This is an optimization exercise on Yosys and OpenROAD, whose aim is small area and a short achievable clock period, not a production implementation. Only simulation tests tie the RTL to the original design; equivalence was not proved. Not every run is shown, and edits may drop behaviour that the tests do not exercise.

==> design/flow/config.mk <==
export PLATFORM = sky130hd
export DESIGN_NAME = FFTSmall
export DESIGN_NICKNAME = FFTSmall
export VERILOG_FILES = /design/flow/design.v
export SDC_FILE = /design/flow/constraint.sdc
export NUM_CORES = 4
export LEC_CHECK = 0
export ABC_AREA = 1
export CAP_MARGIN = 20
export CORE_MARGIN = 2
export CORE_UTILIZATION = 45
export SLEW_MARGIN = 20
==> design/flow/constraint.sdc <==
create_clock -name core_clock -period 80.0 [get_ports {clock}]
set_input_delay 16.0000 -clock core_clock [delete_from_list [all_inputs] [get_ports {clock}]]
set_output_delay 16.0000 -clock core_clock [all_outputs]
set_load 0.01 [all_outputs]
==> design/flow/design.v <==
module FFTSmall(
  input          clock,
  input          reset,
  input          io_in_valid,
  input  [15:0]  io_in_bits_0_real,
  input  [15:0]  io_in_bits_0_imag,
  input  [15:0]  io_in_bits_1_real,
  input  [15:0]  io_in_bits_1_imag,
  input  [15:0]  io_in_bits_2_real,
  input  [15:0]  io_in_bits_2_imag,
  input  [15:0]  io_in_bits_3_real,
  input  [15:0]  io_in_bits_3_imag,
  input  [15:0]  io_in_bits_4_real,
  input  [15:0]  io_in_bits_4_imag,
  input  [15:0]  io_in_bits_5_real,
  input  [15:0]  io_in_bits_5_imag,
  input  [15:0]  io_in_bits_6_real,
  input  [15:0]  io_in_bits_6_imag,
  input  [15:0]  io_in_bits_7_real,
  input  [15:0]  io_in_bits_7_imag,
  input          io_in_sync,
  output         io_out_valid,
  output [15:0]  io_out_bits_0_real,
  output [15:0]  io_out_bits_0_imag,
  output [15:0]  io_out_bits_1_real,
  output [15:0]  io_out_bits_1_imag,
  output [15:0]  io_out_bits_2_real,
  output [15:0]  io_out_bits_2_imag,
  output [15:0]  io_out_bits_3_real,
  output [15:0]  io_out_bits_3_imag,
  output [15:0]  io_out_bits_4_real,
  output [15:0]  io_out_bits_4_imag,
  output [15:0]  io_out_bits_5_real,
  output [15:0]  io_out_bits_5_imag,
  output [15:0]  io_out_bits_6_real,
  output [15:0]  io_out_bits_6_imag,
  output [15:0]  io_out_bits_7_real,
  output [15:0]  io_out_bits_7_imag,
  output         io_out_sync,
  output         io_data_set_end_status,
  input          io_data_set_end_clear
);
  wire metaReset = 1'b0;
  wire [191:0] auto_cover_out;
  wire  direct_metaReset;  
  wire  direct_clock;  
  wire  direct_reset;  
  wire  direct_io_in_valid;  
  wire [16:0] direct_io_in_bits_0_real;  
  wire [16:0] direct_io_in_bits_0_imag;  
  wire [16:0] direct_io_in_bits_1_real;  
  wire [16:0] direct_io_in_bits_1_imag;  
  wire [16:0] direct_io_in_bits_2_real;  
  wire [16:0] direct_io_in_bits_2_imag;  
  wire [16:0] direct_io_in_bits_3_real;  
  wire [16:0] direct_io_in_bits_3_imag;  
  wire [16:0] direct_io_in_bits_4_real;  
  wire [16:0] direct_io_in_bits_4_imag;  
  wire [16:0] direct_io_in_bits_5_real;  
  wire [16:0] direct_io_in_bits_5_imag;  
  wire [16:0] direct_io_in_bits_6_real;  
  wire [16:0] direct_io_in_bits_6_imag;  
  wire [16:0] direct_io_in_bits_7_real;  
  wire [16:0] direct_io_in_bits_7_imag;  
  wire  direct_io_in_sync;  
  wire  direct_io_out_valid;  
  wire [15:0] direct_io_out_bits_0_real;  
  wire [15:0] direct_io_out_bits_0_imag;  
  wire [15:0] direct_io_out_bits_1_real;  
  wire [15:0] direct_io_out_bits_1_imag;  
  wire [15:0] direct_io_out_bits_2_real;  
  wire [15:0] direct_io_out_bits_2_imag;  
  wire [15:0] direct_io_out_bits_3_real;  
  wire [15:0] direct_io_out_bits_3_imag;  
  wire [15:0] direct_io_out_bits_4_real;  
  wire [15:0] direct_io_out_bits_4_imag;  
  wire [15:0] direct_io_out_bits_5_real;  
  wire [15:0] direct_io_out_bits_5_imag;  
  wire [15:0] direct_io_out_bits_6_real;  
  wire [15:0] direct_io_out_bits_6_imag;  
  wire [15:0] direct_io_out_bits_7_real;  
  wire [15:0] direct_io_out_bits_7_imag;  
  wire  direct_io_out_sync;  
  wire  direct__GEN_161_0;  
  wire  direct__GEN_104_0;  
  wire  direct__GEN_54_0;  
  wire  direct__GEN_176_0;  
  wire  direct__GEN_220_0;  
  wire  direct__GEN_92_0;  
  wire  direct__GEN_214_0;  
  wire  direct__GEN_193_0;  
  wire  direct__GEN_98_0;  
  wire  direct__GEN_142_0;  
  wire  direct__GEN_77_0;  
  wire  direct__GEN_119_0;  
  wire  direct__GEN_179_0;  
  wire  direct__GEN_170_0;  
  wire  direct__GEN_61_0;  
  wire  direct__GEN_107_0;  
  wire  direct__GEN_30_0;  
  wire  direct__GEN_202_0;  
  wire  direct__GEN_101_0;  
  wire  direct__GEN_86_0;  
  wire  direct__GEN_208_0;  
  wire  direct__GEN_164_0;  
  wire  direct__GEN_173_0;  
  wire  direct__GEN_89_0;  
  wire  direct__GEN_49_0;  
  wire  direct__GEN_37_0;  
  wire  direct__GEN_19_0;  
  wire  direct__GEN_167_0;  
  wire  direct__GEN_42_0;  
  wire  direct__GEN_156_0;  
  wire  direct__GEN_135_0;  
  wire  direct__GEN_228_0;  
  wire  direct__GEN_222_0;  
  wire  direct__GEN_106_0;  
  wire  direct__GEN_121_0;  
  wire  direct__GEN_144_0;  
  wire  direct__GEN_159_0;  
  wire  direct__GEN_216_0;  
  wire  direct__GEN_207_0;  
  wire  direct__GEN_150_0;  
  wire  direct__GEN_109_0;  
  wire  direct__GEN_204_0;  
  wire  direct__GEN_210_0;  
  wire  direct__GEN_172_0;  
  wire  direct__GEN_115_0;  
  wire  direct__GEN_147_0;  
  wire  direct__GEN_153_0;  
  wire  direct__GEN_88_0;  
  wire  direct__GEN_94_0;  
  wire  direct__GEN_225_0;  
  wire  direct__GEN_175_0;  
  wire  direct__GEN_41_1;  
  wire  direct__GEN_97_0;  
  wire  direct__GEN_103_0;  
  wire  direct__GEN_91_0;  
  wire  direct__GEN_118_0;  
  wire  direct__GEN_53_0;  
  wire  direct__GEN_192_0;  
  wire  direct__GEN_219_0;  
  wire  direct__GEN_213_0;  
  wire  direct__GEN_160_0;  
  wire  direct__GEN_169_0;  
  wire  direct__GEN_112_0;  
  wire  direct__GEN_29_0;  
  wire  direct__GEN_163_0;  
  wire  direct__GEN_201_0;  
  wire  direct__GEN_58_0;  
  wire  direct__GEN_85_0;  
  wire  direct__GEN_100_0;  
  wire  direct__GEN_178_0;  
  wire  direct__GEN_76_0;  
  wire  direct__GEN_46_0;  
  wire  direct__GEN_34_0;  
  wire  direct__GEN_152_0;  
  wire  direct__GEN_166_0;  
  wire  direct__GEN_5_2;  
  wire  direct__GEN_146_0;  
  wire  direct__GEN_218_0;  
  wire  direct__GEN_111_0;  
  wire  direct__GEN_117_0;  
  wire  direct__GEN_155_0;  
  wire  direct__GEN_149_0;  
  wire  direct__GEN_134_0;  
  wire  direct__GEN_212_0;  
  wire  direct__GEN_200_0;  
  wire  direct__GEN_227_0;  
  wire  direct__GEN_177_0;  
  wire  direct__GEN_120_0;  
  wire  direct__GEN_143_0;  
  wire  direct__GEN_215_0;  
  wire  direct__GEN_158_0;  
  wire  direct__GEN_99_0;  
  wire  direct__GEN_105_0;  
  wire  direct__GEN_221_0;  
  wire  direct__GEN_62_0;  
  wire  direct__GEN_93_0;  
  wire  direct__GEN_108_0;  
  wire  direct__GEN_171_0;  
  wire  direct__GEN_114_0;  
  wire  direct__GEN_87_0;  
  wire  direct__GEN_209_0;  
  wire  direct__GEN_203_0;  
  wire  direct__GEN_102_0;  
  wire  direct__GEN_224_0;  
  wire  direct__GEN_165_0;  
  wire  direct__GEN_38_0;  
  wire  direct__GEN_174_0;  
  wire  direct__GEN_50_0;  
  wire  direct__GEN_206_0;  
  wire  direct__GEN_96_0;  
  wire  direct__GEN_168_0;  
  wire  direct__GEN_90_0;  
  wire  direct__GEN_180_0;  
  wire  direct__GEN_57_0;  
  wire  direct__GEN_84_0;  
  wire  direct__GEN_45_0;  
  wire  direct__GEN_157_0;  
  wire  direct__GEN_26_0;  
  wire  direct__GEN_162_0;  
  wire  direct__GEN_33_1;  
  wire  direct__GEN_4_1;  
  wire  direct__GEN_151_0;  
  wire  direct__GEN_122_0;  
  wire  direct__GEN_113_0;  
  wire  direct__GEN_229_0;  
  wire  direct__GEN_223_0;  
  wire  direct__GEN_145_0;  
  wire  direct__GEN_95_0;  
  wire  direct__GEN_217_0;  
  wire  direct__GEN_211_0;  
  wire  direct__GEN_205_0;  
  wire  direct__GEN_148_0;  
  wire  direct__GEN_116_0;  
  wire  direct__GEN_110_0;  
  wire  direct__GEN_226_0;  
  wire  direct__GEN_154_0;  
  wire  BiplexFFT_metaReset;  
  wire  BiplexFFT_clock;  
  wire  BiplexFFT_reset;  
  wire  BiplexFFT_io_in_valid;  
  wire [15:0] BiplexFFT_io_in_bits_0_real;  
  wire [15:0] BiplexFFT_io_in_bits_0_imag;  
  wire [15:0] BiplexFFT_io_in_bits_1_real;  
  wire [15:0] BiplexFFT_io_in_bits_1_imag;  
  wire [15:0] BiplexFFT_io_in_bits_2_real;  
  wire [15:0] BiplexFFT_io_in_bits_2_imag;  
  wire [15:0] BiplexFFT_io_in_bits_3_real;  
  wire [15:0] BiplexFFT_io_in_bits_3_imag;  
  wire [15:0] BiplexFFT_io_in_bits_4_real;  
  wire [15:0] BiplexFFT_io_in_bits_4_imag;  
  wire [15:0] BiplexFFT_io_in_bits_5_real;  
  wire [15:0] BiplexFFT_io_in_bits_5_imag;  
  wire [15:0] BiplexFFT_io_in_bits_6_real;  
  wire [15:0] BiplexFFT_io_in_bits_6_imag;  
  wire [15:0] BiplexFFT_io_in_bits_7_real;  
  wire [15:0] BiplexFFT_io_in_bits_7_imag;  
  wire  BiplexFFT_io_in_sync;  
  wire  BiplexFFT_io_out_valid;  
  wire [16:0] BiplexFFT_io_out_bits_0_real;  
  wire [16:0] BiplexFFT_io_out_bits_0_imag;  
  wire [16:0] BiplexFFT_io_out_bits_1_real;  
  wire [16:0] BiplexFFT_io_out_bits_1_imag;  
  wire [16:0] BiplexFFT_io_out_bits_2_real;  
  wire [16:0] BiplexFFT_io_out_bits_2_imag;  
  wire [16:0] BiplexFFT_io_out_bits_3_real;  
  wire [16:0] BiplexFFT_io_out_bits_3_imag;  
  wire [16:0] BiplexFFT_io_out_bits_4_real;  
  wire [16:0] BiplexFFT_io_out_bits_4_imag;  
  wire [16:0] BiplexFFT_io_out_bits_5_real;  
  wire [16:0] BiplexFFT_io_out_bits_5_imag;  
  wire [16:0] BiplexFFT_io_out_bits_6_real;  
  wire [16:0] BiplexFFT_io_out_bits_6_imag;  
  wire [16:0] BiplexFFT_io_out_bits_7_real;  
  wire [16:0] BiplexFFT_io_out_bits_7_imag;  
  wire  BiplexFFT_io_out_sync;  
  wire  BiplexFFT__GEN_13_0;  
  wire  BiplexFFT__GEN_52_0;  
  wire  BiplexFFT__GEN_28_0;  
  wire  BiplexFFT__GEN_44_0;  
  wire  BiplexFFT__GEN_36_0;  
  wire  BiplexFFT__GEN_12_0;  
  wire  BiplexFFT__GEN_20_0;  
  wire  BiplexFFT__GEN_55_0;  
  wire  BiplexFFT__GEN_49_1;  
  wire  BiplexFFT__GEN_41_0;  
  wire  BiplexFFT__GEN_25_0;  
  wire  BiplexFFT__GEN_33_0;  
  wire  BiplexFFT__GEN_5_0;  
  wire  BiplexFFT__GEN_17_1;  
  wire  BiplexFFT__GEN_51_0;  
  wire  BiplexFFT__GEN_32_0;  
  wire  BiplexFFT__GEN_43_0;  
  wire  BiplexFFT__GEN_4_0;  
  wire  BiplexFFT__GEN_35_0;  
  wire  BiplexFFT__GEN_27_0;  
  wire  BiplexFFT__GEN_54_1;  
  wire  BiplexFFT__GEN_48_0;  
  wire  BiplexFFT__GEN_9_1;  
  wire  BiplexFFT__GEN_19_1;  
  wire  BiplexFFT__GEN_40_0;  
  wire  BiplexFFT__GEN_24_0;  
  wire  BiplexFFT__GEN_16_1;  
  wire  BiplexFFT__GEN_47_0;  
  wire  BiplexFFT__GEN_50_1;  
  wire  BiplexFFT__GEN_31_0;  
  wire  BiplexFFT__GEN_42_1;  
  wire  BiplexFFT__GEN_23_0;  
  wire  BiplexFFT__GEN_26_1;  
  wire  BiplexFFT__GEN_53_1;  
  wire  BiplexFFT__GEN_34_1;  
  wire  BiplexFFT__GEN_39_0;  
  wire  BiplexFFT__GEN_18_0;  
  wire  BiplexFFT__GEN_8_1;  
  wire  profilePin_0 = ~io_in_valid;  
  wire [9:0] _GEN_221 = {io_data_set_end_clear,profilePin_0,profilePin_0,profilePin_0,profilePin_0,profilePin_0,profilePin_0,profilePin_0,profilePin_0,profilePin_0};
  wire  profilePin_17 = direct__GEN_4_1;
  wire [18:0] _GEN_230 = {_GEN_221,profilePin_0,profilePin_0,profilePin_0,profilePin_0,profilePin_0,profilePin_0,profilePin_0,reset,profilePin_17};
  wire  profilePin_18 = direct__GEN_5_2;
  wire  profilePin_19 = direct__GEN_19_0;
  wire  profilePin_20 = direct__GEN_26_0;
  wire  profilePin_21 = direct__GEN_29_0;
  wire  profilePin_22 = direct__GEN_30_0;
  wire  profilePin_23 = direct__GEN_33_1;
  wire  profilePin_24 = direct__GEN_34_0;
  wire  profilePin_25 = direct__GEN_37_0;
  wire  profilePin_26 = direct__GEN_38_0;
  wire [27:0] _GEN_239 = {_GEN_230,profilePin_18,profilePin_19,profilePin_20,profilePin_21,profilePin_22,profilePin_23,profilePin_24,profilePin_25,profilePin_26};
  wire  profilePin_27 = direct__GEN_41_1;
  wire  profilePin_28 = direct__GEN_42_0;
  wire  profilePin_29 = direct__GEN_45_0;
  wire  profilePin_30 = direct__GEN_46_0;
  wire  profilePin_31 = direct__GEN_49_0;
  wire  profilePin_32 = direct__GEN_50_0;
  wire  profilePin_33 = direct__GEN_53_0;
  wire  profilePin_34 = direct__GEN_54_0;
  wire  profilePin_35 = direct__GEN_57_0;
  wire [36:0] _GEN_248 = {_GEN_239,profilePin_27,profilePin_28,profilePin_29,profilePin_30,profilePin_31,profilePin_32,profilePin_33,profilePin_34,profilePin_35};
  wire  profilePin_36 = direct__GEN_58_0;
  wire  profilePin_37 = direct__GEN_61_0;
  wire  profilePin_38 = direct__GEN_62_0;
  wire  profilePin_39 = direct__GEN_76_0;
  wire  profilePin_40 = direct__GEN_77_0;
  wire  profilePin_41 = direct__GEN_84_0;
  wire  profilePin_42 = direct__GEN_85_0;
  wire  profilePin_43 = direct__GEN_86_0;
  wire  profilePin_44 = direct__GEN_87_0;
  wire [45:0] _GEN_257 = {_GEN_248,profilePin_36,profilePin_37,profilePin_38,profilePin_39,profilePin_40,profilePin_41,profilePin_42,profilePin_43,profilePin_44};
  wire  profilePin_45 = direct__GEN_88_0;
  wire  profilePin_46 = direct__GEN_89_0;
  wire  profilePin_47 = direct__GEN_90_0;
  wire  profilePin_48 = direct__GEN_91_0;
  wire  profilePin_49 = direct__GEN_92_0;
  wire  profilePin_50 = direct__GEN_93_0;
  wire  profilePin_51 = direct__GEN_94_0;
  wire  profilePin_52 = direct__GEN_95_0;
  wire  profilePin_53 = direct__GEN_96_0;
  wire [54:0] _GEN_266 = {_GEN_257,profilePin_45,profilePin_46,profilePin_47,profilePin_48,profilePin_49,profilePin_50,profilePin_51,profilePin_52,profilePin_53};
  wire  profilePin_54 = direct__GEN_97_0;
  wire  profilePin_55 = direct__GEN_98_0;
  wire  profilePin_56 = direct__GEN_99_0;
  wire  profilePin_57 = direct__GEN_100_0;
  wire  profilePin_58 = direct__GEN_101_0;
  wire  profilePin_59 = direct__GEN_102_0;
  wire  profilePin_60 = direct__GEN_103_0;
  wire  profilePin_61 = direct__GEN_104_0;
  wire  profilePin_62 = direct__GEN_105_0;
  wire [63:0] _GEN_275 = {_GEN_266,profilePin_54,profilePin_55,profilePin_56,profilePin_57,profilePin_58,profilePin_59,profilePin_60,profilePin_61,profilePin_62};
  wire  profilePin_63 = direct__GEN_106_0;
  wire  profilePin_64 = direct__GEN_107_0;
  wire  profilePin_65 = direct__GEN_108_0;
  wire  profilePin_66 = direct__GEN_109_0;
  wire  profilePin_67 = direct__GEN_110_0;
  wire  profilePin_68 = direct__GEN_111_0;
  wire  profilePin_69 = direct__GEN_112_0;
  wire  profilePin_70 = direct__GEN_113_0;
  wire  profilePin_71 = direct__GEN_114_0;
  wire [72:0] _GEN_284 = {_GEN_275,profilePin_63,profilePin_64,profilePin_65,profilePin_66,profilePin_67,profilePin_68,profilePin_69,profilePin_70,profilePin_71};
  wire  profilePin_72 = direct__GEN_115_0;
  wire  profilePin_73 = direct__GEN_116_0;
  wire  profilePin_74 = direct__GEN_117_0;
  wire  profilePin_75 = direct__GEN_118_0;
  wire  profilePin_76 = direct__GEN_119_0;
  wire  profilePin_77 = direct__GEN_120_0;
  wire  profilePin_78 = direct__GEN_121_0;
  wire  profilePin_79 = direct__GEN_122_0;
  wire  profilePin_80 = direct__GEN_134_0;
  wire [81:0] _GEN_293 = {_GEN_284,profilePin_72,profilePin_73,profilePin_74,profilePin_75,profilePin_76,profilePin_77,profilePin_78,profilePin_79,profilePin_80};
  wire  profilePin_81 = direct__GEN_135_0;
  wire  profilePin_82 = direct__GEN_142_0;
  wire  profilePin_83 = direct__GEN_143_0;
  wire  profilePin_84 = direct__GEN_144_0;
  wire  profilePin_85 = direct__GEN_145_0;
  wire  profilePin_86 = direct__GEN_146_0;
  wire  profilePin_87 = direct__GEN_147_0;
  wire  profilePin_88 = direct__GEN_148_0;
  wire  profilePin_89 = direct__GEN_149_0;
  wire [90:0] _GEN_302 = {_GEN_293,profilePin_81,profilePin_82,profilePin_83,profilePin_84,profilePin_85,profilePin_86,profilePin_87,profilePin_88,profilePin_89};
  wire  profilePin_90 = direct__GEN_150_0;
  wire  profilePin_91 = direct__GEN_151_0;
  wire  profilePin_92 = direct__GEN_152_0;
  wire  profilePin_93 = direct__GEN_153_0;
  wire  profilePin_94 = direct__GEN_154_0;
  wire  profilePin_95 = direct__GEN_155_0;
  wire  profilePin_96 = direct__GEN_156_0;
  wire  profilePin_97 = direct__GEN_157_0;
  wire  profilePin_98 = direct__GEN_158_0;
  wire [99:0] _GEN_311 = {_GEN_302,profilePin_90,profilePin_91,profilePin_92,profilePin_93,profilePin_94,profilePin_95,profilePin_96,profilePin_97,profilePin_98};
  wire  profilePin_99 = direct__GEN_159_0;
  wire  profilePin_100 = direct__GEN_160_0;
  wire  profilePin_101 = direct__GEN_161_0;
  wire  profilePin_102 = direct__GEN_162_0;
  wire  profilePin_103 = direct__GEN_163_0;
  wire  profilePin_104 = direct__GEN_164_0;
  wire  profilePin_105 = direct__GEN_165_0;
  wire  profilePin_106 = direct__GEN_166_0;
  wire  profilePin_107 = direct__GEN_167_0;
  wire [108:0] _GEN_320 = {_GEN_311,profilePin_99,profilePin_100,profilePin_101,profilePin_102,profilePin_103,profilePin_104,profilePin_105,profilePin_106,profilePin_107};
  wire  profilePin_108 = direct__GEN_168_0;
  wire  profilePin_109 = direct__GEN_169_0;
  wire  profilePin_110 = direct__GEN_170_0;
  wire  profilePin_111 = direct__GEN_171_0;
  wire  profilePin_112 = direct__GEN_172_0;
  wire  profilePin_113 = direct__GEN_173_0;
  wire  profilePin_114 = direct__GEN_174_0;
  wire  profilePin_115 = direct__GEN_175_0;
  wire  profilePin_116 = direct__GEN_176_0;
  wire [117:0] _GEN_329 = {_GEN_320,profilePin_108,profilePin_109,profilePin_110,profilePin_111,profilePin_112,profilePin_113,profilePin_114,profilePin_115,profilePin_116};
  wire  profilePin_117 = direct__GEN_177_0;
  wire  profilePin_118 = direct__GEN_178_0;
  wire  profilePin_119 = direct__GEN_179_0;
  wire  profilePin_120 = direct__GEN_180_0;
  wire  profilePin_121 = direct__GEN_192_0;
  wire  profilePin_122 = direct__GEN_193_0;
  wire  profilePin_123 = direct__GEN_200_0;
  wire  profilePin_124 = direct__GEN_201_0;
  wire  profilePin_125 = direct__GEN_202_0;
  wire [126:0] _GEN_338 = {_GEN_329,profilePin_117,profilePin_118,profilePin_119,profilePin_120,profilePin_121,profilePin_122,profilePin_123,profilePin_124,profilePin_125};
  wire  profilePin_126 = direct__GEN_203_0;
  wire  profilePin_127 = direct__GEN_204_0;
  wire  profilePin_128 = direct__GEN_205_0;
  wire  profilePin_129 = direct__GEN_206_0;
  wire  profilePin_130 = direct__GEN_207_0;
  wire  profilePin_131 = direct__GEN_208_0;
  wire  profilePin_132 = direct__GEN_209_0;
  wire  profilePin_133 = direct__GEN_210_0;
  wire  profilePin_134 = direct__GEN_211_0;
  wire [135:0] _GEN_347 = {_GEN_338,profilePin_126,profilePin_127,profilePin_128,profilePin_129,profilePin_130,profilePin_131,profilePin_132,profilePin_133,profilePin_134};
  wire  profilePin_135 = direct__GEN_212_0;
  wire  profilePin_136 = direct__GEN_213_0;
  wire  profilePin_137 = direct__GEN_214_0;
  wire  profilePin_138 = direct__GEN_215_0;
  wire  profilePin_139 = direct__GEN_216_0;
  wire  profilePin_140 = direct__GEN_217_0;
  wire  profilePin_141 = direct__GEN_218_0;
  wire  profilePin_142 = direct__GEN_219_0;
  wire  profilePin_143 = direct__GEN_220_0;
  wire [144:0] _GEN_356 = {_GEN_347,profilePin_135,profilePin_136,profilePin_137,profilePin_138,profilePin_139,profilePin_140,profilePin_141,profilePin_142,profilePin_143};
  wire  profilePin_144 = direct__GEN_221_0;
  wire  profilePin_145 = direct__GEN_222_0;
  wire  profilePin_146 = direct__GEN_223_0;
  wire  profilePin_147 = direct__GEN_224_0;
  wire  profilePin_148 = direct__GEN_225_0;
  wire  profilePin_149 = direct__GEN_226_0;
  wire  profilePin_150 = direct__GEN_227_0;
  wire  profilePin_151 = direct__GEN_228_0;
  wire  profilePin_152 = direct__GEN_229_0;
  wire [153:0] _GEN_365 = {_GEN_356,profilePin_144,profilePin_145,profilePin_146,profilePin_147,profilePin_148,profilePin_149,profilePin_150,profilePin_151,profilePin_152};
  wire  profilePin_153 = BiplexFFT__GEN_4_0;
  wire  profilePin_154 = BiplexFFT__GEN_5_0;
  wire  profilePin_155 = BiplexFFT__GEN_8_1;
  wire  profilePin_156 = BiplexFFT__GEN_9_1;
  wire  profilePin_157 = BiplexFFT__GEN_12_0;
  wire  profilePin_158 = BiplexFFT__GEN_13_0;
  wire  profilePin_159 = BiplexFFT__GEN_16_1;
  wire  profilePin_160 = BiplexFFT__GEN_17_1;
  wire  profilePin_161 = BiplexFFT__GEN_18_0;
  wire [162:0] _GEN_374 = {_GEN_365,profilePin_153,profilePin_154,profilePin_155,profilePin_156,profilePin_157,profilePin_158,profilePin_159,profilePin_160,profilePin_161};
  wire  profilePin_162 = BiplexFFT__GEN_19_1;
  wire  profilePin_163 = BiplexFFT__GEN_20_0;
  wire  profilePin_164 = BiplexFFT__GEN_23_0;
  wire  profilePin_165 = BiplexFFT__GEN_24_0;
  wire  profilePin_166 = BiplexFFT__GEN_25_0;
  wire  profilePin_167 = BiplexFFT__GEN_26_1;
  wire  profilePin_168 = BiplexFFT__GEN_27_0;
  wire  profilePin_169 = BiplexFFT__GEN_28_0;
  wire  profilePin_170 = BiplexFFT__GEN_31_0;
  wire [171:0] _GEN_383 = {_GEN_374,profilePin_162,profilePin_163,profilePin_164,profilePin_165,profilePin_166,profilePin_167,profilePin_168,profilePin_169,profilePin_170};
  wire  profilePin_171 = BiplexFFT__GEN_32_0;
  wire  profilePin_172 = BiplexFFT__GEN_33_0;
  wire  profilePin_173 = BiplexFFT__GEN_34_1;
  wire  profilePin_174 = BiplexFFT__GEN_35_0;
  wire  profilePin_175 = BiplexFFT__GEN_36_0;
  wire  profilePin_176 = BiplexFFT__GEN_39_0;
  wire  profilePin_177 = BiplexFFT__GEN_40_0;
  wire  profilePin_178 = BiplexFFT__GEN_41_0;
  wire  profilePin_179 = BiplexFFT__GEN_42_1;
  wire [180:0] _GEN_392 = {_GEN_383,profilePin_171,profilePin_172,profilePin_173,profilePin_174,profilePin_175,profilePin_176,profilePin_177,profilePin_178,profilePin_179};
  wire  profilePin_180 = BiplexFFT__GEN_43_0;
  wire  profilePin_181 = BiplexFFT__GEN_44_0;
  wire  profilePin_182 = BiplexFFT__GEN_47_0;
  wire  profilePin_183 = BiplexFFT__GEN_48_0;
  wire  profilePin_184 = BiplexFFT__GEN_49_1;
  wire  profilePin_185 = BiplexFFT__GEN_50_1;
  wire  profilePin_186 = BiplexFFT__GEN_51_0;
  wire  profilePin_187 = BiplexFFT__GEN_52_0;
  wire  profilePin_188 = BiplexFFT__GEN_53_1;
  wire [189:0] _GEN_401 = {_GEN_392,profilePin_180,profilePin_181,profilePin_182,profilePin_183,profilePin_184,profilePin_185,profilePin_186,profilePin_187,profilePin_188};
  wire  profilePin_189 = BiplexFFT__GEN_54_1;
  wire [190:0] _GEN_402 = {_GEN_401,profilePin_189};
  wire  profilePin_190 = BiplexFFT__GEN_55_0;
  reg  valid_delay;  
  reg  dses;  
  wire  _GEN_33 = io_data_set_end_clear ? 1'h0 : dses;  
  wire  _T_1005 = ~io_out_valid;  
  wire  _T_1006 = valid_delay & _T_1005;  
  wire  _T_1008 = ~io_data_set_end_clear;  
  wire  _T_1009 = _T_1008 & _T_1006;  
  wire  _GEN_34 = _T_1009 | _GEN_33;  
  DirectFFT direct (  
    .metaReset(direct_metaReset),
    .clock(direct_clock),
    .reset(direct_reset),
    .io_in_valid(direct_io_in_valid),
    .io_in_bits_0_real(direct_io_in_bits_0_real),
    .io_in_bits_0_imag(direct_io_in_bits_0_imag),
    .io_in_bits_1_real(direct_io_in_bits_1_real),
    .io_in_bits_1_imag(direct_io_in_bits_1_imag),
    .io_in_bits_2_real(direct_io_in_bits_2_real),
    .io_in_bits_2_imag(direct_io_in_bits_2_imag),
    .io_in_bits_3_real(direct_io_in_bits_3_real),
    .io_in_bits_3_imag(direct_io_in_bits_3_imag),
    .io_in_bits_4_real(direct_io_in_bits_4_real),
    .io_in_bits_4_imag(direct_io_in_bits_4_imag),
    .io_in_bits_5_real(direct_io_in_bits_5_real),
    .io_in_bits_5_imag(direct_io_in_bits_5_imag),
    .io_in_bits_6_real(direct_io_in_bits_6_real),
    .io_in_bits_6_imag(direct_io_in_bits_6_imag),
    .io_in_bits_7_real(direct_io_in_bits_7_real),
    .io_in_bits_7_imag(direct_io_in_bits_7_imag),
    .io_in_sync(direct_io_in_sync),
    .io_out_valid(direct_io_out_valid),
    .io_out_bits_0_real(direct_io_out_bits_0_real),
    .io_out_bits_0_imag(direct_io_out_bits_0_imag),
    .io_out_bits_1_real(direct_io_out_bits_1_real),
    .io_out_bits_1_imag(direct_io_out_bits_1_imag),
    .io_out_bits_2_real(direct_io_out_bits_2_real),
    .io_out_bits_2_imag(direct_io_out_bits_2_imag),
    .io_out_bits_3_real(direct_io_out_bits_3_real),
    .io_out_bits_3_imag(direct_io_out_bits_3_imag),
    .io_out_bits_4_real(direct_io_out_bits_4_real),
    .io_out_bits_4_imag(direct_io_out_bits_4_imag),
    .io_out_bits_5_real(direct_io_out_bits_5_real),
    .io_out_bits_5_imag(direct_io_out_bits_5_imag),
    .io_out_bits_6_real(direct_io_out_bits_6_real),
    .io_out_bits_6_imag(direct_io_out_bits_6_imag),
    .io_out_bits_7_real(direct_io_out_bits_7_real),
    .io_out_bits_7_imag(direct_io_out_bits_7_imag),
    .io_out_sync(direct_io_out_sync),
    ._GEN_161_0(direct__GEN_161_0),
    ._GEN_104_0(direct__GEN_104_0),
    ._GEN_54_0(direct__GEN_54_0),
    ._GEN_176_0(direct__GEN_176_0),
    ._GEN_220_0(direct__GEN_220_0),
    ._GEN_92_0(direct__GEN_92_0),
    ._GEN_214_0(direct__GEN_214_0),
    ._GEN_193_0(direct__GEN_193_0),
    ._GEN_98_0(direct__GEN_98_0),
    ._GEN_142_0(direct__GEN_142_0),
    ._GEN_77_0(direct__GEN_77_0),
    ._GEN_119_0(direct__GEN_119_0),
    ._GEN_179_0(direct__GEN_179_0),
    ._GEN_170_0(direct__GEN_170_0),
    ._GEN_61_0(direct__GEN_61_0),
    ._GEN_107_0(direct__GEN_107_0),
    ._GEN_30_0(direct__GEN_30_0),
    ._GEN_202_0(direct__GEN_202_0),
    ._GEN_101_0(direct__GEN_101_0),
    ._GEN_86_0(direct__GEN_86_0),
    ._GEN_208_0(direct__GEN_208_0),
    ._GEN_164_0(direct__GEN_164_0),
    ._GEN_173_0(direct__GEN_173_0),
    ._GEN_89_0(direct__GEN_89_0),
    ._GEN_49_0(direct__GEN_49_0),
    ._GEN_37_0(direct__GEN_37_0),
    ._GEN_19_0(direct__GEN_19_0),
    ._GEN_167_0(direct__GEN_167_0),
    ._GEN_42_0(direct__GEN_42_0),
    ._GEN_156_0(direct__GEN_156_0),
    ._GEN_135_0(direct__GEN_135_0),
    ._GEN_228_0(direct__GEN_228_0),
    ._GEN_222_0(direct__GEN_222_0),
    ._GEN_106_0(direct__GEN_106_0),
    ._GEN_121_0(direct__GEN_121_0),
    ._GEN_144_0(direct__GEN_144_0),
    ._GEN_159_0(direct__GEN_159_0),
    ._GEN_216_0(direct__GEN_216_0),
    ._GEN_207_0(direct__GEN_207_0),
    ._GEN_150_0(direct__GEN_150_0),
    ._GEN_109_0(direct__GEN_109_0),
    ._GEN_204_0(direct__GEN_204_0),
    ._GEN_210_0(direct__GEN_210_0),
    ._GEN_172_0(direct__GEN_172_0),
    ._GEN_115_0(direct__GEN_115_0),
    ._GEN_147_0(direct__GEN_147_0),
    ._GEN_153_0(direct__GEN_153_0),
    ._GEN_88_0(direct__GEN_88_0),
    ._GEN_94_0(direct__GEN_94_0),
    ._GEN_225_0(direct__GEN_225_0),
    ._GEN_175_0(direct__GEN_175_0),
    ._GEN_41_1(direct__GEN_41_1),
    ._GEN_97_0(direct__GEN_97_0),
    ._GEN_103_0(direct__GEN_103_0),
    ._GEN_91_0(direct__GEN_91_0),
    ._GEN_118_0(direct__GEN_118_0),
    ._GEN_53_0(direct__GEN_53_0),
    ._GEN_192_0(direct__GEN_192_0),
    ._GEN_219_0(direct__GEN_219_0),
    ._GEN_213_0(direct__GEN_213_0),
    ._GEN_160_0(direct__GEN_160_0),
    ._GEN_169_0(direct__GEN_169_0),
    ._GEN_112_0(direct__GEN_112_0),
    ._GEN_29_0(direct__GEN_29_0),
    ._GEN_163_0(direct__GEN_163_0),
    ._GEN_201_0(direct__GEN_201_0),
    ._GEN_58_0(direct__GEN_58_0),
    ._GEN_85_0(direct__GEN_85_0),
    ._GEN_100_0(direct__GEN_100_0),
    ._GEN_178_0(direct__GEN_178_0),
    ._GEN_76_0(direct__GEN_76_0),
    ._GEN_46_0(direct__GEN_46_0),
    ._GEN_34_0(direct__GEN_34_0),
    ._GEN_152_0(direct__GEN_152_0),
    ._GEN_166_0(direct__GEN_166_0),
    ._GEN_5_2(direct__GEN_5_2),
    ._GEN_146_0(direct__GEN_146_0),
    ._GEN_218_0(direct__GEN_218_0),
    ._GEN_111_0(direct__GEN_111_0),
    ._GEN_117_0(direct__GEN_117_0),
    ._GEN_155_0(direct__GEN_155_0),
    ._GEN_149_0(direct__GEN_149_0),
    ._GEN_134_0(direct__GEN_134_0),
    ._GEN_212_0(direct__GEN_212_0),
    ._GEN_200_0(direct__GEN_200_0),
    ._GEN_227_0(direct__GEN_227_0),
    ._GEN_177_0(direct__GEN_177_0),
    ._GEN_120_0(direct__GEN_120_0),
    ._GEN_143_0(direct__GEN_143_0),
    ._GEN_215_0(direct__GEN_215_0),
    ._GEN_158_0(direct__GEN_158_0),
    ._GEN_99_0(direct__GEN_99_0),
    ._GEN_105_0(direct__GEN_105_0),
    ._GEN_221_0(direct__GEN_221_0),
    ._GEN_62_0(direct__GEN_62_0),
    ._GEN_93_0(direct__GEN_93_0),
    ._GEN_108_0(direct__GEN_108_0),
    ._GEN_171_0(direct__GEN_171_0),
    ._GEN_114_0(direct__GEN_114_0),
    ._GEN_87_0(direct__GEN_87_0),
    ._GEN_209_0(direct__GEN_209_0),
    ._GEN_203_0(direct__GEN_203_0),
    ._GEN_102_0(direct__GEN_102_0),
    ._GEN_224_0(direct__GEN_224_0),
    ._GEN_165_0(direct__GEN_165_0),
    ._GEN_38_0(direct__GEN_38_0),
    ._GEN_174_0(direct__GEN_174_0),
    ._GEN_50_0(direct__GEN_50_0),
    ._GEN_206_0(direct__GEN_206_0),
    ._GEN_96_0(direct__GEN_96_0),
    ._GEN_168_0(direct__GEN_168_0),
    ._GEN_90_0(direct__GEN_90_0),
    ._GEN_180_0(direct__GEN_180_0),
    ._GEN_57_0(direct__GEN_57_0),
    ._GEN_84_0(direct__GEN_84_0),
    ._GEN_45_0(direct__GEN_45_0),
    ._GEN_157_0(direct__GEN_157_0),
    ._GEN_26_0(direct__GEN_26_0),
    ._GEN_162_0(direct__GEN_162_0),
    ._GEN_33_1(direct__GEN_33_1),
    ._GEN_4_1(direct__GEN_4_1),
    ._GEN_151_0(direct__GEN_151_0),
    ._GEN_122_0(direct__GEN_122_0),
    ._GEN_113_0(direct__GEN_113_0),
    ._GEN_229_0(direct__GEN_229_0),
    ._GEN_223_0(direct__GEN_223_0),
    ._GEN_145_0(direct__GEN_145_0),
    ._GEN_95_0(direct__GEN_95_0),
    ._GEN_217_0(direct__GEN_217_0),
    ._GEN_211_0(direct__GEN_211_0),
    ._GEN_205_0(direct__GEN_205_0),
    ._GEN_148_0(direct__GEN_148_0),
    ._GEN_116_0(direct__GEN_116_0),
    ._GEN_110_0(direct__GEN_110_0),
    ._GEN_226_0(direct__GEN_226_0),
    ._GEN_154_0(direct__GEN_154_0)
  );
  BiplexFFT BiplexFFT (  
    .metaReset(BiplexFFT_metaReset),
    .clock(BiplexFFT_clock),
    .reset(BiplexFFT_reset),
    .io_in_valid(BiplexFFT_io_in_valid),
    .io_in_bits_0_real(BiplexFFT_io_in_bits_0_real),
    .io_in_bits_0_imag(BiplexFFT_io_in_bits_0_imag),
    .io_in_bits_1_real(BiplexFFT_io_in_bits_1_real),
    .io_in_bits_1_imag(BiplexFFT_io_in_bits_1_imag),
    .io_in_bits_2_real(BiplexFFT_io_in_bits_2_real),
    .io_in_bits_2_imag(BiplexFFT_io_in_bits_2_imag),
    .io_in_bits_3_real(BiplexFFT_io_in_bits_3_real),
    .io_in_bits_3_imag(BiplexFFT_io_in_bits_3_imag),
    .io_in_bits_4_real(BiplexFFT_io_in_bits_4_real),
    .io_in_bits_4_imag(BiplexFFT_io_in_bits_4_imag),
    .io_in_bits_5_real(BiplexFFT_io_in_bits_5_real),
    .io_in_bits_5_imag(BiplexFFT_io_in_bits_5_imag),
    .io_in_bits_6_real(BiplexFFT_io_in_bits_6_real),
    .io_in_bits_6_imag(BiplexFFT_io_in_bits_6_imag),
    .io_in_bits_7_real(BiplexFFT_io_in_bits_7_real),
    .io_in_bits_7_imag(BiplexFFT_io_in_bits_7_imag),
    .io_in_sync(BiplexFFT_io_in_sync),
    .io_out_valid(BiplexFFT_io_out_valid),
    .io_out_bits_0_real(BiplexFFT_io_out_bits_0_real),
    .io_out_bits_0_imag(BiplexFFT_io_out_bits_0_imag),
    .io_out_bits_1_real(BiplexFFT_io_out_bits_1_real),
    .io_out_bits_1_imag(BiplexFFT_io_out_bits_1_imag),
    .io_out_bits_2_real(BiplexFFT_io_out_bits_2_real),
    .io_out_bits_2_imag(BiplexFFT_io_out_bits_2_imag),
    .io_out_bits_3_real(BiplexFFT_io_out_bits_3_real),
    .io_out_bits_3_imag(BiplexFFT_io_out_bits_3_imag),
    .io_out_bits_4_real(BiplexFFT_io_out_bits_4_real),
    .io_out_bits_4_imag(BiplexFFT_io_out_bits_4_imag),
    .io_out_bits_5_real(BiplexFFT_io_out_bits_5_real),
    .io_out_bits_5_imag(BiplexFFT_io_out_bits_5_imag),
    .io_out_bits_6_real(BiplexFFT_io_out_bits_6_real),
    .io_out_bits_6_imag(BiplexFFT_io_out_bits_6_imag),
    .io_out_bits_7_real(BiplexFFT_io_out_bits_7_real),
    .io_out_bits_7_imag(BiplexFFT_io_out_bits_7_imag),
    .io_out_sync(BiplexFFT_io_out_sync),
    ._GEN_13_0(BiplexFFT__GEN_13_0),
    ._GEN_52_0(BiplexFFT__GEN_52_0),
    ._GEN_28_0(BiplexFFT__GEN_28_0),
    ._GEN_44_0(BiplexFFT__GEN_44_0),
    ._GEN_36_0(BiplexFFT__GEN_36_0),
    ._GEN_12_0(BiplexFFT__GEN_12_0),
    ._GEN_20_0(BiplexFFT__GEN_20_0),
    ._GEN_55_0(BiplexFFT__GEN_55_0),
    ._GEN_49_1(BiplexFFT__GEN_49_1),
    ._GEN_41_0(BiplexFFT__GEN_41_0),
    ._GEN_25_0(BiplexFFT__GEN_25_0),
    ._GEN_33_0(BiplexFFT__GEN_33_0),
    ._GEN_5_0(BiplexFFT__GEN_5_0),
    ._GEN_17_1(BiplexFFT__GEN_17_1),
    ._GEN_51_0(BiplexFFT__GEN_51_0),
    ._GEN_32_0(BiplexFFT__GEN_32_0),
    ._GEN_43_0(BiplexFFT__GEN_43_0),
    ._GEN_4_0(BiplexFFT__GEN_4_0),
    ._GEN_35_0(BiplexFFT__GEN_35_0),
    ._GEN_27_0(BiplexFFT__GEN_27_0),
    ._GEN_54_1(BiplexFFT__GEN_54_1),
    ._GEN_48_0(BiplexFFT__GEN_48_0),
    ._GEN_9_1(BiplexFFT__GEN_9_1),
    ._GEN_19_1(BiplexFFT__GEN_19_1),
    ._GEN_40_0(BiplexFFT__GEN_40_0),
    ._GEN_24_0(BiplexFFT__GEN_24_0),
    ._GEN_16_1(BiplexFFT__GEN_16_1),
    ._GEN_47_0(BiplexFFT__GEN_47_0),
    ._GEN_50_1(BiplexFFT__GEN_50_1),
    ._GEN_31_0(BiplexFFT__GEN_31_0),
    ._GEN_42_1(BiplexFFT__GEN_42_1),
    ._GEN_23_0(BiplexFFT__GEN_23_0),
    ._GEN_26_1(BiplexFFT__GEN_26_1),
    ._GEN_53_1(BiplexFFT__GEN_53_1),
    ._GEN_34_1(BiplexFFT__GEN_34_1),
    ._GEN_39_0(BiplexFFT__GEN_39_0),
    ._GEN_18_0(BiplexFFT__GEN_18_0),
    ._GEN_8_1(BiplexFFT__GEN_8_1)
  );
  assign direct_metaReset = metaReset;
  assign BiplexFFT_metaReset = metaReset;
  assign io_out_valid = direct_io_out_valid;  
  assign io_out_bits_0_real = direct_io_out_bits_0_real;  
  assign io_out_bits_0_imag = direct_io_out_bits_0_imag;  
  assign io_out_bits_1_real = direct_io_out_bits_1_real;  
  assign io_out_bits_1_imag = direct_io_out_bits_1_imag;  
  assign io_out_bits_2_real = direct_io_out_bits_2_real;  
  assign io_out_bits_2_imag = direct_io_out_bits_2_imag;  
  assign io_out_bits_3_real = direct_io_out_bits_3_real;  
  assign io_out_bits_3_imag = direct_io_out_bits_3_imag;  
  assign io_out_bits_4_real = direct_io_out_bits_4_real;  
  assign io_out_bits_4_imag = direct_io_out_bits_4_imag;  
  assign io_out_bits_5_real = direct_io_out_bits_5_real;  
  assign io_out_bits_5_imag = direct_io_out_bits_5_imag;  
  assign io_out_bits_6_real = direct_io_out_bits_6_real;  
  assign io_out_bits_6_imag = direct_io_out_bits_6_imag;  
  assign io_out_bits_7_real = direct_io_out_bits_7_real;  
  assign io_out_bits_7_imag = direct_io_out_bits_7_imag;  
  assign io_out_sync = direct_io_out_sync;  
  assign io_data_set_end_status = dses;  
  assign auto_cover_out = {_GEN_402,profilePin_190};
  assign direct_clock = clock;
  assign direct_reset = reset;
  assign direct_io_in_valid = BiplexFFT_io_out_valid;  
  assign direct_io_in_bits_0_real = BiplexFFT_io_out_bits_0_real;  
  assign direct_io_in_bits_0_imag = BiplexFFT_io_out_bits_0_imag;  
  assign direct_io_in_bits_1_real = BiplexFFT_io_out_bits_1_real;  
  assign direct_io_in_bits_1_imag = BiplexFFT_io_out_bits_1_imag;  
  assign direct_io_in_bits_2_real = BiplexFFT_io_out_bits_2_real;  
  assign direct_io_in_bits_2_imag = BiplexFFT_io_out_bits_2_imag;  
  assign direct_io_in_bits_3_real = BiplexFFT_io_out_bits_3_real;  
  assign direct_io_in_bits_3_imag = BiplexFFT_io_out_bits_3_imag;  
  assign direct_io_in_bits_4_real = BiplexFFT_io_out_bits_4_real;  
  assign direct_io_in_bits_4_imag = BiplexFFT_io_out_bits_4_imag;  
  assign direct_io_in_bits_5_real = BiplexFFT_io_out_bits_5_real;  
  assign direct_io_in_bits_5_imag = BiplexFFT_io_out_bits_5_imag;  
  assign direct_io_in_bits_6_real = BiplexFFT_io_out_bits_6_real;  
  assign direct_io_in_bits_6_imag = BiplexFFT_io_out_bits_6_imag;  
  assign direct_io_in_bits_7_real = BiplexFFT_io_out_bits_7_real;  
  assign direct_io_in_bits_7_imag = BiplexFFT_io_out_bits_7_imag;  
  assign direct_io_in_sync = BiplexFFT_io_out_sync;  
  assign BiplexFFT_clock = clock;
  assign BiplexFFT_reset = reset;
  assign BiplexFFT_io_in_valid = io_in_valid;  
  assign BiplexFFT_io_in_bits_0_real = profilePin_0 ? $signed(16'sh0) : $signed(io_in_bits_0_real);  
  assign BiplexFFT_io_in_bits_0_imag = profilePin_0 ? $signed(16'sh0) : $signed(io_in_bits_0_imag);  
  assign BiplexFFT_io_in_bits_1_real = profilePin_0 ? $signed(16'sh0) : $signed(io_in_bits_1_real);  
  assign BiplexFFT_io_in_bits_1_imag = profilePin_0 ? $signed(16'sh0) : $signed(io_in_bits_1_imag);  
  assign BiplexFFT_io_in_bits_2_real = profilePin_0 ? $signed(16'sh0) : $signed(io_in_bits_2_real);  
  assign BiplexFFT_io_in_bits_2_imag = profilePin_0 ? $signed(16'sh0) : $signed(io_in_bits_2_imag);  
  assign BiplexFFT_io_in_bits_3_real = profilePin_0 ? $signed(16'sh0) : $signed(io_in_bits_3_real);  
  assign BiplexFFT_io_in_bits_3_imag = profilePin_0 ? $signed(16'sh0) : $signed(io_in_bits_3_imag);  
  assign BiplexFFT_io_in_bits_4_real = profilePin_0 ? $signed(16'sh0) : $signed(io_in_bits_4_real);  
  assign BiplexFFT_io_in_bits_4_imag = profilePin_0 ? $signed(16'sh0) : $signed(io_in_bits_4_imag);  
  assign BiplexFFT_io_in_bits_5_real = profilePin_0 ? $signed(16'sh0) : $signed(io_in_bits_5_real);  
  assign BiplexFFT_io_in_bits_5_imag = profilePin_0 ? $signed(16'sh0) : $signed(io_in_bits_5_imag);  
  assign BiplexFFT_io_in_bits_6_real = profilePin_0 ? $signed(16'sh0) : $signed(io_in_bits_6_real);  
  assign BiplexFFT_io_in_bits_6_imag = profilePin_0 ? $signed(16'sh0) : $signed(io_in_bits_6_imag);  
  assign BiplexFFT_io_in_bits_7_real = profilePin_0 ? $signed(16'sh0) : $signed(io_in_bits_7_real);  
  assign BiplexFFT_io_in_bits_7_imag = profilePin_0 ? $signed(16'sh0) : $signed(io_in_bits_7_imag);  
  assign BiplexFFT_io_in_sync = io_in_sync;  
  always @(posedge clock) begin
    if (metaReset) begin
      valid_delay <= 1'h0;
    end else begin
      valid_delay <= io_out_valid;
    end
    if (metaReset) begin
      dses <= 1'h0;
    end else if (reset) begin
      dses <= 1'h0;
    end else begin
      dses <= _GEN_34;
    end
  end
endmodule
module DirectFFT(
  input         metaReset,
  input         clock,
  input         reset,
  input         io_in_valid,
  input  [16:0] io_in_bits_0_real,
  input  [16:0] io_in_bits_0_imag,
  input  [16:0] io_in_bits_1_real,
  input  [16:0] io_in_bits_1_imag,
  input  [16:0] io_in_bits_2_real,
  input  [16:0] io_in_bits_2_imag,
  input  [16:0] io_in_bits_3_real,
  input  [16:0] io_in_bits_3_imag,
  input  [16:0] io_in_bits_4_real,
  input  [16:0] io_in_bits_4_imag,
  input  [16:0] io_in_bits_5_real,
  input  [16:0] io_in_bits_5_imag,
  input  [16:0] io_in_bits_6_real,
  input  [16:0] io_in_bits_6_imag,
  input  [16:0] io_in_bits_7_real,
  input  [16:0] io_in_bits_7_imag,
  input         io_in_sync,
  output        io_out_valid,
  output [15:0] io_out_bits_0_real,
  output [15:0] io_out_bits_0_imag,
  output [15:0] io_out_bits_1_real,
  output [15:0] io_out_bits_1_imag,
  output [15:0] io_out_bits_2_real,
  output [15:0] io_out_bits_2_imag,
  output [15:0] io_out_bits_3_real,
  output [15:0] io_out_bits_3_imag,
  output [15:0] io_out_bits_4_real,
  output [15:0] io_out_bits_4_imag,
  output [15:0] io_out_bits_5_real,
  output [15:0] io_out_bits_5_imag,
  output [15:0] io_out_bits_6_real,
  output [15:0] io_out_bits_6_imag,
  output [15:0] io_out_bits_7_real,
  output [15:0] io_out_bits_7_imag,
  output        io_out_sync,
  output        _GEN_161_0,
  output        _GEN_104_0,
  output        _GEN_54_0,
  output        _GEN_176_0,
  output        _GEN_220_0,
  output        _GEN_92_0,
  output        _GEN_214_0,
  output        _GEN_193_0,
  output        _GEN_98_0,
  output        _GEN_142_0,
  output        _GEN_77_0,
  output        _GEN_119_0,
  output        _GEN_179_0,
  output        _GEN_170_0,
  output        _GEN_61_0,
  output        _GEN_107_0,
  output        _GEN_30_0,
  output        _GEN_202_0,
  output        _GEN_101_0,
  output        _GEN_86_0,
  output        _GEN_208_0,
  output        _GEN_164_0,
  output        _GEN_173_0,
  output        _GEN_89_0,
  output        _GEN_49_0,
  output        _GEN_37_0,
  output        _GEN_19_0,
  output        _GEN_167_0,
  output        _GEN_42_0,
  output        _GEN_156_0,
  output        _GEN_135_0,
  output        _GEN_228_0,
  output        _GEN_222_0,
  output        _GEN_106_0,
  output        _GEN_121_0,
  output        _GEN_144_0,
  output        _GEN_159_0,
  output        _GEN_216_0,
  output        _GEN_207_0,
  output        _GEN_150_0,
  output        _GEN_109_0,
  output        _GEN_204_0,
  output        _GEN_210_0,
  output        _GEN_172_0,
  output        _GEN_115_0,
  output        _GEN_147_0,
  output        _GEN_153_0,
  output        _GEN_88_0,
  output        _GEN_94_0,
  output        _GEN_225_0,
  output        _GEN_175_0,
  output        _GEN_41_1,
  output        _GEN_97_0,
  output        _GEN_103_0,
  output        _GEN_91_0,
  output        _GEN_118_0,
  output        _GEN_53_0,
  output        _GEN_192_0,
  output        _GEN_219_0,
  output        _GEN_213_0,
  output        _GEN_160_0,
  output        _GEN_169_0,
  output        _GEN_112_0,
  output        _GEN_29_0,
  output        _GEN_163_0,
  output        _GEN_201_0,
  output        _GEN_58_0,
  output        _GEN_85_0,
  output        _GEN_100_0,
  output        _GEN_178_0,
  output        _GEN_76_0,
  output        _GEN_46_0,
  output        _GEN_34_0,
  output        _GEN_152_0,
  output        _GEN_166_0,
  output        _GEN_5_2,
  output        _GEN_146_0,
  output        _GEN_218_0,
  output        _GEN_111_0,
  output        _GEN_117_0,
  output        _GEN_155_0,
  output        _GEN_149_0,
  output        _GEN_134_0,
  output        _GEN_212_0,
  output        _GEN_200_0,
  output        _GEN_227_0,
  output        _GEN_177_0,
  output        _GEN_120_0,
  output        _GEN_143_0,
  output        _GEN_215_0,
  output        _GEN_158_0,
  output        _GEN_99_0,
  output        _GEN_105_0,
  output        _GEN_221_0,
  output        _GEN_62_0,
  output        _GEN_93_0,
  output        _GEN_108_0,
  output        _GEN_171_0,
  output        _GEN_114_0,
  output        _GEN_87_0,
  output        _GEN_209_0,
  output        _GEN_203_0,
  output        _GEN_102_0,
  output        _GEN_224_0,
  output        _GEN_165_0,
  output        _GEN_38_0,
  output        _GEN_174_0,
  output        _GEN_50_0,
  output        _GEN_206_0,
  output        _GEN_96_0,
  output        _GEN_168_0,
  output        _GEN_90_0,
  output        _GEN_180_0,
  output        _GEN_57_0,
  output        _GEN_84_0,
  output        _GEN_45_0,
  output        _GEN_157_0,
  output        _GEN_26_0,
  output        _GEN_162_0,
  output        _GEN_33_1,
  output        _GEN_4_1,
  output        _GEN_151_0,
  output        _GEN_122_0,
  output        _GEN_113_0,
  output        _GEN_229_0,
  output        _GEN_223_0,
  output        _GEN_145_0,
  output        _GEN_95_0,
  output        _GEN_217_0,
  output        _GEN_211_0,
  output        _GEN_205_0,
  output        _GEN_148_0,
  output        _GEN_116_0,
  output        _GEN_110_0,
  output        _GEN_226_0,
  output        _GEN_154_0
);
  reg  valid_delay;  
  wire  _T_553 = ~valid_delay;  
  wire  _T_554 = _T_553 & io_in_valid;  
  reg  value;  
  wire  _T_561 = value + 1'h1;  
  wire  _GEN_1 = io_in_sync ? 1'h0 : _T_561;  
  wire  _GEN_2 = _T_554 | _GEN_1;  
  wire  sync = _T_554 ? 1'h0 : value;  
  wire [2:0] _GEN_768 = {{2'd0}, sync};  
  wire [5:0] start = _GEN_768 * 3'h7;  
  wire  _GEN_413 = 5'h3 == start[4:0];  
  wire [2:0] _GEN_7 = _GEN_413 ? 3'h4 : 3'h0;  
  wire  _GEN_414 = 5'h4 == start[4:0];  
  wire [2:0] _GEN_8 = _GEN_414 ? 3'h4 : _GEN_7;  
  wire  _GEN_415 = 5'h5 == start[4:0];  
  wire [2:0] _GEN_9 = _GEN_415 ? 3'h2 : _GEN_8;  
  wire  _GEN_416 = 5'h6 == start[4:0];  
  wire [2:0] _GEN_10 = _GEN_416 ? 3'h6 : _GEN_9;  
  wire  _GEN_417 = 5'h7 == start[4:0];  
  wire [2:0] _GEN_11 = _GEN_417 ? 3'h4 : _GEN_10;  
  wire  _GEN_418 = 5'h8 == start[4:0];  
  wire [2:0] _GEN_12 = _GEN_418 ? 3'h2 : _GEN_11;  
  wire  _GEN_419 = 5'h9 == start[4:0];  
  wire [2:0] _GEN_13 = _GEN_419 ? 3'h1 : _GEN_12;  
  wire  _GEN_420 = 5'ha == start[4:0];  
  wire [2:0] _GEN_14 = _GEN_420 ? 3'h5 : _GEN_13;  
  wire  _GEN_421 = 5'hb == start[4:0];  
  wire [2:0] _GEN_15 = _GEN_421 ? 3'h6 : _GEN_14;  
  wire  _GEN_422 = 5'hc == start[4:0];  
  wire [2:0] _GEN_16 = _GEN_422 ? 3'h3 : _GEN_15;  
  wire  _GEN_423 = 5'hd == start[4:0];  
  wire [2:0] _GEN_17 = _GEN_423 ? 3'h7 : _GEN_16;  
  wire  _GEN_424 = 2'h1 == _GEN_17[1:0];  
  wire [19:0] _GEN_20 = _GEN_424 ? $signed(20'sh3b20d) : $signed(20'sh40000);  
  wire [19:0] _GEN_21 = _GEN_424 ? $signed(-20'sh187de) : $signed(20'sh0);  
  wire  _GEN_426 = 2'h2 == _GEN_17[1:0];  
  wire [19:0] _GEN_22 = _GEN_426 ? $signed(20'sh2d414) : $signed(_GEN_20);  
  wire [19:0] _GEN_23 = _GEN_426 ? $signed(-20'sh2d414) : $signed(_GEN_21);  
  wire  _GEN_428 = 2'h3 == _GEN_17[1:0];  
  wire [19:0] _GEN_24 = _GEN_428 ? $signed(20'sh187de) : $signed(_GEN_22);  
  wire [19:0] _GEN_25 = _GEN_428 ? $signed(-20'sh3b20d) : $signed(_GEN_23);  
  wire [20:0] _T_790 = 20'sh0 - $signed(_GEN_24);  
  wire [19:0] twiddle_0_real = _GEN_17[2] ? $signed(_GEN_25) : $signed(_GEN_24);  
  wire [19:0] _T_775_imag = _T_790[19:0];  
  wire [19:0] twiddle_0_imag = _GEN_17[2] ? $signed(_T_775_imag) : $signed(_GEN_25);  
  wire [5:0] _T_832 = start + 6'h1;  
  wire  _GEN_464 = 6'h3 == _T_832;  
  wire [2:0] _GEN_65 = _GEN_464 ? 3'h4 : 3'h0;  
  wire  _GEN_465 = 6'h4 == _T_832;  
  wire [2:0] _GEN_66 = _GEN_465 ? 3'h4 : _GEN_65;  
  wire  _GEN_466 = 6'h5 == _T_832;  
  wire [2:0] _GEN_67 = _GEN_466 ? 3'h2 : _GEN_66;  
  wire  _GEN_467 = 6'h6 == _T_832;  
  wire [2:0] _GEN_68 = _GEN_467 ? 3'h6 : _GEN_67;  
  wire  _GEN_468 = 6'h7 == _T_832;  
  wire [2:0] _GEN_69 = _GEN_468 ? 3'h4 : _GEN_68;  
  wire  _GEN_469 = 6'h8 == _T_832;  
  wire [2:0] _GEN_70 = _GEN_469 ? 3'h2 : _GEN_69;  
  wire  _GEN_470 = 6'h9 == _T_832;  
  wire [2:0] _GEN_71 = _GEN_470 ? 3'h1 : _GEN_70;  
  wire  _GEN_471 = 6'ha == _T_832;  
  wire [2:0] _GEN_72 = _GEN_471 ? 3'h5 : _GEN_71;  
  wire  _GEN_472 = 6'hb == _T_832;  
  wire [2:0] _GEN_73 = _GEN_472 ? 3'h6 : _GEN_72;  
  wire  _GEN_473 = 6'hc == _T_832;  
  wire [2:0] _GEN_74 = _GEN_473 ? 3'h3 : _GEN_73;  
  wire  _GEN_474 = 6'hd == _T_832;  
  wire [2:0] _GEN_75 = _GEN_474 ? 3'h7 : _GEN_74;  
  wire  _GEN_475 = 2'h1 == _GEN_75[1:0];  
  wire [19:0] _GEN_78 = _GEN_475 ? $signed(20'sh3b20d) : $signed(20'sh40000);  
  wire [19:0] _GEN_79 = _GEN_475 ? $signed(-20'sh187de) : $signed(20'sh0);  
  wire  _GEN_477 = 2'h2 == _GEN_75[1:0];  
  wire [19:0] _GEN_80 = _GEN_477 ? $signed(20'sh2d414) : $signed(_GEN_78);  
  wire [19:0] _GEN_81 = _GEN_477 ? $signed(-20'sh2d414) : $signed(_GEN_79);  
  wire  _GEN_479 = 2'h3 == _GEN_75[1:0];  
  wire [19:0] _GEN_82 = _GEN_479 ? $signed(20'sh187de) : $signed(_GEN_80);  
  wire [19:0] _GEN_83 = _GEN_479 ? $signed(-20'sh3b20d) : $signed(_GEN_81);  
  wire [20:0] _T_844 = 20'sh0 - $signed(_GEN_82);  
  wire [19:0] twiddle_1_real = _GEN_75[2] ? $signed(_GEN_83) : $signed(_GEN_82);  
  wire [19:0] _T_829_imag = _T_844[19:0];  
  wire [19:0] twiddle_1_imag = _GEN_75[2] ? $signed(_T_829_imag) : $signed(_GEN_83);  
  wire [5:0] _T_886 = start + 6'h2;  
  wire  _GEN_515 = 6'h3 == _T_886;  
  wire [2:0] _GEN_123 = _GEN_515 ? 3'h4 : 3'h0;  
  wire  _GEN_516 = 6'h4 == _T_886;  
  wire [2:0] _GEN_124 = _GEN_516 ? 3'h4 : _GEN_123;  
  wire  _GEN_517 = 6'h5 == _T_886;  
  wire [2:0] _GEN_125 = _GEN_517 ? 3'h2 : _GEN_124;  
  wire  _GEN_518 = 6'h6 == _T_886;  
  wire [2:0] _GEN_126 = _GEN_518 ? 3'h6 : _GEN_125;  
  wire  _GEN_519 = 6'h7 == _T_886;  
  wire [2:0] _GEN_127 = _GEN_519 ? 3'h4 : _GEN_126;  
  wire  _GEN_520 = 6'h8 == _T_886;  
  wire [2:0] _GEN_128 = _GEN_520 ? 3'h2 : _GEN_127;  
  wire  _GEN_521 = 6'h9 == _T_886;  
  wire [2:0] _GEN_129 = _GEN_521 ? 3'h1 : _GEN_128;  
  wire  _GEN_522 = 6'ha == _T_886;  
  wire [2:0] _GEN_130 = _GEN_522 ? 3'h5 : _GEN_129;  
  wire  _GEN_523 = 6'hb == _T_886;  
  wire [2:0] _GEN_131 = _GEN_523 ? 3'h6 : _GEN_130;  
  wire  _GEN_524 = 6'hc == _T_886;  
  wire [2:0] _GEN_132 = _GEN_524 ? 3'h3 : _GEN_131;  
  wire  _GEN_525 = 6'hd == _T_886;  
  wire [2:0] _GEN_133 = _GEN_525 ? 3'h7 : _GEN_132;  
  wire  _GEN_526 = 2'h1 == _GEN_133[1:0];  
  wire [19:0] _GEN_136 = _GEN_526 ? $signed(20'sh3b20d) : $signed(20'sh40000);  
  wire [19:0] _GEN_137 = _GEN_526 ? $signed(-20'sh187de) : $signed(20'sh0);  
  wire  _GEN_528 = 2'h2 == _GEN_133[1:0];  
  wire [19:0] _GEN_138 = _GEN_528 ? $signed(20'sh2d414) : $signed(_GEN_136);  
  wire [19:0] _GEN_139 = _GEN_528 ? $signed(-20'sh2d414) : $signed(_GEN_137);  
  wire  _GEN_530 = 2'h3 == _GEN_133[1:0];  
  wire [19:0] _GEN_140 = _GEN_530 ? $signed(20'sh187de) : $signed(_GEN_138);  
  wire [19:0] _GEN_141 = _GEN_530 ? $signed(-20'sh3b20d) : $signed(_GEN_139);  
  wire [20:0] _T_898 = 20'sh0 - $signed(_GEN_140);  
  wire [19:0] twiddle_2_real = _GEN_133[2] ? $signed(_GEN_141) : $signed(_GEN_140);  
  wire [19:0] _T_883_imag = _T_898[19:0];  
  wire [19:0] twiddle_2_imag = _GEN_133[2] ? $signed(_T_883_imag) : $signed(_GEN_141);  
  wire [5:0] _T_940 = start + 6'h3;  
  wire  _GEN_566 = 6'h3 == _T_940;  
  wire [2:0] _GEN_181 = _GEN_566 ? 3'h4 : 3'h0;  
  wire  _GEN_567 = 6'h4 == _T_940;  
  wire [2:0] _GEN_182 = _GEN_567 ? 3'h4 : _GEN_181;  
  wire  _GEN_568 = 6'h5 == _T_940;  
  wire [2:0] _GEN_183 = _GEN_568 ? 3'h2 : _GEN_182;  
  wire  _GEN_569 = 6'h6 == _T_940;  
  wire [2:0] _GEN_184 = _GEN_569 ? 3'h6 : _GEN_183;  
  wire  _GEN_570 = 6'h7 == _T_940;  
  wire [2:0] _GEN_185 = _GEN_570 ? 3'h4 : _GEN_184;  
  wire  _GEN_571 = 6'h8 == _T_940;  
  wire [2:0] _GEN_186 = _GEN_571 ? 3'h2 : _GEN_185;  
  wire  _GEN_572 = 6'h9 == _T_940;  
  wire [2:0] _GEN_187 = _GEN_572 ? 3'h1 : _GEN_186;  
  wire  _GEN_573 = 6'ha == _T_940;  
  wire [2:0] _GEN_188 = _GEN_573 ? 3'h5 : _GEN_187;  
  wire  _GEN_574 = 6'hb == _T_940;  
  wire [2:0] _GEN_189 = _GEN_574 ? 3'h6 : _GEN_188;  
  wire  _GEN_575 = 6'hc == _T_940;  
  wire [2:0] _GEN_190 = _GEN_575 ? 3'h3 : _GEN_189;  
  wire  _GEN_576 = 6'hd == _T_940;  
  wire [2:0] _GEN_191 = _GEN_576 ? 3'h7 : _GEN_190;  
  wire  _GEN_577 = 2'h1 == _GEN_191[1:0];  
  wire [19:0] _GEN_194 = _GEN_577 ? $signed(20'sh3b20d) : $signed(20'sh40000);  
  wire [19:0] _GEN_195 = _GEN_577 ? $signed(-20'sh187de) : $signed(20'sh0);  
  wire  _GEN_579 = 2'h2 == _GEN_191[1:0];  
  wire [19:0] _GEN_196 = _GEN_579 ? $signed(20'sh2d414) : $signed(_GEN_194);  
  wire [19:0] _GEN_197 = _GEN_579 ? $signed(-20'sh2d414) : $signed(_GEN_195);  
  wire  _GEN_581 = 2'h3 == _GEN_191[1:0];  
  wire [19:0] _GEN_198 = _GEN_581 ? $signed(20'sh187de) : $signed(_GEN_196);  
  wire [19:0] _GEN_199 = _GEN_581 ? $signed(-20'sh3b20d) : $signed(_GEN_197);  
  wire [20:0] _T_952 = 20'sh0 - $signed(_GEN_198);  
  wire [19:0] twiddle_3_real = _GEN_191[2] ? $signed(_GEN_199) : $signed(_GEN_198);  
  wire [19:0] _T_937_imag = _T_952[19:0];  
  wire [19:0] twiddle_3_imag = _GEN_191[2] ? $signed(_T_937_imag) : $signed(_GEN_199);  
  wire [5:0] _T_994 = start + 6'h4;  
  wire  _GEN_617 = 6'h3 == _T_994;  
  wire [2:0] _GEN_239 = _GEN_617 ? 3'h4 : 3'h0;  
  wire  _GEN_618 = 6'h4 == _T_994;  
  wire [2:0] _GEN_240 = _GEN_618 ? 3'h4 : _GEN_239;  
  wire  _GEN_619 = 6'h5 == _T_994;  
  wire [2:0] _GEN_241 = _GEN_619 ? 3'h2 : _GEN_240;  
  wire  _GEN_620 = 6'h6 == _T_994;  
  wire [2:0] _GEN_242 = _GEN_620 ? 3'h6 : _GEN_241;  
  wire  _GEN_621 = 6'h7 == _T_994;  
  wire [2:0] _GEN_243 = _GEN_621 ? 3'h4 : _GEN_242;  
  wire  _GEN_622 = 6'h8 == _T_994;  
  wire [2:0] _GEN_244 = _GEN_622 ? 3'h2 : _GEN_243;  
  wire  _GEN_623 = 6'h9 == _T_994;  
  wire [2:0] _GEN_245 = _GEN_623 ? 3'h1 : _GEN_244;  
  wire  _GEN_624 = 6'ha == _T_994;  
  wire [2:0] _GEN_246 = _GEN_624 ? 3'h5 : _GEN_245;  
  wire  _GEN_625 = 6'hb == _T_994;  
  wire [2:0] _GEN_247 = _GEN_625 ? 3'h6 : _GEN_246;  
  wire  _GEN_626 = 6'hc == _T_994;  
  wire [2:0] _GEN_248 = _GEN_626 ? 3'h3 : _GEN_247;  
  wire  _GEN_627 = 6'hd == _T_994;  
  wire [2:0] _GEN_249 = _GEN_627 ? 3'h7 : _GEN_248;  
  wire  _GEN_628 = 2'h1 == _GEN_249[1:0];  
  wire [19:0] _GEN_252 = _GEN_628 ? $signed(20'sh3b20d) : $signed(20'sh40000);  
  wire [19:0] _GEN_253 = _GEN_628 ? $signed(-20'sh187de) : $signed(20'sh0);  
  wire  _GEN_630 = 2'h2 == _GEN_249[1:0];  
  wire [19:0] _GEN_254 = _GEN_630 ? $signed(20'sh2d414) : $signed(_GEN_252);  
  wire [19:0] _GEN_255 = _GEN_630 ? $signed(-20'sh2d414) : $signed(_GEN_253);  
  wire  _GEN_632 = 2'h3 == _GEN_249[1:0];  
  wire [19:0] _GEN_256 = _GEN_632 ? $signed(20'sh187de) : $signed(_GEN_254);  
  wire [19:0] _GEN_257 = _GEN_632 ? $signed(-20'sh3b20d) : $signed(_GEN_255);  
  wire [20:0] _T_1006 = 20'sh0 - $signed(_GEN_256);  
  wire [19:0] twiddle_4_real = _GEN_249[2] ? $signed(_GEN_257) : $signed(_GEN_256);  
  wire [19:0] _T_991_imag = _T_1006[19:0];  
  wire [19:0] twiddle_4_imag = _GEN_249[2] ? $signed(_T_991_imag) : $signed(_GEN_257);  
  wire [5:0] _T_1048 = start + 6'h5;  
  wire  _GEN_668 = 6'h3 == _T_1048;  
  wire [2:0] _GEN_297 = _GEN_668 ? 3'h4 : 3'h0;  
  wire  _GEN_669 = 6'h4 == _T_1048;  
  wire [2:0] _GEN_298 = _GEN_669 ? 3'h4 : _GEN_297;  
  wire  _GEN_670 = 6'h5 == _T_1048;  
  wire [2:0] _GEN_299 = _GEN_670 ? 3'h2 : _GEN_298;  
  wire  _GEN_671 = 6'h6 == _T_1048;  
  wire [2:0] _GEN_300 = _GEN_671 ? 3'h6 : _GEN_299;  
  wire  _GEN_672 = 6'h7 == _T_1048;  
  wire [2:0] _GEN_301 = _GEN_672 ? 3'h4 : _GEN_300;  
  wire  _GEN_673 = 6'h8 == _T_1048;  
  wire [2:0] _GEN_302 = _GEN_673 ? 3'h2 : _GEN_301;  
  wire  _GEN_674 = 6'h9 == _T_1048;  
  wire [2:0] _GEN_303 = _GEN_674 ? 3'h1 : _GEN_302;  
  wire  _GEN_675 = 6'ha == _T_1048;  
  wire [2:0] _GEN_304 = _GEN_675 ? 3'h5 : _GEN_303;  
  wire  _GEN_676 = 6'hb == _T_1048;  
  wire [2:0] _GEN_305 = _GEN_676 ? 3'h6 : _GEN_304;  
  wire  _GEN_677 = 6'hc == _T_1048;  
  wire [2:0] _GEN_306 = _GEN_677 ? 3'h3 : _GEN_305;  
  wire  _GEN_678 = 6'hd == _T_1048;  
  wire [2:0] _GEN_307 = _GEN_678 ? 3'h7 : _GEN_306;  
  wire  _GEN_679 = 2'h1 == _GEN_307[1:0];  
  wire [19:0] _GEN_310 = _GEN_679 ? $signed(20'sh3b20d) : $signed(20'sh40000);  
  wire [19:0] _GEN_311 = _GEN_679 ? $signed(-20'sh187de) : $signed(20'sh0);  
  wire  _GEN_681 = 2'h2 == _GEN_307[1:0];  
  wire [19:0] _GEN_312 = _GEN_681 ? $signed(20'sh2d414) : $signed(_GEN_310);  
  wire [19:0] _GEN_313 = _GEN_681 ? $signed(-20'sh2d414) : $signed(_GEN_311);  
  wire  _GEN_683 = 2'h3 == _GEN_307[1:0];  
  wire [19:0] _GEN_314 = _GEN_683 ? $signed(20'sh187de) : $signed(_GEN_312);  
  wire [19:0] _GEN_315 = _GEN_683 ? $signed(-20'sh3b20d) : $signed(_GEN_313);  
  wire [20:0] _T_1060 = 20'sh0 - $signed(_GEN_314);  
  wire [19:0] twiddle_5_real = _GEN_307[2] ? $signed(_GEN_315) : $signed(_GEN_314);  
  wire [19:0] _T_1045_imag = _T_1060[19:0];  
  wire [19:0] twiddle_5_imag = _GEN_307[2] ? $signed(_T_1045_imag) : $signed(_GEN_315);  
  wire [5:0] _T_1102 = start + 6'h6;  
  wire  _GEN_719 = 6'h3 == _T_1102;  
  wire [2:0] _GEN_355 = _GEN_719 ? 3'h4 : 3'h0;  
  wire  _GEN_720 = 6'h4 == _T_1102;  
  wire [2:0] _GEN_356 = _GEN_720 ? 3'h4 : _GEN_355;  
  wire  _GEN_721 = 6'h5 == _T_1102;  
  wire [2:0] _GEN_357 = _GEN_721 ? 3'h2 : _GEN_356;  
  wire  _GEN_722 = 6'h6 == _T_1102;  
  wire [2:0] _GEN_358 = _GEN_722 ? 3'h6 : _GEN_357;  
  wire  _GEN_723 = 6'h7 == _T_1102;  
  wire [2:0] _GEN_359 = _GEN_723 ? 3'h4 : _GEN_358;  
  wire  _GEN_724 = 6'h8 == _T_1102;  
  wire [2:0] _GEN_360 = _GEN_724 ? 3'h2 : _GEN_359;  
  wire  _GEN_725 = 6'h9 == _T_1102;  
  wire [2:0] _GEN_361 = _GEN_725 ? 3'h1 : _GEN_360;  
  wire  _GEN_726 = 6'ha == _T_1102;  
  wire [2:0] _GEN_362 = _GEN_726 ? 3'h5 : _GEN_361;  
  wire  _GEN_727 = 6'hb == _T_1102;  
  wire [2:0] _GEN_363 = _GEN_727 ? 3'h6 : _GEN_362;  
  wire  _GEN_728 = 6'hc == _T_1102;  
  wire [2:0] _GEN_364 = _GEN_728 ? 3'h3 : _GEN_363;  
  wire  _GEN_729 = 6'hd == _T_1102;  
  wire [2:0] _GEN_365 = _GEN_729 ? 3'h7 : _GEN_364;  
  wire  _GEN_730 = 2'h1 == _GEN_365[1:0];  
  wire [19:0] _GEN_368 = _GEN_730 ? $signed(20'sh3b20d) : $signed(20'sh40000);  
  wire [19:0] _GEN_369 = _GEN_730 ? $signed(-20'sh187de) : $signed(20'sh0);  
  wire  _GEN_732 = 2'h2 == _GEN_365[1:0];  
  wire [19:0] _GEN_370 = _GEN_732 ? $signed(20'sh2d414) : $signed(_GEN_368);  
  wire [19:0] _GEN_371 = _GEN_732 ? $signed(-20'sh2d414) : $signed(_GEN_369);  
  wire  _GEN_734 = 2'h3 == _GEN_365[1:0];  
  wire [19:0] _GEN_372 = _GEN_734 ? $signed(20'sh187de) : $signed(_GEN_370);  
  wire [19:0] _GEN_373 = _GEN_734 ? $signed(-20'sh3b20d) : $signed(_GEN_371);  
  wire [20:0] _T_1114 = 20'sh0 - $signed(_GEN_372);  
  wire [19:0] twiddle_6_real = _GEN_365[2] ? $signed(_GEN_373) : $signed(_GEN_372);  
  wire [19:0] _T_1099_imag = _T_1114[19:0];  
  wire [19:0] twiddle_6_imag = _GEN_365[2] ? $signed(_T_1099_imag) : $signed(_GEN_373);  
  wire [20:0] _T_1279 = $signed(twiddle_0_real) + $signed(twiddle_0_imag);  
  wire [19:0] stage_outputs_0_4_real = {{3{io_in_bits_4_real[16]}},io_in_bits_4_real};  
  wire [19:0] stage_outputs_0_4_imag = {{3{io_in_bits_4_imag[16]}},io_in_bits_4_imag};  
  wire [20:0] _T_1281 = $signed(stage_outputs_0_4_real) + $signed(stage_outputs_0_4_imag);  
  wire [20:0] _T_1283 = $signed(stage_outputs_0_4_imag) - $signed(stage_outputs_0_4_real);  
  wire [20:0] _GEN_776 = {{1{stage_outputs_0_4_real[19]}},stage_outputs_0_4_real};  
  wire [41:0] _T_1285 = $signed(_GEN_776) * $signed(_T_1279);  
  wire [34:0] _T_1287 = _T_1285[41:7];  
  wire [20:0] _GEN_777 = {{1{twiddle_0_imag[19]}},twiddle_0_imag};  
  wire [41:0] _T_1288 = $signed(_T_1281) * $signed(_GEN_777);  
  wire [34:0] _T_1290 = _T_1288[41:7];  
  wire [20:0] _GEN_778 = {{1{twiddle_0_real[19]}},twiddle_0_real};  
  wire [41:0] _T_1291 = $signed(_T_1283) * $signed(_GEN_778);  
  wire [34:0] _T_1293 = _T_1291[41:7];  
  wire [35:0] _T_1294 = $signed(_T_1287) - $signed(_T_1290);  
  wire [35:0] _T_1296 = $signed(_T_1287) + $signed(_T_1293);  
  wire [19:0] stage_outputs_0_0_real = {{3{io_in_bits_0_real[16]}},io_in_bits_0_real};  
  wire [30:0] _GEN_779 = {$signed(stage_outputs_0_0_real), 11'h0};  
  wire [34:0] _GEN_780 = {{4{_GEN_779[30]}},_GEN_779};  
  wire [35:0] _GEN_0 = {{1{_GEN_780[34]}},_GEN_780};  
  wire [36:0] _T_1306 = $signed(_GEN_0) + $signed(_T_1294);  
  wire [19:0] stage_outputs_0_0_imag = {{3{io_in_bits_0_imag[16]}},io_in_bits_0_imag};  
  wire [30:0] _GEN_781 = {$signed(stage_outputs_0_0_imag), 11'h0};  
  wire [34:0] _GEN_782 = {{4{_GEN_781[30]}},_GEN_781};  
  wire [35:0] _GEN_3 = {{1{_GEN_782[34]}},_GEN_782};  
  wire [36:0] _T_1308 = $signed(_GEN_3) + $signed(_T_1296);  
  wire [36:0] _T_1318 = $signed(_GEN_0) - $signed(_T_1294);  
  wire [36:0] _T_1320 = $signed(_GEN_3) - $signed(_T_1296);  
  wire [19:0] stage_outputs_0_5_real = {{3{io_in_bits_5_real[16]}},io_in_bits_5_real};  
  wire [19:0] stage_outputs_0_5_imag = {{3{io_in_bits_5_imag[16]}},io_in_bits_5_imag};  
  wire [20:0] _T_1338 = $signed(stage_outputs_0_5_real) + $signed(stage_outputs_0_5_imag);  
  wire [20:0] _T_1340 = $signed(stage_outputs_0_5_imag) - $signed(stage_outputs_0_5_real);  
  wire [20:0] _GEN_787 = {{1{stage_outputs_0_5_real[19]}},stage_outputs_0_5_real};  
  wire [41:0] _T_1342 = $signed(_GEN_787) * $signed(_T_1279);  
  wire [34:0] _T_1344 = _T_1342[41:7];  
  wire [41:0] _T_1345 = $signed(_T_1338) * $signed(_GEN_777);  
  wire [34:0] _T_1347 = _T_1345[41:7];  
  wire [41:0] _T_1348 = $signed(_T_1340) * $signed(_GEN_778);  
  wire [34:0] _T_1350 = _T_1348[41:7];  
  wire [35:0] _T_1351 = $signed(_T_1344) - $signed(_T_1347);  
  wire [35:0] _T_1353 = $signed(_T_1344) + $signed(_T_1350);  
  wire [19:0] stage_outputs_0_1_real = {{3{io_in_bits_1_real[16]}},io_in_bits_1_real};  
  wire [30:0] _GEN_790 = {$signed(stage_outputs_0_1_real), 11'h0};  
  wire [34:0] _GEN_791 = {{4{_GEN_790[30]}},_GEN_790};  
  wire [35:0] _GEN_6 = {{1{_GEN_791[34]}},_GEN_791};  
  wire [36:0] _T_1363 = $signed(_GEN_6) + $signed(_T_1351);  
  wire [19:0] stage_outputs_0_1_imag = {{3{io_in_bits_1_imag[16]}},io_in_bits_1_imag};  
  wire [30:0] _GEN_792 = {$signed(stage_outputs_0_1_imag), 11'h0};  
  wire [34:0] _GEN_793 = {{4{_GEN_792[30]}},_GEN_792};  
  wire [35:0] _GEN_18 = {{1{_GEN_793[34]}},_GEN_793};  
  wire [36:0] _T_1365 = $signed(_GEN_18) + $signed(_T_1353);  
  wire [36:0] _T_1375 = $signed(_GEN_6) - $signed(_T_1351);  
  wire [36:0] _T_1377 = $signed(_GEN_18) - $signed(_T_1353);  
  wire [19:0] stage_outputs_0_6_real = {{3{io_in_bits_6_real[16]}},io_in_bits_6_real};  
  wire [19:0] stage_outputs_0_6_imag = {{3{io_in_bits_6_imag[16]}},io_in_bits_6_imag};  
  wire [20:0] _T_1395 = $signed(stage_outputs_0_6_real) + $signed(stage_outputs_0_6_imag);  
  wire [20:0] _T_1397 = $signed(stage_outputs_0_6_imag) - $signed(stage_outputs_0_6_real);  
  wire [20:0] _GEN_798 = {{1{stage_outputs_0_6_real[19]}},stage_outputs_0_6_real};  
  wire [41:0] _T_1399 = $signed(_GEN_798) * $signed(_T_1279);  
  wire [34:0] _T_1401 = _T_1399[41:7];  
  wire [41:0] _T_1402 = $signed(_T_1395) * $signed(_GEN_777);  
  wire [34:0] _T_1404 = _T_1402[41:7];  
  wire [41:0] _T_1405 = $signed(_T_1397) * $signed(_GEN_778);  
  wire [34:0] _T_1407 = _T_1405[41:7];  
  wire [35:0] _T_1408 = $signed(_T_1401) - $signed(_T_1404);  
  wire [35:0] _T_1410 = $signed(_T_1401) + $signed(_T_1407);  
  wire [19:0] stage_outputs_0_2_real = {{3{io_in_bits_2_real[16]}},io_in_bits_2_real};  
  wire [30:0] _GEN_801 = {$signed(stage_outputs_0_2_real), 11'h0};  
  wire [34:0] _GEN_802 = {{4{_GEN_801[30]}},_GEN_801};  
  wire [35:0] _GEN_27 = {{1{_GEN_802[34]}},_GEN_802};  
  wire [36:0] _T_1420 = $signed(_GEN_27) + $signed(_T_1408);  
  wire [19:0] stage_outputs_0_2_imag = {{3{io_in_bits_2_imag[16]}},io_in_bits_2_imag};  
  wire [30:0] _GEN_803 = {$signed(stage_outputs_0_2_imag), 11'h0};  
  wire [34:0] _GEN_804 = {{4{_GEN_803[30]}},_GEN_803};  
  wire [35:0] _GEN_28 = {{1{_GEN_804[34]}},_GEN_804};  
  wire [36:0] _T_1422 = $signed(_GEN_28) + $signed(_T_1410);  
  wire [36:0] _T_1432 = $signed(_GEN_27) - $signed(_T_1408);  
  wire [36:0] _T_1434 = $signed(_GEN_28) - $signed(_T_1410);  
  wire [19:0] stage_outputs_0_7_real = {{3{io_in_bits_7_real[16]}},io_in_bits_7_real};  
  wire [19:0] stage_outputs_0_7_imag = {{3{io_in_bits_7_imag[16]}},io_in_bits_7_imag};  
  wire [20:0] _T_1452 = $signed(stage_outputs_0_7_real) + $signed(stage_outputs_0_7_imag);  
  wire [20:0] _T_1454 = $signed(stage_outputs_0_7_imag) - $signed(stage_outputs_0_7_real);  
  wire [20:0] _GEN_809 = {{1{stage_outputs_0_7_real[19]}},stage_outputs_0_7_real};  
  wire [41:0] _T_1456 = $signed(_GEN_809) * $signed(_T_1279);  
  wire [34:0] _T_1458 = _T_1456[41:7];  
  wire [41:0] _T_1459 = $signed(_T_1452) * $signed(_GEN_777);  
  wire [34:0] _T_1461 = _T_1459[41:7];  
  wire [41:0] _T_1462 = $signed(_T_1454) * $signed(_GEN_778);  
  wire [34:0] _T_1464 = _T_1462[41:7];  
  wire [35:0] _T_1465 = $signed(_T_1458) - $signed(_T_1461);  
  wire [35:0] _T_1467 = $signed(_T_1458) + $signed(_T_1464);  
  wire [19:0] stage_outputs_0_3_real = {{3{io_in_bits_3_real[16]}},io_in_bits_3_real};  
  wire [30:0] _GEN_812 = {$signed(stage_outputs_0_3_real), 11'h0};  
  wire [34:0] _GEN_813 = {{4{_GEN_812[30]}},_GEN_812};  
  wire [35:0] _GEN_31 = {{1{_GEN_813[34]}},_GEN_813};  
  wire [36:0] _T_1477 = $signed(_GEN_31) + $signed(_T_1465);  
  wire [19:0] stage_outputs_0_3_imag = {{3{io_in_bits_3_imag[16]}},io_in_bits_3_imag};  
  wire [30:0] _GEN_814 = {$signed(stage_outputs_0_3_imag), 11'h0};  
  wire [34:0] _GEN_815 = {{4{_GEN_814[30]}},_GEN_814};  
  wire [35:0] _GEN_32 = {{1{_GEN_815[34]}},_GEN_815};  
  wire [36:0] _T_1479 = $signed(_GEN_32) + $signed(_T_1467);  
  wire [36:0] _T_1489 = $signed(_GEN_31) - $signed(_T_1465);  
  wire [36:0] _T_1491 = $signed(_GEN_32) - $signed(_T_1467);  
  wire [20:0] _T_1507 = $signed(twiddle_1_real) + $signed(twiddle_1_imag);  
  wire [25:0] _GEN_820 = _T_1420[36:11];  
  wire [19:0] stage_outputs_1_2_real = _GEN_820[19:0];  
  wire [25:0] _GEN_822 = _T_1422[36:11];  
  wire [19:0] stage_outputs_1_2_imag = _GEN_822[19:0];  
  wire [20:0] _T_1509 = $signed(stage_outputs_1_2_real) + $signed(stage_outputs_1_2_imag);  
  wire [20:0] _T_1511 = $signed(stage_outputs_1_2_imag) - $signed(stage_outputs_1_2_real);  
  wire [20:0] _GEN_824 = {{1{stage_outputs_1_2_real[19]}},stage_outputs_1_2_real};  
  wire [41:0] _T_1513 = $signed(_GEN_824) * $signed(_T_1507);  
  wire [34:0] _T_1515 = _T_1513[41:7];  
  wire [20:0] _GEN_825 = {{1{twiddle_1_imag[19]}},twiddle_1_imag};  
  wire [41:0] _T_1516 = $signed(_T_1509) * $signed(_GEN_825);  
  wire [34:0] _T_1518 = _T_1516[41:7];  
  wire [20:0] _GEN_826 = {{1{twiddle_1_real[19]}},twiddle_1_real};  
  wire [41:0] _T_1519 = $signed(_T_1511) * $signed(_GEN_826);  
  wire [34:0] _T_1521 = _T_1519[41:7];  
  wire [35:0] _T_1522 = $signed(_T_1515) - $signed(_T_1518);  
  wire [35:0] _T_1524 = $signed(_T_1515) + $signed(_T_1521);  
  wire [25:0] _GEN_827 = _T_1306[36:11];  
  wire [19:0] stage_outputs_1_0_real = _GEN_827[19:0];  
  wire [30:0] _GEN_829 = {$signed(stage_outputs_1_0_real), 11'h0};  
  wire [34:0] _GEN_830 = {{4{_GEN_829[30]}},_GEN_829};  
  wire [35:0] _GEN_35 = {{1{_GEN_830[34]}},_GEN_830};  
  wire [36:0] _T_1534 = $signed(_GEN_35) + $signed(_T_1522);  
  wire [25:0] _GEN_831 = _T_1308[36:11];  
  wire [19:0] stage_outputs_1_0_imag = _GEN_831[19:0];  
  wire [30:0] _GEN_833 = {$signed(stage_outputs_1_0_imag), 11'h0};  
  wire [34:0] _GEN_834 = {{4{_GEN_833[30]}},_GEN_833};  
  wire [35:0] _GEN_36 = {{1{_GEN_834[34]}},_GEN_834};  
  wire [36:0] _T_1536 = $signed(_GEN_36) + $signed(_T_1524);  
  wire [36:0] _T_1546 = $signed(_GEN_35) - $signed(_T_1522);  
  wire [36:0] _T_1548 = $signed(_GEN_36) - $signed(_T_1524);  
  wire [25:0] _GEN_839 = _T_1477[36:11];  
  wire [19:0] stage_outputs_1_3_real = _GEN_839[19:0];  
  wire [25:0] _GEN_841 = _T_1479[36:11];  
  wire [19:0] stage_outputs_1_3_imag = _GEN_841[19:0];  
  wire [20:0] _T_1566 = $signed(stage_outputs_1_3_real) + $signed(stage_outputs_1_3_imag);  
  wire [20:0] _T_1568 = $signed(stage_outputs_1_3_imag) - $signed(stage_outputs_1_3_real);  
  wire [20:0] _GEN_843 = {{1{stage_outputs_1_3_real[19]}},stage_outputs_1_3_real};  
  wire [41:0] _T_1570 = $signed(_GEN_843) * $signed(_T_1507);  
  wire [34:0] _T_1572 = _T_1570[41:7];  
  wire [41:0] _T_1573 = $signed(_T_1566) * $signed(_GEN_825);  
  wire [34:0] _T_1575 = _T_1573[41:7];  
  wire [41:0] _T_1576 = $signed(_T_1568) * $signed(_GEN_826);  
  wire [34:0] _T_1578 = _T_1576[41:7];  
  wire [35:0] _T_1579 = $signed(_T_1572) - $signed(_T_1575);  
  wire [35:0] _T_1581 = $signed(_T_1572) + $signed(_T_1578);  
  wire [25:0] _GEN_846 = _T_1363[36:11];  
  wire [19:0] stage_outputs_1_1_real = _GEN_846[19:0];  
  wire [30:0] _GEN_848 = {$signed(stage_outputs_1_1_real), 11'h0};  
  wire [34:0] _GEN_849 = {{4{_GEN_848[30]}},_GEN_848};  
  wire [35:0] _GEN_39 = {{1{_GEN_849[34]}},_GEN_849};  
  wire [36:0] _T_1591 = $signed(_GEN_39) + $signed(_T_1579);  
  wire [25:0] _GEN_850 = _T_1365[36:11];  
  wire [19:0] stage_outputs_1_1_imag = _GEN_850[19:0];  
  wire [30:0] _GEN_852 = {$signed(stage_outputs_1_1_imag), 11'h0};  
  wire [34:0] _GEN_853 = {{4{_GEN_852[30]}},_GEN_852};  
  wire [35:0] _GEN_40 = {{1{_GEN_853[34]}},_GEN_853};  
  wire [36:0] _T_1593 = $signed(_GEN_40) + $signed(_T_1581);  
  wire [36:0] _T_1603 = $signed(_GEN_39) - $signed(_T_1579);  
  wire [36:0] _T_1605 = $signed(_GEN_40) - $signed(_T_1581);  
  wire [20:0] _T_1621 = $signed(twiddle_4_real) + $signed(twiddle_4_imag);  
  wire [25:0] _GEN_858 = _T_1432[36:11];  
  wire [19:0] stage_outputs_1_6_real = _GEN_858[19:0];  
  wire [25:0] _GEN_860 = _T_1434[36:11];  
  wire [19:0] stage_outputs_1_6_imag = _GEN_860[19:0];  
  wire [20:0] _T_1623 = $signed(stage_outputs_1_6_real) + $signed(stage_outputs_1_6_imag);  
  wire [20:0] _T_1625 = $signed(stage_outputs_1_6_imag) - $signed(stage_outputs_1_6_real);  
  wire [20:0] _GEN_862 = {{1{stage_outputs_1_6_real[19]}},stage_outputs_1_6_real};  
  wire [41:0] _T_1627 = $signed(_GEN_862) * $signed(_T_1621);  
  wire [34:0] _T_1629 = _T_1627[41:7];  
  wire [20:0] _GEN_863 = {{1{twiddle_4_imag[19]}},twiddle_4_imag};  
  wire [41:0] _T_1630 = $signed(_T_1623) * $signed(_GEN_863);  
  wire [34:0] _T_1632 = _T_1630[41:7];  
  wire [20:0] _GEN_864 = {{1{twiddle_4_real[19]}},twiddle_4_real};  
  wire [41:0] _T_1633 = $signed(_T_1625) * $signed(_GEN_864);  
  wire [34:0] _T_1635 = _T_1633[41:7];  
  wire [35:0] _T_1636 = $signed(_T_1629) - $signed(_T_1632);  
  wire [35:0] _T_1638 = $signed(_T_1629) + $signed(_T_1635);  
  wire [25:0] _GEN_865 = _T_1318[36:11];  
  wire [19:0] stage_outputs_1_4_real = _GEN_865[19:0];  
  wire [30:0] _GEN_867 = {$signed(stage_outputs_1_4_real), 11'h0};  
  wire [34:0] _GEN_868 = {{4{_GEN_867[30]}},_GEN_867};  
  wire [35:0] _GEN_43 = {{1{_GEN_868[34]}},_GEN_868};  
  wire [36:0] _T_1648 = $signed(_GEN_43) + $signed(_T_1636);  
  wire [25:0] _GEN_869 = _T_1320[36:11];  
  wire [19:0] stage_outputs_1_4_imag = _GEN_869[19:0];  
  wire [30:0] _GEN_871 = {$signed(stage_outputs_1_4_imag), 11'h0};  
  wire [34:0] _GEN_872 = {{4{_GEN_871[30]}},_GEN_871};  
  wire [35:0] _GEN_44 = {{1{_GEN_872[34]}},_GEN_872};  
  wire [36:0] _T_1650 = $signed(_GEN_44) + $signed(_T_1638);  
  wire [36:0] _T_1660 = $signed(_GEN_43) - $signed(_T_1636);  
  wire [36:0] _T_1662 = $signed(_GEN_44) - $signed(_T_1638);  
  wire [25:0] _GEN_877 = _T_1489[36:11];  
  wire [19:0] stage_outputs_1_7_real = _GEN_877[19:0];  
  wire [25:0] _GEN_879 = _T_1491[36:11];  
  wire [19:0] stage_outputs_1_7_imag = _GEN_879[19:0];  
  wire [20:0] _T_1680 = $signed(stage_outputs_1_7_real) + $signed(stage_outputs_1_7_imag);  
  wire [20:0] _T_1682 = $signed(stage_outputs_1_7_imag) - $signed(stage_outputs_1_7_real);  
  wire [20:0] _GEN_881 = {{1{stage_outputs_1_7_real[19]}},stage_outputs_1_7_real};  
  wire [41:0] _T_1684 = $signed(_GEN_881) * $signed(_T_1621);  
  wire [34:0] _T_1686 = _T_1684[41:7];  
  wire [41:0] _T_1687 = $signed(_T_1680) * $signed(_GEN_863);  
  wire [34:0] _T_1689 = _T_1687[41:7];  
  wire [41:0] _T_1690 = $signed(_T_1682) * $signed(_GEN_864);  
  wire [34:0] _T_1692 = _T_1690[41:7];  
  wire [35:0] _T_1693 = $signed(_T_1686) - $signed(_T_1689);  
  wire [35:0] _T_1695 = $signed(_T_1686) + $signed(_T_1692);  
  wire [25:0] _GEN_884 = _T_1375[36:11];  
  wire [19:0] stage_outputs_1_5_real = _GEN_884[19:0];  
  wire [30:0] _GEN_886 = {$signed(stage_outputs_1_5_real), 11'h0};  
  wire [34:0] _GEN_887 = {{4{_GEN_886[30]}},_GEN_886};  
  wire [35:0] _GEN_47 = {{1{_GEN_887[34]}},_GEN_887};  
  wire [36:0] _T_1705 = $signed(_GEN_47) + $signed(_T_1693);  
  wire [25:0] _GEN_888 = _T_1377[36:11];  
  wire [19:0] stage_outputs_1_5_imag = _GEN_888[19:0];  
  wire [30:0] _GEN_890 = {$signed(stage_outputs_1_5_imag), 11'h0};  
  wire [34:0] _GEN_891 = {{4{_GEN_890[30]}},_GEN_890};  
  wire [35:0] _GEN_48 = {{1{_GEN_891[34]}},_GEN_891};  
  wire [36:0] _T_1707 = $signed(_GEN_48) + $signed(_T_1695);  
  wire [36:0] _T_1717 = $signed(_GEN_47) - $signed(_T_1693);  
  wire [36:0] _T_1719 = $signed(_GEN_48) - $signed(_T_1695);  
  wire [20:0] _T_1735 = $signed(twiddle_2_real) + $signed(twiddle_2_imag);  
  wire [25:0] _GEN_896 = _T_1591[36:11];  
  wire [19:0] stage_outputs_2_1_real = _GEN_896[19:0];  
  wire [25:0] _GEN_898 = _T_1593[36:11];  
  wire [19:0] stage_outputs_2_1_imag = _GEN_898[19:0];  
  wire [20:0] _T_1737 = $signed(stage_outputs_2_1_real) + $signed(stage_outputs_2_1_imag);  
  wire [20:0] _T_1739 = $signed(stage_outputs_2_1_imag) - $signed(stage_outputs_2_1_real);  
  wire [20:0] _GEN_900 = {{1{stage_outputs_2_1_real[19]}},stage_outputs_2_1_real};  
  wire [41:0] _T_1741 = $signed(_GEN_900) * $signed(_T_1735);  
  wire [34:0] _T_1743 = _T_1741[41:7];  
  wire [20:0] _GEN_901 = {{1{twiddle_2_imag[19]}},twiddle_2_imag};  
  wire [41:0] _T_1744 = $signed(_T_1737) * $signed(_GEN_901);  
  wire [34:0] _T_1746 = _T_1744[41:7];  
  wire [20:0] _GEN_902 = {{1{twiddle_2_real[19]}},twiddle_2_real};  
  wire [41:0] _T_1747 = $signed(_T_1739) * $signed(_GEN_902);  
  wire [34:0] _T_1749 = _T_1747[41:7];  
  wire [35:0] _T_1750 = $signed(_T_1743) - $signed(_T_1746);  
  wire [35:0] _T_1752 = $signed(_T_1743) + $signed(_T_1749);  
  wire [25:0] _GEN_903 = _T_1534[36:11];  
  wire [19:0] stage_outputs_2_0_real = _GEN_903[19:0];  
  wire [30:0] _GEN_905 = {$signed(stage_outputs_2_0_real), 11'h0};  
  wire [34:0] _GEN_906 = {{4{_GEN_905[30]}},_GEN_905};  
  wire [35:0] _GEN_51 = {{1{_GEN_906[34]}},_GEN_906};  
  wire [36:0] _T_1762 = $signed(_GEN_51) + $signed(_T_1750);  
  wire [25:0] _GEN_907 = _T_1536[36:11];  
  wire [19:0] stage_outputs_2_0_imag = _GEN_907[19:0];  
  wire [30:0] _GEN_909 = {$signed(stage_outputs_2_0_imag), 11'h0};  
  wire [34:0] _GEN_910 = {{4{_GEN_909[30]}},_GEN_909};  
  wire [35:0] _GEN_52 = {{1{_GEN_910[34]}},_GEN_910};  
  wire [36:0] _T_1764 = $signed(_GEN_52) + $signed(_T_1752);  
  wire [36:0] _T_1774 = $signed(_GEN_51) - $signed(_T_1750);  
  wire [36:0] _T_1776 = $signed(_GEN_52) - $signed(_T_1752);  
  wire [20:0] _T_1792 = $signed(twiddle_3_real) + $signed(twiddle_3_imag);  
  wire [25:0] _GEN_915 = _T_1603[36:11];  
  wire [19:0] stage_outputs_2_3_real = _GEN_915[19:0];  
  wire [25:0] _GEN_917 = _T_1605[36:11];  
  wire [19:0] stage_outputs_2_3_imag = _GEN_917[19:0];  
  wire [20:0] _T_1794 = $signed(stage_outputs_2_3_real) + $signed(stage_outputs_2_3_imag);  
  wire [20:0] _T_1796 = $signed(stage_outputs_2_3_imag) - $signed(stage_outputs_2_3_real);  
  wire [20:0] _GEN_919 = {{1{stage_outputs_2_3_real[19]}},stage_outputs_2_3_real};  
  wire [41:0] _T_1798 = $signed(_GEN_919) * $signed(_T_1792);  
  wire [34:0] _T_1800 = _T_1798[41:7];  
  wire [20:0] _GEN_920 = {{1{twiddle_3_imag[19]}},twiddle_3_imag};  
  wire [41:0] _T_1801 = $signed(_T_1794) * $signed(_GEN_920);  
  wire [34:0] _T_1803 = _T_1801[41:7];  
  wire [20:0] _GEN_921 = {{1{twiddle_3_real[19]}},twiddle_3_real};  
  wire [41:0] _T_1804 = $signed(_T_1796) * $signed(_GEN_921);  
  wire [34:0] _T_1806 = _T_1804[41:7];  
  wire [35:0] _T_1807 = $signed(_T_1800) - $signed(_T_1803);  
  wire [35:0] _T_1809 = $signed(_T_1800) + $signed(_T_1806);  
  wire [25:0] _GEN_922 = _T_1546[36:11];  
  wire [19:0] stage_outputs_2_2_real = _GEN_922[19:0];  
  wire [30:0] _GEN_924 = {$signed(stage_outputs_2_2_real), 11'h0};  
  wire [34:0] _GEN_925 = {{4{_GEN_924[30]}},_GEN_924};  
  wire [35:0] _GEN_55 = {{1{_GEN_925[34]}},_GEN_925};  
  wire [36:0] _T_1819 = $signed(_GEN_55) + $signed(_T_1807);  
  wire [25:0] _GEN_926 = _T_1548[36:11];  
  wire [19:0] stage_outputs_2_2_imag = _GEN_926[19:0];  
  wire [30:0] _GEN_928 = {$signed(stage_outputs_2_2_imag), 11'h0};  
  wire [34:0] _GEN_929 = {{4{_GEN_928[30]}},_GEN_928};  
  wire [35:0] _GEN_56 = {{1{_GEN_929[34]}},_GEN_929};  
  wire [36:0] _T_1821 = $signed(_GEN_56) + $signed(_T_1809);  
  wire [36:0] _T_1831 = $signed(_GEN_55) - $signed(_T_1807);  
  wire [36:0] _T_1833 = $signed(_GEN_56) - $signed(_T_1809);  
  wire [20:0] _T_1849 = $signed(twiddle_5_real) + $signed(twiddle_5_imag);  
  wire [25:0] _GEN_934 = _T_1705[36:11];  
  wire [19:0] stage_outputs_2_5_real = _GEN_934[19:0];  
  wire [25:0] _GEN_936 = _T_1707[36:11];  
  wire [19:0] stage_outputs_2_5_imag = _GEN_936[19:0];  
  wire [20:0] _T_1851 = $signed(stage_outputs_2_5_real) + $signed(stage_outputs_2_5_imag);  
  wire [20:0] _T_1853 = $signed(stage_outputs_2_5_imag) - $signed(stage_outputs_2_5_real);  
  wire [20:0] _GEN_938 = {{1{stage_outputs_2_5_real[19]}},stage_outputs_2_5_real};  
  wire [41:0] _T_1855 = $signed(_GEN_938) * $signed(_T_1849);  
  wire [34:0] _T_1857 = _T_1855[41:7];  
  wire [20:0] _GEN_939 = {{1{twiddle_5_imag[19]}},twiddle_5_imag};  
  wire [41:0] _T_1858 = $signed(_T_1851) * $signed(_GEN_939);  
  wire [34:0] _T_1860 = _T_1858[41:7];  
  wire [20:0] _GEN_940 = {{1{twiddle_5_real[19]}},twiddle_5_real};  
  wire [41:0] _T_1861 = $signed(_T_1853) * $signed(_GEN_940);  
  wire [34:0] _T_1863 = _T_1861[41:7];  
  wire [35:0] _T_1864 = $signed(_T_1857) - $signed(_T_1860);  
  wire [35:0] _T_1866 = $signed(_T_1857) + $signed(_T_1863);  
  wire [25:0] _GEN_941 = _T_1648[36:11];  
  wire [19:0] stage_outputs_2_4_real = _GEN_941[19:0];  
  wire [30:0] _GEN_943 = {$signed(stage_outputs_2_4_real), 11'h0};  
  wire [34:0] _GEN_944 = {{4{_GEN_943[30]}},_GEN_943};  
  wire [35:0] _GEN_59 = {{1{_GEN_944[34]}},_GEN_944};  
  wire [36:0] _T_1876 = $signed(_GEN_59) + $signed(_T_1864);  
  wire [25:0] _GEN_945 = _T_1650[36:11];  
  wire [19:0] stage_outputs_2_4_imag = _GEN_945[19:0];  
  wire [30:0] _GEN_947 = {$signed(stage_outputs_2_4_imag), 11'h0};  
  wire [34:0] _GEN_948 = {{4{_GEN_947[30]}},_GEN_947};  
  wire [35:0] _GEN_60 = {{1{_GEN_948[34]}},_GEN_948};  
  wire [36:0] _T_1878 = $signed(_GEN_60) + $signed(_T_1866);  
  wire [36:0] _T_1888 = $signed(_GEN_59) - $signed(_T_1864);  
  wire [36:0] _T_1890 = $signed(_GEN_60) - $signed(_T_1866);  
  wire [20:0] _T_1906 = $signed(twiddle_6_real) + $signed(twiddle_6_imag);  
  wire [25:0] _GEN_953 = _T_1717[36:11];  
  wire [19:0] stage_outputs_2_7_real = _GEN_953[19:0];  
  wire [25:0] _GEN_955 = _T_1719[36:11];  
  wire [19:0] stage_outputs_2_7_imag = _GEN_955[19:0];  
  wire [20:0] _T_1908 = $signed(stage_outputs_2_7_real) + $signed(stage_outputs_2_7_imag);  
  wire [20:0] _T_1910 = $signed(stage_outputs_2_7_imag) - $signed(stage_outputs_2_7_real);  
  wire [20:0] _GEN_957 = {{1{stage_outputs_2_7_real[19]}},stage_outputs_2_7_real};  
  wire [41:0] _T_1912 = $signed(_GEN_957) * $signed(_T_1906);  
  wire [34:0] _T_1914 = _T_1912[41:7];  
  wire [20:0] _GEN_958 = {{1{twiddle_6_imag[19]}},twiddle_6_imag};  
  wire [41:0] _T_1915 = $signed(_T_1908) * $signed(_GEN_958);  
  wire [34:0] _T_1917 = _T_1915[41:7];  
  wire [20:0] _GEN_959 = {{1{twiddle_6_real[19]}},twiddle_6_real};  
  wire [41:0] _T_1918 = $signed(_T_1910) * $signed(_GEN_959);  
  wire [34:0] _T_1920 = _T_1918[41:7];  
  wire [35:0] _T_1921 = $signed(_T_1914) - $signed(_T_1917);  
  wire [35:0] _T_1923 = $signed(_T_1914) + $signed(_T_1920);  
  wire [25:0] _GEN_960 = _T_1660[36:11];  
  wire [19:0] stage_outputs_2_6_real = _GEN_960[19:0];  
  wire [30:0] _GEN_962 = {$signed(stage_outputs_2_6_real), 11'h0};  
  wire [34:0] _GEN_963 = {{4{_GEN_962[30]}},_GEN_962};  
  wire [35:0] _GEN_63 = {{1{_GEN_963[34]}},_GEN_963};  
  wire [36:0] _T_1933 = $signed(_GEN_63) + $signed(_T_1921);  
  wire [25:0] _GEN_964 = _T_1662[36:11];  
  wire [19:0] stage_outputs_2_6_imag = _GEN_964[19:0];  
  wire [30:0] _GEN_966 = {$signed(stage_outputs_2_6_imag), 11'h0};  
  wire [34:0] _GEN_967 = {{4{_GEN_966[30]}},_GEN_966};  
  wire [35:0] _GEN_64 = {{1{_GEN_967[34]}},_GEN_967};  
  wire [36:0] _T_1935 = $signed(_GEN_64) + $signed(_T_1923);  
  wire [36:0] _T_1945 = $signed(_GEN_63) - $signed(_T_1921);  
  wire [36:0] _T_1947 = $signed(_GEN_64) - $signed(_T_1923);  
  wire [25:0] _GEN_972 = _T_1762[36:11];  
  wire [19:0] stage_outputs_3_0_real = _GEN_972[19:0];  
  wire [25:0] _GEN_974 = _T_1764[36:11];  
  wire [19:0] stage_outputs_3_0_imag = _GEN_974[19:0];  
  wire [25:0] _GEN_976 = _T_1774[36:11];  
  wire [19:0] stage_outputs_3_1_real = _GEN_976[19:0];  
  wire [25:0] _GEN_978 = _T_1776[36:11];  
  wire [19:0] stage_outputs_3_1_imag = _GEN_978[19:0];  
  wire [25:0] _GEN_980 = _T_1819[36:11];  
  wire [19:0] stage_outputs_3_2_real = _GEN_980[19:0];  
  wire [25:0] _GEN_982 = _T_1821[36:11];  
  wire [19:0] stage_outputs_3_2_imag = _GEN_982[19:0];  
  wire [25:0] _GEN_984 = _T_1831[36:11];  
  wire [19:0] stage_outputs_3_3_real = _GEN_984[19:0];  
  wire [25:0] _GEN_986 = _T_1833[36:11];  
  wire [19:0] stage_outputs_3_3_imag = _GEN_986[19:0];  
  wire [25:0] _GEN_988 = _T_1876[36:11];  
  wire [19:0] stage_outputs_3_4_real = _GEN_988[19:0];  
  wire [25:0] _GEN_990 = _T_1878[36:11];  
  wire [19:0] stage_outputs_3_4_imag = _GEN_990[19:0];  
  wire [25:0] _GEN_992 = _T_1888[36:11];  
  wire [19:0] stage_outputs_3_5_real = _GEN_992[19:0];  
  wire [25:0] _GEN_994 = _T_1890[36:11];  
  wire [19:0] stage_outputs_3_5_imag = _GEN_994[19:0];  
  wire [25:0] _GEN_996 = _T_1933[36:11];  
  wire [19:0] stage_outputs_3_6_real = _GEN_996[19:0];  
  wire [25:0] _GEN_998 = _T_1935[36:11];  
  wire [19:0] stage_outputs_3_6_imag = _GEN_998[19:0];  
  wire [25:0] _GEN_1000 = _T_1945[36:11];  
  wire [19:0] stage_outputs_3_7_real = _GEN_1000[19:0];  
  wire [25:0] _GEN_1002 = _T_1947[36:11];  
  wire [19:0] stage_outputs_3_7_imag = _GEN_1002[19:0];  
  assign io_out_valid = io_in_valid;  
  assign io_out_bits_0_real = stage_outputs_3_0_real[15:0];  
  assign io_out_bits_0_imag = stage_outputs_3_0_imag[15:0];  
  assign io_out_bits_1_real = stage_outputs_3_1_real[15:0];  
  assign io_out_bits_1_imag = stage_outputs_3_1_imag[15:0];  
  assign io_out_bits_2_real = stage_outputs_3_2_real[15:0];  
  assign io_out_bits_2_imag = stage_outputs_3_2_imag[15:0];  
  assign io_out_bits_3_real = stage_outputs_3_3_real[15:0];  
  assign io_out_bits_3_imag = stage_outputs_3_3_imag[15:0];  
  assign io_out_bits_4_real = stage_outputs_3_4_real[15:0];  
  assign io_out_bits_4_imag = stage_outputs_3_4_imag[15:0];  
  assign io_out_bits_5_real = stage_outputs_3_5_real[15:0];  
  assign io_out_bits_5_imag = stage_outputs_3_5_imag[15:0];  
  assign io_out_bits_6_real = stage_outputs_3_6_real[15:0];  
  assign io_out_bits_6_imag = stage_outputs_3_6_imag[15:0];  
  assign io_out_bits_7_real = stage_outputs_3_7_real[15:0];  
  assign io_out_bits_7_imag = stage_outputs_3_7_imag[15:0];  
  assign io_out_sync = io_in_valid & sync;  
  assign _GEN_161_0 = 6'h9 == _T_994;
  assign _GEN_104_0 = 6'h7 == _T_886;
  assign _GEN_54_0 = 2'h3 == _GEN_17[1:0];
  assign _GEN_176_0 = 6'h5 == _T_1048;
  assign _GEN_220_0 = 6'hd == _T_1102;
  assign _GEN_92_0 = 2'h1 == _GEN_75[1:0];
  assign _GEN_214_0 = 6'h7 == _T_1102;
  assign _GEN_193_0 = 6'hb == _T_1048;
  assign _GEN_98_0 = _GEN_75[2];
  assign _GEN_142_0 = 6'h9 == _T_940;
  assign _GEN_77_0 = 6'h5 == _T_832;
  assign _GEN_119_0 = 6'h3 == _T_940;
  assign _GEN_179_0 = 6'h8 == _T_1048;
  assign _GEN_170_0 = 2'h3 == _GEN_249[1:0];
  assign _GEN_61_0 = _GEN_17[2];
  assign _GEN_107_0 = 6'ha == _T_886;
  assign _GEN_30_0 = 5'h6 == start[4:0];
  assign _GEN_202_0 = 2'h1 == _GEN_307[1:0];
  assign _GEN_101_0 = 6'h4 == _T_886;
  assign _GEN_86_0 = 6'h8 == _T_832;
  assign _GEN_208_0 = _GEN_307[2];
  assign _GEN_164_0 = 6'hc == _T_994;
  assign _GEN_173_0 = _GEN_249[2];
  assign _GEN_89_0 = 6'hb == _T_832;
  assign _GEN_49_0 = 2'h1 == _GEN_17[1:0];
  assign _GEN_37_0 = 5'h9 == start[4:0];
  assign _GEN_19_0 = 5'h3 == start[4:0];
  assign _GEN_167_0 = 2'h1 == _GEN_249[1:0];
  assign _GEN_42_0 = 5'hc == start[4:0];
  assign _GEN_156_0 = 6'h4 == _T_994;
  assign _GEN_135_0 = 6'h8 == _T_940;
  assign _GEN_228_0 = _GEN_365[2];
  assign _GEN_222_0 = 2'h1 == _GEN_365[1:0];
  assign _GEN_106_0 = 6'h9 == _T_886;
  assign _GEN_121_0 = 6'h5 == _T_940;
  assign _GEN_144_0 = 6'hb == _T_940;
  assign _GEN_159_0 = 6'h7 == _T_994;
  assign _GEN_216_0 = 6'h9 == _T_1102;
  assign _GEN_207_0 = 2'h3 == _GEN_307[1:0];
  assign _GEN_150_0 = 2'h2 == _GEN_191[1:0];
  assign _GEN_109_0 = 6'hc == _T_886;
  assign _GEN_204_0 = 2'h2 == _GEN_307[1:0];
  assign _GEN_210_0 = 6'h3 == _T_1102;
  assign _GEN_172_0 = _GEN_249[2];
  assign _GEN_115_0 = 2'h3 == _GEN_133[1:0];
  assign _GEN_147_0 = 2'h1 == _GEN_191[1:0];
  assign _GEN_153_0 = _GEN_191[2];
  assign _GEN_88_0 = 6'ha == _T_832;
  assign _GEN_94_0 = 2'h2 == _GEN_75[1:0];
  assign _GEN_225_0 = 2'h3 == _GEN_365[1:0];
  assign _GEN_175_0 = 6'h4 == _T_1048;
  assign _GEN_41_1 = 5'hb == start[4:0];
  assign _GEN_97_0 = 2'h3 == _GEN_75[1:0];
  assign _GEN_103_0 = 6'h6 == _T_886;
  assign _GEN_91_0 = 6'hd == _T_832;
  assign _GEN_118_0 = _GEN_133[2];
  assign _GEN_53_0 = 2'h2 == _GEN_17[1:0];
  assign _GEN_192_0 = 6'ha == _T_1048;
  assign _GEN_219_0 = 6'hc == _T_1102;
  assign _GEN_213_0 = 6'h6 == _T_1102;
  assign _GEN_160_0 = 6'h8 == _T_994;
  assign _GEN_169_0 = 2'h2 == _GEN_249[1:0];
  assign _GEN_112_0 = 2'h1 == _GEN_133[1:0];
  assign _GEN_29_0 = 5'h5 == start[4:0];
  assign _GEN_163_0 = 6'hb == _T_994;
  assign _GEN_201_0 = 6'hd == _T_1048;
  assign _GEN_58_0 = _GEN_17[2];
  assign _GEN_85_0 = 6'h7 == _T_832;
  assign _GEN_100_0 = 6'h3 == _T_886;
  assign _GEN_178_0 = 6'h7 == _T_1048;
  assign _GEN_76_0 = 6'h4 == _T_832;
  assign _GEN_46_0 = 2'h1 == _GEN_17[1:0];
  assign _GEN_34_0 = 5'h8 == start[4:0];
  assign _GEN_152_0 = 2'h3 == _GEN_191[1:0];
  assign _GEN_166_0 = 2'h1 == _GEN_249[1:0];
  assign _GEN_5_2 = _T_553 & io_in_valid;
  assign _GEN_146_0 = 6'hd == _T_940;
  assign _GEN_218_0 = 6'hb == _T_1102;
  assign _GEN_111_0 = 2'h1 == _GEN_133[1:0];
  assign _GEN_117_0 = _GEN_133[2];
  assign _GEN_155_0 = 6'h3 == _T_994;
  assign _GEN_149_0 = 2'h2 == _GEN_191[1:0];
  assign _GEN_134_0 = 6'h7 == _T_940;
  assign _GEN_212_0 = 6'h5 == _T_1102;
  assign _GEN_200_0 = 6'hc == _T_1048;
  assign _GEN_227_0 = _GEN_365[2];
  assign _GEN_177_0 = 6'h6 == _T_1048;
  assign _GEN_120_0 = 6'h4 == _T_940;
  assign _GEN_143_0 = 6'ha == _T_940;
  assign _GEN_215_0 = 6'h8 == _T_1102;
  assign _GEN_158_0 = 6'h6 == _T_994;
  assign _GEN_99_0 = _GEN_75[2];
  assign _GEN_105_0 = 6'h8 == _T_886;
  assign _GEN_221_0 = 2'h1 == _GEN_365[1:0];
  assign _GEN_62_0 = 6'h3 == _T_832;
  assign _GEN_93_0 = 2'h1 == _GEN_75[1:0];
  assign _GEN_108_0 = 6'hb == _T_886;
  assign _GEN_171_0 = 2'h3 == _GEN_249[1:0];
  assign _GEN_114_0 = 2'h2 == _GEN_133[1:0];
  assign _GEN_87_0 = 6'h9 == _T_832;
  assign _GEN_209_0 = _GEN_307[2];
  assign _GEN_203_0 = 2'h1 == _GEN_307[1:0];
  assign _GEN_102_0 = 6'h5 == _T_886;
  assign _GEN_224_0 = 2'h2 == _GEN_365[1:0];
  assign _GEN_165_0 = 6'hd == _T_994;
  assign _GEN_38_0 = 5'ha == start[4:0];
  assign _GEN_174_0 = 6'h3 == _T_1048;
  assign _GEN_50_0 = 2'h2 == _GEN_17[1:0];
  assign _GEN_206_0 = 2'h3 == _GEN_307[1:0];
  assign _GEN_96_0 = 2'h3 == _GEN_75[1:0];
  assign _GEN_168_0 = 2'h2 == _GEN_249[1:0];
  assign _GEN_90_0 = 6'hc == _T_832;
  assign _GEN_180_0 = 6'h9 == _T_1048;
  assign _GEN_57_0 = 2'h3 == _GEN_17[1:0];
  assign _GEN_84_0 = 6'h6 == _T_832;
  assign _GEN_45_0 = 5'hd == start[4:0];
  assign _GEN_157_0 = 6'h5 == _T_994;
  assign _GEN_26_0 = 5'h4 == start[4:0];
  assign _GEN_162_0 = 6'ha == _T_994;
  assign _GEN_33_1 = 5'h7 == start[4:0];
  assign _GEN_4_1 = io_in_sync;
  assign _GEN_151_0 = 2'h3 == _GEN_191[1:0];
  assign _GEN_122_0 = 6'h6 == _T_940;
  assign _GEN_113_0 = 2'h2 == _GEN_133[1:0];
  assign _GEN_229_0 = reset;
  assign _GEN_223_0 = 2'h2 == _GEN_365[1:0];
  assign _GEN_145_0 = 6'hc == _T_940;
  assign _GEN_95_0 = 2'h2 == _GEN_75[1:0];
  assign _GEN_217_0 = 6'ha == _T_1102;
  assign _GEN_211_0 = 6'h4 == _T_1102;
  assign _GEN_205_0 = 2'h2 == _GEN_307[1:0];
  assign _GEN_148_0 = 2'h1 == _GEN_191[1:0];
  assign _GEN_116_0 = 2'h3 == _GEN_133[1:0];
  assign _GEN_110_0 = 6'hd == _T_886;
  assign _GEN_226_0 = 2'h3 == _GEN_365[1:0];
  assign _GEN_154_0 = _GEN_191[2];
  always @(posedge clock) begin
    if (metaReset) begin
      valid_delay <= 1'h0;
    end else begin
      valid_delay <= io_in_valid;
    end
    if (metaReset) begin
      value <= 1'h0;
    end else if (reset) begin
      value <= 1'h0;
    end else begin
      value <= _GEN_2;
    end
  end
endmodule
module BiplexFFT(
  input         metaReset,
  input         clock,
  input         reset,
  input         io_in_valid,
  input  [15:0] io_in_bits_0_real,
  input  [15:0] io_in_bits_0_imag,
  input  [15:0] io_in_bits_1_real,
  input  [15:0] io_in_bits_1_imag,
  input  [15:0] io_in_bits_2_real,
  input  [15:0] io_in_bits_2_imag,
  input  [15:0] io_in_bits_3_real,
  input  [15:0] io_in_bits_3_imag,
  input  [15:0] io_in_bits_4_real,
  input  [15:0] io_in_bits_4_imag,
  input  [15:0] io_in_bits_5_real,
  input  [15:0] io_in_bits_5_imag,
  input  [15:0] io_in_bits_6_real,
  input  [15:0] io_in_bits_6_imag,
  input  [15:0] io_in_bits_7_real,
  input  [15:0] io_in_bits_7_imag,
  input         io_in_sync,
  output        io_out_valid,
  output [16:0] io_out_bits_0_real,
  output [16:0] io_out_bits_0_imag,
  output [16:0] io_out_bits_1_real,
  output [16:0] io_out_bits_1_imag,
  output [16:0] io_out_bits_2_real,
  output [16:0] io_out_bits_2_imag,
  output [16:0] io_out_bits_3_real,
  output [16:0] io_out_bits_3_imag,
  output [16:0] io_out_bits_4_real,
  output [16:0] io_out_bits_4_imag,
  output [16:0] io_out_bits_5_real,
  output [16:0] io_out_bits_5_imag,
  output [16:0] io_out_bits_6_real,
  output [16:0] io_out_bits_6_imag,
  output [16:0] io_out_bits_7_real,
  output [16:0] io_out_bits_7_imag,
  output        io_out_sync,
  output        _GEN_13_0,
  output        _GEN_52_0,
  output        _GEN_28_0,
  output        _GEN_44_0,
  output        _GEN_36_0,
  output        _GEN_12_0,
  output        _GEN_20_0,
  output        _GEN_55_0,
  output        _GEN_49_1,
  output        _GEN_41_0,
  output        _GEN_25_0,
  output        _GEN_33_0,
  output        _GEN_5_0,
  output        _GEN_17_1,
  output        _GEN_51_0,
  output        _GEN_32_0,
  output        _GEN_43_0,
  output        _GEN_4_0,
  output        _GEN_35_0,
  output        _GEN_27_0,
  output        _GEN_54_1,
  output        _GEN_48_0,
  output        _GEN_9_1,
  output        _GEN_19_1,
  output        _GEN_40_0,
  output        _GEN_24_0,
  output        _GEN_16_1,
  output        _GEN_47_0,
  output        _GEN_50_1,
  output        _GEN_31_0,
  output        _GEN_42_1,
  output        _GEN_23_0,
  output        _GEN_26_1,
  output        _GEN_53_1,
  output        _GEN_34_1,
  output        _GEN_39_0,
  output        _GEN_18_0,
  output        _GEN_8_1
);
  reg  valid_delay;  
  wire  _T_555 = ~valid_delay;  
  wire  _T_556 = _T_555 & io_in_valid;  
  reg  value;  
  wire  _T_563 = value + 1'h1;  
  wire  _GEN_1 = io_in_sync ? 1'h0 : _T_563;  
  wire  _GEN_2 = _T_556 | _GEN_1;  
  wire  sync_0 = _T_556 ? 1'h0 : value;  
  reg  sync_1;  
  reg  _T_579;  
  reg  _T_581;  
  reg [16:0] _T_776_real;  
  reg [16:0] _T_776_imag;  
  wire [1:0] _T_807 = {{1'd0}, sync_0};  
  wire  _T_818 = sync_0 + 1'h1;  
  wire [16:0] stage_outputs_0_0_real = {{1{io_in_bits_0_real[15]}},io_in_bits_0_real};  
  wire [16:0] stage_outputs_0_0_imag = {{1{io_in_bits_0_imag[15]}},io_in_bits_0_imag};  
  wire [16:0] _GEN_21 = _T_818 ? $signed(_T_776_real) : $signed(stage_outputs_0_0_real);  
  wire [16:0] _GEN_22 = _T_818 ? $signed(_T_776_imag) : $signed(stage_outputs_0_0_imag);  
  reg [16:0] _T_855_real;  
  reg [16:0] _T_855_imag;  
  wire [17:0] _T_861 = $signed(_GEN_21) + $signed(_GEN_22);  
  wire [17:0] _T_863 = $signed(_GEN_22) - $signed(_GEN_21);  
  wire [17:0] _GEN_121 = {{1{_GEN_21[16]}},_GEN_21};  
  wire [35:0] _T_865 = $signed(_GEN_121) * 18'sh8000;  
  wire [28:0] _T_867 = _T_865[35:7];  
  wire [35:0] _T_868 = $signed(_T_861) * 18'sh0;  
  wire [28:0] _T_870 = _T_868[35:7];  
  wire [35:0] _T_871 = $signed(_T_863) * 18'sh8000;  
  wire [28:0] _T_873 = _T_871[35:7];  
  wire [29:0] _T_874 = $signed(_T_867) - $signed(_T_870);  
  wire [29:0] _T_876 = $signed(_T_867) + $signed(_T_873);  
  wire [24:0] _GEN_122 = {$signed(_T_855_real), 8'h0};  
  wire [28:0] _GEN_123 = {{4{_GEN_122[24]}},_GEN_122};  
  wire [29:0] _GEN_0 = {{1{_GEN_123[28]}},_GEN_123};  
  wire [30:0] _T_886 = $signed(_GEN_0) + $signed(_T_874);  
  wire [24:0] _GEN_124 = {$signed(_T_855_imag), 8'h0};  
  wire [28:0] _GEN_125 = {{4{_GEN_124[24]}},_GEN_124};  
  wire [29:0] _GEN_3 = {{1{_GEN_125[28]}},_GEN_125};  
  wire [30:0] _T_888 = $signed(_GEN_3) + $signed(_T_876);  
  wire [30:0] _T_898 = $signed(_GEN_0) - $signed(_T_874);  
  wire [30:0] _T_900 = $signed(_GEN_3) - $signed(_T_876);  
  reg [16:0] _T_918_real;  
  reg [16:0] _T_918_imag;  
  wire [16:0] stage_outputs_0_2_real = {{1{io_in_bits_2_real[15]}},io_in_bits_2_real};  
  wire [16:0] stage_outputs_0_2_imag = {{1{io_in_bits_2_imag[15]}},io_in_bits_2_imag};  
  wire [16:0] _GEN_29 = _T_818 ? $signed(_T_918_real) : $signed(stage_outputs_0_2_real);  
  wire [16:0] _GEN_30 = _T_818 ? $signed(_T_918_imag) : $signed(stage_outputs_0_2_imag);  
  reg [16:0] _T_997_real;  
  reg [16:0] _T_997_imag;  
  wire [17:0] _T_1003 = $signed(_GEN_29) + $signed(_GEN_30);  
  wire [17:0] _T_1005 = $signed(_GEN_30) - $signed(_GEN_29);  
  wire [17:0] _GEN_130 = {{1{_GEN_29[16]}},_GEN_29};  
  wire [35:0] _T_1007 = $signed(_GEN_130) * 18'sh8000;  
  wire [28:0] _T_1009 = _T_1007[35:7];  
  wire [35:0] _T_1010 = $signed(_T_1003) * 18'sh0;  
  wire [28:0] _T_1012 = _T_1010[35:7];  
  wire [35:0] _T_1013 = $signed(_T_1005) * 18'sh8000;  
  wire [28:0] _T_1015 = _T_1013[35:7];  
  wire [29:0] _T_1016 = $signed(_T_1009) - $signed(_T_1012);  
  wire [29:0] _T_1018 = $signed(_T_1009) + $signed(_T_1015);  
  wire [24:0] _GEN_131 = {$signed(_T_997_real), 8'h0};  
  wire [28:0] _GEN_132 = {{4{_GEN_131[24]}},_GEN_131};  
  wire [29:0] _GEN_6 = {{1{_GEN_132[28]}},_GEN_132};  
  wire [30:0] _T_1028 = $signed(_GEN_6) + $signed(_T_1016);  
  wire [24:0] _GEN_133 = {$signed(_T_997_imag), 8'h0};  
  wire [28:0] _GEN_134 = {{4{_GEN_133[24]}},_GEN_133};  
  wire [29:0] _GEN_7 = {{1{_GEN_134[28]}},_GEN_134};  
  wire [30:0] _T_1030 = $signed(_GEN_7) + $signed(_T_1018);  
  wire [30:0] _T_1040 = $signed(_GEN_6) - $signed(_T_1016);  
  wire [30:0] _T_1042 = $signed(_GEN_7) - $signed(_T_1018);  
  reg [16:0] _T_1060_real;  
  reg [16:0] _T_1060_imag;  
  wire [16:0] stage_outputs_0_4_real = {{1{io_in_bits_4_real[15]}},io_in_bits_4_real};  
  wire [16:0] stage_outputs_0_4_imag = {{1{io_in_bits_4_imag[15]}},io_in_bits_4_imag};  
  wire [16:0] _GEN_37 = _T_818 ? $signed(_T_1060_real) : $signed(stage_outputs_0_4_real);  
  wire [16:0] _GEN_38 = _T_818 ? $signed(_T_1060_imag) : $signed(stage_outputs_0_4_imag);  
  reg [16:0] _T_1139_real;  
  reg [16:0] _T_1139_imag;  
  wire [17:0] _T_1145 = $signed(_GEN_37) + $signed(_GEN_38);  
  wire [17:0] _T_1147 = $signed(_GEN_38) - $signed(_GEN_37);  
  wire [17:0] _GEN_139 = {{1{_GEN_37[16]}},_GEN_37};  
  wire [35:0] _T_1149 = $signed(_GEN_139) * 18'sh8000;  
  wire [28:0] _T_1151 = _T_1149[35:7];  
  wire [35:0] _T_1152 = $signed(_T_1145) * 18'sh0;  
  wire [28:0] _T_1154 = _T_1152[35:7];  
  wire [35:0] _T_1155 = $signed(_T_1147) * 18'sh8000;  
  wire [28:0] _T_1157 = _T_1155[35:7];  
  wire [29:0] _T_1158 = $signed(_T_1151) - $signed(_T_1154);  
  wire [29:0] _T_1160 = $signed(_T_1151) + $signed(_T_1157);  
  wire [24:0] _GEN_140 = {$signed(_T_1139_real), 8'h0};  
  wire [28:0] _GEN_141 = {{4{_GEN_140[24]}},_GEN_140};  
  wire [29:0] _GEN_10 = {{1{_GEN_141[28]}},_GEN_141};  
  wire [30:0] _T_1170 = $signed(_GEN_10) + $signed(_T_1158);  
  wire [24:0] _GEN_142 = {$signed(_T_1139_imag), 8'h0};  
  wire [28:0] _GEN_143 = {{4{_GEN_142[24]}},_GEN_142};  
  wire [29:0] _GEN_11 = {{1{_GEN_143[28]}},_GEN_143};  
  wire [30:0] _T_1172 = $signed(_GEN_11) + $signed(_T_1160);  
  wire [30:0] _T_1182 = $signed(_GEN_10) - $signed(_T_1158);  
  wire [30:0] _T_1184 = $signed(_GEN_11) - $signed(_T_1160);  
  reg [16:0] _T_1202_real;  
  reg [16:0] _T_1202_imag;  
  wire [16:0] stage_outputs_0_6_real = {{1{io_in_bits_6_real[15]}},io_in_bits_6_real};  
  wire [16:0] stage_outputs_0_6_imag = {{1{io_in_bits_6_imag[15]}},io_in_bits_6_imag};  
  wire [16:0] _GEN_45 = _T_818 ? $signed(_T_1202_real) : $signed(stage_outputs_0_6_real);  
  wire [16:0] _GEN_46 = _T_818 ? $signed(_T_1202_imag) : $signed(stage_outputs_0_6_imag);  
  reg [16:0] _T_1281_real;  
  reg [16:0] _T_1281_imag;  
  wire [17:0] _T_1287 = $signed(_GEN_45) + $signed(_GEN_46);  
  wire [17:0] _T_1289 = $signed(_GEN_46) - $signed(_GEN_45);  
  wire [17:0] _GEN_148 = {{1{_GEN_45[16]}},_GEN_45};  
  wire [35:0] _T_1291 = $signed(_GEN_148) * 18'sh8000;  
  wire [28:0] _T_1293 = _T_1291[35:7];  
  wire [35:0] _T_1294 = $signed(_T_1287) * 18'sh0;  
  wire [28:0] _T_1296 = _T_1294[35:7];  
  wire [35:0] _T_1297 = $signed(_T_1289) * 18'sh8000;  
  wire [28:0] _T_1299 = _T_1297[35:7];  
  wire [29:0] _T_1300 = $signed(_T_1293) - $signed(_T_1296);  
  wire [29:0] _T_1302 = $signed(_T_1293) + $signed(_T_1299);  
  wire [24:0] _GEN_149 = {$signed(_T_1281_real), 8'h0};  
  wire [28:0] _GEN_150 = {{4{_GEN_149[24]}},_GEN_149};  
  wire [29:0] _GEN_14 = {{1{_GEN_150[28]}},_GEN_150};  
  wire [30:0] _T_1312 = $signed(_GEN_14) + $signed(_T_1300);  
  wire [24:0] _GEN_151 = {$signed(_T_1281_imag), 8'h0};  
  wire [28:0] _GEN_152 = {{4{_GEN_151[24]}},_GEN_151};  
  wire [29:0] _GEN_15 = {{1{_GEN_152[28]}},_GEN_152};  
  wire [30:0] _T_1314 = $signed(_GEN_15) + $signed(_T_1302);  
  wire [30:0] _T_1324 = $signed(_GEN_14) - $signed(_T_1300);  
  wire [30:0] _T_1326 = $signed(_GEN_15) - $signed(_T_1302);  
  reg [16:0] _T_1344_real;  
  reg [16:0] _T_1344_imag;  
  wire [1:0] _T_1375 = {{1'd0}, sync_1};  
  wire  _T_1386 = sync_1 + 1'h1;  
  wire [22:0] _GEN_157 = _T_886[30:8];  
  wire [16:0] stage_outputs_1_0_real = _GEN_157[16:0];  
  wire [22:0] _GEN_159 = _T_888[30:8];  
  wire [16:0] stage_outputs_1_0_imag = _GEN_159[16:0];  
  reg [16:0] stage_outputs_2_0_real;  
  reg [16:0] stage_outputs_2_0_imag;  
  reg [16:0] _T_1430_real;  
  reg [16:0] _T_1430_imag;  
  wire [22:0] _GEN_161 = _T_1028[30:8];  
  wire [16:0] stage_outputs_1_2_real = _GEN_161[16:0];  
  wire [22:0] _GEN_163 = _T_1030[30:8];  
  wire [16:0] stage_outputs_1_2_imag = _GEN_163[16:0];  
  reg [16:0] stage_outputs_2_2_real;  
  reg [16:0] stage_outputs_2_2_imag;  
  reg [16:0] _T_1516_real;  
  reg [16:0] _T_1516_imag;  
  wire [22:0] _GEN_165 = _T_1170[30:8];  
  wire [16:0] stage_outputs_1_4_real = _GEN_165[16:0];  
  wire [22:0] _GEN_167 = _T_1172[30:8];  
  wire [16:0] stage_outputs_1_4_imag = _GEN_167[16:0];  
  reg [16:0] stage_outputs_2_4_real;  
  reg [16:0] stage_outputs_2_4_imag;  
  reg [16:0] _T_1602_real;  
  reg [16:0] _T_1602_imag;  
  wire [22:0] _GEN_169 = _T_1312[30:8];  
  wire [16:0] stage_outputs_1_6_real = _GEN_169[16:0];  
  wire [22:0] _GEN_171 = _T_1314[30:8];  
  wire [16:0] stage_outputs_1_6_imag = _GEN_171[16:0];  
  reg [16:0] stage_outputs_2_6_real;  
  reg [16:0] stage_outputs_2_6_imag;  
  wire [22:0] _GEN_173 = _T_898[30:8];  
  wire [22:0] _GEN_175 = _T_900[30:8];  
  wire [22:0] _GEN_177 = _T_1040[30:8];  
  wire [22:0] _GEN_179 = _T_1042[30:8];  
  wire [22:0] _GEN_181 = _T_1182[30:8];  
  wire [22:0] _GEN_183 = _T_1184[30:8];  
  wire [22:0] _GEN_185 = _T_1324[30:8];  
  wire [22:0] _GEN_187 = _T_1326[30:8];  
  assign io_out_valid = _T_581;  
  assign io_out_bits_0_real = stage_outputs_2_0_real;  
  assign io_out_bits_0_imag = stage_outputs_2_0_imag;  
  assign io_out_bits_1_real = _T_1386 ? $signed(_T_1344_real) : $signed(stage_outputs_1_0_real);  
  assign io_out_bits_1_imag = _T_1386 ? $signed(_T_1344_imag) : $signed(stage_outputs_1_0_imag);  
  assign io_out_bits_2_real = stage_outputs_2_2_real;  
  assign io_out_bits_2_imag = stage_outputs_2_2_imag;  
  assign io_out_bits_3_real = _T_1386 ? $signed(_T_1430_real) : $signed(stage_outputs_1_2_real);  
  assign io_out_bits_3_imag = _T_1386 ? $signed(_T_1430_imag) : $signed(stage_outputs_1_2_imag);  
  assign io_out_bits_4_real = stage_outputs_2_4_real;  
  assign io_out_bits_4_imag = stage_outputs_2_4_imag;  
  assign io_out_bits_5_real = _T_1386 ? $signed(_T_1516_real) : $signed(stage_outputs_1_4_real);  
  assign io_out_bits_5_imag = _T_1386 ? $signed(_T_1516_imag) : $signed(stage_outputs_1_4_imag);  
  assign io_out_bits_6_real = stage_outputs_2_6_real;  
  assign io_out_bits_6_imag = stage_outputs_2_6_imag;  
  assign io_out_bits_7_real = _T_1386 ? $signed(_T_1602_real) : $signed(stage_outputs_1_6_real);  
  assign io_out_bits_7_imag = _T_1386 ? $signed(_T_1602_imag) : $signed(stage_outputs_1_6_imag);  
  assign io_out_sync = ~sync_1;  
  assign _GEN_13_0 = sync_0 + 1'h1;
  assign _GEN_52_0 = _T_1375[0];
  assign _GEN_28_0 = sync_1 + 1'h1;
  assign _GEN_44_0 = _T_807[0];
  assign _GEN_36_0 = _T_807[0];
  assign _GEN_12_0 = sync_0 + 1'h1;
  assign _GEN_20_0 = sync_1 + 1'h1;
  assign _GEN_55_0 = _T_1375[0];
  assign _GEN_49_1 = _T_1375[0];
  assign _GEN_41_0 = _T_807[0];
  assign _GEN_25_0 = sync_1 + 1'h1;
  assign _GEN_33_0 = reset;
  assign _GEN_5_0 = _T_555 & io_in_valid;
  assign _GEN_17_1 = sync_0 + 1'h1;
  assign _GEN_51_0 = _T_1375[0];
  assign _GEN_32_0 = reset;
  assign _GEN_43_0 = _T_807[0];
  assign _GEN_4_0 = io_in_sync;
  assign _GEN_35_0 = reset;
  assign _GEN_27_0 = sync_1 + 1'h1;
  assign _GEN_54_1 = _T_1375[0];
  assign _GEN_48_0 = _T_1375[0];
  assign _GEN_9_1 = sync_0 + 1'h1;
  assign _GEN_19_1 = sync_0 + 1'h1;
  assign _GEN_40_0 = _T_807[0];
  assign _GEN_24_0 = sync_1 + 1'h1;
  assign _GEN_16_1 = sync_0 + 1'h1;
  assign _GEN_47_0 = _T_807[0];
  assign _GEN_50_1 = _T_1375[0];
  assign _GEN_31_0 = sync_1 + 1'h1;
  assign _GEN_42_1 = _T_807[0];
  assign _GEN_23_0 = sync_1 + 1'h1;
  assign _GEN_26_1 = sync_1 + 1'h1;
  assign _GEN_53_1 = _T_1375[0];
  assign _GEN_34_1 = reset;
  assign _GEN_39_0 = _T_807[0];
  assign _GEN_18_0 = sync_0 + 1'h1;
  assign _GEN_8_1 = sync_0 + 1'h1;
  always @(posedge clock) begin
    if (metaReset) begin
      valid_delay <= 1'h0;
    end else begin
      valid_delay <= io_in_valid;
    end
    if (metaReset) begin
      value <= 1'h0;
    end else if (reset) begin
      value <= 1'h0;
    end else begin
      value <= _GEN_2;
    end
    if (metaReset) begin
      sync_1 <= 1'h0;
    end else if (reset) begin
      sync_1 <= 1'h0;
    end else if (_T_556) begin
      sync_1 <= 1'h0;
    end else begin
      sync_1 <= value;
    end
    if (metaReset) begin
      _T_579 <= 1'h0;
    end else if (reset) begin
      _T_579 <= 1'h0;
    end else begin
      _T_579 <= io_in_valid;
    end
    if (metaReset) begin
      _T_581 <= 1'h0;
    end else if (reset) begin
      _T_581 <= 1'h0;
    end else begin
      _T_581 <= _T_579;
    end
    if (metaReset) begin
      _T_776_real <= 17'sh0;
    end else begin
      _T_776_real <= {{1{io_in_bits_1_real[15]}},io_in_bits_1_real};
    end
    if (metaReset) begin
      _T_776_imag <= 17'sh0;
    end else begin
      _T_776_imag <= {{1{io_in_bits_1_imag[15]}},io_in_bits_1_imag};
    end
    if (metaReset) begin
      _T_855_real <= 17'sh0;
    end else if (_T_807[0]) begin
      _T_855_real <= _T_776_real;
    end else begin
      _T_855_real <= stage_outputs_0_0_real;
    end
    if (metaReset) begin
      _T_855_imag <= 17'sh0;
    end else if (_T_807[0]) begin
      _T_855_imag <= _T_776_imag;
    end else begin
      _T_855_imag <= stage_outputs_0_0_imag;
    end
    if (metaReset) begin
      _T_918_real <= 17'sh0;
    end else begin
      _T_918_real <= {{1{io_in_bits_3_real[15]}},io_in_bits_3_real};
    end
    if (metaReset) begin
      _T_918_imag <= 17'sh0;
    end else begin
      _T_918_imag <= {{1{io_in_bits_3_imag[15]}},io_in_bits_3_imag};
    end
    if (metaReset) begin
      _T_997_real <= 17'sh0;
    end else if (_T_807[0]) begin
      _T_997_real <= _T_918_real;
    end else begin
      _T_997_real <= stage_outputs_0_2_real;
    end
    if (metaReset) begin
      _T_997_imag <= 17'sh0;
    end else if (_T_807[0]) begin
      _T_997_imag <= _T_918_imag;
    end else begin
      _T_997_imag <= stage_outputs_0_2_imag;
    end
    if (metaReset) begin
      _T_1060_real <= 17'sh0;
    end else begin
      _T_1060_real <= {{1{io_in_bits_5_real[15]}},io_in_bits_5_real};
    end
    if (metaReset) begin
      _T_1060_imag <= 17'sh0;
    end else begin
      _T_1060_imag <= {{1{io_in_bits_5_imag[15]}},io_in_bits_5_imag};
    end
    if (metaReset) begin
      _T_1139_real <= 17'sh0;
    end else if (_T_807[0]) begin
      _T_1139_real <= _T_1060_real;
    end else begin
      _T_1139_real <= stage_outputs_0_4_real;
    end
    if (metaReset) begin
      _T_1139_imag <= 17'sh0;
    end else if (_T_807[0]) begin
      _T_1139_imag <= _T_1060_imag;
    end else begin
      _T_1139_imag <= stage_outputs_0_4_imag;
    end
    if (metaReset) begin
      _T_1202_real <= 17'sh0;
    end else begin
      _T_1202_real <= {{1{io_in_bits_7_real[15]}},io_in_bits_7_real};
    end
    if (metaReset) begin
      _T_1202_imag <= 17'sh0;
    end else begin
      _T_1202_imag <= {{1{io_in_bits_7_imag[15]}},io_in_bits_7_imag};
    end
    if (metaReset) begin
      _T_1281_real <= 17'sh0;
    end else if (_T_807[0]) begin
      _T_1281_real <= _T_1202_real;
    end else begin
      _T_1281_real <= stage_outputs_0_6_real;
    end
    if (metaReset) begin
      _T_1281_imag <= 17'sh0;
    end else if (_T_807[0]) begin
      _T_1281_imag <= _T_1202_imag;
    end else begin
      _T_1281_imag <= stage_outputs_0_6_imag;
    end
    if (metaReset) begin
      _T_1344_real <= 17'sh0;
    end else begin
      _T_1344_real <= _GEN_173[16:0];
    end
    if (metaReset) begin
      _T_1344_imag <= 17'sh0;
    end else begin
      _T_1344_imag <= _GEN_175[16:0];
    end
    if (metaReset) begin
      stage_outputs_2_0_real <= 17'sh0;
    end else if (_T_1375[0]) begin
      stage_outputs_2_0_real <= _T_1344_real;
    end else begin
      stage_outputs_2_0_real <= stage_outputs_1_0_real;
    end
    if (metaReset) begin
      stage_outputs_2_0_imag <= 17'sh0;
    end else if (_T_1375[0]) begin
      stage_outputs_2_0_imag <= _T_1344_imag;
    end else begin
      stage_outputs_2_0_imag <= stage_outputs_1_0_imag;
    end
    if (metaReset) begin
      _T_1430_real <= 17'sh0;
    end else begin
      _T_1430_real <= _GEN_177[16:0];
    end
    if (metaReset) begin
      _T_1430_imag <= 17'sh0;
    end else begin
      _T_1430_imag <= _GEN_179[16:0];
    end
    if (metaReset) begin
      stage_outputs_2_2_real <= 17'sh0;
    end else if (_T_1375[0]) begin
      stage_outputs_2_2_real <= _T_1430_real;
    end else begin
      stage_outputs_2_2_real <= stage_outputs_1_2_real;
    end
    if (metaReset) begin
      stage_outputs_2_2_imag <= 17'sh0;
    end else if (_T_1375[0]) begin
      stage_outputs_2_2_imag <= _T_1430_imag;
    end else begin
      stage_outputs_2_2_imag <= stage_outputs_1_2_imag;
    end
    if (metaReset) begin
      _T_1516_real <= 17'sh0;
    end else begin
      _T_1516_real <= _GEN_181[16:0];
    end
    if (metaReset) begin
      _T_1516_imag <= 17'sh0;
    end else begin
      _T_1516_imag <= _GEN_183[16:0];
    end
    if (metaReset) begin
      stage_outputs_2_4_real <= 17'sh0;
    end else if (_T_1375[0]) begin
      stage_outputs_2_4_real <= _T_1516_real;
    end else begin
      stage_outputs_2_4_real <= stage_outputs_1_4_real;
    end
    if (metaReset) begin
      stage_outputs_2_4_imag <= 17'sh0;
    end else if (_T_1375[0]) begin
      stage_outputs_2_4_imag <= _T_1516_imag;
    end else begin
      stage_outputs_2_4_imag <= stage_outputs_1_4_imag;
    end
    if (metaReset) begin
      _T_1602_real <= 17'sh0;
    end else begin
      _T_1602_real <= _GEN_185[16:0];
    end
    if (metaReset) begin
      _T_1602_imag <= 17'sh0;
    end else begin
      _T_1602_imag <= _GEN_187[16:0];
    end
    if (metaReset) begin
      stage_outputs_2_6_real <= 17'sh0;
    end else if (_T_1375[0]) begin
      stage_outputs_2_6_real <= _T_1602_real;
    end else begin
      stage_outputs_2_6_real <= stage_outputs_1_6_real;
    end
    if (metaReset) begin
      stage_outputs_2_6_imag <= 17'sh0;
    end else if (_T_1375[0]) begin
      stage_outputs_2_6_imag <= _T_1602_imag;
    end else begin
      stage_outputs_2_6_imag <= stage_outputs_1_6_imag;
    end
  end
endmodule
==> design/flow/run.sh <==
#!/bin/bash
# synth_recipe.tcl (not shown) runs the flow's synth.tcl, then flattens the netlist and writes it again
# the make line also repeats each setting of config.mk as NAME=value (left out here)
make -C /OpenROAD-flow-scripts/flow DESIGN_CONFIG=/design/flow/config.mk WORK_HOME=/design/flow/orfs CLKGATE_MAP_FILE= SYNTH_SCRIPT=/design/flow/synth_recipe.tcl finish
==> summary.txt, run 1 <==
simple-gate share of the synthesized area: 0.1074
final core occ: 0.4808
starting density of the core: 0.4512
# Max-Cap Violations: 0
#FFs+latches synth: 534
normalized max-slew margin: 0.1143
GPL Wtd Cong: 1.065
Site Rows: 312
worst hold path class: reg -> reg
Die ar.: 730100 sq um
Ports: 520
die span in y: 854.5 um
critical path type: in -> out
dpl hpwl: 1063 mm
Bufs and invs on worst path: 32
overall routing resource usage: 0.3148
FF/Latch Area: 10690 sq um
Worst setup SP type: input port
post-CTS setup buffers: 0
die width: 854.5 um
fillers: 71442
cell type with the largest total area after synthesis: fa_1
critical path's slowest cell: clkdlybuf4s50_1
main combinational cell family by area after synthesis: adder cells
Clock Latency Late Sink: 0.73 ns
WP data arrival: 53.77 ns
TritonCTS clock tree: done
setup repair after global routing missed its margin: no
nets@finish: 52762
first-pass GRT wire length: 1713 mm
number of hold buffers added after cts: 0
largest net degree at the start of global routing: 165
Synth Area in Adders: 0.5504
Area after DPL: 344500 sq um
Finished Layout Cells: 50709
skew final: 0.02973 ns
XOR/XNOR share of the synthesized area: 0.07789
Worst path most repeated cell: inv_1
crit path max fanout: 73
per-cell routed wire length: 22.76 um
prevailing post-synth register cell: dfxtp_1
antenna violations before repair: 120
DRT antenna net count: 0
sequential share of the synthesized area: 0.03284
Place WS: 10.36 ns
CTS max path bufs: 3
total CTS buffers: 61
via-per-instance ratio: 5.142
Post-synth EDFFs: 0
Synthesis Warnings: 3
Cells after Synth: 40465
post-cts gate resize count: 0
fraction of registers with async set/reset: 0
Largest stage delay, worst path: 1.02 ns
Mapped Avg Cell Area: 8.044 sq um
crit-path leading delay family: adder cells
I/O Buffers: 519
Tcrit/Tclk final: 0.8721
H-tree levels: 2
clock sink count: 534
number of DRC markers in iteration 0: 16239
dpl cells: 50518
setup violators final: 0
DRC: 0
Final Hold Fails: 0
CTS root buf: clkbuf_16
overflow left after global routing: 0
Max Transition Viols Final: 0
layout cells sized above 1: 0.02175
run status: no timing/DRC/antenna violations
Synth top cells by count: inv_1 (10765), ha_1 (6795), fa_1 (4702)
min cycle time layout: 69.77 ns
footprint of the multi-input gates: 273100 sq um
Synth Area in Compound Gates: 0.09971
top post-synthesis cells by area: fa_1 (29%), ha_1 (26%), inv_1 (12%), xor2_1 (5.8%), nand2_1 (5.2%)
most common cell in the netlist: inv_1
final std cell area, no fill: 346900 sq um
vias in the first global route: 270923
Final TNS setup: 0 ns
top cell type's share of synthesized area: 0.2892
DR pass1 iterations: 9
Area Overhead vs Synth: 6.567%
core footprint: 721400 sq um
hold slack: 0.4095 ns
Slew @ Worst Pin: 1.319 ns
crit end category: output pin
post-synthesis mux area share: 0.00003075
clk slew on worst S/H paths: 0.07 ns
Netlist cell types: 88
worst path required time: 64.00 ns
Highest Clock Rate: 14.33 MHz
==> run 1: worst paths after layout <==
kind / from / endpoint / slack [ns] / cells past startpoint
setup reg to reg: BiplexFFT.valid_delay$_DFF_P_ / BiplexFFT.stage_outputs_2_0_imag[15]$_DFF_P_ / 71.47 / 31
hold / removal: BiplexFFT._T_579$_SDFF_PP0_ / BiplexFFT._T_581$_SDFF_PP0_ / 0.41 / 2
hold reg to reg: BiplexFFT._T_579$_SDFF_PP0_ / BiplexFFT._T_581$_SDFF_PP0_ / 0.41 / 2
setup / recovery: io_in_valid / io_out_bits_7_imag[7] / 10.23 / 153
==> run 1: routing by layer <==
layer | global-route usage | vias up | share of wire
li1 | - | 126146 | -
met1 | 0.3937 | 127082 | 0.42
met2 | 0.5210 | 5948 | 0.45
met3 | 0.04539 | 1506 | 0.053
met4 | 0.1791 | 56 | 0.072
met5 | 0 | - | 0.00034
==> run 1: layout make-up <==
type	instances	area share
Tap cell	9577	0.03455
Clock inverter	32	0.001237
Inverter	10825	0.1172
Timing Repair Buffer	906	0.02348
Multi-Input combinational cell	28676	0.7873
Antenna cell	80	0.0005772
Sequential cell	534	0.03083
Clock buffer	79	0.004888
==> run 1: cells in the final DEF (no fill, tap or decap), types with 36 or more instances in the layout <==
cell             netlist  routed
buf_4                  7     384
a211oi_1              57      57
nor3_1               213     211
o21bai_1             497     497
nand3_1              968     968
a221oi_1              53      53
a31oi_1              125     125
o211ai_1              64      64
nand2_1             4513    4512
nand3b_1              95      95
nor2_1              2108    2104
o21ai_0             1428    1417
conb_1                 2     117
clkbuf_16              0      62
a21oi_1             2770    2770
nand4_1              195     195
fa_1                4702    4702
a21o_1               147     147
diode_2                0      80
xor2_1              2166    2089
inv_2                 48      47
xnor2_1              699     697
nand2_2               50      49
xor2_2                 4      80
inv_1              10765   10764
a21boi_0              36      36
o31ai_1              160     160
o21a_1                45      45
o21ai_1              182     190
ha_1                6795    6794
dfxtp_1              534     533
or2_2                 87      87
clkdlybuf4s50_1        0     518
nor4_1                71      69
==> run 1: worst min-delay path: stages, from the launching register on <==
cell and delay [ns]:
dfxtp_1 0.30, inv_1 0.04, nor2_1 0.03
==> run_1/met1.png <==
Scale: 1 px per um. Supply wires on this layer in gray.
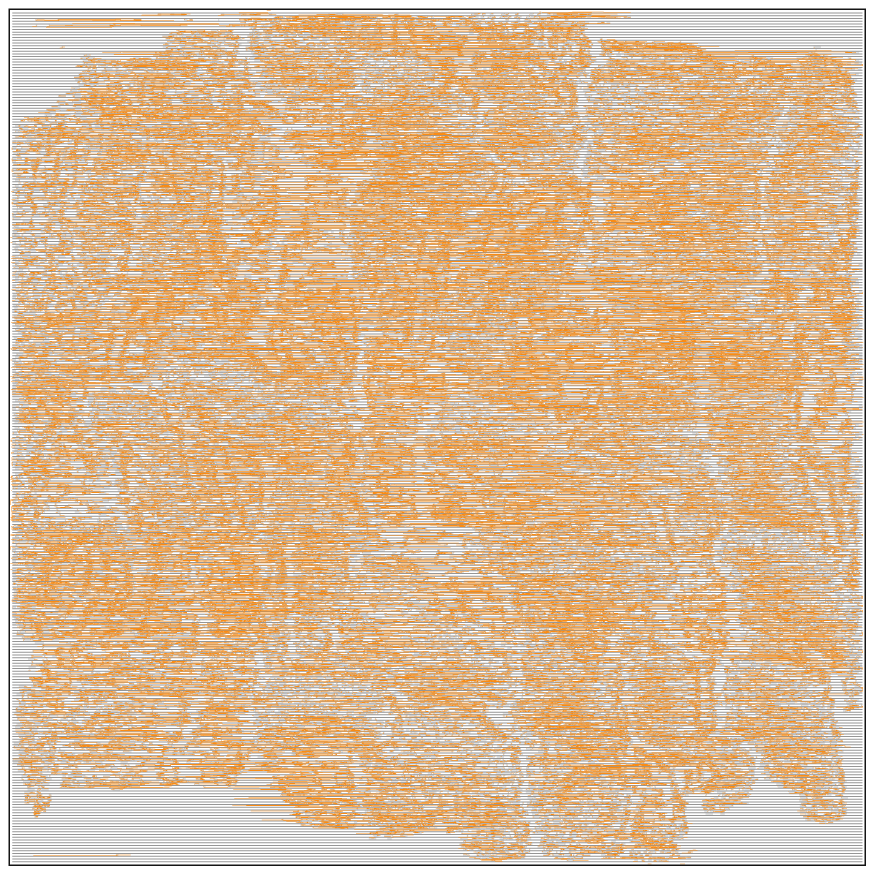
- main direction: horizontal
- longest straight run: 271 um
- share of all routed wire: 42%
DR vias: 260738
final WL: 1154 mm
GR Util met1: 0.3937

==> run_1/met2.png <==
Scale: 1 px per um.
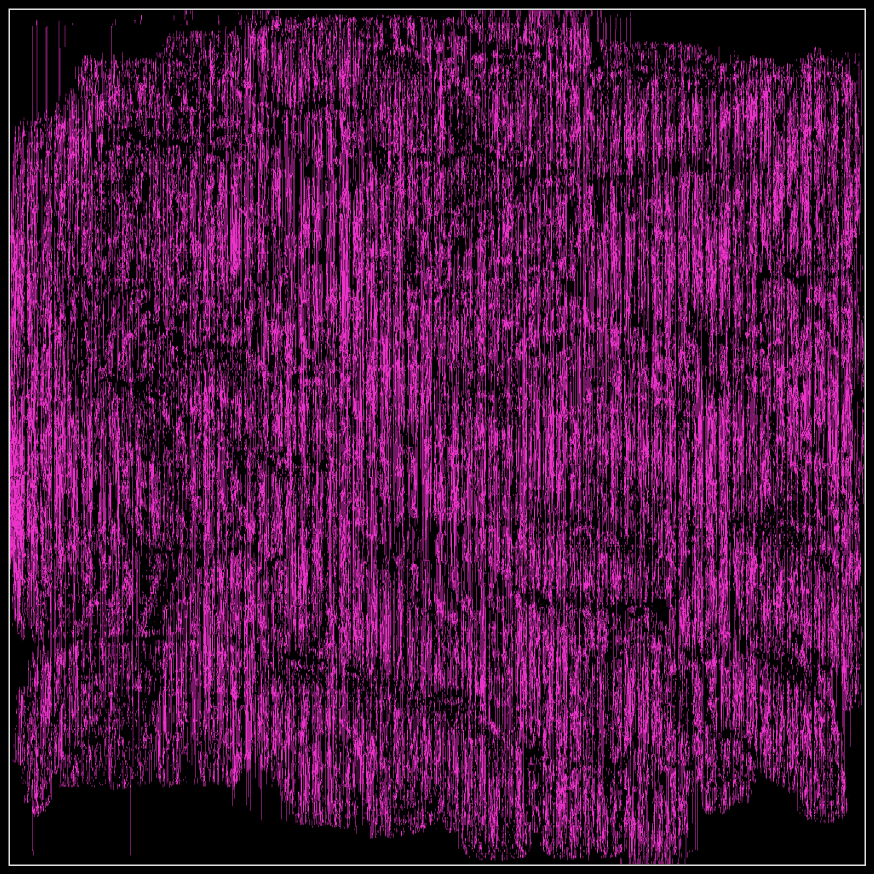
- share of all routed wire: 45%
- longest straight run: 224 um
M2 GR Usage: 0.5210

==> run_1/met3.png <==
Scale: 1 px per um.
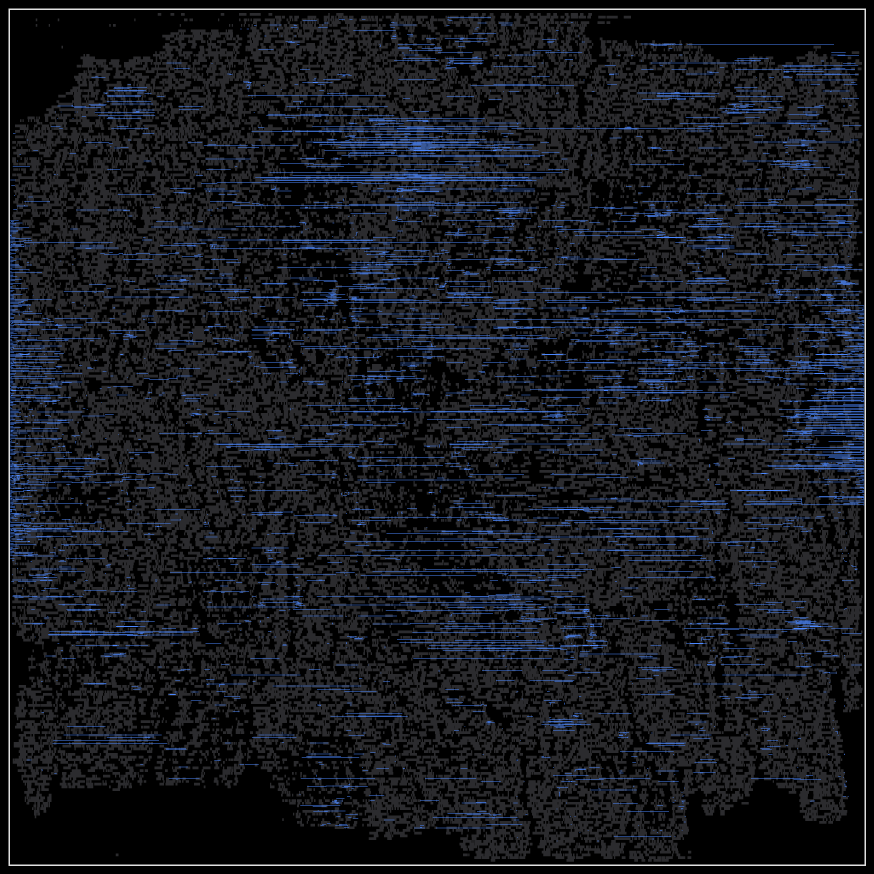
- longest straight run: 302 um
- wire length on this layer: 61.4 mm
- main direction: horizontal
- nets with wire on the layer: 2648
met3 usage: 0.04539

==> run_1/met4.png <==
Scale: 1 px per um. Supply wires on this layer in gray.
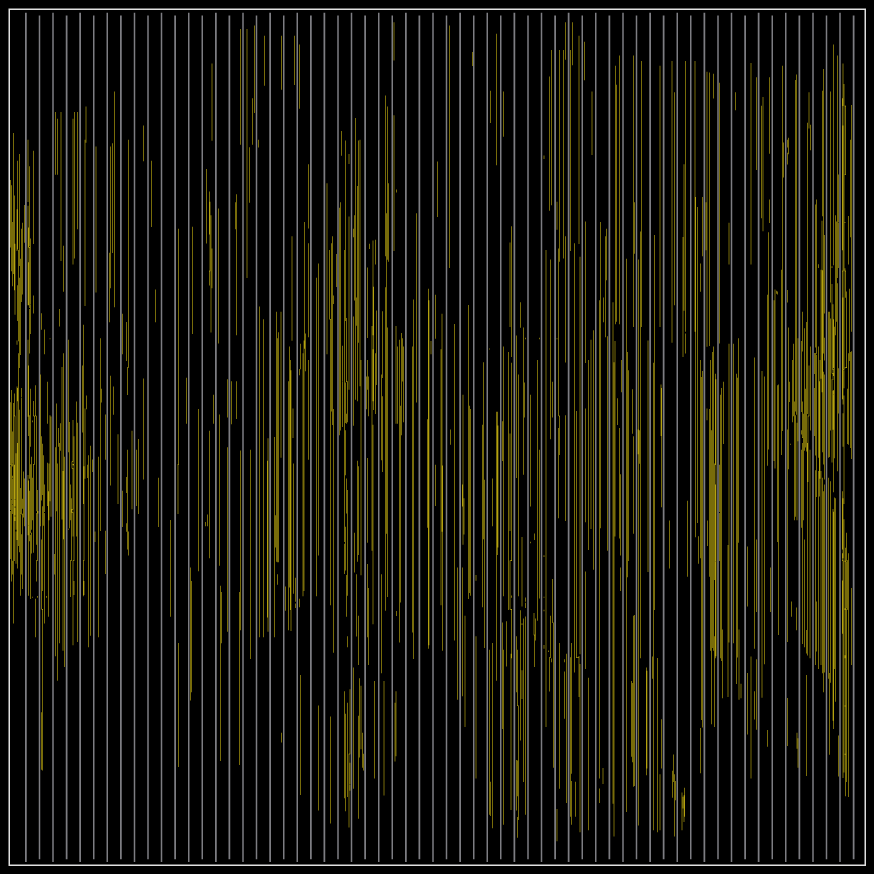
- nets with wire on the layer: 625
- share of all routed wire: 7.2%
- longest straight run: 566 um
- wire length on this layer: 83.6 mm

## Run 2: large edit since run 1, in outline
design/flow/design.v: 2362 -> 28573 lines; modules unchanged: 0
  FFTSmall: edited, 834 -> 28573 lines
  removed: DirectFFT, BiplexFFT
--- a/design/flow/config.mk
+++ b/design/flow/config.mk
@@ -8,5 +8,5 @@
 export ABC_AREA = 1
 export CAP_MARGIN = 20
-export CORE_MARGIN = 2
+export CORE_MARGIN = 10
 export CORE_UTILIZATION = 45
 export SLEW_MARGIN = 20
==> run_2/met3.png <==
Scale: 1 px per um.
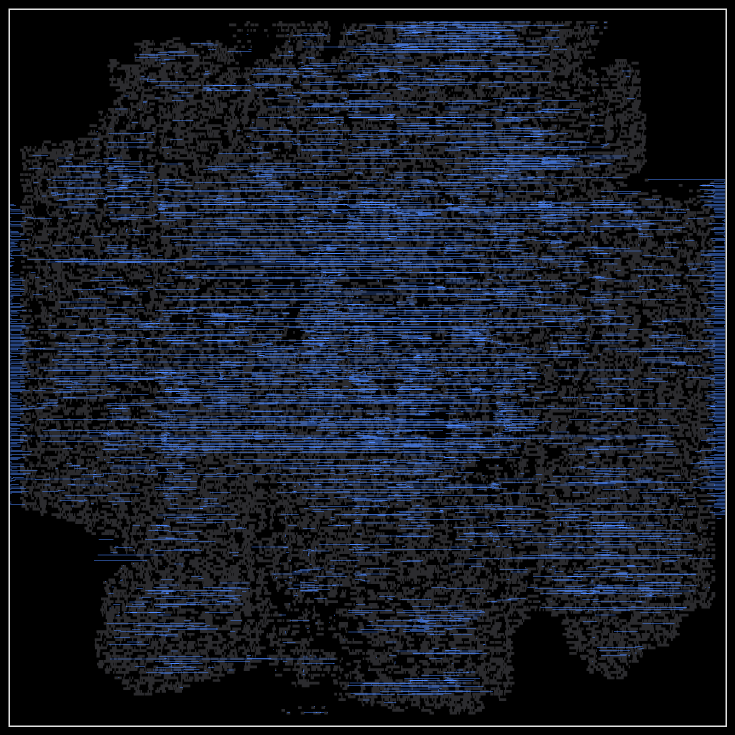
- nets with wire on the layer: 2790
- longest straight run: 414 um

==> run_2/final_congestion.png <==
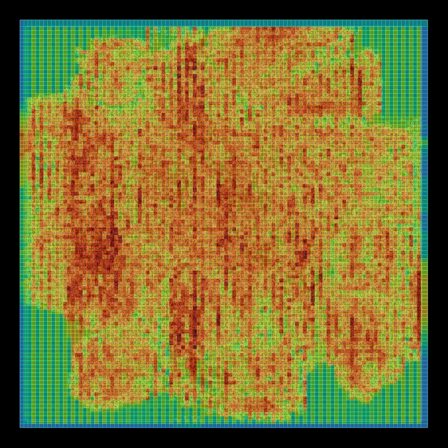
busiest layer in global routing: met2
GR Util met1: 0.4541

==> summary.txt, run 2 <==
vias in the first global route: 164554 (was 270923)
crit path max fanout: 10 (was 73)
HP Start: b_v2$_DFF_P_ (was BiplexFFT._T_579$_SDFF_PP0_)
setup violators final: 0 (unchanged)
Place WS: 52.13 ns (was 10.36 ns)
per-cell routed wire length: 26.50 um (was 22.76 um)
DR pass1 iterations: 8 (was 9)
Cells after Synth: 24351 (was 40465)
cell type with the largest total area after synthesis: fa_1 (unchanged)
Ports: 520 (unchanged)
#FFs+latches synth: 669 (was 534)
setup repair after global routing missed its margin: no (unchanged)
GPL Wtd Cong: 1.054 (was 1.065)
DR vias: 163128 (was 260738)
Highest Clock Rate: 35.86 MHz (was 14.33 MHz)
starting density of the core: 0.4514 (was 0.4512)
Largest stage delay, worst path: 1.09 ns (was 1.02 ns)
largest net degree at the start of global routing: 219 (was 165)
Mapped Avg Cell Area: 8.936 sq um (was 8.044 sq um)
commonest non-fill, non-tap cell in the layout: inv_1 (unchanged)
R2R depth: 99 (was 31)
crit end category: flop (was output pin)
DRC: 0 (unchanged)
most common cell in the netlist: inv_1 (unchanged)
WP depth: 99 (was 153)
dpl hpwl: 756.0 mm (was 1063 mm)
sequential share of the synthesized area: 0.06155 (was 0.03284)
number of hold buffers added after cts: 0 (unchanged)
critical path's slowest cell: fa_1 (was clkdlybuf4s50_1)
number of DRC markers in iteration 0: 15969 (was 16239)
worst hold stages: 0 (was 2)
DRT antenna net count: 0 (unchanged)
Bufs and invs on worst path: 22 (was 32)
via-per-instance ratio: 5.227 (was 5.142)
CTS max path bufs: 4 (was 3)
top cell type's share of synthesized area: 0.4092 (was 0.2892)
Area Overhead vs Synth: 7.526% (was 6.567%)
antenna violations before repair: 53 (was 120)
# Max-Cap Violations: 0 (unchanged)
die width: 715.4 um (was 854.5 um)
reg2reg setup slack: 52.11 ns (was 71.47 ns)
post-cts gate resize count: 0 (unchanged)
Synthesis Warnings: 1 (was 3)
crit-path leading delay family: adder cells (unchanged)
Netlist cell types: 70 (was 88)
CTS root buf: clkbuf_16 (unchanged)
Die ar.: 511800 sq um (was 730100 sq um)
Max Transition Viols Final: 0 (unchanged)
worst path required time: 80.75 ns (was 64.00 ns)
Synth top cells by count: inv_1 (7183), fa_1 (4448), ha_1 (3239) (was inv_1 (10765), ha_1 (6795), fa_1 (4702))
layout cells sized above 1: 0.02657 (was 0.02175)
Site Rows: 255 (was 312)
critical path type: reg -> reg (was in -> out)
reg2reg start: r1_3_imag[1]$_DFF_P_ (was BiplexFFT.valid_delay$_DFF_P_)
prevailing post-synth register cell: dfxtp_1 (unchanged)
Slew @ Worst Pin: 1.374 ns (was 1.319 ns)
post-CTS setup buffers: 0 (unchanged)
Worst setup SP type: flop (was input port)
footprint of the multi-input gates: 175700 sq um (was 273100 sq um)
Min-Delay Endpoint: d_vd$_DFF_P_ (was BiplexFFT._T_581$_SDFF_PP0_)
final WL: 827.1 mm (was 1154 mm)
clock sink count: 669 (was 534)
top post-synthesis cells by area: fa_1 (41%), ha_1 (19%), inv_1 (12%), dfxtp_1 (6.2%), nand2_1 (4.7%) (was fa_1 (29%), ha_1 (26%), inv_1 (12%), xor2_1 (5.8%), nand2_1 (5.2%))
fraction of registers with async set/reset: 0 (unchanged)
worst hold path class: reg -> reg (unchanged)
nets@finish: 32645 (was 52762)
Final TNS setup: 0 ns (unchanged)
WP data arrival: 28.64 ns (was 53.77 ns)
TritonCTS clock tree: done (unchanged)
die span in y: 715.4 um (was 854.5 um)
normalized max-slew margin: 0.08085 (was 0.1143)
most frequent cells in the layout: inv_1 (7180), fa_1 (4448), ha_1 (3239) (was inv_1 (10764), ha_1 (6794), fa_1 (4702))
Final Hold Fails: 0 (unchanged)
clk slew on worst S/H paths: 0.07 ns (about the same)
run status: no timing/DRC/antenna violations (unchanged)
Post-synth EDFFs: 0 (unchanged)
skew final: 0.1604 ns (was 0.02973 ns)
first-pass GRT wire length: 1168 mm (was 1713 mm)
overall routing resource usage: 0.3186 (was 0.3148)
FF/Latch Area: 13400 sq um (was 10690 sq um)
Worst path most repeated cell: fa_1 (was inv_1)
Tcrit/Tclk final: 0.3486 (was 0.8721)
min cycle time layout: 27.89 ns (was 69.77 ns)
overflow left after global routing: 0 (unchanged)
r2r endpoint: q_7_imag[15]$_DFF_P_ (was BiplexFFT.stage_outputs_2_0_imag[15]$_DFF_P_)
critical path launch point: r1_3_imag[1]$_DFF_P_ (was io_in_valid)
==> run_2/cts_layout.png <==
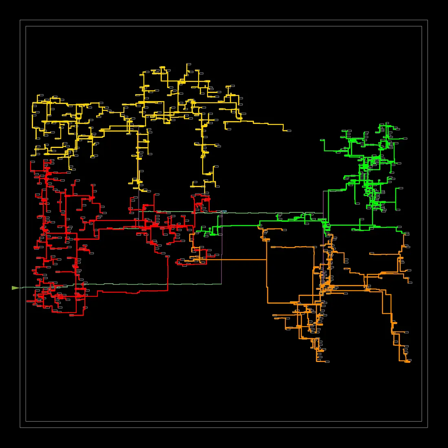
total CTS buffers: 95
H-tree levels: 3

-- run 2: cell count changes after synthesis, moves of 503 or more --
| cell | previous run | this run |
|---|---|---|
| nand3_1 | 968 | 465 |
| xor2_1 | 2166 | 661 |
| nor2_1 | 2108 | 584 |
| inv_1 | 10765 | 7183 |
| nand2_1 | 4513 | 2728 |
| ha_1 | 6795 | 3239 |
| a21oi_1 | 2770 | 720 |
-- run 2: layer usage --
metal  routed length, um  global-route usage  vias to the layer above  part of all wire
li1                    -                   -                    73305                 -
met1              361800              0.4541                    82283              0.44
met2              333300              0.4556                     6596              0.40
met3               90190             0.08911                      922              0.11
met4               41660              0.1266                       22             0.050
met5                 149                   0                        -           0.00018
-- run 2: area by class of cell --
| cell class | count | area share |
|---|---|---|
| clock buffers | 121 | 0.01122 |
| diodes | 14 | 0.0001497 |
| well taps | 6425 | 0.03436 |
| inverters | 7191 | 0.1155 |
| clock inverters | 48 | 0.002246 |
| multi-input cells | 16036 | 0.7508 |
| repair buffers | 704 | 0.02848 |
| flip-flops and latches | 669 | 0.05727 |
-- run 2: metrics by stage --
stage / util / std cells / instance area [sq um] / hold slack, ns
floorplan: - / 24351 / 217600 / 0.3932
global placement: 0.4785 / 31024 / 230700 / 0.3670
detailed placement: 0.4786 / 31024 / 230700 / 0.3630
CTS: 0.4851 / 31193 / 233900 / 0.3756
global route: 0.4853 / 31195 / 233900 / 0.3825
finish: 0.4853 / 31208 / 234000 / 0.3741
-- run 2: how the worst max path moves through the flow --
stage                        endpoint
3_5_place_dp     q_7_imag[15]$_DFF_P_
3_3_place_gp     q_7_imag[15]$_DFF_P_
5_1_grt          q_7_imag[15]$_DFF_P_
6_report         q_7_imag[15]$_DFF_P_
4_1_cts          q_7_imag[15]$_DFF_P_
2_1_floorplan  io_out_bits_6_imag[14]
-- run 2: logic make-up after synthesis --
family,synth area share
multiplexers,0.001794
adder cells (fa/ha/maj),0.5955
buffers and inverters,0.1325
AND/OR/NAND/NOR,0.08307
XOR/XNOR,0.04874
flip-flops,0.06155
AO/OA/AOI/OAI,0.07694
==> run 2 -> run 3 <==
==> design/flow/flow/run.sh (new file) <==
#!/bin/bash
# Layout flow: the standard layout (standard.sh, all ORFS steps) with two knobs changed:
#  - the port buffers are sky130_fd_sc_hd__buf_4 (BUFFER_PORTS_ARGS) rather than the
#    resizer's default pick (a slow clkdlybuf4s50_1);
#  - repair_timing aims for a setup slack margin of 56 ns (SETUP_SLACK_MARGIN), so that it
#    sizes the longest paths instead of stopping at the 80 ns clock's large slack.
# The clock period, the SDC and all other settings are the standard flow's.  make's full output goes to
# standard_flow.log in this folder; ORFS's per-step logs are under orfs/logs.
set -euo pipefail
bash standard.sh SETUP_SLACK_MARGIN=56 "BUFFER_PORTS_ARGS=-buffer_cell sky130_fd_sc_hd__buf_4" finish > standard_flow.log 2>&1
==> design/flow/standard.sh (new file) <==
#!/bin/bash
# synth_recipe.tcl (not shown) runs the flow's synth.tcl, then flattens the netlist and writes it again
# the make line also repeats each setting of config.mk as NAME=value (left out here)
make -C /OpenROAD-flow-scripts/flow DESIGN_CONFIG=/design/flow/config.mk WORK_HOME=/design/flow/orfs CLKGATE_MAP_FILE= SYNTH_SCRIPT=/design/flow/synth_recipe.tcl "${@:-finish}"
removed: design/flow/run.sh
==> run_3/met3.png <==
Scale: 1 px per um.
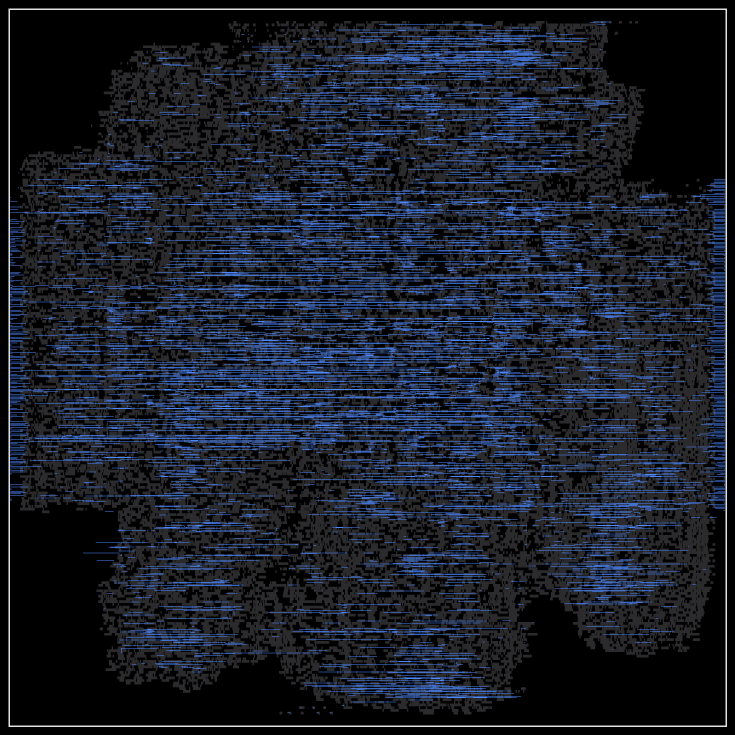
- nets with wire on the layer: 3083
- share of all routed wire: 11%
met3 usage: 0.08417
final WL: 853.4 mm
DR vias: 168121

==> run_3/met2.png <==
Scale: 1 px per um.
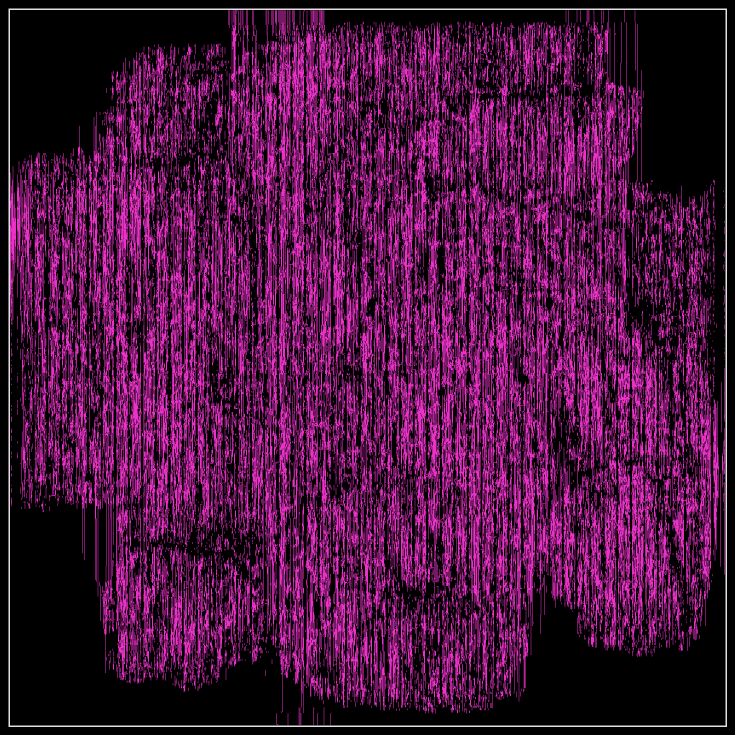
- longest straight run: 263 um
- main direction: vertical
- nets with wire on the layer: 27052
- share of all routed wire: 39%

==> summary.txt, run 3 <==
run status: no timing/DRC/antenna violations (unchanged)
top cell type's share of synthesized area: 0.4092 (unchanged)
CTS max path bufs: 4 (unchanged)
number of hold buffers added after cts: 0 (unchanged)
I/O Buffers: 519 (unchanged)
critical path's slowest cell: fa_2 (was fa_1)
dpl hpwl: 759.9 mm (was 756.0 mm)
DR pass1 iterations: 9 (was 8)
TritonCTS clock tree: done (unchanged)
die width: 715.4 um (unchanged)
normalized max-slew margin: 0.09586 (was 0.08085)
worst hold path class: reg -> reg (unchanged)
setup violators final: 0 (unchanged)
Mapped Avg Cell Area: 8.936 sq um (unchanged)
Worst path most repeated cell: nand2_2 (was fa_1)
sequential share of the synthesized area: 0.06155 (unchanged)
prevailing post-synth register cell: dfxtp_1 (unchanged)
first-pass GRT wire length: 1193 mm (was 1168 mm)
clk slew on worst S/H paths: 0.07 ns (about the same)
commonest non-fill, non-tap cell in the layout: inv_1 (unchanged)
Highest Clock Rate: 38.98 MHz (was 35.86 MHz)
Max Transition Viols Final: 0 (unchanged)
reg2reg setup slack: 56.21 ns (was 52.11 ns)
#FFs+latches synth: 669 (unchanged)
starting density of the core: 0.4514 (unchanged)
fillers: 44820 (was 46346)
per-cell routed wire length: 26.77 um (was 26.50 um)
H-tree levels: 3 (unchanged)
Slew @ Worst Pin: 1.352 ns (was 1.374 ns)
crit path max fanout: 3 (was 10)
skew final: 0.1276 ns (was 0.1604 ns)
Synth top cells by count: inv_1 (7183), fa_1 (4448), ha_1 (3239) (unchanged)
Site Rows: 255 (unchanged)
DRT antenna net count: 0 (unchanged)
Die ar.: 511800 sq um (unchanged)
overflow left after global routing: 0 (unchanged)
Bufs and invs on worst path: 7 (was 22)
critical path type: reg -> out (was reg -> reg)
vias in the first global route: 167576 (was 164554)
min cycle time layout: 25.66 ns (was 27.89 ns)
Clock Latency Late Sink: 0.92 ns (was 0.96 ns)
worst path required time: 64.00 ns (was 80.75 ns)
GPL Wtd Cong: 1.059 (was 1.054)
Worst setup SP type: flop (unchanged)
most common cell in the netlist: inv_1 (unchanged)
antenna violations before repair: 62 (was 53)
crit-path leading delay family: adder cells (unchanged)
setup repair after global routing missed its margin: yes (was no)
Largest stage delay, worst path: 0.62 ns (was 1.09 ns)
Netlist cell types: 70 (unchanged)
Final Hold Fails: 0 (unchanged)
WP data arrival: 9.66 ns (was 28.64 ns)
nets@finish: 33317 (was 32645)
largest net degree at the start of global routing: 153 (was 219)
most frequent cells in the layout: inv_1 (6903), fa_1 (4033), ha_1 (3010) (was inv_1 (7180), fa_1 (4448), ha_1 (3239))
top post-synthesis cells by area: fa_1 (41%), ha_1 (19%), inv_1 (12%), dfxtp_1 (6.2%), nand2_1 (4.7%) (unchanged)
==> run_3/cts_layout.png <==
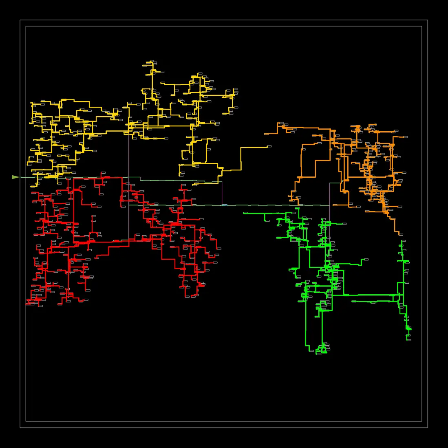
sequential cell count: 669
CTS root buf: clkbuf_16
clock sink count: 669
total CTS buffers: 94

run 3: changes by cell type in the layout (fill, tap and decap cells not counted), moves of 229 or more:
cell,previous run,this run
buf_4,179,1224
clkdlybuf4s50_1,518,0
fa_1,4448,4033
fa_2,0,415
inv_1,7180,6903
ha_1,3239,3010
run 3: final timing paths:
| check | startpoint | to | cells after the start |
|---|---|---|---|
| max | q_7_real[10]$_DFF_P_ | io_out_bits_7_imag[14] | 41 |
| max reg2reg | r1_1_real[1]$_DFF_P_ | q_4_imag[10]$_DFF_P_ | 92 |
| min reg2reg | b_v2$_DFF_P_ | d_vd$_DFF_P_ | 0 |
| min | b_v2$_DFF_P_ | d_vd$_DFF_P_ | 0 |
run 3: area by class of cell:
class | instances | area, sq um | area share
diodes | 16 | 40.04 | 0.0001610
well taps | 6425 | 8039 | 0.03233
inverters | 7191 | 27300 | 0.1098
repair buffers | 1375 | 11180 | 0.04498
clock buffers | 116 | 2596 | 0.01044
flip-flops and latches | 669 | 13560 | 0.05453
clock inverters | 47 | 466.7 | 0.001877
multi-input cells | 16038 | 185500 | 0.7459
run 3: timing repair:
action / CTS / global route
buffers inserted: 330 / 340
endpoints found under the setup margin: 394 / 332
cloned: 3 / 4
pin swaps: 366 / 606
gates resized for setup: 1378 / 1058
run 3: kinds of logic (layout without fill, tap and decap cells):
| kind of cell | Yosys count | in the layout | share of synthesized area |
|---|---|---|---|
| compound gates | 2799 | 2799 | 0.07694 |
| xor+xnor | 1196 | 1196 | 0.04874 |
| fa+ha+maj | 7687 | 7687 | 0.5955 |
| buf+inv | 7646 | 8729 | 0.1325 |
| flops | 669 | 669 | 0.06155 |
| mux | 39 | 39 | 0.001794 |
| other cells | 0 | 16 | 0 |
| simple gates | 4315 | 4317 | 0.08307 |
run 3: through the flow:
step           instance area [sq um]  worst slack, ns  utilization  std cells
5_1_grt                       248600            54.10       0.5157      31861
2_1_floorplan                 218000            55.70            -      24351
6_report                      248700            54.34       0.5158      31877
3_3_place_gp                  229600            52.67       0.4762      31018
4_1_cts                       241300            54.35       0.5005      31517
3_5_place_dp                  229600            52.56       0.4763      31021
run 3: per-layer routing:
metal	wire length [um]	vias up	track usage
met2	336400	7413	0.4492
met4	48990	32	0.1434
li1	-	74603	-
met3	95190	1116	0.08417
met5	375	-	0.001587
met1	372400	84957	0.4744
==> run 3 -> run 4 <==
--- a/design/flow/design.v
+++ b/design/flow/design.v
@@ -70,3 +70,3 @@
   assign io_out_valid = b_v2;
-  assign io_out_sync = d_sync;
+  assign io_out_sync = b_v2 & d_sync;
   assign io_data_set_end_status = dses;
--- a/design/flow/config.mk
+++ b/design/flow/config.mk
@@ -10,3 +10,3 @@
 export CORE_MARGIN = 10
-export CORE_UTILIZATION = 45
+export CORE_UTILIZATION = 55
 export SLEW_MARGIN = 20
==> run_4/met2.png <==
Scale: 1 px per um.
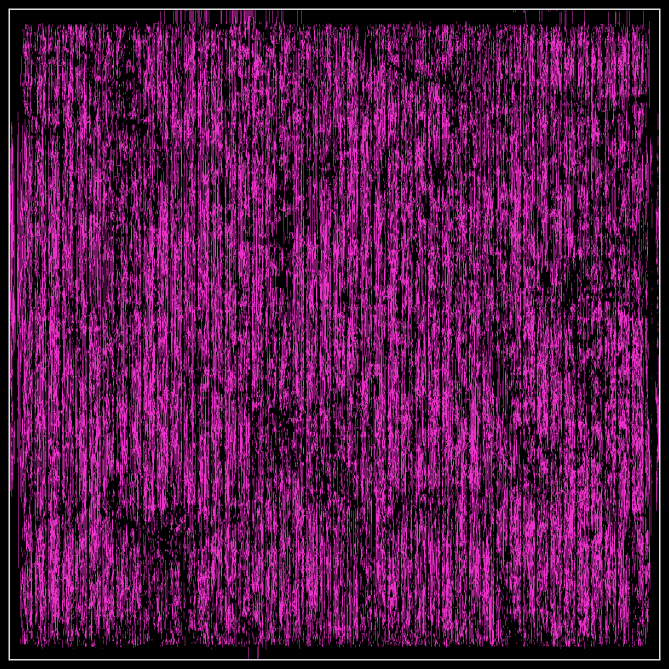
- main direction: vertical
- nets with wire on the layer: 27202
- longest straight run: 233 um

==> run_4/met3.png <==
Scale: 1 px per um.
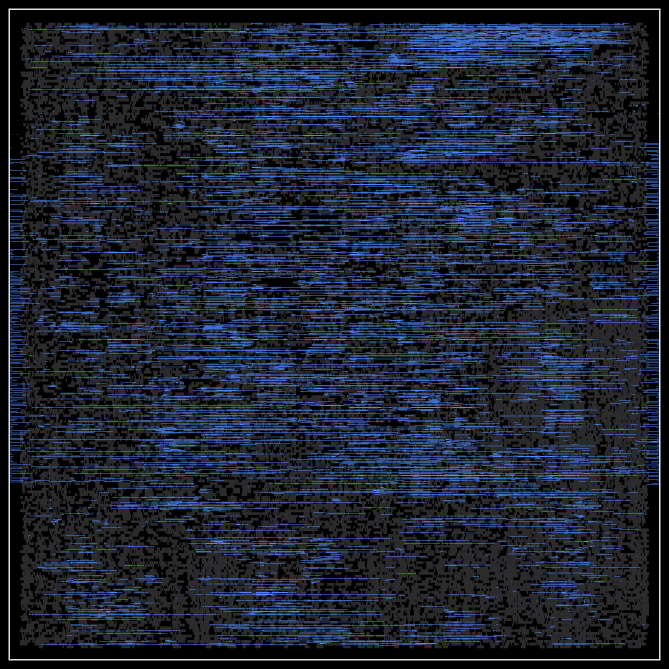
- nets with wire on the layer: 3279
- longest straight run: 329 um
- share of all routed wire: 11%
- wire length on this layer: 97.1 mm

==> summary.txt, run 4 <==
most frequent cells in the layout: inv_1 (6882), fa_1 (4023), ha_1 (3006) (was inv_1 (6903), fa_1 (4033), ha_1 (3010))
skew final: 0.08291 ns (was 0.1276 ns)
die width: 649.1 um (was 715.4 um)
Highest Clock Rate: 39.04 MHz (was 38.98 MHz)
clock sink count: 669 (unchanged)
first-pass GRT wire length: 1192 mm (was 1193 mm)
crit end category: output pin (unchanged)
GPL Wtd Cong: 1.069 (was 1.059)
top cell type's share of synthesized area: 0.4090 (was 0.4092)
DRT antenna net count: 0 (unchanged)
critical path type: reg -> out (unchanged)
commonest non-fill, non-tap cell in the layout: inv_1 (unchanged)
DR pass1 iterations: 6 (was 9)
Worst setup SP type: flop (unchanged)
core footprint: 393400 sq um (was 482100 sq um)
setup violators final: 0 (unchanged)
clk slew on worst S/H paths: 0.06 ns (was 0.07 ns)
cell type with the largest total area after synthesis: fa_1 (unchanged)
worst hold stages: 2 (was 0)
die span in y: 649.1 um (was 715.4 um)
hold slack: 0.4827 ns (was 0.3738 ns)
worst hold path class: reg -> reg (unchanged)
Site Rows: 230 (was 255)
crit path max fanout: 4 (was 3)
I/O Buffers: 519 (unchanged)
worst path required time: 64.00 ns (about the same)
H-tree levels: 3 (unchanged)
fraction of registers with async set/reset: 0 (unchanged)
starting density of the core: 0.5534 (was 0.4514)
R2R depth: 101 (was 92)
vias in the first global route: 168362 (was 167576)
per-cell routed wire length: 27.58 um (was 26.77 um)
Final TNS setup: 0 ns (unchanged)
layout cells sized above 1: 0.1473 (was 0.1415)
nets@finish: 33432 (was 33317)
min cycle time layout: 25.62 ns (was 25.66 ns)
Ports: 520 (unchanged)
overflow left after global routing: 0 (unchanged)
critical path's slowest cell: dfxtp_1 (was fa_2)
prevailing post-synth register cell: dfxtp_1 (unchanged)
most common cell in the netlist: inv_1 (unchanged)
CTS max path bufs: 3 (was 4)
Largest stage delay, worst path: 0.74 ns (was 0.62 ns)
Area Overhead vs Synth: 14.07% (was 14.28%)
PnR worst setup slack: 54.38 ns (was 54.34 ns)
dpl hpwl: 753.6 mm (was 759.9 mm)
# Max-Cap Violations: 0 (unchanged)
number of DRC markers in iteration 0: 17665 (was 17943)
run status: no timing/DRC/antenna violations (unchanged)
Final Hold Fails: 0 (unchanged)
Slew @ Worst Pin: 1.321 ns (was 1.352 ns)
Mapped Avg Cell Area: 8.930 sq um (was 8.936 sq um)
Place WS: 52.57 ns (was 52.56 ns)
number of hold buffers added after cts: 0 (unchanged)
final core occ: 0.6312 (was 0.5158)
setup repair after global routing missed its margin: yes (unchanged)
Die ar.: 421400 sq um (was 511800 sq um)
Synth top cells by count: inv_1 (7184), fa_1 (4447), ha_1 (3234) (was inv_1 (7183), fa_1 (4448), ha_1 (3239))
Clock Latency Late Sink: 0.81 ns (was 0.92 ns)
Max Transition Viols Final: 0 (unchanged)
DRC: 0 (unchanged)
CTS root buf: clkbuf_16 (unchanged)
normalized max-slew margin: 0.1190 (was 0.09586)
sequential share of the synthesized area: 0.06152 (was 0.06155)
TritonCTS clock tree: done (unchanged)
Tcrit/Tclk final: 0.3202 (was 0.3207)
antenna violations before repair: 50 (was 62)
overall routing resource usage: 0.3923 (was 0.3248)
Post-synth EDFFs: 0 (unchanged)
via-per-instance ratio: 5.505 (was 5.274)
total CTS buffers: 92 (was 94)
top post-synthesis cells by area: fa_1 (41%), ha_1 (19%), inv_1 (12%), dfxtp_1 (6.2%), nand2_1 (4.8%) (was fa_1 (41%), ha_1 (19%), inv_1 (12%), dfxtp_1 (6.2%), nand2_1 (4.7%))
Worst path most repeated cell: fa_1 (was nand2_2)
Netlist cell types: 69 (was 70)
largest net degree at the start of global routing: 216 (was 153)
#FFs+latches synth: 669 (unchanged)
==> run_4/met1.png <==
Scale: 1 px per um. Supply wires on this layer in gray.
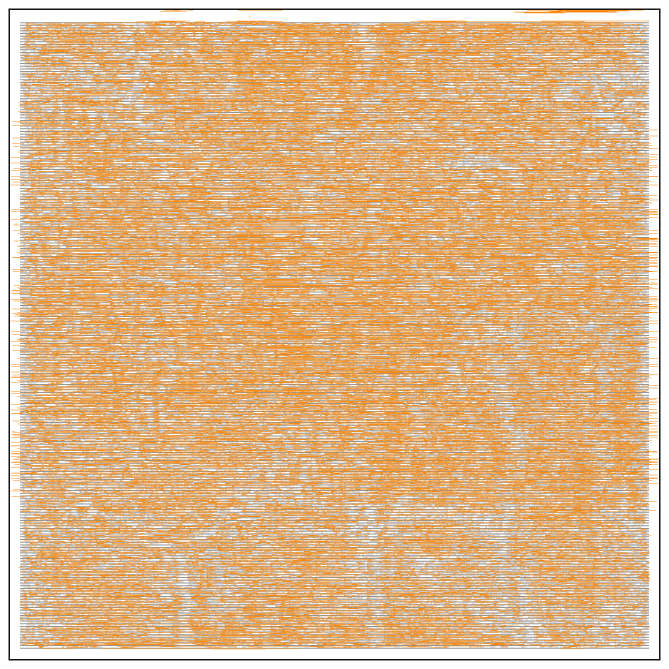
- nets with wire on the layer: 31139
- share of all routed wire: 42%
- longest straight run: 197 um
GR Util met1: 0.5592
final WL: 849.8 mm
DR vias: 169598

-- run 4: what timing repair did --
action	in CTS	in global routing
buffers inserted	383	372
endpoints found under the hold margin	0	0
gates resized for setup	1327	1199
setup endpoints to repair	396	340
pin swaps	414	614
gates cloned	3	1
-- run 4: worst paths after layout --
| kind | from | endpoint | slack [ns] |
|---|---|---|---|
| worst min register to register | r1_2_real[13]$_DFF_P_ | r2_2_real[13]$_DFF_P_ | 0.48 |
| worst min-delay path | r1_2_real[13]$_DFF_P_ | r2_2_real[13]$_DFF_P_ | 0.48 |
| worst max register to register | r1_1_real[1]$_DFF_P_ | q_7_imag[18]$_DFF_P_ | 56.09 |
| worst max-delay path | q_7_imag[10]$_DFF_P_ | io_out_bits_7_real[12] | 54.38 |
-- run 4: area by class of cell --
class                           instances  area (sq um)
Tap cell                             5220          6531
Multi-Input combinational cell      16057        185400
Clock buffer                          136          2688
Timing Repair Buffer                 1471         12080
Clock inverter                         33         590.6
Sequential cell                       669         13560
Antenna cell                           24         60.06
Fill cell                           33816        145100
Inverter                             7199         27370
-- run 4: critical path: cells and delay by family, from the launching register on --
kind	cells	cell delay (ns)
AO/OA/AOI/OAI	11	1.45
adder cells (fa/ha/maj)	11	4.82
buffers and inverters	7	0.73
flip-flops	1	0.74
AND/OR/NAND/NOR	8	1.11
-- run 4: metrics by stage --
stage / cell area, sq um / cells
detailed placement: 228400 / 29857
CTS: 240400 / 30412
floorplan: 218100 / 24378
finish: 248300 / 30809
global placement: 228300 / 29857
global route: 248300 / 30788
-- run 4: cell families (layout without fill, tap and decap cells) --
logic type                 Yosys count  in the layout  synth area share
AOI/OAI and AO/OA                 2794           2794           0.07690
xor gates and xnor gates          1193           1193           0.04857
adders and majority gates         7681           7681            0.5948
buffers and inverters             7654           8839            0.1324
DFF                                669            669           0.06152
muxes                               40             40          0.001839
other                                0             24                 0
and+or+nand+nor                   4347           4349           0.08394
-- run 4: metal layers --
layer  track usage  share of wire  up-vias
met1        0.5592           0.42    85522
met2        0.5545           0.40     7878
li1              -              -    74976
met5             0        0.00028        -
met4        0.1773          0.060       34
met3        0.1099           0.11     1188
## Run 5: large edit since run 4, in outline
design/flow/design.v: 28573 -> 29011 lines; modules unchanged: 0
  FFTSmall: edited, 28573 -> 29011 lines
--- a/design/flow/config.mk
+++ b/design/flow/config.mk
@@ -9,4 +9,4 @@
 export CAP_MARGIN = 20
 export CORE_MARGIN = 10
-export CORE_UTILIZATION = 55
+export CORE_UTILIZATION = 45
 export SLEW_MARGIN = 20
==> run_5/met2.png <==
Scale: 1 px per um.
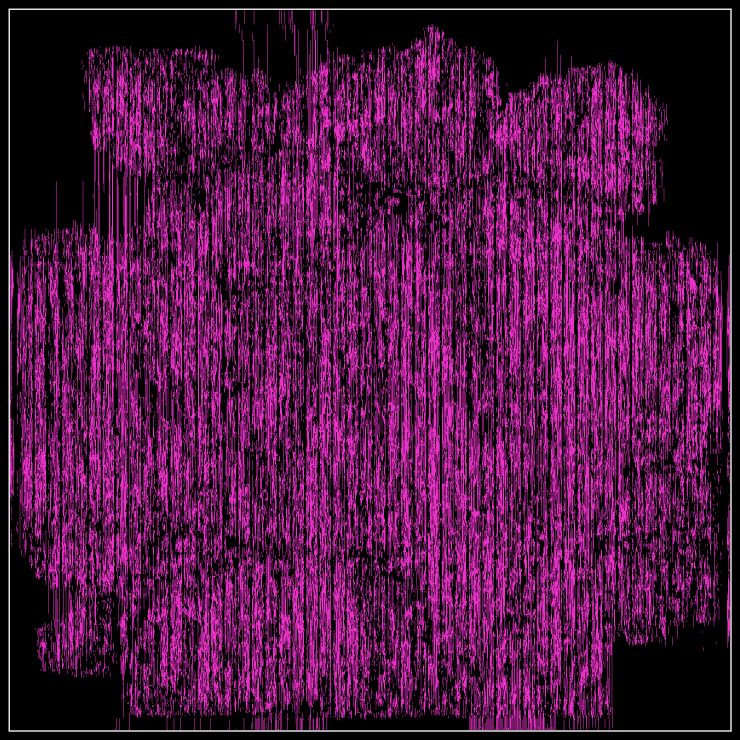
- share of all routed wire: 41%
- wire length on this layer: 364 mm

==> run_5/met1.png <==
Scale: 1 px per um. Supply wires on this layer in gray.
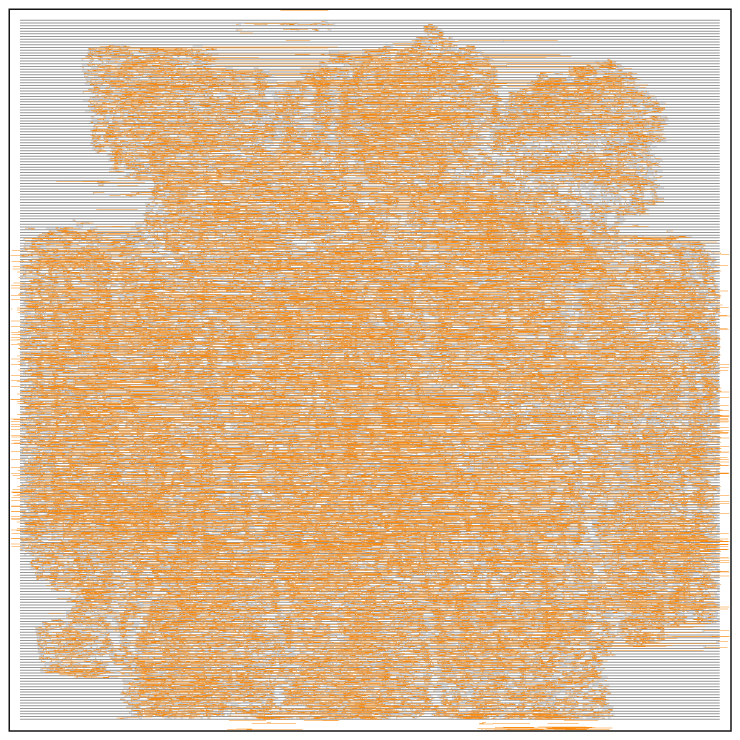
- nets with wire on the layer: 31481
- wire length on this layer: 368 mm

==> summary.txt, run 5 <==
die width: 720.2 um (was 649.1 um)
first-pass GRT wire length: 1241 mm (was 1192 mm)
Netlist cell types: 68 (was 69)
top cell type's share of synthesized area: 0.4139 (was 0.4090)
Final Hold Fails: 0 (unchanged)
footprint of the multi-input gates: 187000 sq um (was 185400 sq um)
Mapped Avg Cell Area: 8.955 sq um (was 8.930 sq um)
TritonCTS clock tree: done (unchanged)
WP data arrival: 9.19 ns (was 9.62 ns)
setup repair after global routing missed its margin: yes (unchanged)
most common cell in the netlist: inv_1 (unchanged)
largest net degree at the start of global routing: 188 (was 216)
Area after DPL: 233100 sq um (was 228400 sq um)
Bufs and invs on worst path: 9 (was 7)
Place WS: 52.55 ns (was 52.57 ns)
CTS max path bufs: 3 (unchanged)
Max Transition Viols Final: 0 (unchanged)
main combinational cell family by area after synthesis: adder cells (unchanged)
normalized max-slew margin: 0.1396 (was 0.1190)
H-tree levels: 3 (unchanged)
prevailing post-synth register cell: dfxtp_1 (unchanged)
Cells after Synth: 24635 (was 24378)
Final TNS setup: 0 ns (unchanged)
skew final: 0.05042 ns (was 0.08291 ns)
Largest stage delay, worst path: 0.63 ns (was 0.74 ns)
CTS root buf: clkbuf_16 (unchanged)
core footprint: 489100 sq um (was 393400 sq um)
number of hold buffers added after cts: 0 (unchanged)
post-synthesis mux area share: 0.001361 (was 0.001839)
run status: no timing/DRC/antenna violations (unchanged)
HP Start: b_v1$_DFF_P_ (was r1_2_real[13]$_DFF_P_)
DRT antenna net count: 0 (unchanged)
most frequent cells in the layout: inv_1 (7094), fa_1 (4171), ha_1 (3048) (was inv_1 (6882), fa_1 (4023), ha_1 (3006))
R2R depth: 100 (was 101)
die span in y: 720.2 um (was 649.1 um)
layout cells sized above 1: 0.1359 (was 0.1473)
DRC: 0 (unchanged)
fraction of registers with async set/reset: 0 (unchanged)
Min-Delay Endpoint: b_v2$_DFF_P_ (was r2_2_real[13]$_DFF_P_)
Slew @ Worst Pin: 1.286 ns (was 1.321 ns)
via-per-instance ratio: 5.273 (was 5.505)
Synth Area in Compound Gates: 0.07661 (was 0.07690)
reg2reg start: r1_1_real[1]$_DFF_P_ (unchanged)
reg2reg setup slack: 55.54 ns (was 56.09 ns)
clock sink count: 693 (was 669)
commonest non-fill, non-tap cell in the layout: inv_1 (unchanged)
overflow left after global routing: 0 (unchanged)
FF/Latch Area: 14030 sq um (was 13560 sq um)
simple-gate share of the synthesized area: 0.08200 (was 0.08394)
DR vias: 169777 (was 169598)
# Max-Cap Violations: 0 (unchanged)
GPL Wtd Cong: 1.076 (was 1.069)
crit-path leading delay family: adder cells (unchanged)
worst hold path class: reg -> reg (unchanged)
final WL: 891.8 mm (was 849.8 mm)
==> run_5/final_congestion.png <==
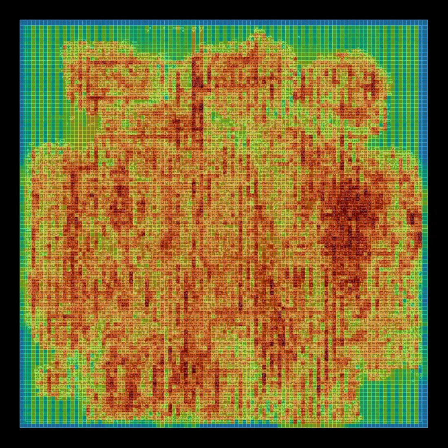
final core occ: 0.5140
per-cell routed wire length: 27.70 um

run 5: area by class of cell:
class | instances | share of cell area
inverter | 7373 | 0.1114
clock buffer | 125 | 0.01063
sequential | 693 | 0.05583
multi-input combinational | 16143 | 0.7440
timing repair buffer | 1315 | 0.04358
antenna | 28 | 0.0002787
clock inverter | 47 | 0.002101
tap | 6475 | 0.03223
run 5: cells by family after synthesis:
kind of cell,Yosys count
AOI/OAI and AO/OA,2817
xor gates and xnor gates,1146
adders and majority gates,7811
buffers and inverters,7803
DFF,693
muxes,30
and+or+nand+nor,4335
run 5: how the worst max path moves through the flow:
stage	to	slack [ns]	cells past startpoint
2_1_floorplan	q_7_a[19]$_DFF_P_	55.97	50
3_3_place_gp	q_7_b[15]$_DFF_P_	52.79	100
3_5_place_dp	q_7_b[20]$_DFF_P_	52.55	99
4_1_cts	io_out_bits_7_imag[14]	54.65	37
5_1_grt	io_out_bits_6_imag[14]	54.63	32
6_report	io_out_bits_6_imag[10]	54.81	32
run 5: metal layers:
metal | track usage | wire length, um
met3 | 0.09596 | 97870
met1 | 0.4554 | 367600
met2 | 0.4835 | 364300
met4 | 0.1738 | 61780
met5 | 0 | 230
run 5: what timing repair did:
action                                  in CTS  in global routing
setup buffers                              254                337
endpoints found under the setup margin     354                293
pin swaps                                  336                581
endpoints found under the hold margin        0                  0
gates resized for setup                   1069               1255
gates cloned                                14                  6
run 5: per-stage QoR:
step | utilization
3_3_place_gp | 0.4765
6_report | 0.5140
4_1_cts | 0.4973
2_1_floorplan | -
5_1_grt | 0.5138
3_5_place_dp | 0.4767
run 5: worst min-delay path, delay by kind of cell (launching register included):
kind / cells / cell delay [ns]
buffers and inverters: 1 / 0.06
flip-flops: 1 / 0.34
AND/OR/NAND/NOR: 1 / 0.04

## afterwards: timing with drivers on the ports
The flow's constraints put no driver on any port. The routed layouts listed below were extracted and timed again, unchanged, in two steps. Step 1 assumes that a clkbuf_16 drives the clock port and a buf_2 every other input. Step 2 times the ports against the registers' clock, not the clock port: input delays grow and output delays shrink by t, the midpoint of the rising clock arrivals with the driver on. Three values: ideal, step 1, step 2; two values: the first two.
run	t (ns)	setup WS [ns]	hold WS [ns]	latest minus earliest clock arrival (ns)	pins driven straight from the clock port
run 1	0.784	10.235 / 10.180 / 10.180	0.409 / 0.409 / 0.409	0.050 / 0.050	1
run 2	0.990	52.113 / 52.082 / 52.113	0.374 / 0.374 / 0.374	0.160 / 0.161	1
run 3	0.957	54.343 / 54.244 / 54.935	0.374 / 0.374 / 0.374	0.128 / 0.127	1
run 4	0.885	54.382 / 54.267 / 55.152	0.483 / 0.483 / 0.483	0.083 / 0.083	1
run 5	0.869	54.808 / 54.704 / 54.808	0.473 / 0.473 / 0.473	0.051 / 0.050	1
After both steps every run listed still meets setup and hold. For run 1, which loses most, drivers alone change the setup slack by -0.055 ns; drivers and shift together by -0.055 ns.
